Context: an optimization exercise on an open-source flow, tuned for small area. The choices shown serve that exercise and are no tape-out recipe.
Function was checked by simulation only, so behaviour that the tests miss may differ from the original.
Not every run is shown, and edits may drop behaviour that the tests do not exercise. The flow treats the clock pin as an ideal source, which a real chip does not have.

==> flow/design.v <==
module sort_pipe(
     input clk,
     input  [7:0] x_0, x_1, x_2, x_3, x_4, x_5, x_6, x_7, x_8, x_9, x_10, x_11, x_12, x_13, x_14, x_15, x_16, x_17, x_18, x_19, x_20, x_21, x_22, x_23, x_24, x_25, x_26, x_27, x_28, x_29, x_30, x_31, x_32, x_33, x_34, x_35, x_36, x_37, x_38, x_39, x_40, x_41, x_42, x_43, x_44, x_45, x_46, x_47, x_48,
     output [7:0] median
);
wire [2:0] s0_e0;
wire [2:0] s0_e1;
wire [2:0] s0_e2;
wire [2:0] s0_e3;
wire [2:0] s0_e4;
wire [2:0] s0_e5;
wire [2:0] s0_e6;
wire [2:0] s0_e7;
wire [2:0] s0_e8;
wire [2:0] s0_e9;
wire [2:0] s0_e10;
wire [2:0] s0_e11;
wire [2:0] s0_e12;
wire [2:0] s0_e13;
wire [2:0] s0_e14;
wire [2:0] s0_e15;
wire [2:0] s0_e16;
wire [2:0] s0_e17;
wire [2:0] s0_e18;
wire [2:0] s0_e19;
wire [2:0] s0_e20;
wire [2:0] s0_e21;
wire [2:0] s0_e22;
wire [2:0] s0_e23;
wire [2:0] s0_e24;
wire [2:0] s0_e25;
wire [2:0] s0_e26;
wire [2:0] s0_e27;
wire [2:0] s0_e28;
wire [2:0] s0_e29;
wire [2:0] s0_e30;
wire [2:0] s0_e31;
wire [2:0] s0_e32;
wire [2:0] s0_e33;
wire [2:0] s0_e34;
wire [2:0] s0_e35;
wire [2:0] s0_e36;
wire [2:0] s0_e37;
wire [2:0] s0_e38;
wire [2:0] s0_e39;
wire [2:0] s0_e40;
wire [2:0] s0_e41;
wire [2:0] s0_e42;
wire [2:0] s0_e43;
wire [2:0] s0_e44;
wire [2:0] s0_e45;
wire [2:0] s0_e46;
wire [2:0] s0_e47;
wire [2:0] s0_e48;
wire [1:0] s0_f0;
wire [1:0] s0_f1;
wire [1:0] s0_f2;
wire [1:0] s0_f3;
wire [1:0] s0_f4;
wire [1:0] s0_f5;
wire [1:0] s0_f6;
wire [1:0] s0_f7;
wire [1:0] s0_f8;
wire [1:0] s0_f9;
wire [1:0] s0_f10;
wire [1:0] s0_f11;
wire [1:0] s0_f12;
wire [1:0] s0_f13;
wire [1:0] s0_f14;
wire [1:0] s0_f15;
wire [1:0] s0_f16;
wire [1:0] s0_f17;
wire [1:0] s0_f18;
wire [1:0] s0_f19;
wire [1:0] s0_f20;
wire [1:0] s0_f21;
wire [1:0] s0_f22;
wire [1:0] s0_f23;
wire [1:0] s0_f24;
wire [1:0] s0_f25;
wire [1:0] s0_f26;
wire [1:0] s0_f27;
wire [1:0] s0_f28;
wire [1:0] s0_f29;
wire [1:0] s0_f30;
wire [1:0] s0_f31;
wire [1:0] s0_f32;
wire [1:0] s0_f33;
wire [1:0] s0_f34;
wire [1:0] s0_f35;
wire [1:0] s0_f36;
wire [1:0] s0_f37;
wire [1:0] s0_f38;
wire [1:0] s0_f39;
wire [1:0] s0_f40;
wire [1:0] s0_f41;
wire [1:0] s0_f42;
wire [1:0] s0_f43;
wire [1:0] s0_f44;
wire [1:0] s0_f45;
wire [1:0] s0_f46;
wire [1:0] s0_f47;
wire [1:0] s0_f48;
wire [3:1] s0_t;
wire [1:0] s0_d;
wire [3:0] s0_h;
wire [0:0] s0_dl;
wire [5:0] s0_c0;
wire [5:0] s0_c1;
wire [5:0] s0_c2;
wire [5:0] s0_c3;
wire [5:0] s0_c4;
wire [5:0] s0_c5;
wire [5:0] s0_c6;
wire [5:0] s0_c7;
wire [5:0] s0_c8;
wire [5:0] s0_c9;
wire [5:0] s0_c10;
wire [5:0] s0_c11;
wire [5:0] s0_c12;
wire [5:0] s0_c13;
wire [5:0] s0_c14;
wire [5:0] s0_c15;
wire [5:0] s0_c16;
wire [5:0] s0_c17;
wire [5:0] s0_c18;
wire [5:0] s0_c19;
wire [5:0] s0_c20;
wire [5:0] s0_c21;
wire [5:0] s0_c22;
wire [5:0] s0_c23;
wire [5:0] s0_c24;
wire [5:0] s0_c25;
wire [5:0] s0_c26;
wire [5:0] s0_c27;
wire [5:0] s0_c28;
wire [5:0] s0_c29;
wire [5:0] s0_c30;
wire [5:0] s0_c31;
wire [5:0] s0_c32;
wire [5:0] s0_c33;
wire [5:0] s0_c34;
wire [5:0] s0_c35;
wire [5:0] s0_c36;
wire [5:0] s0_c37;
wire [5:0] s0_c38;
wire [5:0] s0_c39;
wire [5:0] s0_c40;
wire [5:0] s0_c41;
wire [5:0] s0_c42;
wire [5:0] s0_c43;
wire [5:0] s0_c44;
wire [5:0] s0_c45;
wire [5:0] s0_c46;
wire [5:0] s0_c47;
wire [5:0] s0_c48;
reg [5:0] s0_v0;
reg [5:0] s0_v1;
reg [5:0] s0_v2;
reg [5:0] s0_v3;
reg [5:0] s0_v4;
reg [5:0] s0_v5;
reg [5:0] s0_v6;
reg [5:0] s0_v7;
reg [5:0] s0_v8;
reg [5:0] s0_v9;
reg [5:0] s0_v10;
reg [5:0] s0_v11;
reg [5:0] s0_v12;
reg [5:0] s0_v13;
reg [5:0] s0_v14;
reg [5:0] s0_v15;
reg [5:0] s0_v16;
reg [5:0] s0_v17;
reg [5:0] s0_v18;
reg [5:0] s0_v19;
reg [5:0] s0_v20;
reg [5:0] s0_v21;
reg [5:0] s0_v22;
reg [5:0] s0_v23;
reg [5:0] s0_v24;
reg [5:0] s0_v25;
reg [5:0] s0_v26;
reg [5:0] s0_v27;
reg [5:0] s0_v28;
reg [5:0] s0_v29;
reg [5:0] s0_v30;
reg [5:0] s0_v31;
reg [5:0] s0_v32;
reg [5:0] s0_v33;
reg [5:0] s0_v34;
reg [5:0] s0_v35;
reg [5:0] s0_v36;
reg [5:0] s0_v37;
reg [5:0] s0_v38;
reg [5:0] s0_v39;
reg [5:0] s0_v40;
reg [5:0] s0_v41;
reg [5:0] s0_v42;
reg [5:0] s0_v43;
reg [5:0] s0_v44;
reg [5:0] s0_v45;
reg [5:0] s0_v46;
reg [5:0] s0_v47;
reg [5:0] s0_v48;
reg [1:0] s0_m;
wire [2:0] s1_e0;
wire [2:0] s1_e1;
wire [2:0] s1_e2;
wire [2:0] s1_e3;
wire [2:0] s1_e4;
wire [2:0] s1_e5;
wire [2:0] s1_e6;
wire [2:0] s1_e7;
wire [2:0] s1_e8;
wire [2:0] s1_e9;
wire [2:0] s1_e10;
wire [2:0] s1_e11;
wire [2:0] s1_e12;
wire [2:0] s1_e13;
wire [2:0] s1_e14;
wire [2:0] s1_e15;
wire [2:0] s1_e16;
wire [2:0] s1_e17;
wire [2:0] s1_e18;
wire [2:0] s1_e19;
wire [2:0] s1_e20;
wire [2:0] s1_e21;
wire [2:0] s1_e22;
wire [2:0] s1_e23;
wire [2:0] s1_e24;
wire [2:0] s1_e25;
wire [2:0] s1_e26;
wire [2:0] s1_e27;
wire [2:0] s1_e28;
wire [2:0] s1_e29;
wire [2:0] s1_e30;
wire [2:0] s1_e31;
wire [2:0] s1_e32;
wire [2:0] s1_e33;
wire [2:0] s1_e34;
wire [2:0] s1_e35;
wire [2:0] s1_e36;
wire [2:0] s1_e37;
wire [2:0] s1_e38;
wire [2:0] s1_e39;
wire [2:0] s1_e40;
wire [2:0] s1_e41;
wire [2:0] s1_e42;
wire [2:0] s1_e43;
wire [2:0] s1_e44;
wire [2:0] s1_e45;
wire [2:0] s1_e46;
wire [2:0] s1_e47;
wire [2:0] s1_e48;
wire [1:0] s1_f0;
wire [1:0] s1_f1;
wire [1:0] s1_f2;
wire [1:0] s1_f3;
wire [1:0] s1_f4;
wire [1:0] s1_f5;
wire [1:0] s1_f6;
wire [1:0] s1_f7;
wire [1:0] s1_f8;
wire [1:0] s1_f9;
wire [1:0] s1_f10;
wire [1:0] s1_f11;
wire [1:0] s1_f12;
wire [1:0] s1_f13;
wire [1:0] s1_f14;
wire [1:0] s1_f15;
wire [1:0] s1_f16;
wire [1:0] s1_f17;
wire [1:0] s1_f18;
wire [1:0] s1_f19;
wire [1:0] s1_f20;
wire [1:0] s1_f21;
wire [1:0] s1_f22;
wire [1:0] s1_f23;
wire [1:0] s1_f24;
wire [1:0] s1_f25;
wire [1:0] s1_f26;
wire [1:0] s1_f27;
wire [1:0] s1_f28;
wire [1:0] s1_f29;
wire [1:0] s1_f30;
wire [1:0] s1_f31;
wire [1:0] s1_f32;
wire [1:0] s1_f33;
wire [1:0] s1_f34;
wire [1:0] s1_f35;
wire [1:0] s1_f36;
wire [1:0] s1_f37;
wire [1:0] s1_f38;
wire [1:0] s1_f39;
wire [1:0] s1_f40;
wire [1:0] s1_f41;
wire [1:0] s1_f42;
wire [1:0] s1_f43;
wire [1:0] s1_f44;
wire [1:0] s1_f45;
wire [1:0] s1_f46;
wire [1:0] s1_f47;
wire [1:0] s1_f48;
wire [3:1] s1_t;
wire [1:0] s1_d;
wire [3:0] s1_h;
wire [0:0] s1_dl;
wire [3:0] s1_c0;
wire [3:0] s1_c1;
wire [3:0] s1_c2;
wire [3:0] s1_c3;
wire [3:0] s1_c4;
wire [3:0] s1_c5;
wire [3:0] s1_c6;
wire [3:0] s1_c7;
wire [3:0] s1_c8;
wire [3:0] s1_c9;
wire [3:0] s1_c10;
wire [3:0] s1_c11;
wire [3:0] s1_c12;
wire [3:0] s1_c13;
wire [3:0] s1_c14;
wire [3:0] s1_c15;
wire [3:0] s1_c16;
wire [3:0] s1_c17;
wire [3:0] s1_c18;
wire [3:0] s1_c19;
wire [3:0] s1_c20;
wire [3:0] s1_c21;
wire [3:0] s1_c22;
wire [3:0] s1_c23;
wire [3:0] s1_c24;
wire [3:0] s1_c25;
wire [3:0] s1_c26;
wire [3:0] s1_c27;
wire [3:0] s1_c28;
wire [3:0] s1_c29;
wire [3:0] s1_c30;
wire [3:0] s1_c31;
wire [3:0] s1_c32;
wire [3:0] s1_c33;
wire [3:0] s1_c34;
wire [3:0] s1_c35;
wire [3:0] s1_c36;
wire [3:0] s1_c37;
wire [3:0] s1_c38;
wire [3:0] s1_c39;
wire [3:0] s1_c40;
wire [3:0] s1_c41;
wire [3:0] s1_c42;
wire [3:0] s1_c43;
wire [3:0] s1_c44;
wire [3:0] s1_c45;
wire [3:0] s1_c46;
wire [3:0] s1_c47;
wire [3:0] s1_c48;
reg [3:0] s1_v0;
reg [3:0] s1_v1;
reg [3:0] s1_v2;
reg [3:0] s1_v3;
reg [3:0] s1_v4;
reg [3:0] s1_v5;
reg [3:0] s1_v6;
reg [3:0] s1_v7;
reg [3:0] s1_v8;
reg [3:0] s1_v9;
reg [3:0] s1_v10;
reg [3:0] s1_v11;
reg [3:0] s1_v12;
reg [3:0] s1_v13;
reg [3:0] s1_v14;
reg [3:0] s1_v15;
reg [3:0] s1_v16;
reg [3:0] s1_v17;
reg [3:0] s1_v18;
reg [3:0] s1_v19;
reg [3:0] s1_v20;
reg [3:0] s1_v21;
reg [3:0] s1_v22;
reg [3:0] s1_v23;
reg [3:0] s1_v24;
reg [3:0] s1_v25;
reg [3:0] s1_v26;
reg [3:0] s1_v27;
reg [3:0] s1_v28;
reg [3:0] s1_v29;
reg [3:0] s1_v30;
reg [3:0] s1_v31;
reg [3:0] s1_v32;
reg [3:0] s1_v33;
reg [3:0] s1_v34;
reg [3:0] s1_v35;
reg [3:0] s1_v36;
reg [3:0] s1_v37;
reg [3:0] s1_v38;
reg [3:0] s1_v39;
reg [3:0] s1_v40;
reg [3:0] s1_v41;
reg [3:0] s1_v42;
reg [3:0] s1_v43;
reg [3:0] s1_v44;
reg [3:0] s1_v45;
reg [3:0] s1_v46;
reg [3:0] s1_v47;
reg [3:0] s1_v48;
reg [3:0] s1_m;
wire [2:0] s2_e0;
wire [2:0] s2_e1;
wire [2:0] s2_e2;
wire [2:0] s2_e3;
wire [2:0] s2_e4;
wire [2:0] s2_e5;
wire [2:0] s2_e6;
wire [2:0] s2_e7;
wire [2:0] s2_e8;
wire [2:0] s2_e9;
wire [2:0] s2_e10;
wire [2:0] s2_e11;
wire [2:0] s2_e12;
wire [2:0] s2_e13;
wire [2:0] s2_e14;
wire [2:0] s2_e15;
wire [2:0] s2_e16;
wire [2:0] s2_e17;
wire [2:0] s2_e18;
wire [2:0] s2_e19;
wire [2:0] s2_e20;
wire [2:0] s2_e21;
wire [2:0] s2_e22;
wire [2:0] s2_e23;
wire [2:0] s2_e24;
wire [2:0] s2_e25;
wire [2:0] s2_e26;
wire [2:0] s2_e27;
wire [2:0] s2_e28;
wire [2:0] s2_e29;
wire [2:0] s2_e30;
wire [2:0] s2_e31;
wire [2:0] s2_e32;
wire [2:0] s2_e33;
wire [2:0] s2_e34;
wire [2:0] s2_e35;
wire [2:0] s2_e36;
wire [2:0] s2_e37;
wire [2:0] s2_e38;
wire [2:0] s2_e39;
wire [2:0] s2_e40;
wire [2:0] s2_e41;
wire [2:0] s2_e42;
wire [2:0] s2_e43;
wire [2:0] s2_e44;
wire [2:0] s2_e45;
wire [2:0] s2_e46;
wire [2:0] s2_e47;
wire [2:0] s2_e48;
wire [1:0] s2_f0;
wire [1:0] s2_f1;
wire [1:0] s2_f2;
wire [1:0] s2_f3;
wire [1:0] s2_f4;
wire [1:0] s2_f5;
wire [1:0] s2_f6;
wire [1:0] s2_f7;
wire [1:0] s2_f8;
wire [1:0] s2_f9;
wire [1:0] s2_f10;
wire [1:0] s2_f11;
wire [1:0] s2_f12;
wire [1:0] s2_f13;
wire [1:0] s2_f14;
wire [1:0] s2_f15;
wire [1:0] s2_f16;
wire [1:0] s2_f17;
wire [1:0] s2_f18;
wire [1:0] s2_f19;
wire [1:0] s2_f20;
wire [1:0] s2_f21;
wire [1:0] s2_f22;
wire [1:0] s2_f23;
wire [1:0] s2_f24;
wire [1:0] s2_f25;
wire [1:0] s2_f26;
wire [1:0] s2_f27;
wire [1:0] s2_f28;
wire [1:0] s2_f29;
wire [1:0] s2_f30;
wire [1:0] s2_f31;
wire [1:0] s2_f32;
wire [1:0] s2_f33;
wire [1:0] s2_f34;
wire [1:0] s2_f35;
wire [1:0] s2_f36;
wire [1:0] s2_f37;
wire [1:0] s2_f38;
wire [1:0] s2_f39;
wire [1:0] s2_f40;
wire [1:0] s2_f41;
wire [1:0] s2_f42;
wire [1:0] s2_f43;
wire [1:0] s2_f44;
wire [1:0] s2_f45;
wire [1:0] s2_f46;
wire [1:0] s2_f47;
wire [1:0] s2_f48;
wire [3:1] s2_t;
wire [1:0] s2_d;
wire [3:0] s2_h;
wire [0:0] s2_dl;
wire [1:0] s2_c0;
wire [1:0] s2_c1;
wire [1:0] s2_c2;
wire [1:0] s2_c3;
wire [1:0] s2_c4;
wire [1:0] s2_c5;
wire [1:0] s2_c6;
wire [1:0] s2_c7;
wire [1:0] s2_c8;
wire [1:0] s2_c9;
wire [1:0] s2_c10;
wire [1:0] s2_c11;
wire [1:0] s2_c12;
wire [1:0] s2_c13;
wire [1:0] s2_c14;
wire [1:0] s2_c15;
wire [1:0] s2_c16;
wire [1:0] s2_c17;
wire [1:0] s2_c18;
wire [1:0] s2_c19;
wire [1:0] s2_c20;
wire [1:0] s2_c21;
wire [1:0] s2_c22;
wire [1:0] s2_c23;
wire [1:0] s2_c24;
wire [1:0] s2_c25;
wire [1:0] s2_c26;
wire [1:0] s2_c27;
wire [1:0] s2_c28;
wire [1:0] s2_c29;
wire [1:0] s2_c30;
wire [1:0] s2_c31;
wire [1:0] s2_c32;
wire [1:0] s2_c33;
wire [1:0] s2_c34;
wire [1:0] s2_c35;
wire [1:0] s2_c36;
wire [1:0] s2_c37;
wire [1:0] s2_c38;
wire [1:0] s2_c39;
wire [1:0] s2_c40;
wire [1:0] s2_c41;
wire [1:0] s2_c42;
wire [1:0] s2_c43;
wire [1:0] s2_c44;
wire [1:0] s2_c45;
wire [1:0] s2_c46;
wire [1:0] s2_c47;
wire [1:0] s2_c48;
reg [1:0] s2_v0;
reg [1:0] s2_v1;
reg [1:0] s2_v2;
reg [1:0] s2_v3;
reg [1:0] s2_v4;
reg [1:0] s2_v5;
reg [1:0] s2_v6;
reg [1:0] s2_v7;
reg [1:0] s2_v8;
reg [1:0] s2_v9;
reg [1:0] s2_v10;
reg [1:0] s2_v11;
reg [1:0] s2_v12;
reg [1:0] s2_v13;
reg [1:0] s2_v14;
reg [1:0] s2_v15;
reg [1:0] s2_v16;
reg [1:0] s2_v17;
reg [1:0] s2_v18;
reg [1:0] s2_v19;
reg [1:0] s2_v20;
reg [1:0] s2_v21;
reg [1:0] s2_v22;
reg [1:0] s2_v23;
reg [1:0] s2_v24;
reg [1:0] s2_v25;
reg [1:0] s2_v26;
reg [1:0] s2_v27;
reg [1:0] s2_v28;
reg [1:0] s2_v29;
reg [1:0] s2_v30;
reg [1:0] s2_v31;
reg [1:0] s2_v32;
reg [1:0] s2_v33;
reg [1:0] s2_v34;
reg [1:0] s2_v35;
reg [1:0] s2_v36;
reg [1:0] s2_v37;
reg [1:0] s2_v38;
reg [1:0] s2_v39;
reg [1:0] s2_v40;
reg [1:0] s2_v41;
reg [1:0] s2_v42;
reg [1:0] s2_v43;
reg [1:0] s2_v44;
reg [1:0] s2_v45;
reg [1:0] s2_v46;
reg [1:0] s2_v47;
reg [1:0] s2_v48;
reg [5:0] s2_m;
wire [2:0] s3_e0;
wire [2:0] s3_e1;
wire [2:0] s3_e2;
wire [2:0] s3_e3;
wire [2:0] s3_e4;
wire [2:0] s3_e5;
wire [2:0] s3_e6;
wire [2:0] s3_e7;
wire [2:0] s3_e8;
wire [2:0] s3_e9;
wire [2:0] s3_e10;
wire [2:0] s3_e11;
wire [2:0] s3_e12;
wire [2:0] s3_e13;
wire [2:0] s3_e14;
wire [2:0] s3_e15;
wire [2:0] s3_e16;
wire [2:0] s3_e17;
wire [2:0] s3_e18;
wire [2:0] s3_e19;
wire [2:0] s3_e20;
wire [2:0] s3_e21;
wire [2:0] s3_e22;
wire [2:0] s3_e23;
wire [2:0] s3_e24;
wire [2:0] s3_e25;
wire [2:0] s3_e26;
wire [2:0] s3_e27;
wire [2:0] s3_e28;
wire [2:0] s3_e29;
wire [2:0] s3_e30;
wire [2:0] s3_e31;
wire [2:0] s3_e32;
wire [2:0] s3_e33;
wire [2:0] s3_e34;
wire [2:0] s3_e35;
wire [2:0] s3_e36;
wire [2:0] s3_e37;
wire [2:0] s3_e38;
wire [2:0] s3_e39;
wire [2:0] s3_e40;
wire [2:0] s3_e41;
wire [2:0] s3_e42;
wire [2:0] s3_e43;
wire [2:0] s3_e44;
wire [2:0] s3_e45;
wire [2:0] s3_e46;
wire [2:0] s3_e47;
wire [2:0] s3_e48;
wire [1:0] s3_f0;
wire [1:0] s3_f1;
wire [1:0] s3_f2;
wire [1:0] s3_f3;
wire [1:0] s3_f4;
wire [1:0] s3_f5;
wire [1:0] s3_f6;
wire [1:0] s3_f7;
wire [1:0] s3_f8;
wire [1:0] s3_f9;
wire [1:0] s3_f10;
wire [1:0] s3_f11;
wire [1:0] s3_f12;
wire [1:0] s3_f13;
wire [1:0] s3_f14;
wire [1:0] s3_f15;
wire [1:0] s3_f16;
wire [1:0] s3_f17;
wire [1:0] s3_f18;
wire [1:0] s3_f19;
wire [1:0] s3_f20;
wire [1:0] s3_f21;
wire [1:0] s3_f22;
wire [1:0] s3_f23;
wire [1:0] s3_f24;
wire [1:0] s3_f25;
wire [1:0] s3_f26;
wire [1:0] s3_f27;
wire [1:0] s3_f28;
wire [1:0] s3_f29;
wire [1:0] s3_f30;
wire [1:0] s3_f31;
wire [1:0] s3_f32;
wire [1:0] s3_f33;
wire [1:0] s3_f34;
wire [1:0] s3_f35;
wire [1:0] s3_f36;
wire [1:0] s3_f37;
wire [1:0] s3_f38;
wire [1:0] s3_f39;
wire [1:0] s3_f40;
wire [1:0] s3_f41;
wire [1:0] s3_f42;
wire [1:0] s3_f43;
wire [1:0] s3_f44;
wire [1:0] s3_f45;
wire [1:0] s3_f46;
wire [1:0] s3_f47;
wire [1:0] s3_f48;
wire [3:1] s3_t;
wire [1:0] s3_d;
wire [3:0] s3_h;
wire [0:0] s3_dl;
reg [7:0] s3_m;
reg [7:0] dly1;
reg [7:0] dly2;
reg [7:0] dly3;
reg [7:0] dly4;
reg [7:0] dly5;
reg [7:0] dly6;
reg [7:0] dly7;
reg [7:0] dly8;
reg [7:0] dly9;
reg [7:0] dly10;
reg [7:0] dly11;
reg [7:0] dly12;
reg [7:0] dly13;
reg [7:0] dly14;
reg [7:0] dly15;
reg [7:0] dly16;
reg [7:0] dly17;
reg [7:0] dly18;
reg [7:0] dly19;
reg [7:0] dly20;
reg [7:0] dly21;
reg [7:0] dly22;
reg [7:0] dly23;
reg [7:0] dly24;
reg [7:0] dly25;
reg [7:0] dly26;
reg [7:0] dly27;
reg [7:0] dly28;
reg [7:0] dly29;
reg [7:0] dly30;
reg [7:0] dly31;
reg [7:0] dly32;
reg [7:0] dly33;
reg [7:0] dly34;
reg [7:0] dly35;
reg [7:0] dly36;
reg [7:0] dly37;
hyp_2 s0_hy0 (.a(x_0[7:6]), .f(s0_f0));
assign s0_e0 = {s0_f0[1:1], x_0[7], s0_f0[0:0]};
hyp_2 s0_hy1 (.a(x_1[7:6]), .f(s0_f1));
assign s0_e1 = {s0_f1[1:1], x_1[7], s0_f1[0:0]};
hyp_2 s0_hy2 (.a(x_2[7:6]), .f(s0_f2));
assign s0_e2 = {s0_f2[1:1], x_2[7], s0_f2[0:0]};
hyp_2 s0_hy3 (.a(x_3[7:6]), .f(s0_f3));
assign s0_e3 = {s0_f3[1:1], x_3[7], s0_f3[0:0]};
hyp_2 s0_hy4 (.a(x_4[7:6]), .f(s0_f4));
assign s0_e4 = {s0_f4[1:1], x_4[7], s0_f4[0:0]};
hyp_2 s0_hy5 (.a(x_5[7:6]), .f(s0_f5));
assign s0_e5 = {s0_f5[1:1], x_5[7], s0_f5[0:0]};
hyp_2 s0_hy6 (.a(x_6[7:6]), .f(s0_f6));
assign s0_e6 = {s0_f6[1:1], x_6[7], s0_f6[0:0]};
hyp_2 s0_hy7 (.a(x_7[7:6]), .f(s0_f7));
assign s0_e7 = {s0_f7[1:1], x_7[7], s0_f7[0:0]};
hyp_2 s0_hy8 (.a(x_8[7:6]), .f(s0_f8));
assign s0_e8 = {s0_f8[1:1], x_8[7], s0_f8[0:0]};
hyp_2 s0_hy9 (.a(x_9[7:6]), .f(s0_f9));
assign s0_e9 = {s0_f9[1:1], x_9[7], s0_f9[0:0]};
hyp_2 s0_hy10 (.a(x_10[7:6]), .f(s0_f10));
assign s0_e10 = {s0_f10[1:1], x_10[7], s0_f10[0:0]};
hyp_2 s0_hy11 (.a(x_11[7:6]), .f(s0_f11));
assign s0_e11 = {s0_f11[1:1], x_11[7], s0_f11[0:0]};
hyp_2 s0_hy12 (.a(x_12[7:6]), .f(s0_f12));
assign s0_e12 = {s0_f12[1:1], x_12[7], s0_f12[0:0]};
hyp_2 s0_hy13 (.a(x_13[7:6]), .f(s0_f13));
assign s0_e13 = {s0_f13[1:1], x_13[7], s0_f13[0:0]};
hyp_2 s0_hy14 (.a(x_14[7:6]), .f(s0_f14));
assign s0_e14 = {s0_f14[1:1], x_14[7], s0_f14[0:0]};
hyp_2 s0_hy15 (.a(x_15[7:6]), .f(s0_f15));
assign s0_e15 = {s0_f15[1:1], x_15[7], s0_f15[0:0]};
hyp_2 s0_hy16 (.a(x_16[7:6]), .f(s0_f16));
assign s0_e16 = {s0_f16[1:1], x_16[7], s0_f16[0:0]};
hyp_2 s0_hy17 (.a(x_17[7:6]), .f(s0_f17));
assign s0_e17 = {s0_f17[1:1], x_17[7], s0_f17[0:0]};
hyp_2 s0_hy18 (.a(x_18[7:6]), .f(s0_f18));
assign s0_e18 = {s0_f18[1:1], x_18[7], s0_f18[0:0]};
hyp_2 s0_hy19 (.a(x_19[7:6]), .f(s0_f19));
assign s0_e19 = {s0_f19[1:1], x_19[7], s0_f19[0:0]};
hyp_2 s0_hy20 (.a(x_20[7:6]), .f(s0_f20));
assign s0_e20 = {s0_f20[1:1], x_20[7], s0_f20[0:0]};
hyp_2 s0_hy21 (.a(x_21[7:6]), .f(s0_f21));
assign s0_e21 = {s0_f21[1:1], x_21[7], s0_f21[0:0]};
hyp_2 s0_hy22 (.a(x_22[7:6]), .f(s0_f22));
assign s0_e22 = {s0_f22[1:1], x_22[7], s0_f22[0:0]};
hyp_2 s0_hy23 (.a(x_23[7:6]), .f(s0_f23));
assign s0_e23 = {s0_f23[1:1], x_23[7], s0_f23[0:0]};
hyp_2 s0_hy24 (.a(x_24[7:6]), .f(s0_f24));
assign s0_e24 = {s0_f24[1:1], x_24[7], s0_f24[0:0]};
hyp_2 s0_hy25 (.a(x_25[7:6]), .f(s0_f25));
assign s0_e25 = {s0_f25[1:1], x_25[7], s0_f25[0:0]};
hyp_2 s0_hy26 (.a(x_26[7:6]), .f(s0_f26));
assign s0_e26 = {s0_f26[1:1], x_26[7], s0_f26[0:0]};
hyp_2 s0_hy27 (.a(x_27[7:6]), .f(s0_f27));
assign s0_e27 = {s0_f27[1:1], x_27[7], s0_f27[0:0]};
hyp_2 s0_hy28 (.a(x_28[7:6]), .f(s0_f28));
assign s0_e28 = {s0_f28[1:1], x_28[7], s0_f28[0:0]};
hyp_2 s0_hy29 (.a(x_29[7:6]), .f(s0_f29));
assign s0_e29 = {s0_f29[1:1], x_29[7], s0_f29[0:0]};
hyp_2 s0_hy30 (.a(x_30[7:6]), .f(s0_f30));
assign s0_e30 = {s0_f30[1:1], x_30[7], s0_f30[0:0]};
hyp_2 s0_hy31 (.a(x_31[7:6]), .f(s0_f31));
assign s0_e31 = {s0_f31[1:1], x_31[7], s0_f31[0:0]};
hyp_2 s0_hy32 (.a(x_32[7:6]), .f(s0_f32));
assign s0_e32 = {s0_f32[1:1], x_32[7], s0_f32[0:0]};
hyp_2 s0_hy33 (.a(x_33[7:6]), .f(s0_f33));
assign s0_e33 = {s0_f33[1:1], x_33[7], s0_f33[0:0]};
hyp_2 s0_hy34 (.a(x_34[7:6]), .f(s0_f34));
assign s0_e34 = {s0_f34[1:1], x_34[7], s0_f34[0:0]};
hyp_2 s0_hy35 (.a(x_35[7:6]), .f(s0_f35));
assign s0_e35 = {s0_f35[1:1], x_35[7], s0_f35[0:0]};
hyp_2 s0_hy36 (.a(x_36[7:6]), .f(s0_f36));
assign s0_e36 = {s0_f36[1:1], x_36[7], s0_f36[0:0]};
hyp_2 s0_hy37 (.a(x_37[7:6]), .f(s0_f37));
assign s0_e37 = {s0_f37[1:1], x_37[7], s0_f37[0:0]};
hyp_2 s0_hy38 (.a(x_38[7:6]), .f(s0_f38));
assign s0_e38 = {s0_f38[1:1], x_38[7], s0_f38[0:0]};
hyp_2 s0_hy39 (.a(x_39[7:6]), .f(s0_f39));
assign s0_e39 = {s0_f39[1:1], x_39[7], s0_f39[0:0]};
hyp_2 s0_hy40 (.a(x_40[7:6]), .f(s0_f40));
assign s0_e40 = {s0_f40[1:1], x_40[7], s0_f40[0:0]};
hyp_2 s0_hy41 (.a(x_41[7:6]), .f(s0_f41));
assign s0_e41 = {s0_f41[1:1], x_41[7], s0_f41[0:0]};
hyp_2 s0_hy42 (.a(x_42[7:6]), .f(s0_f42));
assign s0_e42 = {s0_f42[1:1], x_42[7], s0_f42[0:0]};
hyp_2 s0_hy43 (.a(x_43[7:6]), .f(s0_f43));
assign s0_e43 = {s0_f43[1:1], x_43[7], s0_f43[0:0]};
hyp_2 s0_hy44 (.a(x_44[7:6]), .f(s0_f44));
assign s0_e44 = {s0_f44[1:1], x_44[7], s0_f44[0:0]};
hyp_2 s0_hy45 (.a(x_45[7:6]), .f(s0_f45));
assign s0_e45 = {s0_f45[1:1], x_45[7], s0_f45[0:0]};
hyp_2 s0_hy46 (.a(x_46[7:6]), .f(s0_f46));
assign s0_e46 = {s0_f46[1:1], x_46[7], s0_f46[0:0]};
hyp_2 s0_hy47 (.a(x_47[7:6]), .f(s0_f47));
assign s0_e47 = {s0_f47[1:1], x_47[7], s0_f47[0:0]};
hyp_2 s0_hy48 (.a(x_48[7:6]), .f(s0_f48));
assign s0_e48 = {s0_f48[1:1], x_48[7], s0_f48[0:0]};
maj49 s0_mj1 (.in({s0_e48[0], s0_e47[0], s0_e46[0], s0_e45[0], s0_e44[0], s0_e43[0], s0_e42[0], s0_e41[0], s0_e40[0], s0_e39[0], s0_e38[0], s0_e37[0], s0_e36[0], s0_e35[0], s0_e34[0], s0_e33[0], s0_e32[0], s0_e31[0], s0_e30[0], s0_e29[0], s0_e28[0], s0_e27[0], s0_e26[0], s0_e25[0], s0_e24[0], s0_e23[0], s0_e22[0], s0_e21[0], s0_e20[0], s0_e19[0], s0_e18[0], s0_e17[0], s0_e16[0], s0_e15[0], s0_e14[0], s0_e13[0], s0_e12[0], s0_e11[0], s0_e10[0], s0_e9[0], s0_e8[0], s0_e7[0], s0_e6[0], s0_e5[0], s0_e4[0], s0_e3[0], s0_e2[0], s0_e1[0], s0_e0[0]}), .out(s0_t[1]));
maj49 s0_mj2 (.in({s0_e48[1], s0_e47[1], s0_e46[1], s0_e45[1], s0_e44[1], s0_e43[1], s0_e42[1], s0_e41[1], s0_e40[1], s0_e39[1], s0_e38[1], s0_e37[1], s0_e36[1], s0_e35[1], s0_e34[1], s0_e33[1], s0_e32[1], s0_e31[1], s0_e30[1], s0_e29[1], s0_e28[1], s0_e27[1], s0_e26[1], s0_e25[1], s0_e24[1], s0_e23[1], s0_e22[1], s0_e21[1], s0_e20[1], s0_e19[1], s0_e18[1], s0_e17[1], s0_e16[1], s0_e15[1], s0_e14[1], s0_e13[1], s0_e12[1], s0_e11[1], s0_e10[1], s0_e9[1], s0_e8[1], s0_e7[1], s0_e6[1], s0_e5[1], s0_e4[1], s0_e3[1], s0_e2[1], s0_e1[1], s0_e0[1]}), .out(s0_t[2]));
maj49 s0_mj3 (.in({s0_e48[2], s0_e47[2], s0_e46[2], s0_e45[2], s0_e44[2], s0_e43[2], s0_e42[2], s0_e41[2], s0_e40[2], s0_e39[2], s0_e38[2], s0_e37[2], s0_e36[2], s0_e35[2], s0_e34[2], s0_e33[2], s0_e32[2], s0_e31[2], s0_e30[2], s0_e29[2], s0_e28[2], s0_e27[2], s0_e26[2], s0_e25[2], s0_e24[2], s0_e23[2], s0_e22[2], s0_e21[2], s0_e20[2], s0_e19[2], s0_e18[2], s0_e17[2], s0_e16[2], s0_e15[2], s0_e14[2], s0_e13[2], s0_e12[2], s0_e11[2], s0_e10[2], s0_e9[2], s0_e8[2], s0_e7[2], s0_e6[2], s0_e5[2], s0_e4[2], s0_e3[2], s0_e2[2], s0_e1[2], s0_e0[2]}), .out(s0_t[3]));
dec_2 s0_dc (.t(s0_t), .dl(s0_dl), .h(s0_h));
assign s0_d = {s0_t[2], s0_dl};
clamp_8_2 s0_cl0 (.v(x_0[5:0]), .e(s0_e0), .h(s0_h), .o(s0_c0));
clamp_8_2 s0_cl1 (.v(x_1[5:0]), .e(s0_e1), .h(s0_h), .o(s0_c1));
clamp_8_2 s0_cl2 (.v(x_2[5:0]), .e(s0_e2), .h(s0_h), .o(s0_c2));
clamp_8_2 s0_cl3 (.v(x_3[5:0]), .e(s0_e3), .h(s0_h), .o(s0_c3));
clamp_8_2 s0_cl4 (.v(x_4[5:0]), .e(s0_e4), .h(s0_h), .o(s0_c4));
clamp_8_2 s0_cl5 (.v(x_5[5:0]), .e(s0_e5), .h(s0_h), .o(s0_c5));
clamp_8_2 s0_cl6 (.v(x_6[5:0]), .e(s0_e6), .h(s0_h), .o(s0_c6));
clamp_8_2 s0_cl7 (.v(x_7[5:0]), .e(s0_e7), .h(s0_h), .o(s0_c7));
clamp_8_2 s0_cl8 (.v(x_8[5:0]), .e(s0_e8), .h(s0_h), .o(s0_c8));
clamp_8_2 s0_cl9 (.v(x_9[5:0]), .e(s0_e9), .h(s0_h), .o(s0_c9));
clamp_8_2 s0_cl10 (.v(x_10[5:0]), .e(s0_e10), .h(s0_h), .o(s0_c10));
clamp_8_2 s0_cl11 (.v(x_11[5:0]), .e(s0_e11), .h(s0_h), .o(s0_c11));
clamp_8_2 s0_cl12 (.v(x_12[5:0]), .e(s0_e12), .h(s0_h), .o(s0_c12));
clamp_8_2 s0_cl13 (.v(x_13[5:0]), .e(s0_e13), .h(s0_h), .o(s0_c13));
clamp_8_2 s0_cl14 (.v(x_14[5:0]), .e(s0_e14), .h(s0_h), .o(s0_c14));
clamp_8_2 s0_cl15 (.v(x_15[5:0]), .e(s0_e15), .h(s0_h), .o(s0_c15));
clamp_8_2 s0_cl16 (.v(x_16[5:0]), .e(s0_e16), .h(s0_h), .o(s0_c16));
clamp_8_2 s0_cl17 (.v(x_17[5:0]), .e(s0_e17), .h(s0_h), .o(s0_c17));
clamp_8_2 s0_cl18 (.v(x_18[5:0]), .e(s0_e18), .h(s0_h), .o(s0_c18));
clamp_8_2 s0_cl19 (.v(x_19[5:0]), .e(s0_e19), .h(s0_h), .o(s0_c19));
clamp_8_2 s0_cl20 (.v(x_20[5:0]), .e(s0_e20), .h(s0_h), .o(s0_c20));
clamp_8_2 s0_cl21 (.v(x_21[5:0]), .e(s0_e21), .h(s0_h), .o(s0_c21));
clamp_8_2 s0_cl22 (.v(x_22[5:0]), .e(s0_e22), .h(s0_h), .o(s0_c22));
clamp_8_2 s0_cl23 (.v(x_23[5:0]), .e(s0_e23), .h(s0_h), .o(s0_c23));
clamp_8_2 s0_cl24 (.v(x_24[5:0]), .e(s0_e24), .h(s0_h), .o(s0_c24));
clamp_8_2 s0_cl25 (.v(x_25[5:0]), .e(s0_e25), .h(s0_h), .o(s0_c25));
clamp_8_2 s0_cl26 (.v(x_26[5:0]), .e(s0_e26), .h(s0_h), .o(s0_c26));
clamp_8_2 s0_cl27 (.v(x_27[5:0]), .e(s0_e27), .h(s0_h), .o(s0_c27));
clamp_8_2 s0_cl28 (.v(x_28[5:0]), .e(s0_e28), .h(s0_h), .o(s0_c28));
clamp_8_2 s0_cl29 (.v(x_29[5:0]), .e(s0_e29), .h(s0_h), .o(s0_c29));
clamp_8_2 s0_cl30 (.v(x_30[5:0]), .e(s0_e30), .h(s0_h), .o(s0_c30));
clamp_8_2 s0_cl31 (.v(x_31[5:0]), .e(s0_e31), .h(s0_h), .o(s0_c31));
clamp_8_2 s0_cl32 (.v(x_32[5:0]), .e(s0_e32), .h(s0_h), .o(s0_c32));
clamp_8_2 s0_cl33 (.v(x_33[5:0]), .e(s0_e33), .h(s0_h), .o(s0_c33));
clamp_8_2 s0_cl34 (.v(x_34[5:0]), .e(s0_e34), .h(s0_h), .o(s0_c34));
clamp_8_2 s0_cl35 (.v(x_35[5:0]), .e(s0_e35), .h(s0_h), .o(s0_c35));
clamp_8_2 s0_cl36 (.v(x_36[5:0]), .e(s0_e36), .h(s0_h), .o(s0_c36));
clamp_8_2 s0_cl37 (.v(x_37[5:0]), .e(s0_e37), .h(s0_h), .o(s0_c37));
clamp_8_2 s0_cl38 (.v(x_38[5:0]), .e(s0_e38), .h(s0_h), .o(s0_c38));
clamp_8_2 s0_cl39 (.v(x_39[5:0]), .e(s0_e39), .h(s0_h), .o(s0_c39));
clamp_8_2 s0_cl40 (.v(x_40[5:0]), .e(s0_e40), .h(s0_h), .o(s0_c40));
clamp_8_2 s0_cl41 (.v(x_41[5:0]), .e(s0_e41), .h(s0_h), .o(s0_c41));
clamp_8_2 s0_cl42 (.v(x_42[5:0]), .e(s0_e42), .h(s0_h), .o(s0_c42));
clamp_8_2 s0_cl43 (.v(x_43[5:0]), .e(s0_e43), .h(s0_h), .o(s0_c43));
clamp_8_2 s0_cl44 (.v(x_44[5:0]), .e(s0_e44), .h(s0_h), .o(s0_c44));
clamp_8_2 s0_cl45 (.v(x_45[5:0]), .e(s0_e45), .h(s0_h), .o(s0_c45));
clamp_8_2 s0_cl46 (.v(x_46[5:0]), .e(s0_e46), .h(s0_h), .o(s0_c46));
clamp_8_2 s0_cl47 (.v(x_47[5:0]), .e(s0_e47), .h(s0_h), .o(s0_c47));
clamp_8_2 s0_cl48 (.v(x_48[5:0]), .e(s0_e48), .h(s0_h), .o(s0_c48));
always @(posedge clk) begin
  s0_v0 <= s0_c0;
  s0_v1 <= s0_c1;
  s0_v2 <= s0_c2;
  s0_v3 <= s0_c3;
  s0_v4 <= s0_c4;
  s0_v5 <= s0_c5;
  s0_v6 <= s0_c6;
  s0_v7 <= s0_c7;
  s0_v8 <= s0_c8;
  s0_v9 <= s0_c9;
  s0_v10 <= s0_c10;
  s0_v11 <= s0_c11;
  s0_v12 <= s0_c12;
  s0_v13 <= s0_c13;
  s0_v14 <= s0_c14;
  s0_v15 <= s0_c15;
  s0_v16 <= s0_c16;
  s0_v17 <= s0_c17;
  s0_v18 <= s0_c18;
  s0_v19 <= s0_c19;
  s0_v20 <= s0_c20;
  s0_v21 <= s0_c21;
  s0_v22 <= s0_c22;
  s0_v23 <= s0_c23;
  s0_v24 <= s0_c24;
  s0_v25 <= s0_c25;
  s0_v26 <= s0_c26;
  s0_v27 <= s0_c27;
  s0_v28 <= s0_c28;
  s0_v29 <= s0_c29;
  s0_v30 <= s0_c30;
  s0_v31 <= s0_c31;
  s0_v32 <= s0_c32;
  s0_v33 <= s0_c33;
  s0_v34 <= s0_c34;
  s0_v35 <= s0_c35;
  s0_v36 <= s0_c36;
  s0_v37 <= s0_c37;
  s0_v38 <= s0_c38;
  s0_v39 <= s0_c39;
  s0_v40 <= s0_c40;
  s0_v41 <= s0_c41;
  s0_v42 <= s0_c42;
  s0_v43 <= s0_c43;
  s0_v44 <= s0_c44;
  s0_v45 <= s0_c45;
  s0_v46 <= s0_c46;
  s0_v47 <= s0_c47;
  s0_v48 <= s0_c48;
  s0_m <= s0_d;
end
hyp_2 s1_hy0 (.a(s0_v0[5:4]), .f(s1_f0));
assign s1_e0 = {s1_f0[1:1], s0_v0[5], s1_f0[0:0]};
hyp_2 s1_hy1 (.a(s0_v1[5:4]), .f(s1_f1));
assign s1_e1 = {s1_f1[1:1], s0_v1[5], s1_f1[0:0]};
hyp_2 s1_hy2 (.a(s0_v2[5:4]), .f(s1_f2));
assign s1_e2 = {s1_f2[1:1], s0_v2[5], s1_f2[0:0]};
hyp_2 s1_hy3 (.a(s0_v3[5:4]), .f(s1_f3));
assign s1_e3 = {s1_f3[1:1], s0_v3[5], s1_f3[0:0]};
hyp_2 s1_hy4 (.a(s0_v4[5:4]), .f(s1_f4));
assign s1_e4 = {s1_f4[1:1], s0_v4[5], s1_f4[0:0]};
hyp_2 s1_hy5 (.a(s0_v5[5:4]), .f(s1_f5));
assign s1_e5 = {s1_f5[1:1], s0_v5[5], s1_f5[0:0]};
hyp_2 s1_hy6 (.a(s0_v6[5:4]), .f(s1_f6));
assign s1_e6 = {s1_f6[1:1], s0_v6[5], s1_f6[0:0]};
hyp_2 s1_hy7 (.a(s0_v7[5:4]), .f(s1_f7));
assign s1_e7 = {s1_f7[1:1], s0_v7[5], s1_f7[0:0]};
hyp_2 s1_hy8 (.a(s0_v8[5:4]), .f(s1_f8));
assign s1_e8 = {s1_f8[1:1], s0_v8[5], s1_f8[0:0]};
hyp_2 s1_hy9 (.a(s0_v9[5:4]), .f(s1_f9));
assign s1_e9 = {s1_f9[1:1], s0_v9[5], s1_f9[0:0]};
hyp_2 s1_hy10 (.a(s0_v10[5:4]), .f(s1_f10));
assign s1_e10 = {s1_f10[1:1], s0_v10[5], s1_f10[0:0]};
hyp_2 s1_hy11 (.a(s0_v11[5:4]), .f(s1_f11));
assign s1_e11 = {s1_f11[1:1], s0_v11[5], s1_f11[0:0]};
hyp_2 s1_hy12 (.a(s0_v12[5:4]), .f(s1_f12));
assign s1_e12 = {s1_f12[1:1], s0_v12[5], s1_f12[0:0]};
hyp_2 s1_hy13 (.a(s0_v13[5:4]), .f(s1_f13));
assign s1_e13 = {s1_f13[1:1], s0_v13[5], s1_f13[0:0]};
hyp_2 s1_hy14 (.a(s0_v14[5:4]), .f(s1_f14));
assign s1_e14 = {s1_f14[1:1], s0_v14[5], s1_f14[0:0]};
hyp_2 s1_hy15 (.a(s0_v15[5:4]), .f(s1_f15));
assign s1_e15 = {s1_f15[1:1], s0_v15[5], s1_f15[0:0]};
hyp_2 s1_hy16 (.a(s0_v16[5:4]), .f(s1_f16));
assign s1_e16 = {s1_f16[1:1], s0_v16[5], s1_f16[0:0]};
hyp_2 s1_hy17 (.a(s0_v17[5:4]), .f(s1_f17));
assign s1_e17 = {s1_f17[1:1], s0_v17[5], s1_f17[0:0]};
hyp_2 s1_hy18 (.a(s0_v18[5:4]), .f(s1_f18));
assign s1_e18 = {s1_f18[1:1], s0_v18[5], s1_f18[0:0]};
hyp_2 s1_hy19 (.a(s0_v19[5:4]), .f(s1_f19));
assign s1_e19 = {s1_f19[1:1], s0_v19[5], s1_f19[0:0]};
hyp_2 s1_hy20 (.a(s0_v20[5:4]), .f(s1_f20));
assign s1_e20 = {s1_f20[1:1], s0_v20[5], s1_f20[0:0]};
hyp_2 s1_hy21 (.a(s0_v21[5:4]), .f(s1_f21));
assign s1_e21 = {s1_f21[1:1], s0_v21[5], s1_f21[0:0]};
hyp_2 s1_hy22 (.a(s0_v22[5:4]), .f(s1_f22));
assign s1_e22 = {s1_f22[1:1], s0_v22[5], s1_f22[0:0]};
hyp_2 s1_hy23 (.a(s0_v23[5:4]), .f(s1_f23));
assign s1_e23 = {s1_f23[1:1], s0_v23[5], s1_f23[0:0]};
hyp_2 s1_hy24 (.a(s0_v24[5:4]), .f(s1_f24));
assign s1_e24 = {s1_f24[1:1], s0_v24[5], s1_f24[0:0]};
hyp_2 s1_hy25 (.a(s0_v25[5:4]), .f(s1_f25));
assign s1_e25 = {s1_f25[1:1], s0_v25[5], s1_f25[0:0]};
hyp_2 s1_hy26 (.a(s0_v26[5:4]), .f(s1_f26));
assign s1_e26 = {s1_f26[1:1], s0_v26[5], s1_f26[0:0]};
hyp_2 s1_hy27 (.a(s0_v27[5:4]), .f(s1_f27));
assign s1_e27 = {s1_f27[1:1], s0_v27[5], s1_f27[0:0]};
hyp_2 s1_hy28 (.a(s0_v28[5:4]), .f(s1_f28));
assign s1_e28 = {s1_f28[1:1], s0_v28[5], s1_f28[0:0]};
hyp_2 s1_hy29 (.a(s0_v29[5:4]), .f(s1_f29));
assign s1_e29 = {s1_f29[1:1], s0_v29[5], s1_f29[0:0]};
hyp_2 s1_hy30 (.a(s0_v30[5:4]), .f(s1_f30));
assign s1_e30 = {s1_f30[1:1], s0_v30[5], s1_f30[0:0]};
hyp_2 s1_hy31 (.a(s0_v31[5:4]), .f(s1_f31));
assign s1_e31 = {s1_f31[1:1], s0_v31[5], s1_f31[0:0]};
hyp_2 s1_hy32 (.a(s0_v32[5:4]), .f(s1_f32));
assign s1_e32 = {s1_f32[1:1], s0_v32[5], s1_f32[0:0]};
hyp_2 s1_hy33 (.a(s0_v33[5:4]), .f(s1_f33));
assign s1_e33 = {s1_f33[1:1], s0_v33[5], s1_f33[0:0]};
hyp_2 s1_hy34 (.a(s0_v34[5:4]), .f(s1_f34));
assign s1_e34 = {s1_f34[1:1], s0_v34[5], s1_f34[0:0]};
hyp_2 s1_hy35 (.a(s0_v35[5:4]), .f(s1_f35));
assign s1_e35 = {s1_f35[1:1], s0_v35[5], s1_f35[0:0]};
hyp_2 s1_hy36 (.a(s0_v36[5:4]), .f(s1_f36));
assign s1_e36 = {s1_f36[1:1], s0_v36[5], s1_f36[0:0]};
hyp_2 s1_hy37 (.a(s0_v37[5:4]), .f(s1_f37));
assign s1_e37 = {s1_f37[1:1], s0_v37[5], s1_f37[0:0]};
hyp_2 s1_hy38 (.a(s0_v38[5:4]), .f(s1_f38));
assign s1_e38 = {s1_f38[1:1], s0_v38[5], s1_f38[0:0]};
hyp_2 s1_hy39 (.a(s0_v39[5:4]), .f(s1_f39));
assign s1_e39 = {s1_f39[1:1], s0_v39[5], s1_f39[0:0]};
hyp_2 s1_hy40 (.a(s0_v40[5:4]), .f(s1_f40));
assign s1_e40 = {s1_f40[1:1], s0_v40[5], s1_f40[0:0]};
hyp_2 s1_hy41 (.a(s0_v41[5:4]), .f(s1_f41));
assign s1_e41 = {s1_f41[1:1], s0_v41[5], s1_f41[0:0]};
hyp_2 s1_hy42 (.a(s0_v42[5:4]), .f(s1_f42));
assign s1_e42 = {s1_f42[1:1], s0_v42[5], s1_f42[0:0]};
hyp_2 s1_hy43 (.a(s0_v43[5:4]), .f(s1_f43));
assign s1_e43 = {s1_f43[1:1], s0_v43[5], s1_f43[0:0]};
hyp_2 s1_hy44 (.a(s0_v44[5:4]), .f(s1_f44));
assign s1_e44 = {s1_f44[1:1], s0_v44[5], s1_f44[0:0]};
hyp_2 s1_hy45 (.a(s0_v45[5:4]), .f(s1_f45));
assign s1_e45 = {s1_f45[1:1], s0_v45[5], s1_f45[0:0]};
hyp_2 s1_hy46 (.a(s0_v46[5:4]), .f(s1_f46));
assign s1_e46 = {s1_f46[1:1], s0_v46[5], s1_f46[0:0]};
hyp_2 s1_hy47 (.a(s0_v47[5:4]), .f(s1_f47));
assign s1_e47 = {s1_f47[1:1], s0_v47[5], s1_f47[0:0]};
hyp_2 s1_hy48 (.a(s0_v48[5:4]), .f(s1_f48));
assign s1_e48 = {s1_f48[1:1], s0_v48[5], s1_f48[0:0]};
maj49 s1_mj1 (.in({s1_e48[0], s1_e47[0], s1_e46[0], s1_e45[0], s1_e44[0], s1_e43[0], s1_e42[0], s1_e41[0], s1_e40[0], s1_e39[0], s1_e38[0], s1_e37[0], s1_e36[0], s1_e35[0], s1_e34[0], s1_e33[0], s1_e32[0], s1_e31[0], s1_e30[0], s1_e29[0], s1_e28[0], s1_e27[0], s1_e26[0], s1_e25[0], s1_e24[0], s1_e23[0], s1_e22[0], s1_e21[0], s1_e20[0], s1_e19[0], s1_e18[0], s1_e17[0], s1_e16[0], s1_e15[0], s1_e14[0], s1_e13[0], s1_e12[0], s1_e11[0], s1_e10[0], s1_e9[0], s1_e8[0], s1_e7[0], s1_e6[0], s1_e5[0], s1_e4[0], s1_e3[0], s1_e2[0], s1_e1[0], s1_e0[0]}), .out(s1_t[1]));
maj49 s1_mj2 (.in({s1_e48[1], s1_e47[1], s1_e46[1], s1_e45[1], s1_e44[1], s1_e43[1], s1_e42[1], s1_e41[1], s1_e40[1], s1_e39[1], s1_e38[1], s1_e37[1], s1_e36[1], s1_e35[1], s1_e34[1], s1_e33[1], s1_e32[1], s1_e31[1], s1_e30[1], s1_e29[1], s1_e28[1], s1_e27[1], s1_e26[1], s1_e25[1], s1_e24[1], s1_e23[1], s1_e22[1], s1_e21[1], s1_e20[1], s1_e19[1], s1_e18[1], s1_e17[1], s1_e16[1], s1_e15[1], s1_e14[1], s1_e13[1], s1_e12[1], s1_e11[1], s1_e10[1], s1_e9[1], s1_e8[1], s1_e7[1], s1_e6[1], s1_e5[1], s1_e4[1], s1_e3[1], s1_e2[1], s1_e1[1], s1_e0[1]}), .out(s1_t[2]));
maj49 s1_mj3 (.in({s1_e48[2], s1_e47[2], s1_e46[2], s1_e45[2], s1_e44[2], s1_e43[2], s1_e42[2], s1_e41[2], s1_e40[2], s1_e39[2], s1_e38[2], s1_e37[2], s1_e36[2], s1_e35[2], s1_e34[2], s1_e33[2], s1_e32[2], s1_e31[2], s1_e30[2], s1_e29[2], s1_e28[2], s1_e27[2], s1_e26[2], s1_e25[2], s1_e24[2], s1_e23[2], s1_e22[2], s1_e21[2], s1_e20[2], s1_e19[2], s1_e18[2], s1_e17[2], s1_e16[2], s1_e15[2], s1_e14[2], s1_e13[2], s1_e12[2], s1_e11[2], s1_e10[2], s1_e9[2], s1_e8[2], s1_e7[2], s1_e6[2], s1_e5[2], s1_e4[2], s1_e3[2], s1_e2[2], s1_e1[2], s1_e0[2]}), .out(s1_t[3]));
dec_2 s1_dc (.t(s1_t), .dl(s1_dl), .h(s1_h));
assign s1_d = {s1_t[2], s1_dl};
clamp_6_2 s1_cl0 (.v(s0_v0[3:0]), .e(s1_e0), .h(s1_h), .o(s1_c0));
clamp_6_2 s1_cl1 (.v(s0_v1[3:0]), .e(s1_e1), .h(s1_h), .o(s1_c1));
clamp_6_2 s1_cl2 (.v(s0_v2[3:0]), .e(s1_e2), .h(s1_h), .o(s1_c2));
clamp_6_2 s1_cl3 (.v(s0_v3[3:0]), .e(s1_e3), .h(s1_h), .o(s1_c3));
clamp_6_2 s1_cl4 (.v(s0_v4[3:0]), .e(s1_e4), .h(s1_h), .o(s1_c4));
clamp_6_2 s1_cl5 (.v(s0_v5[3:0]), .e(s1_e5), .h(s1_h), .o(s1_c5));
clamp_6_2 s1_cl6 (.v(s0_v6[3:0]), .e(s1_e6), .h(s1_h), .o(s1_c6));
clamp_6_2 s1_cl7 (.v(s0_v7[3:0]), .e(s1_e7), .h(s1_h), .o(s1_c7));
clamp_6_2 s1_cl8 (.v(s0_v8[3:0]), .e(s1_e8), .h(s1_h), .o(s1_c8));
clamp_6_2 s1_cl9 (.v(s0_v9[3:0]), .e(s1_e9), .h(s1_h), .o(s1_c9));
clamp_6_2 s1_cl10 (.v(s0_v10[3:0]), .e(s1_e10), .h(s1_h), .o(s1_c10));
clamp_6_2 s1_cl11 (.v(s0_v11[3:0]), .e(s1_e11), .h(s1_h), .o(s1_c11));
clamp_6_2 s1_cl12 (.v(s0_v12[3:0]), .e(s1_e12), .h(s1_h), .o(s1_c12));
clamp_6_2 s1_cl13 (.v(s0_v13[3:0]), .e(s1_e13), .h(s1_h), .o(s1_c13));
clamp_6_2 s1_cl14 (.v(s0_v14[3:0]), .e(s1_e14), .h(s1_h), .o(s1_c14));
clamp_6_2 s1_cl15 (.v(s0_v15[3:0]), .e(s1_e15), .h(s1_h), .o(s1_c15));
clamp_6_2 s1_cl16 (.v(s0_v16[3:0]), .e(s1_e16), .h(s1_h), .o(s1_c16));
clamp_6_2 s1_cl17 (.v(s0_v17[3:0]), .e(s1_e17), .h(s1_h), .o(s1_c17));
clamp_6_2 s1_cl18 (.v(s0_v18[3:0]), .e(s1_e18), .h(s1_h), .o(s1_c18));
clamp_6_2 s1_cl19 (.v(s0_v19[3:0]), .e(s1_e19), .h(s1_h), .o(s1_c19));
clamp_6_2 s1_cl20 (.v(s0_v20[3:0]), .e(s1_e20), .h(s1_h), .o(s1_c20));
clamp_6_2 s1_cl21 (.v(s0_v21[3:0]), .e(s1_e21), .h(s1_h), .o(s1_c21));
clamp_6_2 s1_cl22 (.v(s0_v22[3:0]), .e(s1_e22), .h(s1_h), .o(s1_c22));
clamp_6_2 s1_cl23 (.v(s0_v23[3:0]), .e(s1_e23), .h(s1_h), .o(s1_c23));
clamp_6_2 s1_cl24 (.v(s0_v24[3:0]), .e(s1_e24), .h(s1_h), .o(s1_c24));
clamp_6_2 s1_cl25 (.v(s0_v25[3:0]), .e(s1_e25), .h(s1_h), .o(s1_c25));
clamp_6_2 s1_cl26 (.v(s0_v26[3:0]), .e(s1_e26), .h(s1_h), .o(s1_c26));
clamp_6_2 s1_cl27 (.v(s0_v27[3:0]), .e(s1_e27), .h(s1_h), .o(s1_c27));
clamp_6_2 s1_cl28 (.v(s0_v28[3:0]), .e(s1_e28), .h(s1_h), .o(s1_c28));
clamp_6_2 s1_cl29 (.v(s0_v29[3:0]), .e(s1_e29), .h(s1_h), .o(s1_c29));
clamp_6_2 s1_cl30 (.v(s0_v30[3:0]), .e(s1_e30), .h(s1_h), .o(s1_c30));
clamp_6_2 s1_cl31 (.v(s0_v31[3:0]), .e(s1_e31), .h(s1_h), .o(s1_c31));
clamp_6_2 s1_cl32 (.v(s0_v32[3:0]), .e(s1_e32), .h(s1_h), .o(s1_c32));
clamp_6_2 s1_cl33 (.v(s0_v33[3:0]), .e(s1_e33), .h(s1_h), .o(s1_c33));
clamp_6_2 s1_cl34 (.v(s0_v34[3:0]), .e(s1_e34), .h(s1_h), .o(s1_c34));
clamp_6_2 s1_cl35 (.v(s0_v35[3:0]), .e(s1_e35), .h(s1_h), .o(s1_c35));
clamp_6_2 s1_cl36 (.v(s0_v36[3:0]), .e(s1_e36), .h(s1_h), .o(s1_c36));
clamp_6_2 s1_cl37 (.v(s0_v37[3:0]), .e(s1_e37), .h(s1_h), .o(s1_c37));
clamp_6_2 s1_cl38 (.v(s0_v38[3:0]), .e(s1_e38), .h(s1_h), .o(s1_c38));
clamp_6_2 s1_cl39 (.v(s0_v39[3:0]), .e(s1_e39), .h(s1_h), .o(s1_c39));
clamp_6_2 s1_cl40 (.v(s0_v40[3:0]), .e(s1_e40), .h(s1_h), .o(s1_c40));
clamp_6_2 s1_cl41 (.v(s0_v41[3:0]), .e(s1_e41), .h(s1_h), .o(s1_c41));
clamp_6_2 s1_cl42 (.v(s0_v42[3:0]), .e(s1_e42), .h(s1_h), .o(s1_c42));
clamp_6_2 s1_cl43 (.v(s0_v43[3:0]), .e(s1_e43), .h(s1_h), .o(s1_c43));
clamp_6_2 s1_cl44 (.v(s0_v44[3:0]), .e(s1_e44), .h(s1_h), .o(s1_c44));
clamp_6_2 s1_cl45 (.v(s0_v45[3:0]), .e(s1_e45), .h(s1_h), .o(s1_c45));
clamp_6_2 s1_cl46 (.v(s0_v46[3:0]), .e(s1_e46), .h(s1_h), .o(s1_c46));
clamp_6_2 s1_cl47 (.v(s0_v47[3:0]), .e(s1_e47), .h(s1_h), .o(s1_c47));
clamp_6_2 s1_cl48 (.v(s0_v48[3:0]), .e(s1_e48), .h(s1_h), .o(s1_c48));
always @(posedge clk) begin
  s1_v0 <= s1_c0;
  s1_v1 <= s1_c1;
  s1_v2 <= s1_c2;
  s1_v3 <= s1_c3;
  s1_v4 <= s1_c4;
  s1_v5 <= s1_c5;
  s1_v6 <= s1_c6;
  s1_v7 <= s1_c7;
  s1_v8 <= s1_c8;
  s1_v9 <= s1_c9;
  s1_v10 <= s1_c10;
  s1_v11 <= s1_c11;
  s1_v12 <= s1_c12;
  s1_v13 <= s1_c13;
  s1_v14 <= s1_c14;
  s1_v15 <= s1_c15;
  s1_v16 <= s1_c16;
  s1_v17 <= s1_c17;
  s1_v18 <= s1_c18;
  s1_v19 <= s1_c19;
  s1_v20 <= s1_c20;
  s1_v21 <= s1_c21;
  s1_v22 <= s1_c22;
  s1_v23 <= s1_c23;
  s1_v24 <= s1_c24;
  s1_v25 <= s1_c25;
  s1_v26 <= s1_c26;
  s1_v27 <= s1_c27;
  s1_v28 <= s1_c28;
  s1_v29 <= s1_c29;
  s1_v30 <= s1_c30;
  s1_v31 <= s1_c31;
  s1_v32 <= s1_c32;
  s1_v33 <= s1_c33;
  s1_v34 <= s1_c34;
  s1_v35 <= s1_c35;
  s1_v36 <= s1_c36;
  s1_v37 <= s1_c37;
  s1_v38 <= s1_c38;
  s1_v39 <= s1_c39;
  s1_v40 <= s1_c40;
  s1_v41 <= s1_c41;
  s1_v42 <= s1_c42;
  s1_v43 <= s1_c43;
  s1_v44 <= s1_c44;
  s1_v45 <= s1_c45;
  s1_v46 <= s1_c46;
  s1_v47 <= s1_c47;
  s1_v48 <= s1_c48;
  s1_m <= {s0_m, s1_d};
end
hyp_2 s2_hy0 (.a(s1_v0[3:2]), .f(s2_f0));
assign s2_e0 = {s2_f0[1:1], s1_v0[3], s2_f0[0:0]};
hyp_2 s2_hy1 (.a(s1_v1[3:2]), .f(s2_f1));
assign s2_e1 = {s2_f1[1:1], s1_v1[3], s2_f1[0:0]};
hyp_2 s2_hy2 (.a(s1_v2[3:2]), .f(s2_f2));
assign s2_e2 = {s2_f2[1:1], s1_v2[3], s2_f2[0:0]};
hyp_2 s2_hy3 (.a(s1_v3[3:2]), .f(s2_f3));
assign s2_e3 = {s2_f3[1:1], s1_v3[3], s2_f3[0:0]};
hyp_2 s2_hy4 (.a(s1_v4[3:2]), .f(s2_f4));
assign s2_e4 = {s2_f4[1:1], s1_v4[3], s2_f4[0:0]};
hyp_2 s2_hy5 (.a(s1_v5[3:2]), .f(s2_f5));
assign s2_e5 = {s2_f5[1:1], s1_v5[3], s2_f5[0:0]};
hyp_2 s2_hy6 (.a(s1_v6[3:2]), .f(s2_f6));
assign s2_e6 = {s2_f6[1:1], s1_v6[3], s2_f6[0:0]};
hyp_2 s2_hy7 (.a(s1_v7[3:2]), .f(s2_f7));
assign s2_e7 = {s2_f7[1:1], s1_v7[3], s2_f7[0:0]};
hyp_2 s2_hy8 (.a(s1_v8[3:2]), .f(s2_f8));
assign s2_e8 = {s2_f8[1:1], s1_v8[3], s2_f8[0:0]};
hyp_2 s2_hy9 (.a(s1_v9[3:2]), .f(s2_f9));
assign s2_e9 = {s2_f9[1:1], s1_v9[3], s2_f9[0:0]};
hyp_2 s2_hy10 (.a(s1_v10[3:2]), .f(s2_f10));
assign s2_e10 = {s2_f10[1:1], s1_v10[3], s2_f10[0:0]};
hyp_2 s2_hy11 (.a(s1_v11[3:2]), .f(s2_f11));
assign s2_e11 = {s2_f11[1:1], s1_v11[3], s2_f11[0:0]};
hyp_2 s2_hy12 (.a(s1_v12[3:2]), .f(s2_f12));
assign s2_e12 = {s2_f12[1:1], s1_v12[3], s2_f12[0:0]};
hyp_2 s2_hy13 (.a(s1_v13[3:2]), .f(s2_f13));
assign s2_e13 = {s2_f13[1:1], s1_v13[3], s2_f13[0:0]};
hyp_2 s2_hy14 (.a(s1_v14[3:2]), .f(s2_f14));
assign s2_e14 = {s2_f14[1:1], s1_v14[3], s2_f14[0:0]};
hyp_2 s2_hy15 (.a(s1_v15[3:2]), .f(s2_f15));
assign s2_e15 = {s2_f15[1:1], s1_v15[3], s2_f15[0:0]};
hyp_2 s2_hy16 (.a(s1_v16[3:2]), .f(s2_f16));
assign s2_e16 = {s2_f16[1:1], s1_v16[3], s2_f16[0:0]};
hyp_2 s2_hy17 (.a(s1_v17[3:2]), .f(s2_f17));
assign s2_e17 = {s2_f17[1:1], s1_v17[3], s2_f17[0:0]};
hyp_2 s2_hy18 (.a(s1_v18[3:2]), .f(s2_f18));
assign s2_e18 = {s2_f18[1:1], s1_v18[3], s2_f18[0:0]};
hyp_2 s2_hy19 (.a(s1_v19[3:2]), .f(s2_f19));
assign s2_e19 = {s2_f19[1:1], s1_v19[3], s2_f19[0:0]};
hyp_2 s2_hy20 (.a(s1_v20[3:2]), .f(s2_f20));
assign s2_e20 = {s2_f20[1:1], s1_v20[3], s2_f20[0:0]};
hyp_2 s2_hy21 (.a(s1_v21[3:2]), .f(s2_f21));
assign s2_e21 = {s2_f21[1:1], s1_v21[3], s2_f21[0:0]};
hyp_2 s2_hy22 (.a(s1_v22[3:2]), .f(s2_f22));
assign s2_e22 = {s2_f22[1:1], s1_v22[3], s2_f22[0:0]};
hyp_2 s2_hy23 (.a(s1_v23[3:2]), .f(s2_f23));
assign s2_e23 = {s2_f23[1:1], s1_v23[3], s2_f23[0:0]};
hyp_2 s2_hy24 (.a(s1_v24[3:2]), .f(s2_f24));
assign s2_e24 = {s2_f24[1:1], s1_v24[3], s2_f24[0:0]};
hyp_2 s2_hy25 (.a(s1_v25[3:2]), .f(s2_f25));
assign s2_e25 = {s2_f25[1:1], s1_v25[3], s2_f25[0:0]};
hyp_2 s2_hy26 (.a(s1_v26[3:2]), .f(s2_f26));
assign s2_e26 = {s2_f26[1:1], s1_v26[3], s2_f26[0:0]};
hyp_2 s2_hy27 (.a(s1_v27[3:2]), .f(s2_f27));
assign s2_e27 = {s2_f27[1:1], s1_v27[3], s2_f27[0:0]};
hyp_2 s2_hy28 (.a(s1_v28[3:2]), .f(s2_f28));
assign s2_e28 = {s2_f28[1:1], s1_v28[3], s2_f28[0:0]};
hyp_2 s2_hy29 (.a(s1_v29[3:2]), .f(s2_f29));
assign s2_e29 = {s2_f29[1:1], s1_v29[3], s2_f29[0:0]};
hyp_2 s2_hy30 (.a(s1_v30[3:2]), .f(s2_f30));
assign s2_e30 = {s2_f30[1:1], s1_v30[3], s2_f30[0:0]};
hyp_2 s2_hy31 (.a(s1_v31[3:2]), .f(s2_f31));
assign s2_e31 = {s2_f31[1:1], s1_v31[3], s2_f31[0:0]};
hyp_2 s2_hy32 (.a(s1_v32[3:2]), .f(s2_f32));
assign s2_e32 = {s2_f32[1:1], s1_v32[3], s2_f32[0:0]};
hyp_2 s2_hy33 (.a(s1_v33[3:2]), .f(s2_f33));
assign s2_e33 = {s2_f33[1:1], s1_v33[3], s2_f33[0:0]};
hyp_2 s2_hy34 (.a(s1_v34[3:2]), .f(s2_f34));
assign s2_e34 = {s2_f34[1:1], s1_v34[3], s2_f34[0:0]};
hyp_2 s2_hy35 (.a(s1_v35[3:2]), .f(s2_f35));
assign s2_e35 = {s2_f35[1:1], s1_v35[3], s2_f35[0:0]};
hyp_2 s2_hy36 (.a(s1_v36[3:2]), .f(s2_f36));
assign s2_e36 = {s2_f36[1:1], s1_v36[3], s2_f36[0:0]};
hyp_2 s2_hy37 (.a(s1_v37[3:2]), .f(s2_f37));
assign s2_e37 = {s2_f37[1:1], s1_v37[3], s2_f37[0:0]};
hyp_2 s2_hy38 (.a(s1_v38[3:2]), .f(s2_f38));
assign s2_e38 = {s2_f38[1:1], s1_v38[3], s2_f38[0:0]};
hyp_2 s2_hy39 (.a(s1_v39[3:2]), .f(s2_f39));
assign s2_e39 = {s2_f39[1:1], s1_v39[3], s2_f39[0:0]};
hyp_2 s2_hy40 (.a(s1_v40[3:2]), .f(s2_f40));
assign s2_e40 = {s2_f40[1:1], s1_v40[3], s2_f40[0:0]};
hyp_2 s2_hy41 (.a(s1_v41[3:2]), .f(s2_f41));
assign s2_e41 = {s2_f41[1:1], s1_v41[3], s2_f41[0:0]};
hyp_2 s2_hy42 (.a(s1_v42[3:2]), .f(s2_f42));
assign s2_e42 = {s2_f42[1:1], s1_v42[3], s2_f42[0:0]};
hyp_2 s2_hy43 (.a(s1_v43[3:2]), .f(s2_f43));
assign s2_e43 = {s2_f43[1:1], s1_v43[3], s2_f43[0:0]};
hyp_2 s2_hy44 (.a(s1_v44[3:2]), .f(s2_f44));
assign s2_e44 = {s2_f44[1:1], s1_v44[3], s2_f44[0:0]};
hyp_2 s2_hy45 (.a(s1_v45[3:2]), .f(s2_f45));
assign s2_e45 = {s2_f45[1:1], s1_v45[3], s2_f45[0:0]};
hyp_2 s2_hy46 (.a(s1_v46[3:2]), .f(s2_f46));
assign s2_e46 = {s2_f46[1:1], s1_v46[3], s2_f46[0:0]};
hyp_2 s2_hy47 (.a(s1_v47[3:2]), .f(s2_f47));
assign s2_e47 = {s2_f47[1:1], s1_v47[3], s2_f47[0:0]};
hyp_2 s2_hy48 (.a(s1_v48[3:2]), .f(s2_f48));
assign s2_e48 = {s2_f48[1:1], s1_v48[3], s2_f48[0:0]};
maj49 s2_mj1 (.in({s2_e48[0], s2_e47[0], s2_e46[0], s2_e45[0], s2_e44[0], s2_e43[0], s2_e42[0], s2_e41[0], s2_e40[0], s2_e39[0], s2_e38[0], s2_e37[0], s2_e36[0], s2_e35[0], s2_e34[0], s2_e33[0], s2_e32[0], s2_e31[0], s2_e30[0], s2_e29[0], s2_e28[0], s2_e27[0], s2_e26[0], s2_e25[0], s2_e24[0], s2_e23[0], s2_e22[0], s2_e21[0], s2_e20[0], s2_e19[0], s2_e18[0], s2_e17[0], s2_e16[0], s2_e15[0], s2_e14[0], s2_e13[0], s2_e12[0], s2_e11[0], s2_e10[0], s2_e9[0], s2_e8[0], s2_e7[0], s2_e6[0], s2_e5[0], s2_e4[0], s2_e3[0], s2_e2[0], s2_e1[0], s2_e0[0]}), .out(s2_t[1]));
maj49 s2_mj2 (.in({s2_e48[1], s2_e47[1], s2_e46[1], s2_e45[1], s2_e44[1], s2_e43[1], s2_e42[1], s2_e41[1], s2_e40[1], s2_e39[1], s2_e38[1], s2_e37[1], s2_e36[1], s2_e35[1], s2_e34[1], s2_e33[1], s2_e32[1], s2_e31[1], s2_e30[1], s2_e29[1], s2_e28[1], s2_e27[1], s2_e26[1], s2_e25[1], s2_e24[1], s2_e23[1], s2_e22[1], s2_e21[1], s2_e20[1], s2_e19[1], s2_e18[1], s2_e17[1], s2_e16[1], s2_e15[1], s2_e14[1], s2_e13[1], s2_e12[1], s2_e11[1], s2_e10[1], s2_e9[1], s2_e8[1], s2_e7[1], s2_e6[1], s2_e5[1], s2_e4[1], s2_e3[1], s2_e2[1], s2_e1[1], s2_e0[1]}), .out(s2_t[2]));
maj49 s2_mj3 (.in({s2_e48[2], s2_e47[2], s2_e46[2], s2_e45[2], s2_e44[2], s2_e43[2], s2_e42[2], s2_e41[2], s2_e40[2], s2_e39[2], s2_e38[2], s2_e37[2], s2_e36[2], s2_e35[2], s2_e34[2], s2_e33[2], s2_e32[2], s2_e31[2], s2_e30[2], s2_e29[2], s2_e28[2], s2_e27[2], s2_e26[2], s2_e25[2], s2_e24[2], s2_e23[2], s2_e22[2], s2_e21[2], s2_e20[2], s2_e19[2], s2_e18[2], s2_e17[2], s2_e16[2], s2_e15[2], s2_e14[2], s2_e13[2], s2_e12[2], s2_e11[2], s2_e10[2], s2_e9[2], s2_e8[2], s2_e7[2], s2_e6[2], s2_e5[2], s2_e4[2], s2_e3[2], s2_e2[2], s2_e1[2], s2_e0[2]}), .out(s2_t[3]));
dec_2 s2_dc (.t(s2_t), .dl(s2_dl), .h(s2_h));
assign s2_d = {s2_t[2], s2_dl};
clamp_4_2 s2_cl0 (.v(s1_v0[1:0]), .e(s2_e0), .h(s2_h), .o(s2_c0));
clamp_4_2 s2_cl1 (.v(s1_v1[1:0]), .e(s2_e1), .h(s2_h), .o(s2_c1));
clamp_4_2 s2_cl2 (.v(s1_v2[1:0]), .e(s2_e2), .h(s2_h), .o(s2_c2));
clamp_4_2 s2_cl3 (.v(s1_v3[1:0]), .e(s2_e3), .h(s2_h), .o(s2_c3));
clamp_4_2 s2_cl4 (.v(s1_v4[1:0]), .e(s2_e4), .h(s2_h), .o(s2_c4));
clamp_4_2 s2_cl5 (.v(s1_v5[1:0]), .e(s2_e5), .h(s2_h), .o(s2_c5));
clamp_4_2 s2_cl6 (.v(s1_v6[1:0]), .e(s2_e6), .h(s2_h), .o(s2_c6));
clamp_4_2 s2_cl7 (.v(s1_v7[1:0]), .e(s2_e7), .h(s2_h), .o(s2_c7));
clamp_4_2 s2_cl8 (.v(s1_v8[1:0]), .e(s2_e8), .h(s2_h), .o(s2_c8));
clamp_4_2 s2_cl9 (.v(s1_v9[1:0]), .e(s2_e9), .h(s2_h), .o(s2_c9));
clamp_4_2 s2_cl10 (.v(s1_v10[1:0]), .e(s2_e10), .h(s2_h), .o(s2_c10));
clamp_4_2 s2_cl11 (.v(s1_v11[1:0]), .e(s2_e11), .h(s2_h), .o(s2_c11));
clamp_4_2 s2_cl12 (.v(s1_v12[1:0]), .e(s2_e12), .h(s2_h), .o(s2_c12));
clamp_4_2 s2_cl13 (.v(s1_v13[1:0]), .e(s2_e13), .h(s2_h), .o(s2_c13));
clamp_4_2 s2_cl14 (.v(s1_v14[1:0]), .e(s2_e14), .h(s2_h), .o(s2_c14));
clamp_4_2 s2_cl15 (.v(s1_v15[1:0]), .e(s2_e15), .h(s2_h), .o(s2_c15));
clamp_4_2 s2_cl16 (.v(s1_v16[1:0]), .e(s2_e16), .h(s2_h), .o(s2_c16));
clamp_4_2 s2_cl17 (.v(s1_v17[1:0]), .e(s2_e17), .h(s2_h), .o(s2_c17));
clamp_4_2 s2_cl18 (.v(s1_v18[1:0]), .e(s2_e18), .h(s2_h), .o(s2_c18));
clamp_4_2 s2_cl19 (.v(s1_v19[1:0]), .e(s2_e19), .h(s2_h), .o(s2_c19));
clamp_4_2 s2_cl20 (.v(s1_v20[1:0]), .e(s2_e20), .h(s2_h), .o(s2_c20));
clamp_4_2 s2_cl21 (.v(s1_v21[1:0]), .e(s2_e21), .h(s2_h), .o(s2_c21));
clamp_4_2 s2_cl22 (.v(s1_v22[1:0]), .e(s2_e22), .h(s2_h), .o(s2_c22));
clamp_4_2 s2_cl23 (.v(s1_v23[1:0]), .e(s2_e23), .h(s2_h), .o(s2_c23));
clamp_4_2 s2_cl24 (.v(s1_v24[1:0]), .e(s2_e24), .h(s2_h), .o(s2_c24));
clamp_4_2 s2_cl25 (.v(s1_v25[1:0]), .e(s2_e25), .h(s2_h), .o(s2_c25));
clamp_4_2 s2_cl26 (.v(s1_v26[1:0]), .e(s2_e26), .h(s2_h), .o(s2_c26));
clamp_4_2 s2_cl27 (.v(s1_v27[1:0]), .e(s2_e27), .h(s2_h), .o(s2_c27));
clamp_4_2 s2_cl28 (.v(s1_v28[1:0]), .e(s2_e28), .h(s2_h), .o(s2_c28));
clamp_4_2 s2_cl29 (.v(s1_v29[1:0]), .e(s2_e29), .h(s2_h), .o(s2_c29));
clamp_4_2 s2_cl30 (.v(s1_v30[1:0]), .e(s2_e30), .h(s2_h), .o(s2_c30));
clamp_4_2 s2_cl31 (.v(s1_v31[1:0]), .e(s2_e31), .h(s2_h), .o(s2_c31));
clamp_4_2 s2_cl32 (.v(s1_v32[1:0]), .e(s2_e32), .h(s2_h), .o(s2_c32));
clamp_4_2 s2_cl33 (.v(s1_v33[1:0]), .e(s2_e33), .h(s2_h), .o(s2_c33));
clamp_4_2 s2_cl34 (.v(s1_v34[1:0]), .e(s2_e34), .h(s2_h), .o(s2_c34));
clamp_4_2 s2_cl35 (.v(s1_v35[1:0]), .e(s2_e35), .h(s2_h), .o(s2_c35));
clamp_4_2 s2_cl36 (.v(s1_v36[1:0]), .e(s2_e36), .h(s2_h), .o(s2_c36));
clamp_4_2 s2_cl37 (.v(s1_v37[1:0]), .e(s2_e37), .h(s2_h), .o(s2_c37));
clamp_4_2 s2_cl38 (.v(s1_v38[1:0]), .e(s2_e38), .h(s2_h), .o(s2_c38));
clamp_4_2 s2_cl39 (.v(s1_v39[1:0]), .e(s2_e39), .h(s2_h), .o(s2_c39));
clamp_4_2 s2_cl40 (.v(s1_v40[1:0]), .e(s2_e40), .h(s2_h), .o(s2_c40));
clamp_4_2 s2_cl41 (.v(s1_v41[1:0]), .e(s2_e41), .h(s2_h), .o(s2_c41));
clamp_4_2 s2_cl42 (.v(s1_v42[1:0]), .e(s2_e42), .h(s2_h), .o(s2_c42));
clamp_4_2 s2_cl43 (.v(s1_v43[1:0]), .e(s2_e43), .h(s2_h), .o(s2_c43));
clamp_4_2 s2_cl44 (.v(s1_v44[1:0]), .e(s2_e44), .h(s2_h), .o(s2_c44));
clamp_4_2 s2_cl45 (.v(s1_v45[1:0]), .e(s2_e45), .h(s2_h), .o(s2_c45));
clamp_4_2 s2_cl46 (.v(s1_v46[1:0]), .e(s2_e46), .h(s2_h), .o(s2_c46));
clamp_4_2 s2_cl47 (.v(s1_v47[1:0]), .e(s2_e47), .h(s2_h), .o(s2_c47));
clamp_4_2 s2_cl48 (.v(s1_v48[1:0]), .e(s2_e48), .h(s2_h), .o(s2_c48));
always @(posedge clk) begin
  s2_v0 <= s2_c0;
  s2_v1 <= s2_c1;
  s2_v2 <= s2_c2;
  s2_v3 <= s2_c3;
  s2_v4 <= s2_c4;
  s2_v5 <= s2_c5;
  s2_v6 <= s2_c6;
  s2_v7 <= s2_c7;
  s2_v8 <= s2_c8;
  s2_v9 <= s2_c9;
  s2_v10 <= s2_c10;
  s2_v11 <= s2_c11;
  s2_v12 <= s2_c12;
  s2_v13 <= s2_c13;
  s2_v14 <= s2_c14;
  s2_v15 <= s2_c15;
  s2_v16 <= s2_c16;
  s2_v17 <= s2_c17;
  s2_v18 <= s2_c18;
  s2_v19 <= s2_c19;
  s2_v20 <= s2_c20;
  s2_v21 <= s2_c21;
  s2_v22 <= s2_c22;
  s2_v23 <= s2_c23;
  s2_v24 <= s2_c24;
  s2_v25 <= s2_c25;
  s2_v26 <= s2_c26;
  s2_v27 <= s2_c27;
  s2_v28 <= s2_c28;
  s2_v29 <= s2_c29;
  s2_v30 <= s2_c30;
  s2_v31 <= s2_c31;
  s2_v32 <= s2_c32;
  s2_v33 <= s2_c33;
  s2_v34 <= s2_c34;
  s2_v35 <= s2_c35;
  s2_v36 <= s2_c36;
  s2_v37 <= s2_c37;
  s2_v38 <= s2_c38;
  s2_v39 <= s2_c39;
  s2_v40 <= s2_c40;
  s2_v41 <= s2_c41;
  s2_v42 <= s2_c42;
  s2_v43 <= s2_c43;
  s2_v44 <= s2_c44;
  s2_v45 <= s2_c45;
  s2_v46 <= s2_c46;
  s2_v47 <= s2_c47;
  s2_v48 <= s2_c48;
  s2_m <= {s1_m, s2_d};
end
hyp_2 s3_hy0 (.a(s2_v0[1:0]), .f(s3_f0));
assign s3_e0 = {s3_f0[1:1], s2_v0[1], s3_f0[0:0]};
hyp_2 s3_hy1 (.a(s2_v1[1:0]), .f(s3_f1));
assign s3_e1 = {s3_f1[1:1], s2_v1[1], s3_f1[0:0]};
hyp_2 s3_hy2 (.a(s2_v2[1:0]), .f(s3_f2));
assign s3_e2 = {s3_f2[1:1], s2_v2[1], s3_f2[0:0]};
hyp_2 s3_hy3 (.a(s2_v3[1:0]), .f(s3_f3));
assign s3_e3 = {s3_f3[1:1], s2_v3[1], s3_f3[0:0]};
hyp_2 s3_hy4 (.a(s2_v4[1:0]), .f(s3_f4));
assign s3_e4 = {s3_f4[1:1], s2_v4[1], s3_f4[0:0]};
hyp_2 s3_hy5 (.a(s2_v5[1:0]), .f(s3_f5));
assign s3_e5 = {s3_f5[1:1], s2_v5[1], s3_f5[0:0]};
hyp_2 s3_hy6 (.a(s2_v6[1:0]), .f(s3_f6));
assign s3_e6 = {s3_f6[1:1], s2_v6[1], s3_f6[0:0]};
hyp_2 s3_hy7 (.a(s2_v7[1:0]), .f(s3_f7));
assign s3_e7 = {s3_f7[1:1], s2_v7[1], s3_f7[0:0]};
hyp_2 s3_hy8 (.a(s2_v8[1:0]), .f(s3_f8));
assign s3_e8 = {s3_f8[1:1], s2_v8[1], s3_f8[0:0]};
hyp_2 s3_hy9 (.a(s2_v9[1:0]), .f(s3_f9));
assign s3_e9 = {s3_f9[1:1], s2_v9[1], s3_f9[0:0]};
hyp_2 s3_hy10 (.a(s2_v10[1:0]), .f(s3_f10));
assign s3_e10 = {s3_f10[1:1], s2_v10[1], s3_f10[0:0]};
hyp_2 s3_hy11 (.a(s2_v11[1:0]), .f(s3_f11));
assign s3_e11 = {s3_f11[1:1], s2_v11[1], s3_f11[0:0]};
hyp_2 s3_hy12 (.a(s2_v12[1:0]), .f(s3_f12));
assign s3_e12 = {s3_f12[1:1], s2_v12[1], s3_f12[0:0]};
hyp_2 s3_hy13 (.a(s2_v13[1:0]), .f(s3_f13));
assign s3_e13 = {s3_f13[1:1], s2_v13[1], s3_f13[0:0]};
hyp_2 s3_hy14 (.a(s2_v14[1:0]), .f(s3_f14));
assign s3_e14 = {s3_f14[1:1], s2_v14[1], s3_f14[0:0]};
hyp_2 s3_hy15 (.a(s2_v15[1:0]), .f(s3_f15));
assign s3_e15 = {s3_f15[1:1], s2_v15[1], s3_f15[0:0]};
hyp_2 s3_hy16 (.a(s2_v16[1:0]), .f(s3_f16));
assign s3_e16 = {s3_f16[1:1], s2_v16[1], s3_f16[0:0]};
hyp_2 s3_hy17 (.a(s2_v17[1:0]), .f(s3_f17));
assign s3_e17 = {s3_f17[1:1], s2_v17[1], s3_f17[0:0]};
hyp_2 s3_hy18 (.a(s2_v18[1:0]), .f(s3_f18));
assign s3_e18 = {s3_f18[1:1], s2_v18[1], s3_f18[0:0]};
hyp_2 s3_hy19 (.a(s2_v19[1:0]), .f(s3_f19));
assign s3_e19 = {s3_f19[1:1], s2_v19[1], s3_f19[0:0]};
hyp_2 s3_hy20 (.a(s2_v20[1:0]), .f(s3_f20));
assign s3_e20 = {s3_f20[1:1], s2_v20[1], s3_f20[0:0]};
hyp_2 s3_hy21 (.a(s2_v21[1:0]), .f(s3_f21));
assign s3_e21 = {s3_f21[1:1], s2_v21[1], s3_f21[0:0]};
hyp_2 s3_hy22 (.a(s2_v22[1:0]), .f(s3_f22));
assign s3_e22 = {s3_f22[1:1], s2_v22[1], s3_f22[0:0]};
hyp_2 s3_hy23 (.a(s2_v23[1:0]), .f(s3_f23));
assign s3_e23 = {s3_f23[1:1], s2_v23[1], s3_f23[0:0]};
hyp_2 s3_hy24 (.a(s2_v24[1:0]), .f(s3_f24));
assign s3_e24 = {s3_f24[1:1], s2_v24[1], s3_f24[0:0]};
hyp_2 s3_hy25 (.a(s2_v25[1:0]), .f(s3_f25));
assign s3_e25 = {s3_f25[1:1], s2_v25[1], s3_f25[0:0]};
hyp_2 s3_hy26 (.a(s2_v26[1:0]), .f(s3_f26));
assign s3_e26 = {s3_f26[1:1], s2_v26[1], s3_f26[0:0]};
hyp_2 s3_hy27 (.a(s2_v27[1:0]), .f(s3_f27));
assign s3_e27 = {s3_f27[1:1], s2_v27[1], s3_f27[0:0]};
hyp_2 s3_hy28 (.a(s2_v28[1:0]), .f(s3_f28));
assign s3_e28 = {s3_f28[1:1], s2_v28[1], s3_f28[0:0]};
hyp_2 s3_hy29 (.a(s2_v29[1:0]), .f(s3_f29));
assign s3_e29 = {s3_f29[1:1], s2_v29[1], s3_f29[0:0]};
hyp_2 s3_hy30 (.a(s2_v30[1:0]), .f(s3_f30));
assign s3_e30 = {s3_f30[1:1], s2_v30[1], s3_f30[0:0]};
hyp_2 s3_hy31 (.a(s2_v31[1:0]), .f(s3_f31));
assign s3_e31 = {s3_f31[1:1], s2_v31[1], s3_f31[0:0]};
hyp_2 s3_hy32 (.a(s2_v32[1:0]), .f(s3_f32));
assign s3_e32 = {s3_f32[1:1], s2_v32[1], s3_f32[0:0]};
hyp_2 s3_hy33 (.a(s2_v33[1:0]), .f(s3_f33));
assign s3_e33 = {s3_f33[1:1], s2_v33[1], s3_f33[0:0]};
hyp_2 s3_hy34 (.a(s2_v34[1:0]), .f(s3_f34));
assign s3_e34 = {s3_f34[1:1], s2_v34[1], s3_f34[0:0]};
hyp_2 s3_hy35 (.a(s2_v35[1:0]), .f(s3_f35));
assign s3_e35 = {s3_f35[1:1], s2_v35[1], s3_f35[0:0]};
hyp_2 s3_hy36 (.a(s2_v36[1:0]), .f(s3_f36));
assign s3_e36 = {s3_f36[1:1], s2_v36[1], s3_f36[0:0]};
hyp_2 s3_hy37 (.a(s2_v37[1:0]), .f(s3_f37));
assign s3_e37 = {s3_f37[1:1], s2_v37[1], s3_f37[0:0]};
hyp_2 s3_hy38 (.a(s2_v38[1:0]), .f(s3_f38));
assign s3_e38 = {s3_f38[1:1], s2_v38[1], s3_f38[0:0]};
hyp_2 s3_hy39 (.a(s2_v39[1:0]), .f(s3_f39));
assign s3_e39 = {s3_f39[1:1], s2_v39[1], s3_f39[0:0]};
hyp_2 s3_hy40 (.a(s2_v40[1:0]), .f(s3_f40));
assign s3_e40 = {s3_f40[1:1], s2_v40[1], s3_f40[0:0]};
hyp_2 s3_hy41 (.a(s2_v41[1:0]), .f(s3_f41));
assign s3_e41 = {s3_f41[1:1], s2_v41[1], s3_f41[0:0]};
hyp_2 s3_hy42 (.a(s2_v42[1:0]), .f(s3_f42));
assign s3_e42 = {s3_f42[1:1], s2_v42[1], s3_f42[0:0]};
hyp_2 s3_hy43 (.a(s2_v43[1:0]), .f(s3_f43));
assign s3_e43 = {s3_f43[1:1], s2_v43[1], s3_f43[0:0]};
hyp_2 s3_hy44 (.a(s2_v44[1:0]), .f(s3_f44));
assign s3_e44 = {s3_f44[1:1], s2_v44[1], s3_f44[0:0]};
hyp_2 s3_hy45 (.a(s2_v45[1:0]), .f(s3_f45));
assign s3_e45 = {s3_f45[1:1], s2_v45[1], s3_f45[0:0]};
hyp_2 s3_hy46 (.a(s2_v46[1:0]), .f(s3_f46));
assign s3_e46 = {s3_f46[1:1], s2_v46[1], s3_f46[0:0]};
hyp_2 s3_hy47 (.a(s2_v47[1:0]), .f(s3_f47));
assign s3_e47 = {s3_f47[1:1], s2_v47[1], s3_f47[0:0]};
hyp_2 s3_hy48 (.a(s2_v48[1:0]), .f(s3_f48));
assign s3_e48 = {s3_f48[1:1], s2_v48[1], s3_f48[0:0]};
maj49 s3_mj1 (.in({s3_e48[0], s3_e47[0], s3_e46[0], s3_e45[0], s3_e44[0], s3_e43[0], s3_e42[0], s3_e41[0], s3_e40[0], s3_e39[0], s3_e38[0], s3_e37[0], s3_e36[0], s3_e35[0], s3_e34[0], s3_e33[0], s3_e32[0], s3_e31[0], s3_e30[0], s3_e29[0], s3_e28[0], s3_e27[0], s3_e26[0], s3_e25[0], s3_e24[0], s3_e23[0], s3_e22[0], s3_e21[0], s3_e20[0], s3_e19[0], s3_e18[0], s3_e17[0], s3_e16[0], s3_e15[0], s3_e14[0], s3_e13[0], s3_e12[0], s3_e11[0], s3_e10[0], s3_e9[0], s3_e8[0], s3_e7[0], s3_e6[0], s3_e5[0], s3_e4[0], s3_e3[0], s3_e2[0], s3_e1[0], s3_e0[0]}), .out(s3_t[1]));
maj49 s3_mj2 (.in({s3_e48[1], s3_e47[1], s3_e46[1], s3_e45[1], s3_e44[1], s3_e43[1], s3_e42[1], s3_e41[1], s3_e40[1], s3_e39[1], s3_e38[1], s3_e37[1], s3_e36[1], s3_e35[1], s3_e34[1], s3_e33[1], s3_e32[1], s3_e31[1], s3_e30[1], s3_e29[1], s3_e28[1], s3_e27[1], s3_e26[1], s3_e25[1], s3_e24[1], s3_e23[1], s3_e22[1], s3_e21[1], s3_e20[1], s3_e19[1], s3_e18[1], s3_e17[1], s3_e16[1], s3_e15[1], s3_e14[1], s3_e13[1], s3_e12[1], s3_e11[1], s3_e10[1], s3_e9[1], s3_e8[1], s3_e7[1], s3_e6[1], s3_e5[1], s3_e4[1], s3_e3[1], s3_e2[1], s3_e1[1], s3_e0[1]}), .out(s3_t[2]));
maj49 s3_mj3 (.in({s3_e48[2], s3_e47[2], s3_e46[2], s3_e45[2], s3_e44[2], s3_e43[2], s3_e42[2], s3_e41[2], s3_e40[2], s3_e39[2], s3_e38[2], s3_e37[2], s3_e36[2], s3_e35[2], s3_e34[2], s3_e33[2], s3_e32[2], s3_e31[2], s3_e30[2], s3_e29[2], s3_e28[2], s3_e27[2], s3_e26[2], s3_e25[2], s3_e24[2], s3_e23[2], s3_e22[2], s3_e21[2], s3_e20[2], s3_e19[2], s3_e18[2], s3_e17[2], s3_e16[2], s3_e15[2], s3_e14[2], s3_e13[2], s3_e12[2], s3_e11[2], s3_e10[2], s3_e9[2], s3_e8[2], s3_e7[2], s3_e6[2], s3_e5[2], s3_e4[2], s3_e3[2], s3_e2[2], s3_e1[2], s3_e0[2]}), .out(s3_t[3]));
dec_2 s3_dc (.t(s3_t), .dl(s3_dl), .h(s3_h));
assign s3_d = {s3_t[2], s3_dl};
always @(posedge clk) begin
  s3_m <= {s2_m, s3_d};
end
always @(posedge clk) begin
  dly1 <= s3_m;
  dly2 <= dly1;
  dly3 <= dly2;
  dly4 <= dly3;
  dly5 <= dly4;
  dly6 <= dly5;
  dly7 <= dly6;
  dly8 <= dly7;
  dly9 <= dly8;
  dly10 <= dly9;
  dly11 <= dly10;
  dly12 <= dly11;
  dly13 <= dly12;
  dly14 <= dly13;
  dly15 <= dly14;
  dly16 <= dly15;
  dly17 <= dly16;
  dly18 <= dly17;
  dly19 <= dly18;
  dly20 <= dly19;
  dly21 <= dly20;
  dly22 <= dly21;
  dly23 <= dly22;
  dly24 <= dly23;
  dly25 <= dly24;
  dly26 <= dly25;
  dly27 <= dly26;
  dly28 <= dly27;
  dly29 <= dly28;
  dly30 <= dly29;
  dly31 <= dly30;
  dly32 <= dly31;
  dly33 <= dly32;
  dly34 <= dly33;
  dly35 <= dly34;
  dly36 <= dly35;
  dly37 <= dly36;
end
assign median = dly37;
endmodule
module hyp_2(input [1:0] a, output [1:0] f);
  assign f[0] = (a[1] | a[0]);
  assign f[1] = (a[1] & a[0]);
endmodule
module dec_2(input [3:1] t, output [0:0] dl, output [3:0] h);
  wire [1:0] d;
  assign d[1] = t[2];
  assign d[0] = (d[1:1] == 1'd0) ? t[1] : t[3];
  assign dl = d[0:0];
  assign h[0] = (d == 2'd0);
  assign h[1] = (d == 2'd1);
  assign h[2] = (d == 2'd2);
  assign h[3] = (d == 2'd3);
endmodule
module clamp_8_2(input [5:0] v, input [2:0] e, input [3:0] h, output [5:0] o);
  wire ge = h[0] | (h[1] & e[0]) | (h[2] & e[1]) | (h[3] & e[2]);
  wire gt = (h[0] & e[0]) | (h[1] & e[1]) | (h[2] & e[2]);
  assign o = {6{gt}} | (v & {6{ge}});
endmodule
module clamp_6_2(input [3:0] v, input [2:0] e, input [3:0] h, output [3:0] o);
  wire ge = h[0] | (h[1] & e[0]) | (h[2] & e[1]) | (h[3] & e[2]);
  wire gt = (h[0] & e[0]) | (h[1] & e[1]) | (h[2] & e[2]);
  assign o = {4{gt}} | (v & {4{ge}});
endmodule
module clamp_4_2(input [1:0] v, input [2:0] e, input [3:0] h, output [1:0] o);
  wire ge = h[0] | (h[1] & e[0]) | (h[2] & e[1]) | (h[3] & e[2]);
  wire gt = (h[0] & e[0]) | (h[1] & e[1]) | (h[2] & e[2]);
  assign o = {2{gt}} | (v & {2{ge}});
endmodule
module maj49(input [48:0] in, output out);
  wire w1, w2;
  wire w3, w4;
  wire w5, w6;
  wire w7, w8;
  wire w9, w10;
  wire w11, w12;
  wire w13, w14;
  wire w15, w16;
  wire w17, w18;
  wire w19, w20;
  wire w21, w22;
  wire w23, w24;
  wire w25, w26;
  wire w27, w28;
  wire w29, w30;
  wire w31, w32;
  wire w33, w34;
  wire w35, w36;
  wire w37, w38;
  wire w39, w40;
  wire w41, w42;
  wire w43, w44;
  wire w45, w46;
  wire w47, w48;
  wire w49, w50;
  wire w51, w52;
  wire w53, w54;
  wire w55, w56;
  wire w57, w58;
  wire w59, w60;
  wire w61, w62;
  wire w63, w64;
  wire w65, w66;
  wire w67, w68;
  wire w69, w70;
  wire w71, w72;
  wire w73, w74;
  wire w75, w76;
  wire w77, w78;
  wire w79, w80;
  wire w81, w82;
  wire w83, w84;
  wire w85, w86;
  wire w87, w88;
  assign w1 = ~(in[0] ^ in[1]);
  assign w2 = in[0] | in[1];
  fa3 fw3 (.a(in[2]), .b(in[3]), .c(in[4]), .s(w3), .co(w4));
  fa3 fw5 (.a(in[5]), .b(in[6]), .c(in[7]), .s(w5), .co(w6));
  fa3 fw7 (.a(in[8]), .b(in[9]), .c(in[10]), .s(w7), .co(w8));
  fa3 fw9 (.a(in[11]), .b(in[12]), .c(in[13]), .s(w9), .co(w10));
  fa3 fw11 (.a(in[14]), .b(in[15]), .c(in[16]), .s(w11), .co(w12));
  fa3 fw13 (.a(in[17]), .b(in[18]), .c(in[19]), .s(w13), .co(w14));
  fa3 fw15 (.a(in[20]), .b(in[21]), .c(in[22]), .s(w15), .co(w16));
  fa3 fw17 (.a(in[23]), .b(in[24]), .c(in[25]), .s(w17), .co(w18));
  fa3 fw19 (.a(in[26]), .b(in[27]), .c(in[28]), .s(w19), .co(w20));
  fa3 fw21 (.a(in[29]), .b(in[30]), .c(in[31]), .s(w21), .co(w22));
  fa3 fw23 (.a(in[32]), .b(in[33]), .c(in[34]), .s(w23), .co(w24));
  fa3 fw25 (.a(in[35]), .b(in[36]), .c(in[37]), .s(w25), .co(w26));
  fa3 fw27 (.a(in[38]), .b(in[39]), .c(in[40]), .s(w27), .co(w28));
  fa3 fw29 (.a(in[41]), .b(in[42]), .c(in[43]), .s(w29), .co(w30));
  fa3 fw31 (.a(in[44]), .b(in[45]), .c(in[46]), .s(w31), .co(w32));
  fa3 fw33 (.a(in[47]), .b(in[48]), .c(w1), .s(w33), .co(w34));
  fa3 fw35 (.a(w3), .b(w5), .c(w7), .s(w35), .co(w36));
  fa3 fw37 (.a(w9), .b(w11), .c(w13), .s(w37), .co(w38));
  fa3 fw39 (.a(w15), .b(w17), .c(w19), .s(w39), .co(w40));
  fa3 fw41 (.a(w21), .b(w23), .c(w25), .s(w41), .co(w42));
  fa3 fw43 (.a(w27), .b(w29), .c(w31), .s(w43), .co(w44));
  fa3 fw45 (.a(w33), .b(w35), .c(w37), .s(w45), .co(w46));
  fa3 fw47 (.a(w39), .b(w41), .c(w43), .s(w47), .co(w48));
  assign w49 = ~(w2 ^ w4);
  assign w50 = w2 | w4;
  fa3 fw51 (.a(w6), .b(w8), .c(w10), .s(w51), .co(w52));
  fa3 fw53 (.a(w12), .b(w14), .c(w16), .s(w53), .co(w54));
  fa3 fw55 (.a(w18), .b(w20), .c(w22), .s(w55), .co(w56));
  fa3 fw57 (.a(w24), .b(w26), .c(w28), .s(w57), .co(w58));
  fa3 fw59 (.a(w30), .b(w32), .c(w34), .s(w59), .co(w60));
  fa3 fw61 (.a(w49), .b(w36), .c(w38), .s(w61), .co(w62));
  fa3 fw63 (.a(w40), .b(w42), .c(w44), .s(w63), .co(w64));
  fa3 fw65 (.a(w51), .b(w53), .c(w55), .s(w65), .co(w66));
  fa3 fw67 (.a(w57), .b(w59), .c(w46), .s(w67), .co(w68));
  fa3 fw69 (.a(w48), .b(w61), .c(w63), .s(w69), .co(w70));
  ha2 hw71 (.a(w65), .b(w67), .s(w71), .co(w72));
  assign w73 = ~(w50 ^ w52);
  assign w74 = w50 | w52;
  fa3 fw75 (.a(w54), .b(w56), .c(w58), .s(w75), .co(w76));
  fa3 fw77 (.a(w60), .b(w73), .c(w62), .s(w77), .co(w78));
  fa3 fw79 (.a(w64), .b(w66), .c(w75), .s(w79), .co(w80));
  fa3 fw81 (.a(w68), .b(w70), .c(w77), .s(w81), .co(w82));
  ha2 hw83 (.a(w79), .b(w72), .s(w83), .co(w84));
  fa3 fw85 (.a(w74), .b(w76), .c(w78), .s(w85), .co(w86));
  fa3 fw87 (.a(w80), .b(w82), .c(w85), .s(w87), .co(w88));
  assign out = ((w45 & w47) & (w69 | w71) & (w81 | w83) & (w84 | w87) & (w86 | w88)) | ((w69 & w71) & (w81 | w83) & (w84 | w87) & (w86 | w88)) | ((w81 & w83) & (w84 | w87) & (w86 | w88)) | ((w84 & w87) & (w86 | w88)) | ((w86 & w88));
endmodule
module fa3(input a, input b, input c, output s, output co);
  assign {co, s} = a + b + c;
endmodule
module ha2(input a, input b, output s, output co);
  assign {co, s} = a + b;
endmodule
==> flow/run.sh <==
#!/bin/bash
# synth_recipe.tcl (not shown) runs the flow's synth.tcl, then flattens the netlist and writes it again
# the make line also repeats each setting of config.mk as NAME=value (left out here)
make -C /OpenROAD-flow-scripts/flow DESIGN_CONFIG=/design/flow/config.mk WORK_HOME=/design/flow/orfs CLKGATE_MAP_FILE= SYNTH_SCRIPT=/design/flow/synth_recipe.tcl finish
==> flow/config.mk <==
export PLATFORM = sky130hd
export DESIGN_NAME = sort_pipe
export DESIGN_NICKNAME = sort_pipe
export VERILOG_FILES = /design/flow/design.v
export SDC_FILE = /design/flow/constraint.sdc
export NUM_CORES = 4
export LEC_CHECK = 0
export CAP_MARGIN = 20
export CORE_MARGIN = 2
export CORE_UTILIZATION = 60
export SLEW_MARGIN = 20
export SYNTH_HIERARCHICAL = 1
==> flow/constraint.sdc <==
create_clock -name core_clock -period 6.0 [get_ports {clk}]
set_input_delay 1.2000 -clock core_clock [delete_from_list [all_inputs] [get_ports {clk}]]
set_output_delay 1.2000 -clock core_clock [all_outputs]
set_load 0.01 [all_outputs]
==> metrics.md, run 1 <==
| Metric | Value |
|---|---|
| CP dominant cell by count | `fa_2` |
| Fin crit share | `97.8%` |
| Post-Syn Nets | `4,435` |
| Status | `timing/DRC/antenna clean` |
| Port-buffer cells | `400` |
| Syn. warnings | `7` |
| Synthesized instance count | `3,514` |
| Maximum clock rate | `0.170 GHz` |
| Max-cap violations | `0` |
| Antenna violations before repair | `11` |
| 1st-iter DRT viols | `3,597` |
| Clock period minus worst slack | `5.87 ns` |
| Slew @ Worst Pin | `0.582 ns` |
| Fillers | `4,233` |
| Chip width | `268 µm` |
| Vias per cell | `6.04` |
| Drt drc | `0` |
| Post-Place Setup Slack | `-0.455 ns` |
| Htree depth | `3` |
| WHS | `0.314 ns` |
| Largest net degree at the start of global routing | `99` |
| Die area | `72,000 µm²` |
| Area after DPL | `49,000 µm²` |
| Nets | `5,128` |
| Post-route antenna net violation count | `0` |
| Inst Count DP | `5,049` |
| Clk buf depth | `3` |
| First-pass GRT wire length | `205,000 µm` |
| Setup tns final | `0 ns` |
| Number of global-route vias before repair | `32.5k` |
| Tot GR Track Use | `39.6%` |
| Initial Utilization | `60.9%` |
| Hold-fix buffers, CTS | `0` |
| Final Instance Count excl. Fillers | `5,210` |
## run 1: cell type report
class                      count  area share, %
multi-input combinational   2514           45.2
sequential                   904           34.7
timing repair buffer         604           11.1
clock buffer                 111           4.63
tap                          931           2.23
clock inverter                48           1.41
inverter                      96          0.690
antenna                        2        0.00959
## run 1: worst max-delay path: cells and delay by family
kind                     cells  cell delay (ns)
adder cells (fa/ha/maj)      6             2.80
AO/OA/AOI/OAI                5             0.96
buffers and inverters        4             0.96
AND/OR/NAND/NOR              3             0.46
## run 1: metal layers
layer  up-vias  track usage (%)  wire [µm]
met5         -                0         69
met4        10             20.1       8010
met3       427             10.6      14500
met1     15600             52.6      56700
li1      13500                -          -
met2      1994             60.0      63000
## run 1: cell usage in the layout, fill, tap and decap left out, drive strengths merged
master         count
or2              196
clkinvlp          10
a21o             588
buf              204
o21ai             12
nor2b              3
mux2               4
o22ai             12
nor2              15
clkbuf           111
dfxtp            904
o211ai            12
a21oi            159
clkdlybuf4s50    400
inv              100
bufinv            12
and2             199
diode              2
ha                60
nand2            465
and2b              3
a22oi            306
o22a              12
fa               468
clkinv            22
## run 1: worst min-delay path by stage
| stage | startpoint | end | slack (ns) | depth (start not counted) |
|---|---|---|---|---|
| final | dly4[2] | dly5[2] | 0.31 | 0 |
| after CTS | dly3[7] | dly4[7] | 0.31 | 0 |
| after floorplan | dly9[0] | dly10[0] | 0.31 | 0 |
| after detailed placement | dly32[2] | dly33[2] | 0.31 | 0 |
| after global routing | s3_m[3] | dly1[3] | 0.32 | 0 |
| after global placement | dly7[7] | dly8[7] | 0.31 | 0 |
Run 1, the whole layout, all layers:
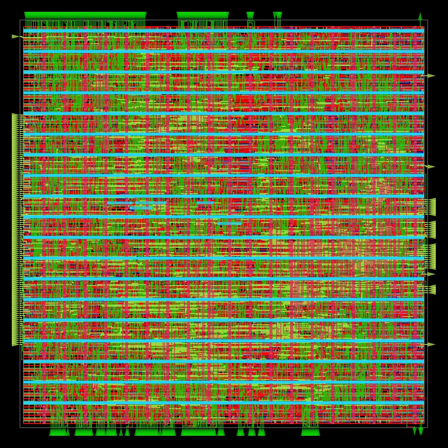
drt total wl: 142,000 µm
die height: 268 µm
Final Util: 75.8%
post-route cell area: 52,200 µm²

Run 1, CTS result over the die:
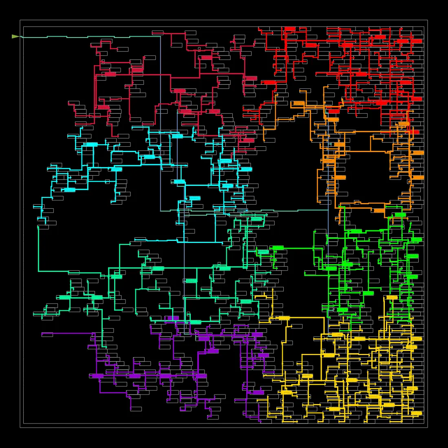
sequential cell count: 904
total CTS buffers: 87
clk sink count: 904
Clock Root Buffer: clkbuf_16

Run 1, cells by drive strength:
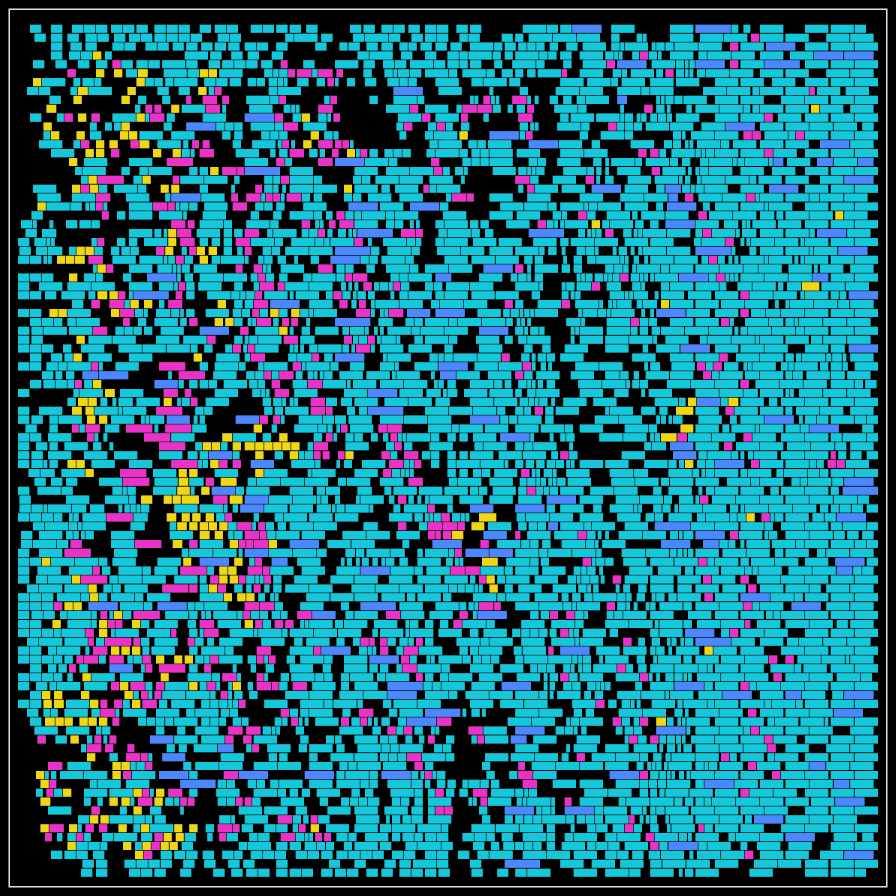
x3 and x4 -> yellow  # cells 227
x1 and smaller -> cyan  # cells 3,436
x2 -> magenta  # cells 469
x6 and larger -> blue  # cells 145
nonclk buf count: 604
area delta synth->final: 24.6%
final setup margin: 0.135 ns

Run 1, clock wires, drivers and flops:
The bar under the picture is 100 µm long.
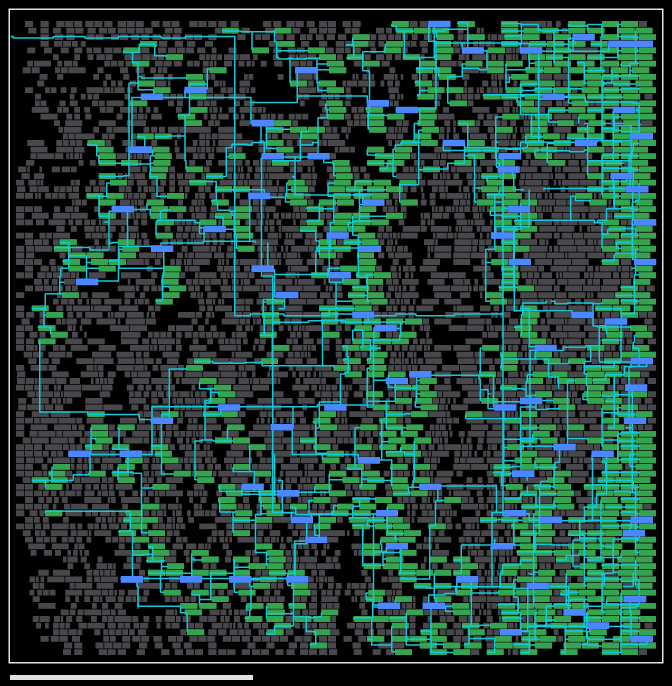
clock-net drivers -> blue  # count 87
clock wires -> cyan  # length 9,790 µm
flip-flops -> green  # count 904
flops lie = widely spread
Worst-Skew Late Latency: 0.66 ns
Fin Clk Skew: 0.0332 ns

==> inputs of run 2 (changes only) <==
--- a/flow/config.mk
+++ b/flow/config.mk
@@ -8,5 +8,7 @@
 export CAP_MARGIN = 20
 export CORE_MARGIN = 2
 export CORE_UTILIZATION = 60
+export CTS_BUF_LIST = sky130_fd_sc_hd__clkbuf_4 sky130_fd_sc_hd__clkbuf_8
+export CTS_CLUSTER_SIZE = 20
 export SLEW_MARGIN = 20
 export SYNTH_HIERARCHICAL = 1
Run 2, clock wires, drivers and flops:
The bar under the picture is 100 µm long.
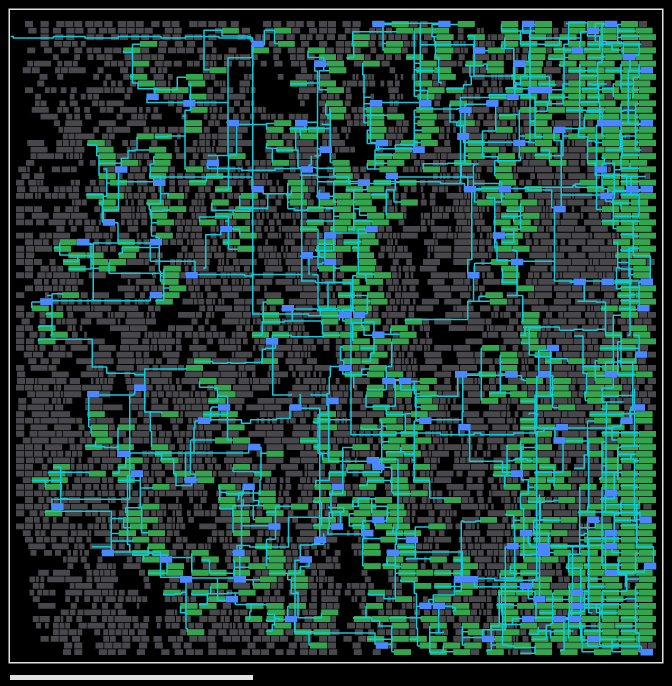
clock-net drivers -> blue  # count 142
flip-flops -> green  # count 904
clock wires -> cyan  # length 10,900 µm
routed clock nets = 143
flops lie = widely spread

Run 2, CTS result over the die:
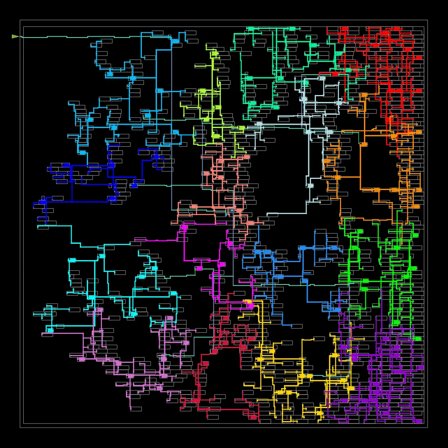
total CTS buffers: 142
Clock Root Buffer: clkbuf_8
htree depth: 4

==> run 2 against run 1 <==
  * Still clean on timing, DRC and antenna
  * Non-clock buffer count did not move
  * Sequential cell count did not move
  * Sequential share of layout area barely moved
  * Worst setup slack improved by 0.076 ns
  * Clock skew rose by 0.017 ns
  * Count of clock-buffer cells in the layout rose by 100
  * Register-to-register slack improved by 0.05 ns
  * Via count rose by 0.78%
  * Core utilization rose by 0.078 points
  * Synthesized cell count did not move
  * Die area did not move
  * Critical path type is now flop to flop
  * Largest cell class unchanged
==> metrics.md, run 2 <==
| Metric | Value |
|---|---|
| Worst-Skew Late Latency | `0.84 ns (was 0.66 ns)` |
| Port-buffer cells | `400 (unchanged)` |
| Sink of the worst hold path | `dly7[0] (was dly5[2])` |
| First-pass GRT wire length | `204,000 µm (was 205,000 µm)` |
| Synthesized instance count | `3,514 (unchanged)` |
| Syn avg cell area | `11.9 µm² (unchanged)` |
| Inst Count DP | `5,049 (unchanged)` |
| CTS tree | `built (unchanged)` |
| Tot GR Track Use | `39.4% (was 39.6%)` |
| Post-route antenna net violation count | `0 (unchanged)` |
| Leading cell types in the layout, fill and taps excluded | `dfxtp_1 (904), a21o_1 (588), fa_1 (447) (unchanged)` |
| Clk buf depth | `3 (unchanged)` |
| Drt total wl | `141,000 µm (was 142,000 µm)` |
| Area of the multi-input gates | `23,600 µm² (about the same)` |
| Register-to-Register Setup Slack | `0.21 ns (was 0.16 ns)` |
| Worst Hold Launch | `dly6[0] (was dly4[2])` |
| 1st-iter DRT viols | `3,745 (was 3,597)` |
| Largest net degree at the start of global routing | `99 (unchanged)` |
| Fin Clk Skew | `0.0503 ns (was 0.0332 ns)` |
| Final setup margin | `0.211 ns (was 0.135 ns)` |
| Area delta synth->final | `24.7% (was 24.6%)` |
| Final Instance Count excl. Fillers | `5,303 (was 5,210)` |
| Drt drc | `0 (unchanged)` |
| Commonest non-fill, non-tap cell in the layout | `dfxtp_1 (unchanged)` |
| Max-cap violations | `0 (unchanged)` |
| Chip width | `268 µm (unchanged)` |
| Number of global-route vias before repair | `32.8k (was 32.5k)` |
| Clk sink count | `904 (unchanged)` |
| Clock period minus worst slack | `5.79 ns (was 5.87 ns)` |
| Fillers | `4,285 (was 4,233)` |
| Vias per cell | `5.98 (was 6.04)` |
| Post-Place Setup Slack | `-0.455 ns (unchanged)` |
| Post-Syn Nets | `4,435 (unchanged)` |
| Maximum clock rate | `0.173 GHz (was 0.170 GHz)` |
| Setup CP Type | `flop to flop (was input pin to flop)` |
| WHS Path Cells | `0 (unchanged)` |
| Worst Setup Start Kind | `flop (was input pin)` |
| Initial Utilization | `60.9% (unchanged)` |
| Syn. warnings | `7 (unchanged)` |
| Antenna violations before repair | `13 (was 11)` |
| Hold-fix buffers, CTS | `0 (unchanged)` |
| Nets | `5,183 (was 5,128)` |
| Status | `timing/DRC/antenna clean (unchanged)` |
| Slew @ Worst Pin | `0.584 ns (was 0.582 ns)` |
| Worst hold path type | `flop to flop (unchanged)` |
| Die height | `268 µm (unchanged)` |
| Fin crit share | `96.5% (was 97.8%)` |
| Final-report setup violation count | `0 (unchanged)` |
Run 2, the whole layout, all layers:
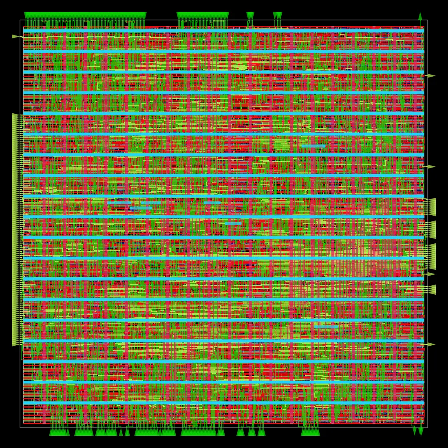
post-route cell area: 52,200 µm²
die area: 72,000 µm²

## run 2: changes by cell type in the layout (fill, tap and decap cells not counted), moves of 2 or more
cell	previous run	this run
bufinv_16	12	6
clkinv_16	6	1
clkinv_4	2	0
inv_16	0	5
clkbuf_16	87	0
inv_12	0	4
clkinv_2	14	18
clkbuf_4	0	38
clkinvlp_4	10	3
clkbuf_8	15	173
clkinv_8	0	3
inv_6	4	0
clkbuf_1	9	0
## run 2: layout make-up
type                    instances  area share (%)
diodes                          2         0.00958
inverters                      96           0.690
well taps                     931            2.23
clock inverters                41            1.05
flip-flops and latches        904            34.6
clock buffers                 211            5.10
repair buffers                604            11.1
multi-input cells            2514            45.2
## run 2: layer usage
metal	vias to the layer above	track usage (%)	routed length (µm)
met5	-	0	83
met3	433	11.8	14700
met4	14	20.1	8070
met1	15700	52.0	56300
met2	1994	59.0	61900
li1	13600	-	-
## run 2: worst max path at each step
stage	end	slack, ns
after floorplan	s0_v15[0]	-0.15
after global placement	s0_v20[5]	-0.37
after detailed placement	s0_v45[3]	-0.45
after CTS	s1_v28[1]	0.30
after global routing	s1_v37[1]	0.11
final	s1_v28[1]	0.21
## run 2: per-stage QoR
stage | util, % | area [µm²] | hold slack [ns] | TNS [ns]
floorplan | - | 42100 | 0.310 | -41.82
global placement | 71.2 | 49000 | 0.310 | -90.11
detailed placement | 71.2 | 49000 | 0.312 | -109.86
CTS | 75.9 | 52200 | 0.304 | 0
global route | 75.9 | 52200 | 0.307 | 0
finish | 75.9 | 52200 | 0.316 | 0
## run 2: critical path, stage by stage, from the launching register on
cell and delay, ns:
dfxtp_1 0.41, or2_1 0.33, fa_1 0.63, fa_1 0.49
fa_1 0.49, fa_1 0.47, fa_1 0.43, fa_1 0.57
o22ai_1 0.10, a21oi_1 0.13, o22a_1 0.27, and2b_4 0.57
buf_12 0.27, a22oi_2 0.11, nand2_2 0.12, a21o_1 0.28
--- run 3: outline of the changes from run 2 ---
flow/design.v: 1636 -> 1660 lines; modules unchanged: 3
  sort_pipe: edited, 1507 -> 1507 lines
  hyp_2_0: new, 5 lines
  dec_2_0: new, 11 lines
  clamp_8_2_01: new, 7 lines
  hyp_2_1: new, 5 lines
  dec_2_1: new, 11 lines
  clamp_6_2_10: new, 7 lines
  clamp_4_2_01: new, 7 lines
  removed: hyp_2, dec_2, clamp_8_2, clamp_6_2, clamp_4_2
==> module hyp_2_1 as of run 3 <==
module hyp_2_1(input [1:0] ai, output [1:0] f);
  wire [1:0] a = ~ai;
  assign f[0] = (a[1] | a[0]);
  assign f[1] = (a[1] & a[0]);
endmodule
==> module hyp_2_0 as of run 3 <==
module hyp_2_0(input [1:0] ai, output [1:0] f);
  wire [1:0] a = ai;
  assign f[0] = ~(a[1] | a[0]);
  assign f[1] = ~(a[1] & a[0]);
endmodule
==> module dec_2_1 as of run 3 <==
module dec_2_1(input [3:1] ti, output [0:0] dl, output [3:0] h);
  wire [3:1] t = ti ^ 3'b010;
  wire [1:0] d;
  assign d[1] = t[2];
  assign d[0] = (d[1:1] == 1'd0) ? t[1] : t[3];
  assign dl = d[0:0];
  assign h[0] = (d == 2'd0);
  assign h[1] = (d == 2'd1);
  assign h[2] = (d == 2'd2);
  assign h[3] = (d == 2'd3);
endmodule
==> module clamp_6_2_10 as of run 3 <==
module clamp_6_2_10(input [3:0] vi, input [2:0] ei, input [3:0] h, output [3:0] o);
  wire [2:0] e = ei ^ 3'b010;
  wire [3:0] v = ~vi;
  wire ge = h[0] | (h[1] & e[0]) | (h[2] & e[1]) | (h[3] & e[2]);
  wire gt = (h[0] & e[0]) | (h[1] & e[1]) | (h[2] & e[2]);
  assign o = ({4{gt}} | (v & {4{ge}}));
endmodule
==> module dec_2_0 as of run 3 <==
module dec_2_0(input [3:1] ti, output [0:0] dl, output [3:0] h);
  wire [3:1] t = ti ^ 3'b101;
  wire [1:0] d;
  assign d[1] = t[2];
  assign d[0] = (d[1:1] == 1'd0) ? t[1] : t[3];
  assign dl = d[0:0];
  assign h[0] = (d == 2'd0);
  assign h[1] = (d == 2'd1);
  assign h[2] = (d == 2'd2);
  assign h[3] = (d == 2'd3);
endmodule
==> module clamp_4_2_01 as of run 3 <==
module clamp_4_2_01(input [1:0] vi, input [2:0] ei, input [3:0] h, output [1:0] o);
  wire [2:0] e = ei ^ 3'b101;
  wire [1:0] v = vi;
  wire ge = h[0] | (h[1] & e[0]) | (h[2] & e[1]) | (h[3] & e[2]);
  wire gt = (h[0] & e[0]) | (h[1] & e[1]) | (h[2] & e[2]);
  assign o = ~({2{gt}} | (v & {2{ge}}));
endmodule
==> module clamp_8_2_01 as of run 3 <==
module clamp_8_2_01(input [5:0] vi, input [2:0] ei, input [3:0] h, output [5:0] o);
  wire [2:0] e = ei ^ 3'b101;
  wire [5:0] v = vi;
  wire ge = h[0] | (h[1] & e[0]) | (h[2] & e[1]) | (h[3] & e[2]);
  wire gt = (h[0] & e[0]) | (h[1] & e[1]) | (h[2] & e[2]);
  assign o = ~({6{gt}} | (v & {6{ge}}));
endmodule
==> flow/flow/run.sh (new file) <==
#!/bin/bash
# The standard layout (standard.sh), with the port buffers made of the
# smallest buffer cell and a clock tree without dummy loads.
set -euo pipefail
export BUFFER_PORTS_ARGS="-buffer_cell sky130_fd_sc_hd__buf_1"
export CTS_ARGS="-sink_clustering_enable -repair_clock_nets -dont_use_dummy_load"
bash standard.sh > standard_flow.log 2>&1
==> flow/standard.sh (new file) <==
#!/bin/bash
# synth_recipe.tcl (not shown) runs the flow's synth.tcl, then flattens the netlist and writes it again
# the make line also repeats each setting of config.mk as NAME=value (left out here)
make -C /OpenROAD-flow-scripts/flow DESIGN_CONFIG=/design/flow/config.mk WORK_HOME=/design/flow/orfs CLKGATE_MAP_FILE= SYNTH_SCRIPT=/design/flow/synth_recipe.tcl "${@:-finish}"
--- a/flow/config.mk
+++ b/flow/config.mk
@@ -9,6 +9,4 @@
 export CORE_MARGIN = 2
 export CORE_UTILIZATION = 60
-export CTS_BUF_LIST = sky130_fd_sc_hd__clkbuf_4 sky130_fd_sc_hd__clkbuf_8
-export CTS_CLUSTER_SIZE = 20
 export SLEW_MARGIN = 20
 export SYNTH_HIERARCHICAL = 1
removed: flow/run.sh
Run 3, clock wires, drivers and flops:
The bar under the picture is 100 µm long.
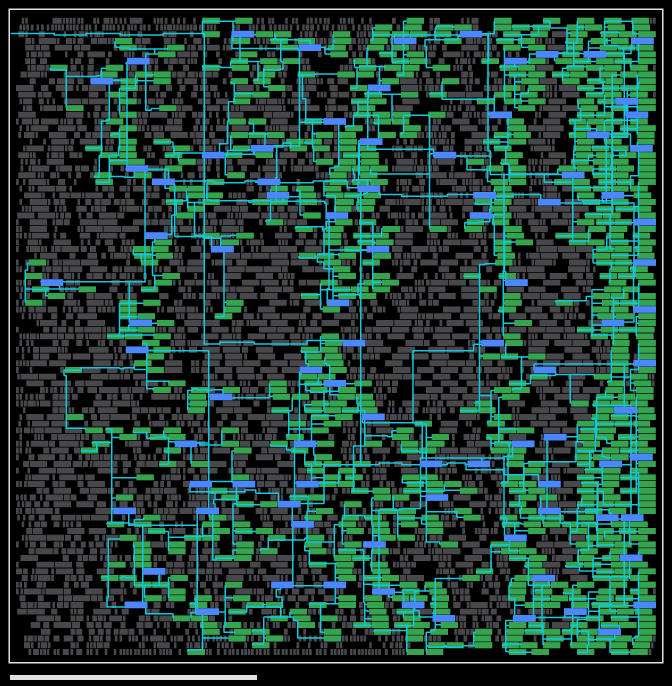
clock wires -> cyan  # length 9,110 µm
clock-net drivers -> blue  # count 89
flip-flops -> green  # count 904
flops lie = widely spread
routed clock nets = 90

Run 3, cells by drive strength:
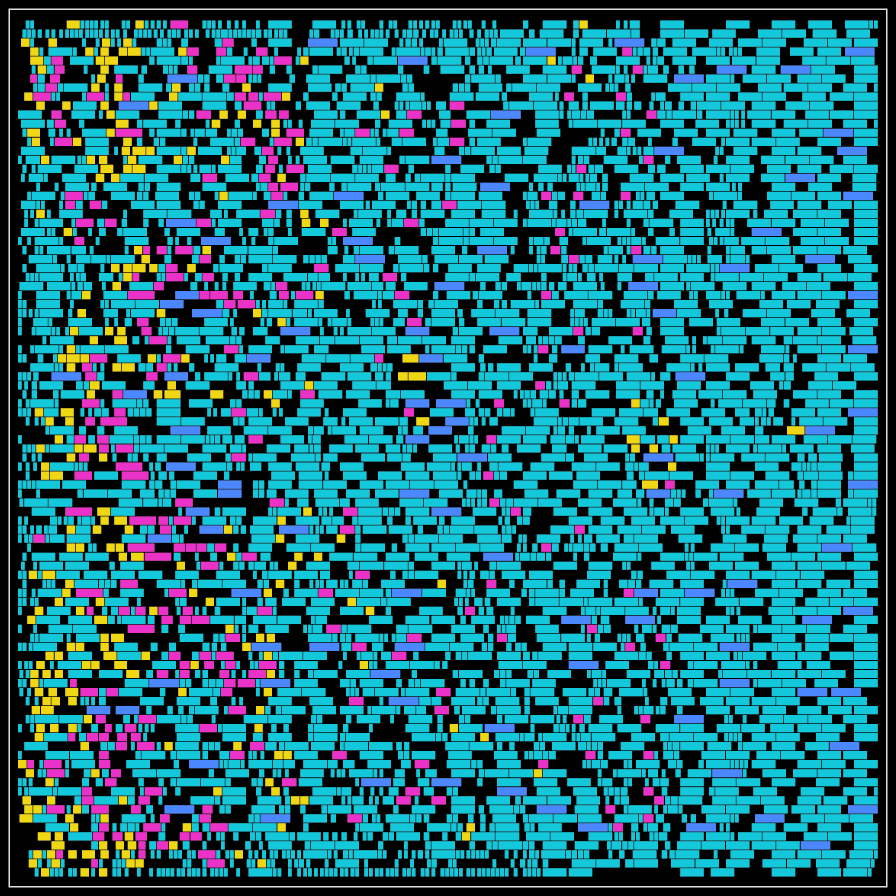
x3 and x4 -> yellow  # cells 274
x6 and larger -> blue  # cells 111
x1 and smaller -> cyan  # cells 3,699
x2 -> magenta  # cells 274
final setup margin: 0.140 ns
post-route cell area: 48,000 µm²
nonclk buf count: 654
area delta synth->final: 18.1%

==> run 3 against run 2 <==
  * Die area shrank 3.0%
  * Hold slack lost 0.011 ns
  * Count of clock-buffer cells in the layout shrank 122
  * Critical endpoint is now s0_v28[1]
  * Core utilization shrank 4.4 points
==> metrics.md, run 3 <==
| Metric | Value |
|---|---|
| Fin Clk Skew | `0.106 ns (was 0.0503 ns)` |
| Syn. warnings | `7 (unchanged)` |
| Post-Syn Nets | `4,535 (was 4,435)` |
| Vias per cell | `5.70 (was 5.98)` |
| Hold-fix buffers, CTS | `0 (unchanged)` |
| Maximum clock rate | `0.171 GHz (was 0.173 GHz)` |
| Post-route antenna net violation count | `0 (unchanged)` |
| Syn avg cell area | `11.2 µm² (was 11.9 µm²)` |
| Antenna violations before repair | `1 (was 13)` |
| Port-buffer cells | `400 (unchanged)` |
| WHS | `0.305 ns (was 0.316 ns)` |
| CTS tree | `built (unchanged)` |
| Worst hold path type | `flop to flop (unchanged)` |
| Nets | `5,281 (was 5,183)` |
| Synthesized instance count | `3,614 (was 3,514)` |
| Fillers | `4,999 (was 4,285)` |
| Status | `timing/DRC/antenna clean (unchanged)` |
| 1st-iter DRT viols | `3,308 (was 3,745)` |
| Die height | `264 µm (was 268 µm)` |
| Worst-Skew Late Latency | `0.66 ns (was 0.84 ns)` |
| Tot GR Track Use | `35.1% (was 39.4%)` |
| Max-cap violations | `0 (unchanged)` |
| Drt total wl | `122,000 µm (was 141,000 µm)` |
| Clock period minus worst slack | `5.86 ns (was 5.79 ns)` |
| Drt drc | `0 (unchanged)` |
| Area after DPL | `45,700 µm² (was 49,000 µm²)` |
| Final-report setup violation count | `0 (unchanged)` |
| Htree depth | `3 (was 4)` |
| Post-Place Setup Slack | `-0.438 ns (was -0.455 ns)` |
| Slew @ Worst Pin | `0.836 ns (was 0.584 ns)` |
Run 3, placement by cell class:
Fill, decap, tap and diode cells in grey.
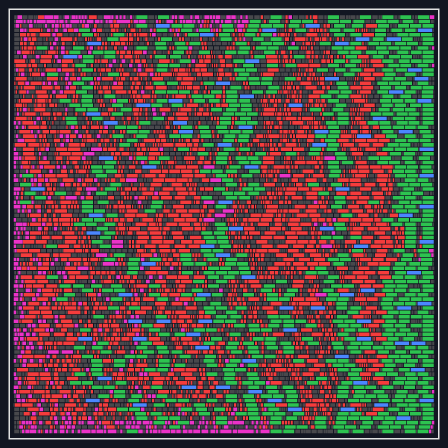
clock-net drivers -> blue  # cells 89, share of their area 4.8%
remaining buffers and delay cells -> magenta  # cells 654, share of their area 7.9%
remaining logic cells -> red  # cells 2,711, share of their area 49%
registers -> green  # cells 904, share of their area 39%

[run 3: cell types whose count changed in the layout (fill, tap and decap cells not counted), sizes merged, moves of 237 or more]
cell / before / now
a21o: 588 / 0
buf: 204 / 654
clkdlybuf4s50: 400 / 0
a21oi: 159 / 502
a22oi: 306 / 12
inv: 106 / 343
[run 3: what timing repair did]
item / CTS / global route
buffers inserted: 0 / 3
endpoints found under the setup margin: 0 / 42
resized for setup: 0 / 2
[run 3: final timing paths]
check / to / start / depth (start not counted) / slack [ns]
max: s0_v28[1] / x_8[7] / 17 / 0.14
min: dly8[0] / dly7[0] / 0 / 0.30
max reg2reg: s1_v43[3] / s0_v29[5] / 15 / 0.19
min reg2reg: dly8[0] / dly7[0] / 0 / 0.30
[run 3: cell type report]
type	count	share of cell area, %
Clock buffer	89	4.64
Timing Repair Buffer	654	7.68
Sequential cell	904	37.7
Inverter	343	2.68
Tap cell	873	2.28
Multi-Input combinational cell	2368	45.0
[run 3: metal layers]
| metal | global-route usage [%] | vias up | wire [µm] |
|---|---|---|---|
| met2 | 53.6 | 1473 | 54000 |
| met5 | 0 | - | 0 |
| met1 | 48.8 | 14300 | 51100 |
| met4 | 15.9 | 0 | 6610 |
| met3 | 6.89 | 296 | 10700 |
| li1 | - | 13700 | - |
[run 3: through the flow]
step                      instances  setup TNS (ns)
after floorplan                3614         -171.13
after global placement         5138          -79.30
after detailed placement       5138         -100.43
after CTS                      5227               0
after global routing           5231               0
final                          5231               0
[run 3: worst max-delay path: stages]
cell and delay (ns):
buf_1 0.25, nand2_1 0.16, fa_1 0.54, fa_1 0.41, fa_1 0.61, fa_1 0.56, fa_1 0.45, fa_1 0.56
a22oi_1 0.08, o21ai_1 0.13, o22a_1 0.24, and2_4 0.36, buf_4 0.25, inv_1 0.07, o221ai_2 0.16, buf_4 0.19
a21oi_1 0.05
==> inputs of run 4 (changes only) <==
--- a/flow/design.v
+++ b/flow/design.v
@@ -1507,22 +1507,19 @@
 endmodule
 module hyp_2_0(input [1:0] ai, output [1:0] f);
   wire [1:0] a = ai;
-  assign f[0] = ~(a[1] | a[0]);
-  assign f[1] = ~(a[1] & a[0]);
+  assign f[0] = (a[1] | a[0]);
+  assign f[1] = (a[1] & a[0]);
 endmodule
 module dec_2_0(input [3:1] ti, output [0:0] dl, output [3:0] h);
-  wire [3:1] t = ti ^ 3'b101;
-  wire [1:0] d;
-  assign d[1] = t[2];
-  assign d[0] = (d[1:1] == 1'd0) ? t[1] : t[3];
-  assign dl = d[0:0];
-  assign h[0] = (d == 2'd0);
-  assign h[1] = (d == 2'd1);
-  assign h[2] = (d == 2'd2);
-  assign h[3] = (d == 2'd3);
+  wire [3:1] t = ti ^ 3'b000;
+  assign h[0] = ~t[1];
+  assign h[3] = t[3];
+  assign h[1] = t[1] & ~t[2];
+  assign h[2] = t[2] & ~t[3];
+  assign dl[0] = h[1] | h[3];
 endmodule
 module clamp_8_2_01(input [5:0] vi, input [2:0] ei, input [3:0] h, output [5:0] o);
-  wire [2:0] e = ei ^ 3'b101;
+  wire [2:0] e = ei ^ 3'b000;
   wire [5:0] v = vi;
   wire ge = h[0] | (h[1] & e[0]) | (h[2] & e[1]) | (h[3] & e[2]);
   wire gt = (h[0] & e[0]) | (h[1] & e[1]) | (h[2] & e[2]);
@@ -1535,14 +1532,11 @@
 endmodule
 module dec_2_1(input [3:1] ti, output [0:0] dl, output [3:0] h);
   wire [3:1] t = ti ^ 3'b010;
-  wire [1:0] d;
-  assign d[1] = t[2];
-  assign d[0] = (d[1:1] == 1'd0) ? t[1] : t[3];
-  assign dl = d[0:0];
-  assign h[0] = (d == 2'd0);
-  assign h[1] = (d == 2'd1);
-  assign h[2] = (d == 2'd2);
-  assign h[3] = (d == 2'd3);
+  assign h[0] = ~t[1];
+  assign h[3] = t[3];
+  assign h[1] = t[1] & ~t[2];
+  assign h[2] = t[2] & ~t[3];
+  assign dl[0] = h[1] | h[3];
 endmodule
 module clamp_6_2_10(input [3:0] vi, input [2:0] ei, input [3:0] h, output [3:0] o);
   wire [2:0] e = ei ^ 3'b010;
@@ -1552,7 +1546,7 @@
   assign o = ({4{gt}} | (v & {4{ge}}));
 endmodule
 module clamp_4_2_01(input [1:0] vi, input [2:0] ei, input [3:0] h, output [1:0] o);
-  wire [2:0] e = ei ^ 3'b101;
+  wire [2:0] e = ei ^ 3'b000;
   wire [1:0] v = vi;
   wire ge = h[0] | (h[1] & e[0]) | (h[2] & e[1]) | (h[3] & e[2]);
   wire gt = (h[0] & e[0]) | (h[1] & e[1]) | (h[2] & e[2]);
--- a/flow/config.mk
+++ b/flow/config.mk
@@ -8,5 +8,7 @@
 export CAP_MARGIN = 20
 export CORE_MARGIN = 2
 export CORE_UTILIZATION = 60
+export GPL_TIMING_DRIVEN = 0
+export SETUP_SLACK_MARGIN = 0.1
 export SLEW_MARGIN = 20
 export SYNTH_HIERARCHICAL = 1
Run 4, the whole layout, all layers:
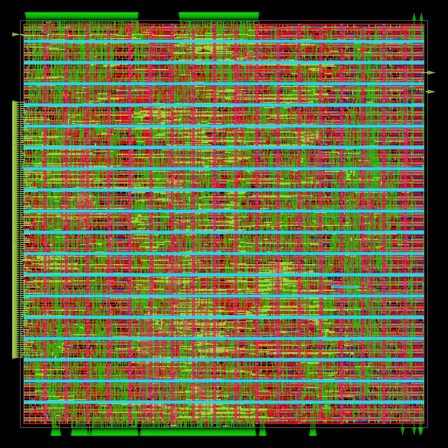
I/O pin cnt: 401
die area: 68,100 µm²
Row Count: 94
post-route cell area: 45,000 µm²

Run 4, cells by drive strength:
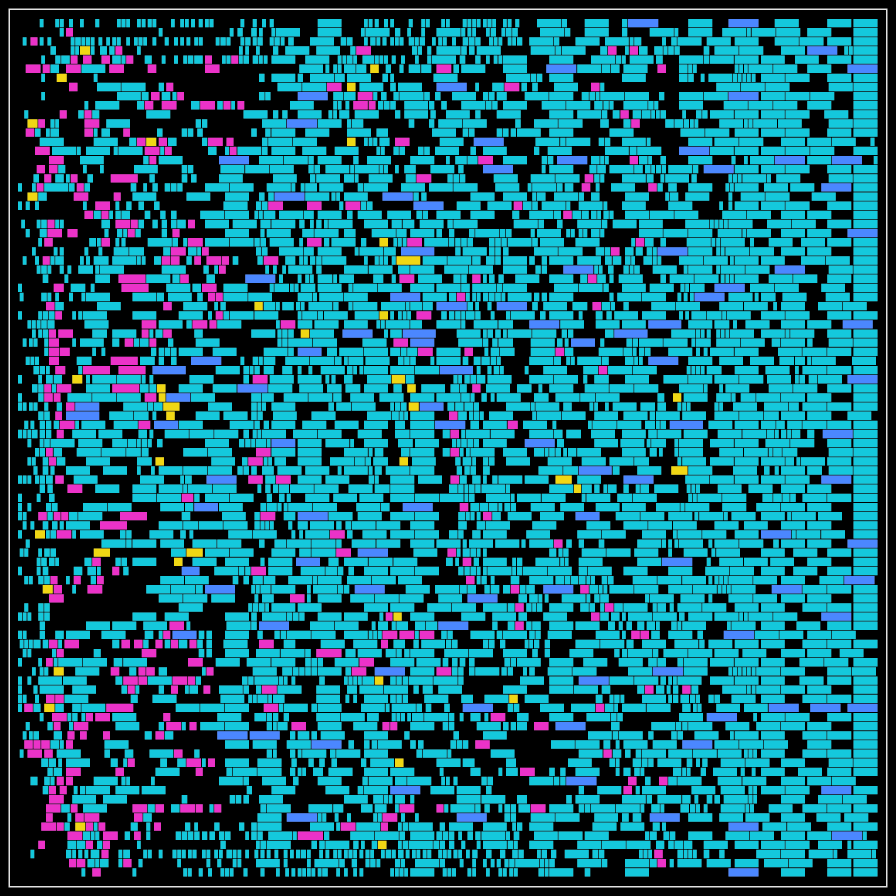
x3 and x4 -> yellow  # cells 40
x6 and larger -> blue  # cells 104
x2 -> magenta  # cells 323
x1 and smaller -> cyan  # cells 3,473

==> run 4 against run 3 <==
  * Hold slack worse by 0.014 ns
  * Clock skew decreased by 0.054 ns
  * Non-clock buffer count fell by 214
  * Via count down 1.6%
  * Synthesized cell count decreased by 5.4%
  * Cell count shrank 8.1%
  * Sequential share of layout area rose by 2.5 points
  * Count of clock-buffer cells in the layout down 7
  * Wire length grew 1.4%
  * First-iteration DRC count up 5.7%
  * Largest cell class unchanged
  * Worst setup slack better by 0.029 ns
==> metrics.md, run 4 <==
| Metric | Value |
|---|---|
| Family with the most delay on the worst path | `adder cells (unchanged)` |
| Status | `timing/DRC/antenna clean (unchanged)` |
| Antenna violations before repair | `4 (was 1)` |
| Clock Root Buffer | `clkbuf_16 (unchanged)` |
| Clk sink count | `904 (unchanged)` |
| Worst hold path type | `flop to flop (unchanged)` |
| Worst Hold Launch | `dly5[6] (was dly7[0])` |
| Commonest non-fill, non-tap cell in the layout | `dfxtp_1 (unchanged)` |
| CP cell instances | `nor2_1, fa_1, fa_1, fa_1, fa_1, fa_1, fa_1, o22ai_1, a21oi_1, o22a_1, nor2_4, buf_12, buf_12, a222oi_1, o21ai_1 (was buf_1, nand2_1, fa_1, fa_1, fa_1, fa_1, fa_1, fa_1, a22oi_1, o21ai_1, o22a_1, and2_4, buf_4, inv_1, o221ai_2, buf_4, a21oi_1)` |
| Slew @ Worst Pin | `0.801 ns (was 0.836 ns)` |
| Clock period minus worst slack | `5.83 ns (was 5.86 ns)` |
| CTS tree | `built (unchanged)` |
| Inst Count DP | `4,702 (was 5,138)` |
| Htree depth | `3 (unchanged)` |
| Nets | `4,863 (was 5,281)` |
| Worst Setup Start Kind | `flop (was input pin)` |
| Buf/Inv on CP | `2 (was 4)` |
| FF-to-FF Start | `s0_v29[5] (unchanged)` |
| WHS | `0.291 ns (was 0.305 ns)` |
| Drt total wl | `124,000 µm (was 122,000 µm)` |
| Syn. warnings | `7 (unchanged)` |
| Area delta synth->final | `13.7% (was 18.1%)` |
| Clk buf depth | `3 (unchanged)` |
| Initial Utilization | `60.5% (was 60.6%)` |
| Syn avg cell area | `11.6 µm² (was 11.2 µm²)` |
Run 4, placement by cell class:
Fill, decap, tap and diode cells in grey.
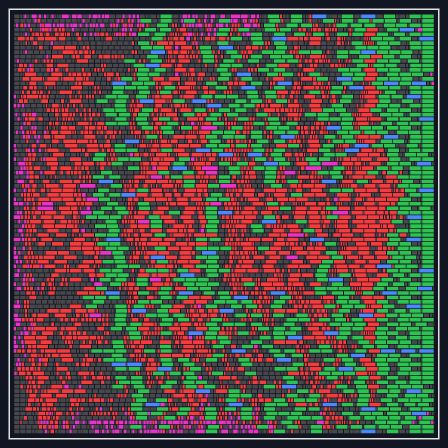
clock-net drivers -> blue  # cells 82, share of their area 4.7%
remaining logic cells -> red  # cells 2,514, share of their area 49%
registers -> green  # cells 904, share of their area 41%
remaining buffers and delay cells -> magenta  # cells 440, share of their area 4.9%

==> run 4: changes by cell type in the layout (fill, tap and decap cells not counted), moves of 145 or more <==
cell      change
o21ai_0     -145
o21ai_1     +145
buf_4       -214
inv_1       -196
nand2b_1    -147
a22oi_1     +147
==> run 4: worst paths after layout <==
path               endpoint  slack [ns]  cells after the start
setup reg to reg  s1_v36[0]        0.17                     15
hold / removal      dly6[6]        0.29                      0
hold reg to reg     dly6[6]        0.29                      0
setup / recovery  s1_v36[0]        0.17                     15
==> run 4: layer usage <==
layer	up-vias	track usage (%)	part of all wire (%)
met1	14300	48.5	40
met3	362	6.70	8.8
met5	-	0	0.012
li1	12900	-	-
met2	1799	57.3	46
met4	2	18.3	5.7
==> run 4: what timing repair did <==
| action | in CTS | in global routing |
|---|---|---|
| setup endpoints to repair | 212 | 345 |
| endpoints found under the hold margin | 0 | 0 |
| pin swaps | 1 | 9 |
| hold buffers | 0 | 0 |
| gates resized for setup | 1 | 15 |
| buffers inserted | 6 | 11 |
| cloned | 2 | 1 |
==> run 4: cell type report <==
type	instances	area (µm²)
inverter	150	572
multi-input combinational	2364	21100
tap	864	1080
buffer	3	30.0
fill	4769	20500
timing repair buffer	437	2110
antenna	2	5.00
clock buffer	82	2050
sequential	904	18100
==> run 4: stage by stage <==
stage / setup WS, ns / TNS [ns] / cell area [µm²] / util, %
floorplan: -0.561 / -162.12 / 39700 / -
finish: 0.169 / 0 / 45000 / 68.7
global route: 0.00420 / 0 / 45000 / 68.7
global placement: -1.92 / -822.65 / 42300 / 64.6
detailed placement: -0.735 / -165.86 / 42800 / 65.3
CTS: 0.132 / 0 / 44900 / 68.5
==> inputs of run 5 (changes only) <==
==> flow/flow/run.sh (replaced) <==
#!/bin/bash
# The standard layout (standard.sh), with the port buffers made of the
# smallest buffer cell and a clock tree without dummy loads.
set -euo pipefail
export BUFFER_PORTS_ARGS="-buffer_cell sky130_fd_sc_hd__buf_1"
export CTS_ARGS="-sink_clustering_enable -repair_clock_nets -dont_use_dummy_load -sink_clustering_size 30 -sink_clustering_max_diameter 100"
bash standard.sh > standard_flow.log 2>&1
Run 5, the whole layout, all layers:
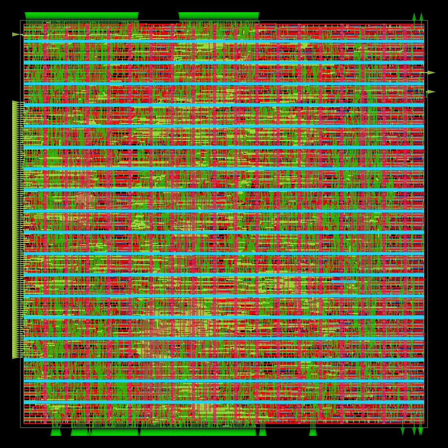
Final Util: 67.0%
die height: 261 µm

Run 5, placement by cell class:
Fill, decap, tap and diode cells in grey.
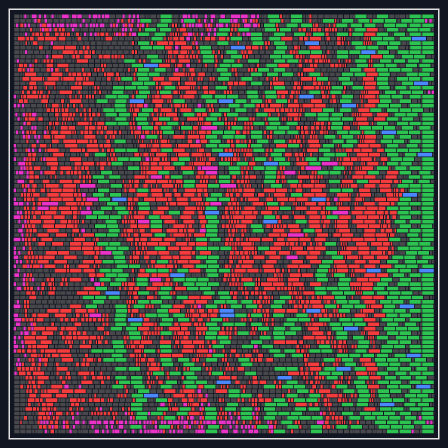
remaining logic cells -> red  # cells 2,514, share of their area 51%
clock-net drivers -> blue  # cells 36, share of their area 2.1%
registers -> green  # cells 904, share of their area 42%
remaining buffers and delay cells -> magenta  # cells 445, share of their area 5.1%

==> run 5 against run 4 <==
  * Global-route usage decreased by 0.78 points
  * Hold slack better by 0.031 ns
  * Core utilization is 1.7 points lower
  * Register-to-register slack about the same
  * Critical path depth unchanged
  * Maximum frequency fell by 0.13%
  * Sequential cell count did not move
  * Non-clock buffer count grew 5
  * Sequential share of layout area rose by 1.0 points
==> metrics.md, run 5 <==
| Metric | Value |
|---|---|
| Area after DPL | `42,800 µm² (unchanged)` |
| Largest net degree at the start of global routing | `72 (unchanged)` |
| Syn avg cell area | `11.6 µm² (unchanged)` |
| Final setup margin | `0.162 ns (was 0.169 ns)` |
| Clock period minus worst slack | `5.84 ns (was 5.83 ns)` |
| Row Count | `94 (unchanged)` |
| Maximum clock rate | `0.171 GHz (was 0.172 GHz)` |
| Clock Root Buffer | `clkbuf_16 (unchanged)` |
| Fin crit share | `97.3% (was 97.2%)` |
| Clk buf depth | `3 (unchanged)` |
| Final Instance Count excl. Fillers | `4,765 (was 4,806)` |
| Clk sink count | `904 (unchanged)` |
| Setup tns final | `0 ns (unchanged)` |
| 1st-iter DRT viols | `3,394 (was 3,496)` |
| Max-cap violations | `0 (unchanged)` |
| Status | `timing/DRC/antenna clean (unchanged)` |
| Area delta synth->final | `10.9% (was 13.7%)` |
| Worst r2r path cells | `14 (was 15)` |
| Slowest library cell on the worst path | `fa_1 (was a222oi_1)` |
| Number of global-route vias before repair | `29.1k (was 29.8k)` |
| Antenna violations before repair | `3 (was 4)` |
| FF/Latch Area | `18,100 µm² (about the same)` |
| Slew @ Worst Pin | `0.827 ns (was 0.801 ns)` |
| Inst Count DP | `4,702 (unchanged)` |
| Post-route cell area | `43,900 µm² (was 45,000 µm²)` |
| Die area | `68,100 µm² (unchanged)` |
| Drt drc | `0 (unchanged)` |
| CTS tree | `built (unchanged)` |
| Htree depth | `2 (was 3)` |
| Worst Setup Start Kind | `input pin (was flop)` |
| Total CTS buffers | `36 (was 82)` |
| Worst hold path type | `flop to flop (unchanged)` |
| Nets | `4,822 (was 4,863)` |
| Leading cell types in the layout, fill and taps excluded | `dfxtp_1 (901), a21oi_1 (495), fa_1 (458) (was dfxtp_1 (902), a21oi_1 (496), fa_1 (458))` |
| Final-report setup violation count | `0 (unchanged)` |
| Setup CP Type | `input pin to flop (was flop to flop)` |
| Hold-fix buffers, CTS | `0 (unchanged)` |
| Drt total wl | `122,000 µm (was 124,000 µm)` |
| Post-Syn Nets | `4,339 (unchanged)` |
| CP dominant cell by count | `fa_1 (unchanged)` |
Run 5, clock wires, drivers and flops:
The bar under the picture is 100 µm long.
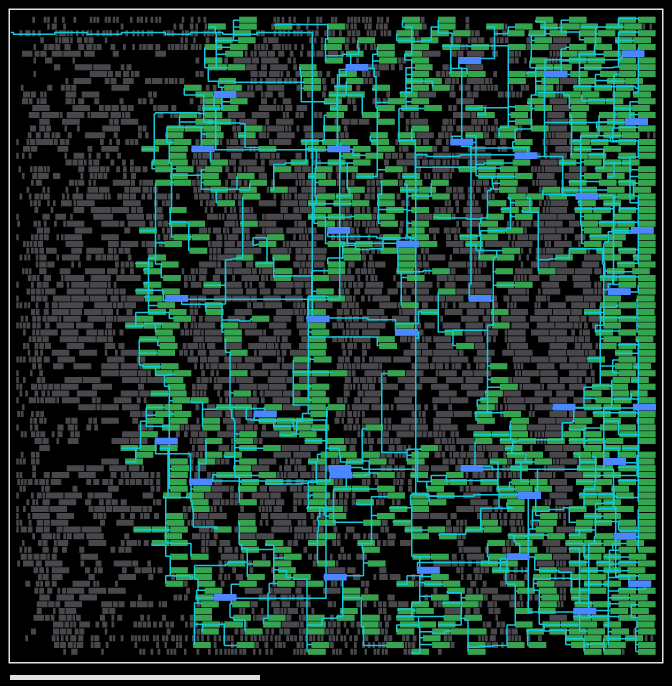
clock-net drivers -> blue  # count 36
flip-flops -> green  # count 904
clock wires -> cyan  # length 8,100 µm
flops lie = widely spread

[run 5: cell types whose count changed in the layout (fill, tap and decap cells not counted), sizes merged]
cell and change:
buf +5, clkbuf -46
[run 5: per-stage QoR]
stage / utilization, %
6_report: 67.0
4_1_cts: 66.8
2_1_floorplan: -
5_1_grt: 67.0
3_3_place_gp: 64.6
3_5_place_dp: 65.3
[run 5: worst max-delay path: cells and delay by family]
family / cells / cell delay, ns
buf+inv: 2 / 0.79
fa+ha+maj: 6 / 2.96
simple gates: 2 / 0.54
compound gates: 5 / 0.75
[run 5: layer usage]
layer | track usage, % | part of all wire (%) | up-vias
li1 | - | - | 12800
met1 | 48.0 | 40 | 14000
met2 | 55.7 | 45 | 1711
met3 | 6.72 | 8.6 | 348
met4 | 17.0 | 5.9 | 2
met5 | 0 | 0.011 | -
[run 5: area by class of cell]
type | count | share of cell area (%)
clock buffer | 36 | 2.05
timing repair buffer | 442 | 4.89
tap | 864 | 2.46
multi-input combinational | 2364 | 48.0
antenna | 2 | 0.0114
sequential | 904 | 41.2
inverter | 150 | 1.30
buffer | 3 | 0.0684
[run 5: repair_timing]
item | 4_1_cts | 5_1_grt
cloned | 2 | 1
buffers inserted | 6 | 16
hold endpoints to repair | 0 | 0
gates resized for setup | 1 | 14
endpoints found under the setup margin | 216 | 417
pin swaps | 1 | 13
[run 5: worst paths after layout]
| path | startpoint | slack, ns | end |
|---|---|---|---|
| max reg2reg | s0_v26[5] | 0.17 | s1_v9[0] |
| max | x_21[7] | 0.16 | s0_v26[3] |
| min reg2reg | s2_m[3] | 0.32 | s3_m[5] |
| min | s2_m[3] | 0.32 | s3_m[5] |
==> inputs of run 6 (changes only) <==
--- a/flow/design.v
+++ b/flow/design.v
@@ -1597,8 +1597,8 @@
   wire w83, w84;
   wire w85, w86;
   wire w87, w88;
-  assign w1 = ~(in[0] ^ in[1]);
-  assign w2 = in[0] | in[1];
+  xnor2m xw1 (.a(in[0]), .b(in[1]), .y(w1));
+  or2m ow1 (.a(in[0]), .b(in[1]), .y(w2));
   fa3 fw3 (.a(in[2]), .b(in[3]), .c(in[4]), .s(w3), .co(w4));
   fa3 fw5 (.a(in[5]), .b(in[6]), .c(in[7]), .s(w5), .co(w6));
   fa3 fw7 (.a(in[8]), .b(in[9]), .c(in[10]), .s(w7), .co(w8));
@@ -1622,8 +1622,8 @@
   fa3 fw43 (.a(w27), .b(w29), .c(w31), .s(w43), .co(w44));
   fa3 fw45 (.a(w33), .b(w35), .c(w37), .s(w45), .co(w46));
   fa3 fw47 (.a(w39), .b(w41), .c(w43), .s(w47), .co(w48));
-  assign w49 = ~(w2 ^ w4);
-  assign w50 = w2 | w4;
+  xnor2m xw49 (.a(w2), .b(w4), .y(w49));
+  or2m ow49 (.a(w2), .b(w4), .y(w50));
   fa3 fw51 (.a(w6), .b(w8), .c(w10), .s(w51), .co(w52));
   fa3 fw53 (.a(w12), .b(w14), .c(w16), .s(w53), .co(w54));
   fa3 fw55 (.a(w18), .b(w20), .c(w22), .s(w55), .co(w56));
@@ -1635,8 +1635,8 @@
   fa3 fw67 (.a(w57), .b(w59), .c(w46), .s(w67), .co(w68));
   fa3 fw69 (.a(w48), .b(w61), .c(w63), .s(w69), .co(w70));
   ha2 hw71 (.a(w65), .b(w67), .s(w71), .co(w72));
-  assign w73 = ~(w50 ^ w52);
-  assign w74 = w50 | w52;
+  xnor2m xw73 (.a(w50), .b(w52), .y(w73));
+  or2m ow73 (.a(w50), .b(w52), .y(w74));
   fa3 fw75 (.a(w54), .b(w56), .c(w58), .s(w75), .co(w76));
   fa3 fw77 (.a(w60), .b(w73), .c(w62), .s(w77), .co(w78));
   fa3 fw79 (.a(w64), .b(w66), .c(w75), .s(w79), .co(w80));
@@ -1649,6 +1649,12 @@
 module fa3(input a, input b, input c, output s, output co);
   assign {co, s} = a + b + c;
 endmodule
+module xnor2m(input a, input b, output y);
+  assign y = ~(a ^ b);
+endmodule
+module or2m(input a, input b, output y);
+  assign y = a | b;
+endmodule
 module ha2(input a, input b, output s, output co);
   assign {co, s} = a + b;
 endmodule
Run 6, placement by cell class:
Fill, decap, tap and diode cells in grey.
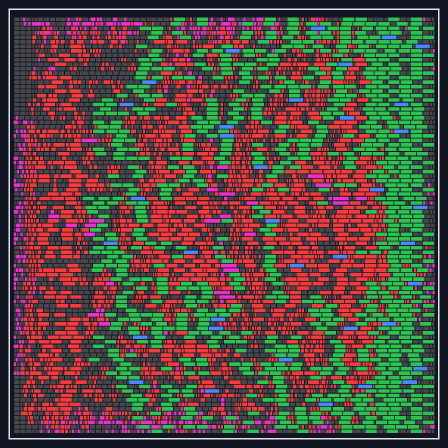
clock-net drivers -> blue  # cells 36, share of their area 2.1%
remaining buffers and delay cells -> magenta  # cells 456, share of their area 5.4%
remaining logic cells -> red  # cells 2,454, share of their area 50%
registers -> green  # cells 904, share of their area 42%
Row Count: 93
core footprint: 64,700 µm²

Run 6, cells by drive strength:
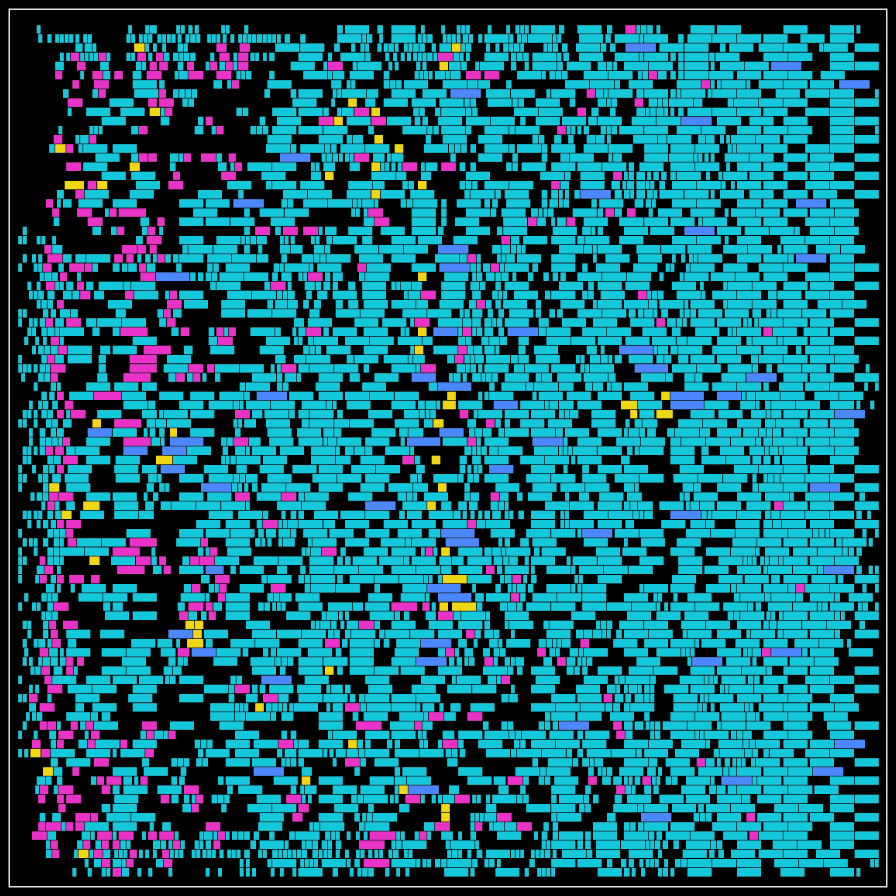
x1 and smaller -> cyan  # cells 3,406
x3 and x4 -> yellow  # cells 55
x6 and larger -> blue  # cells 61
x2 -> magenta  # cells 328
area delta synth->final: 11.4%
post-route cell area: 43,800 µm²
nonclk buf count: 456

==> run 6 against run 5 <==
  * Sequential cell count unchanged
  * Maximum frequency up 0.55%
  * Cell area down 0.24%
  * Wire length up 1.6%
  * Critical path depth unchanged
  * Clock skew down 0.00076 ns
  * Sequential share of layout area up 0.11 points
  * Count of clock-buffer cells in the layout unchanged
  * Hold slack worse by 0.033 ns
  * Die area down 0.67%
  * Cell count down 1.3%
  * Critical path type is now flop to flop
  * Critical endpoint is now s1_v37[3]
==> metrics.md, run 6 <==
| Metric | Value |
|---|---|
| Final Util | `67.7% (was 67.0%)` |
| Vias per cell | `6.17 (was 6.07)` |
| Hold-fix buffers, CTS | `0 (unchanged)` |
| Tot GR Track Use | `36.4% (was 35.5%)` |
| Fin crit share | `96.8% (was 97.3%)` |
| Worst-Skew Late Latency | `0.60 ns (about the same)` |
| Post-Syn Nets | `4,243 (was 4,339)` |
| Drt drc | `0 (unchanged)` |
| Synthesized instance count | `3,358 (was 3,418)` |
| Met2 Use GR | `57.4% (was 55.7%)` |
| Fin Clk Skew | `0.0474 ns (was 0.0481 ns)` |
| Total CTS buffers | `36 (unchanged)` |
| Die height | `260 µm (was 261 µm)` |
| Slew @ Worst Pin | `0.755 ns (was 0.827 ns)` |
| Clk sink count | `904 (unchanged)` |
| Maximum clock rate | `0.172 GHz (was 0.171 GHz)` |
| Worst hold path type | `flop to flop (unchanged)` |
| Initial Utilization | `60.8% (was 60.5%)` |
| I/O pin cnt | `401 (unchanged)` |
| Clock Root Buffer | `clkbuf_16 (unchanged)` |
| Setup CP Type | `flop to flop (was input pin to flop)` |
| 1st-iter DRT viols | `3,798 (was 3,394)` |
| Final Instance Count excl. Fillers | `4,705 (was 4,765)` |
| Syn. warnings | `7 (unchanged)` |
| First-pass GRT wire length | `180,000 µm (was 176,000 µm)` |
| Number of global-route vias before repair | `29.6k (was 29.1k)` |
| Htree depth | `2 (unchanged)` |
| Worst Setup Start Kind | `flop (was input pin)` |
| Setup tns final | `0 ns (unchanged)` |
| Die area | `67,600 µm² (was 68,100 µm²)` |
| CP Launch Point | `s0_v27[5] (was x_21[7])` |
| Syn avg cell area | `11.7 µm² (was 11.6 µm²)` |
| Post-route antenna net violation count | `0 (unchanged)` |
| Commonest non-fill, non-tap cell in the layout | `dfxtp_1 (unchanged)` |
| Clk buf depth | `3 (unchanged)` |
| ANT cells | `0 (was 2)` |
| Drt total wl | `123,000 µm (was 122,000 µm)` |
| Inst Count DP | `4,636 (was 4,702)` |
| Clock period minus worst slack | `5.81 ns (was 5.84 ns)` |
| Status | `timing/DRC/antenna clean (unchanged)` |
Run 6, clock wires, drivers and flops:
The bar under the picture is 100 µm long.
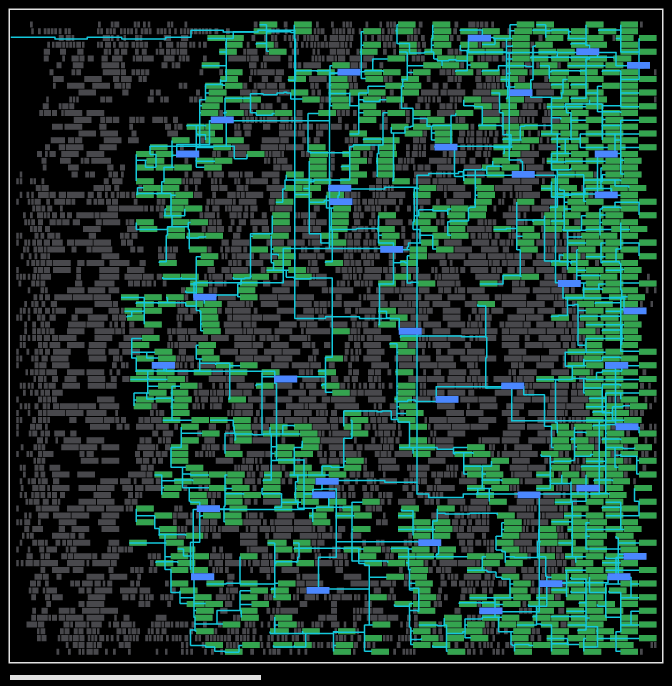
clock-net drivers -> blue  # count 36
clock wires -> cyan  # length 7,880 µm
flip-flops -> green  # count 904
routed clock nets = 37

run 6: layout make-up:
| class | instances | area (µm²) |
|---|---|---|
| Fill cell | 4813 | 20900 |
| Inverter | 54 | 211 |
| Multi-Input combinational cell | 2400 | 21200 |
| Timing Repair Buffer | 453 | 2290 |
| Sequential cell | 904 | 18100 |
| Tap cell | 855 | 1070 |
| Clock buffer | 36 | 901 |
| Buffer | 3 | 35.0 |
run 6: metrics by stage:
stage          cell area (µm²)  worst slack (ns)  hold WS [ns]
2_1_floorplan            39400            -0.561         0.310
3_3_place_gp             42000             -1.96         0.311
3_5_place_dp             42600            -0.775         0.312
4_1_cts                  43600             0.115         0.286
5_1_grt                  43800          -0.00194         0.281
6_report                 43800             0.194         0.289
run 6: critical path, stage by stage, from the launching register on:
cell	delay, ns
dfxtp_1	0.43
nand2_1	0.14
fa_1	0.63
fa_1	0.48
fa_1	0.48
fa_1	0.45
fa_1	0.44
fa_1	0.57
o22ai_1	0.09
a21oi_1	0.14
o22a_2	0.27
clkinvlp_4	0.21
buf_16	0.22
buf_16	0.17
a222oi_1	0.53
o21ai_1	0.30
run 6: metal layers:
| layer | routed length [µm] | part of all wire [%] |
|---|---|---|
| met1 | 48800 | 40 |
| met2 | 57000 | 46 |
| met3 | 11000 | 8.9 |
| met4 | 6640 | 5.4 |
| met5 | 0 | 0 |
run 6: path summary, 6_finish.rpt:
| check | slack (ns) | to | cells after the start |
|---|---|---|---|
| min reg2reg | 0.29 | s2_m[2] | 0 |
| min | 0.29 | s2_m[2] | 0 |
| max reg2reg | 0.19 | s1_v37[3] | 15 |
| max | 0.19 | s1_v37[3] | 15 |
run 6: repair_timing:
item / CTS / global route
gates resized for setup: 4 / 21
hold endpoints to repair: 0 / 0
pin swaps: 7 / 22
buffers inserted: 10 / 20
cloned: 2 / 1
endpoints found under the setup margin: 259 / 330
==> inputs of run 7 (changes only) <==
==> flow/flow/run.sh (replaced) <==
#!/bin/bash
# The standard layout (standard.sh), with the port buffers made of the
# smallest buffer cell and a clock tree without dummy loads.
set -euo pipefail
export BUFFER_PORTS_ARGS="-buffer_cell sky130_fd_sc_hd__buf_1"
export CTS_ARGS="-sink_clustering_enable -repair_clock_nets -dont_use_dummy_load -sink_clustering_size 30 -sink_clustering_max_diameter 60"
bash standard.sh > standard_flow.log 2>&1
Run 7, CTS result over the die:
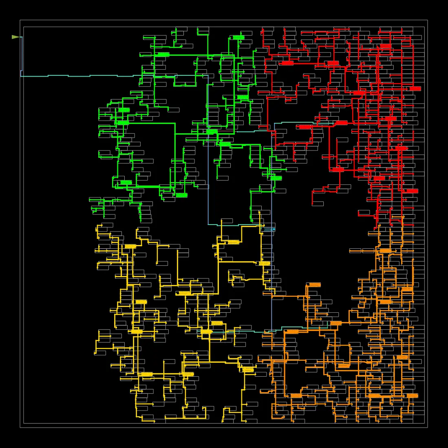
htree depth: 2
total CTS buffers: 45
Clock Root Buffer: clkbuf_16

Run 7, met3 routing:
The bar under the picture is 100 µm long.
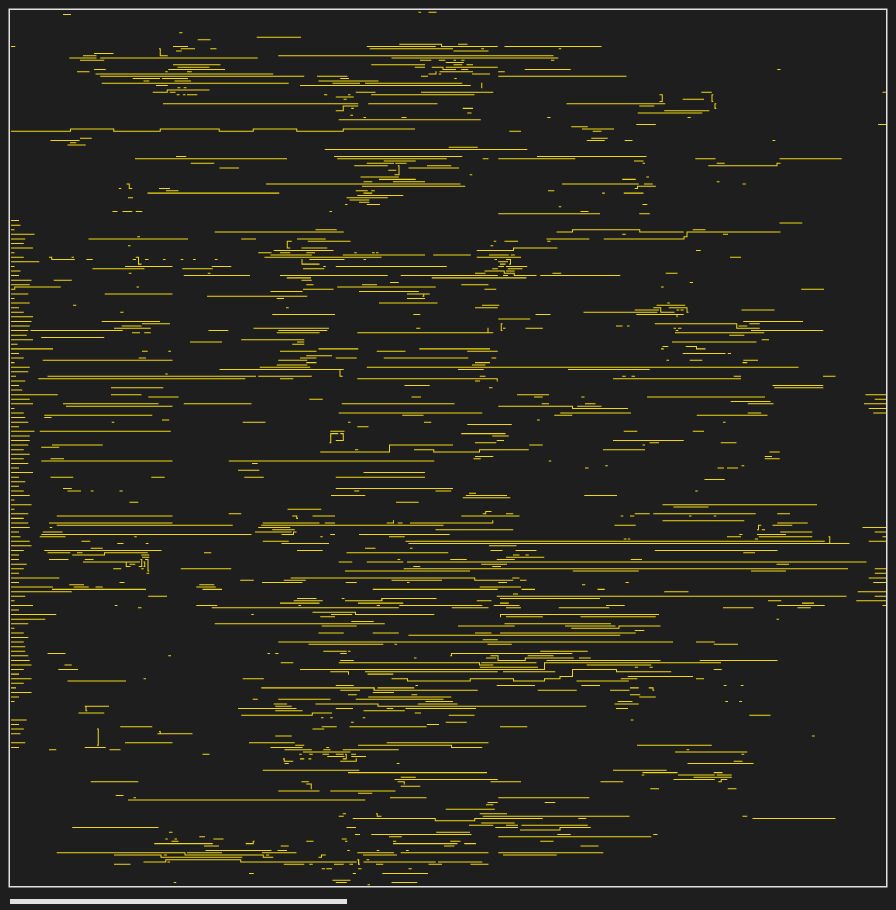
nets with wire on the layer = 760
longest straight run = 136 µm

==> run 7 against run 6 <==
  * Worst setup slack improved by 0.028 ns
  * Critical path depth grew 2
  * Maximum frequency increased by 0.49%
  * Critical path type is now input pin to flop
  * Core utilization is 0.33 points higher
  * Sequential cell count is the same
  * Via count is essentially flat
  * Synthesized cell count stayed put
  * First-iteration DRC count fell by 4.4%
  * Still clean
==> metrics.md, run 7 <==
| Metric | Value |
|---|---|
| Post-Place Setup Slack | `-0.775 ns (unchanged)` |
| First-pass GRT wire length | `180,000 µm (about the same)` |
| Critical Path AT | `6.24 ns (was 6.20 ns)` |
| Slew @ Worst Pin | `0.881 ns (was 0.755 ns)` |
| Worst Setup Start Kind | `input pin (was flop)` |
| Port-buffer cells | `400 (unchanged)` |
| Synthesized instance count | `3,358 (unchanged)` |
| Syn. warnings | `7 (unchanged)` |
| Slowest library cell on the worst path | `fa_1 (unchanged)` |
| Worst r2r path cells | `15 (unchanged)` |
| CP dominant cell by count | `fa_1 (unchanged)` |
| Capture point of the worst reg-to-reg path | `s1_v14[1] (was s1_v37[3])` |
| Syn avg cell area | `11.7 µm² (unchanged)` |
| Post-Syn Nets | `4,243 (unchanged)` |
| Initial Utilization | `60.8% (unchanged)` |
| Fin crit share | `96.3% (was 96.8%)` |
| Setup CP Type | `input pin to flop (was flop to flop)` |
| Die area | `67,600 µm² (unchanged)` |
| Hold-fix buffers, CTS | `0 (unchanged)` |
| CP cell instances | `buf_1, and2_2, fa_1, fa_1, fa_2, fa_1, fa_1, fa_1, o22ai_1, a21oi_1, o22a_2, nor2b_4, buf_8, buf_16, a22oi_1, nand2_2, a21oi_1 (was nand2_1, fa_1, fa_1, fa_1, fa_1, fa_1, fa_1, o22ai_1, a21oi_1, o22a_2, clkinvlp_4, buf_16, buf_16, a222oi_1, o21ai_1)` |
| Layout cell share with drive strength beyond 1 | `11.7% (was 11.5%)` |
| I/O pin cnt | `401 (unchanged)` |
| Clk buf depth | `3 (unchanged)` |
| Largest net degree at the start of global routing | `71 (unchanged)` |
| Clk sink count | `904 (unchanged)` |
| WHS Path Cells | `0 (unchanged)` |
| Leading cell types in the layout, fill and taps excluded | `dfxtp_1 (898), a21oi_1 (494), fa_1 (456) (was dfxtp_1 (899), a21oi_1 (494), fa_1 (456))` |
| Inst Count DP | `4,636 (unchanged)` |
| CP peak stage delay | `0.57 ns (was 0.63 ns)` |
| Vias per cell | `6.16 (was 6.17)` |
| Core footprint | `64,700 µm² (unchanged)` |
| Fillers | `4,768 (was 4,813)` |
| Row Count | `93 (unchanged)` |
| Setup tns final | `0 ns (unchanged)` |
| Area delta synth->final | `11.9% (was 11.4%)` |
| Clock period minus worst slack | `5.78 ns (was 5.81 ns)` |
| Final-report setup violation count | `0 (unchanged)` |
| Drt drc | `0 (unchanged)` |
| Post-route antenna net violation count | `0 (unchanged)` |
| Tot GR Track Use | `36.3% (was 36.4%)` |
| Status | `timing/DRC/antenna clean (unchanged)` |
| Commonest non-fill, non-tap cell in the layout | `dfxtp_1 (unchanged)` |
| Sink of the worst hold path | `s3_m[5] (was s2_m[2])` |
| Worst-Skew Late Latency | `0.61 ns (was 0.60 ns)` |
| Final setup margin | `0.222 ns (was 0.194 ns)` |
| Fin Clk Skew | `0.0582 ns (was 0.0474 ns)` |
| 1st-iter DRT viols | `3,632 (was 3,798)` |
| Worst Hold Launch | `s2_m[3] (was s1_m[0])` |
| Nets | `4,745 (was 4,737)` |
Run 7, the whole layout, all layers:
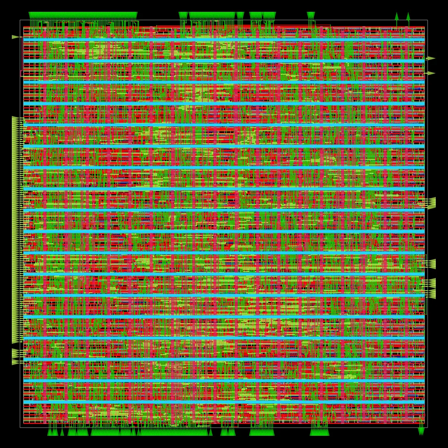
chip width: 260 µm
die height: 260 µm
post-route cell area: 44,000 µm²
Final Instance Count excl. Fillers: 4,713
drt total wl: 123,000 µm

[run 7: changes by cell type in the layout (fill, tap and decap cells not counted), sizes merged]
cell and delta:
buf -1, clkbuf +9
[run 7: final cells by class]
cell class	instances	area (µm²)	area share (%)
Buffer	3	42.5	0.0966
Clock buffer	45	1130	2.56
Inverter	54	211	0.480
Multi-Input combinational cell	2400	21200	48.2
Sequential cell	904	18100	41.1
Tap cell	855	1070	2.43
Timing Repair Buffer	452	2270	5.15
[run 7: routing by layer]
layer | global-route usage (%) | routed length, µm
met1 | 48.7 | 48600
met2 | 56.9 | 56700
met3 | 7.12 | 10800
met4 | 17.7 | 7080
met5 | 0 | 0
[run 7: timing repair]
| item | CTS | global route |
|---|---|---|
| endpoints found under the setup margin | 254 | 306 |
| endpoints found under the hold margin | 0 | 0 |
| setup buffers | 10 | 19 |
| pin swaps | 7 | 24 |
| gates resized for setup | 4 | 23 |
| cloned | 2 | 1 |
[run 7: metrics by stage]
stage / hold WS (ns) / area [µm²]
after global placement: 0.311 / 42000
final: 0.283 / 44000
after CTS: 0.286 / 43800
after floorplan: 0.310 / 39400
after detailed placement: 0.312 / 42600
after global routing: 0.282 / 44000
[run 7: worst max-delay path by stage]
stage	endpoint	startpoint	depth (start not counted)
final	s0_v3[2]	x_11[7]	17
after global routing	s0_v5[4]	x_20[7]	17
after CTS	s0_v21[4]	x_33[7]	16
after detailed placement	s0_v8[4]	x_2[7]	17
after global placement	s0_v8[4]	x_7[7]	14
after floorplan	s0_v0[0]	x_28[6]	14
[run 7: worst max-delay path: cells and delay by family]
| kind | cells | cell delay [ns] |
|---|---|---|
| compound gates | 5 | 1.03 |
| fa+ha+maj | 6 | 3.02 |
| buf+inv | 3 | 0.49 |
| simple gates | 3 | 0.48 |

## what the ideal ports hide
No port has a modelled driver above. Below, the same layouts with a new extraction and two added sets of constraints.
Step 1 (the two cells are an assumption about what drives the block):
set clk [get_ports {clk}]
set_driving_cell -lib_cell sky130_fd_sc_hd__clkbuf_16 $clk
set_driving_cell -lib_cell sky130_fd_sc_hd__buf_2 [delete_from_list [all_inputs] $clk]
Step 2 moves the port delays by t, midway between the first and last clock arrival at a register: inputs arrive t later, outputs are due t later. That takes back most of the time a late clock gives input paths.
a / b / c = no drivers / after step 1 / after step 2; a / b = the first two.
run	t (ns)	setup slack, ns	worst hold slack (ns)	slew at the worst register clock pin (ns)	worst slew at a driven data input, ns
run 1	0.716	0.135 / 0.161 / -0.536	0.314 / 0.314 / 0.314	0.08 / 0.08	0.12
run 2	0.876	0.211 / 0.211 / -0.550	0.316 / 0.316 / 0.316	0.08 / 0.08	0.12
run 3	0.683	0.140 / 0.188 / -0.495	0.305 / 0.305 / 0.305	0.07 / 0.07	0.07
run 4	0.681	0.169 / 0.169 / -0.409	0.291 / 0.291 / 0.291	0.07 / 0.07	0.05
run 5	0.654	0.162 / 0.169 / -0.446	0.322 / 0.322 / 0.322	0.11 / 0.11	0.06
run 6	0.649	0.194 / 0.194 / -0.403	0.289 / 0.289 / 0.289	0.12 / 0.12	0.07
run 7	0.655	0.222 / 0.247 / -0.404	0.283 / 0.283 / 0.283	0.11 / 0.11	0.07
With both steps, setup timing fails in every run listed, where it was met with ideal ports. The setup slack of run 2, which loses most, moves by 0.000 ns with the drivers and by -0.761 ns with both steps.
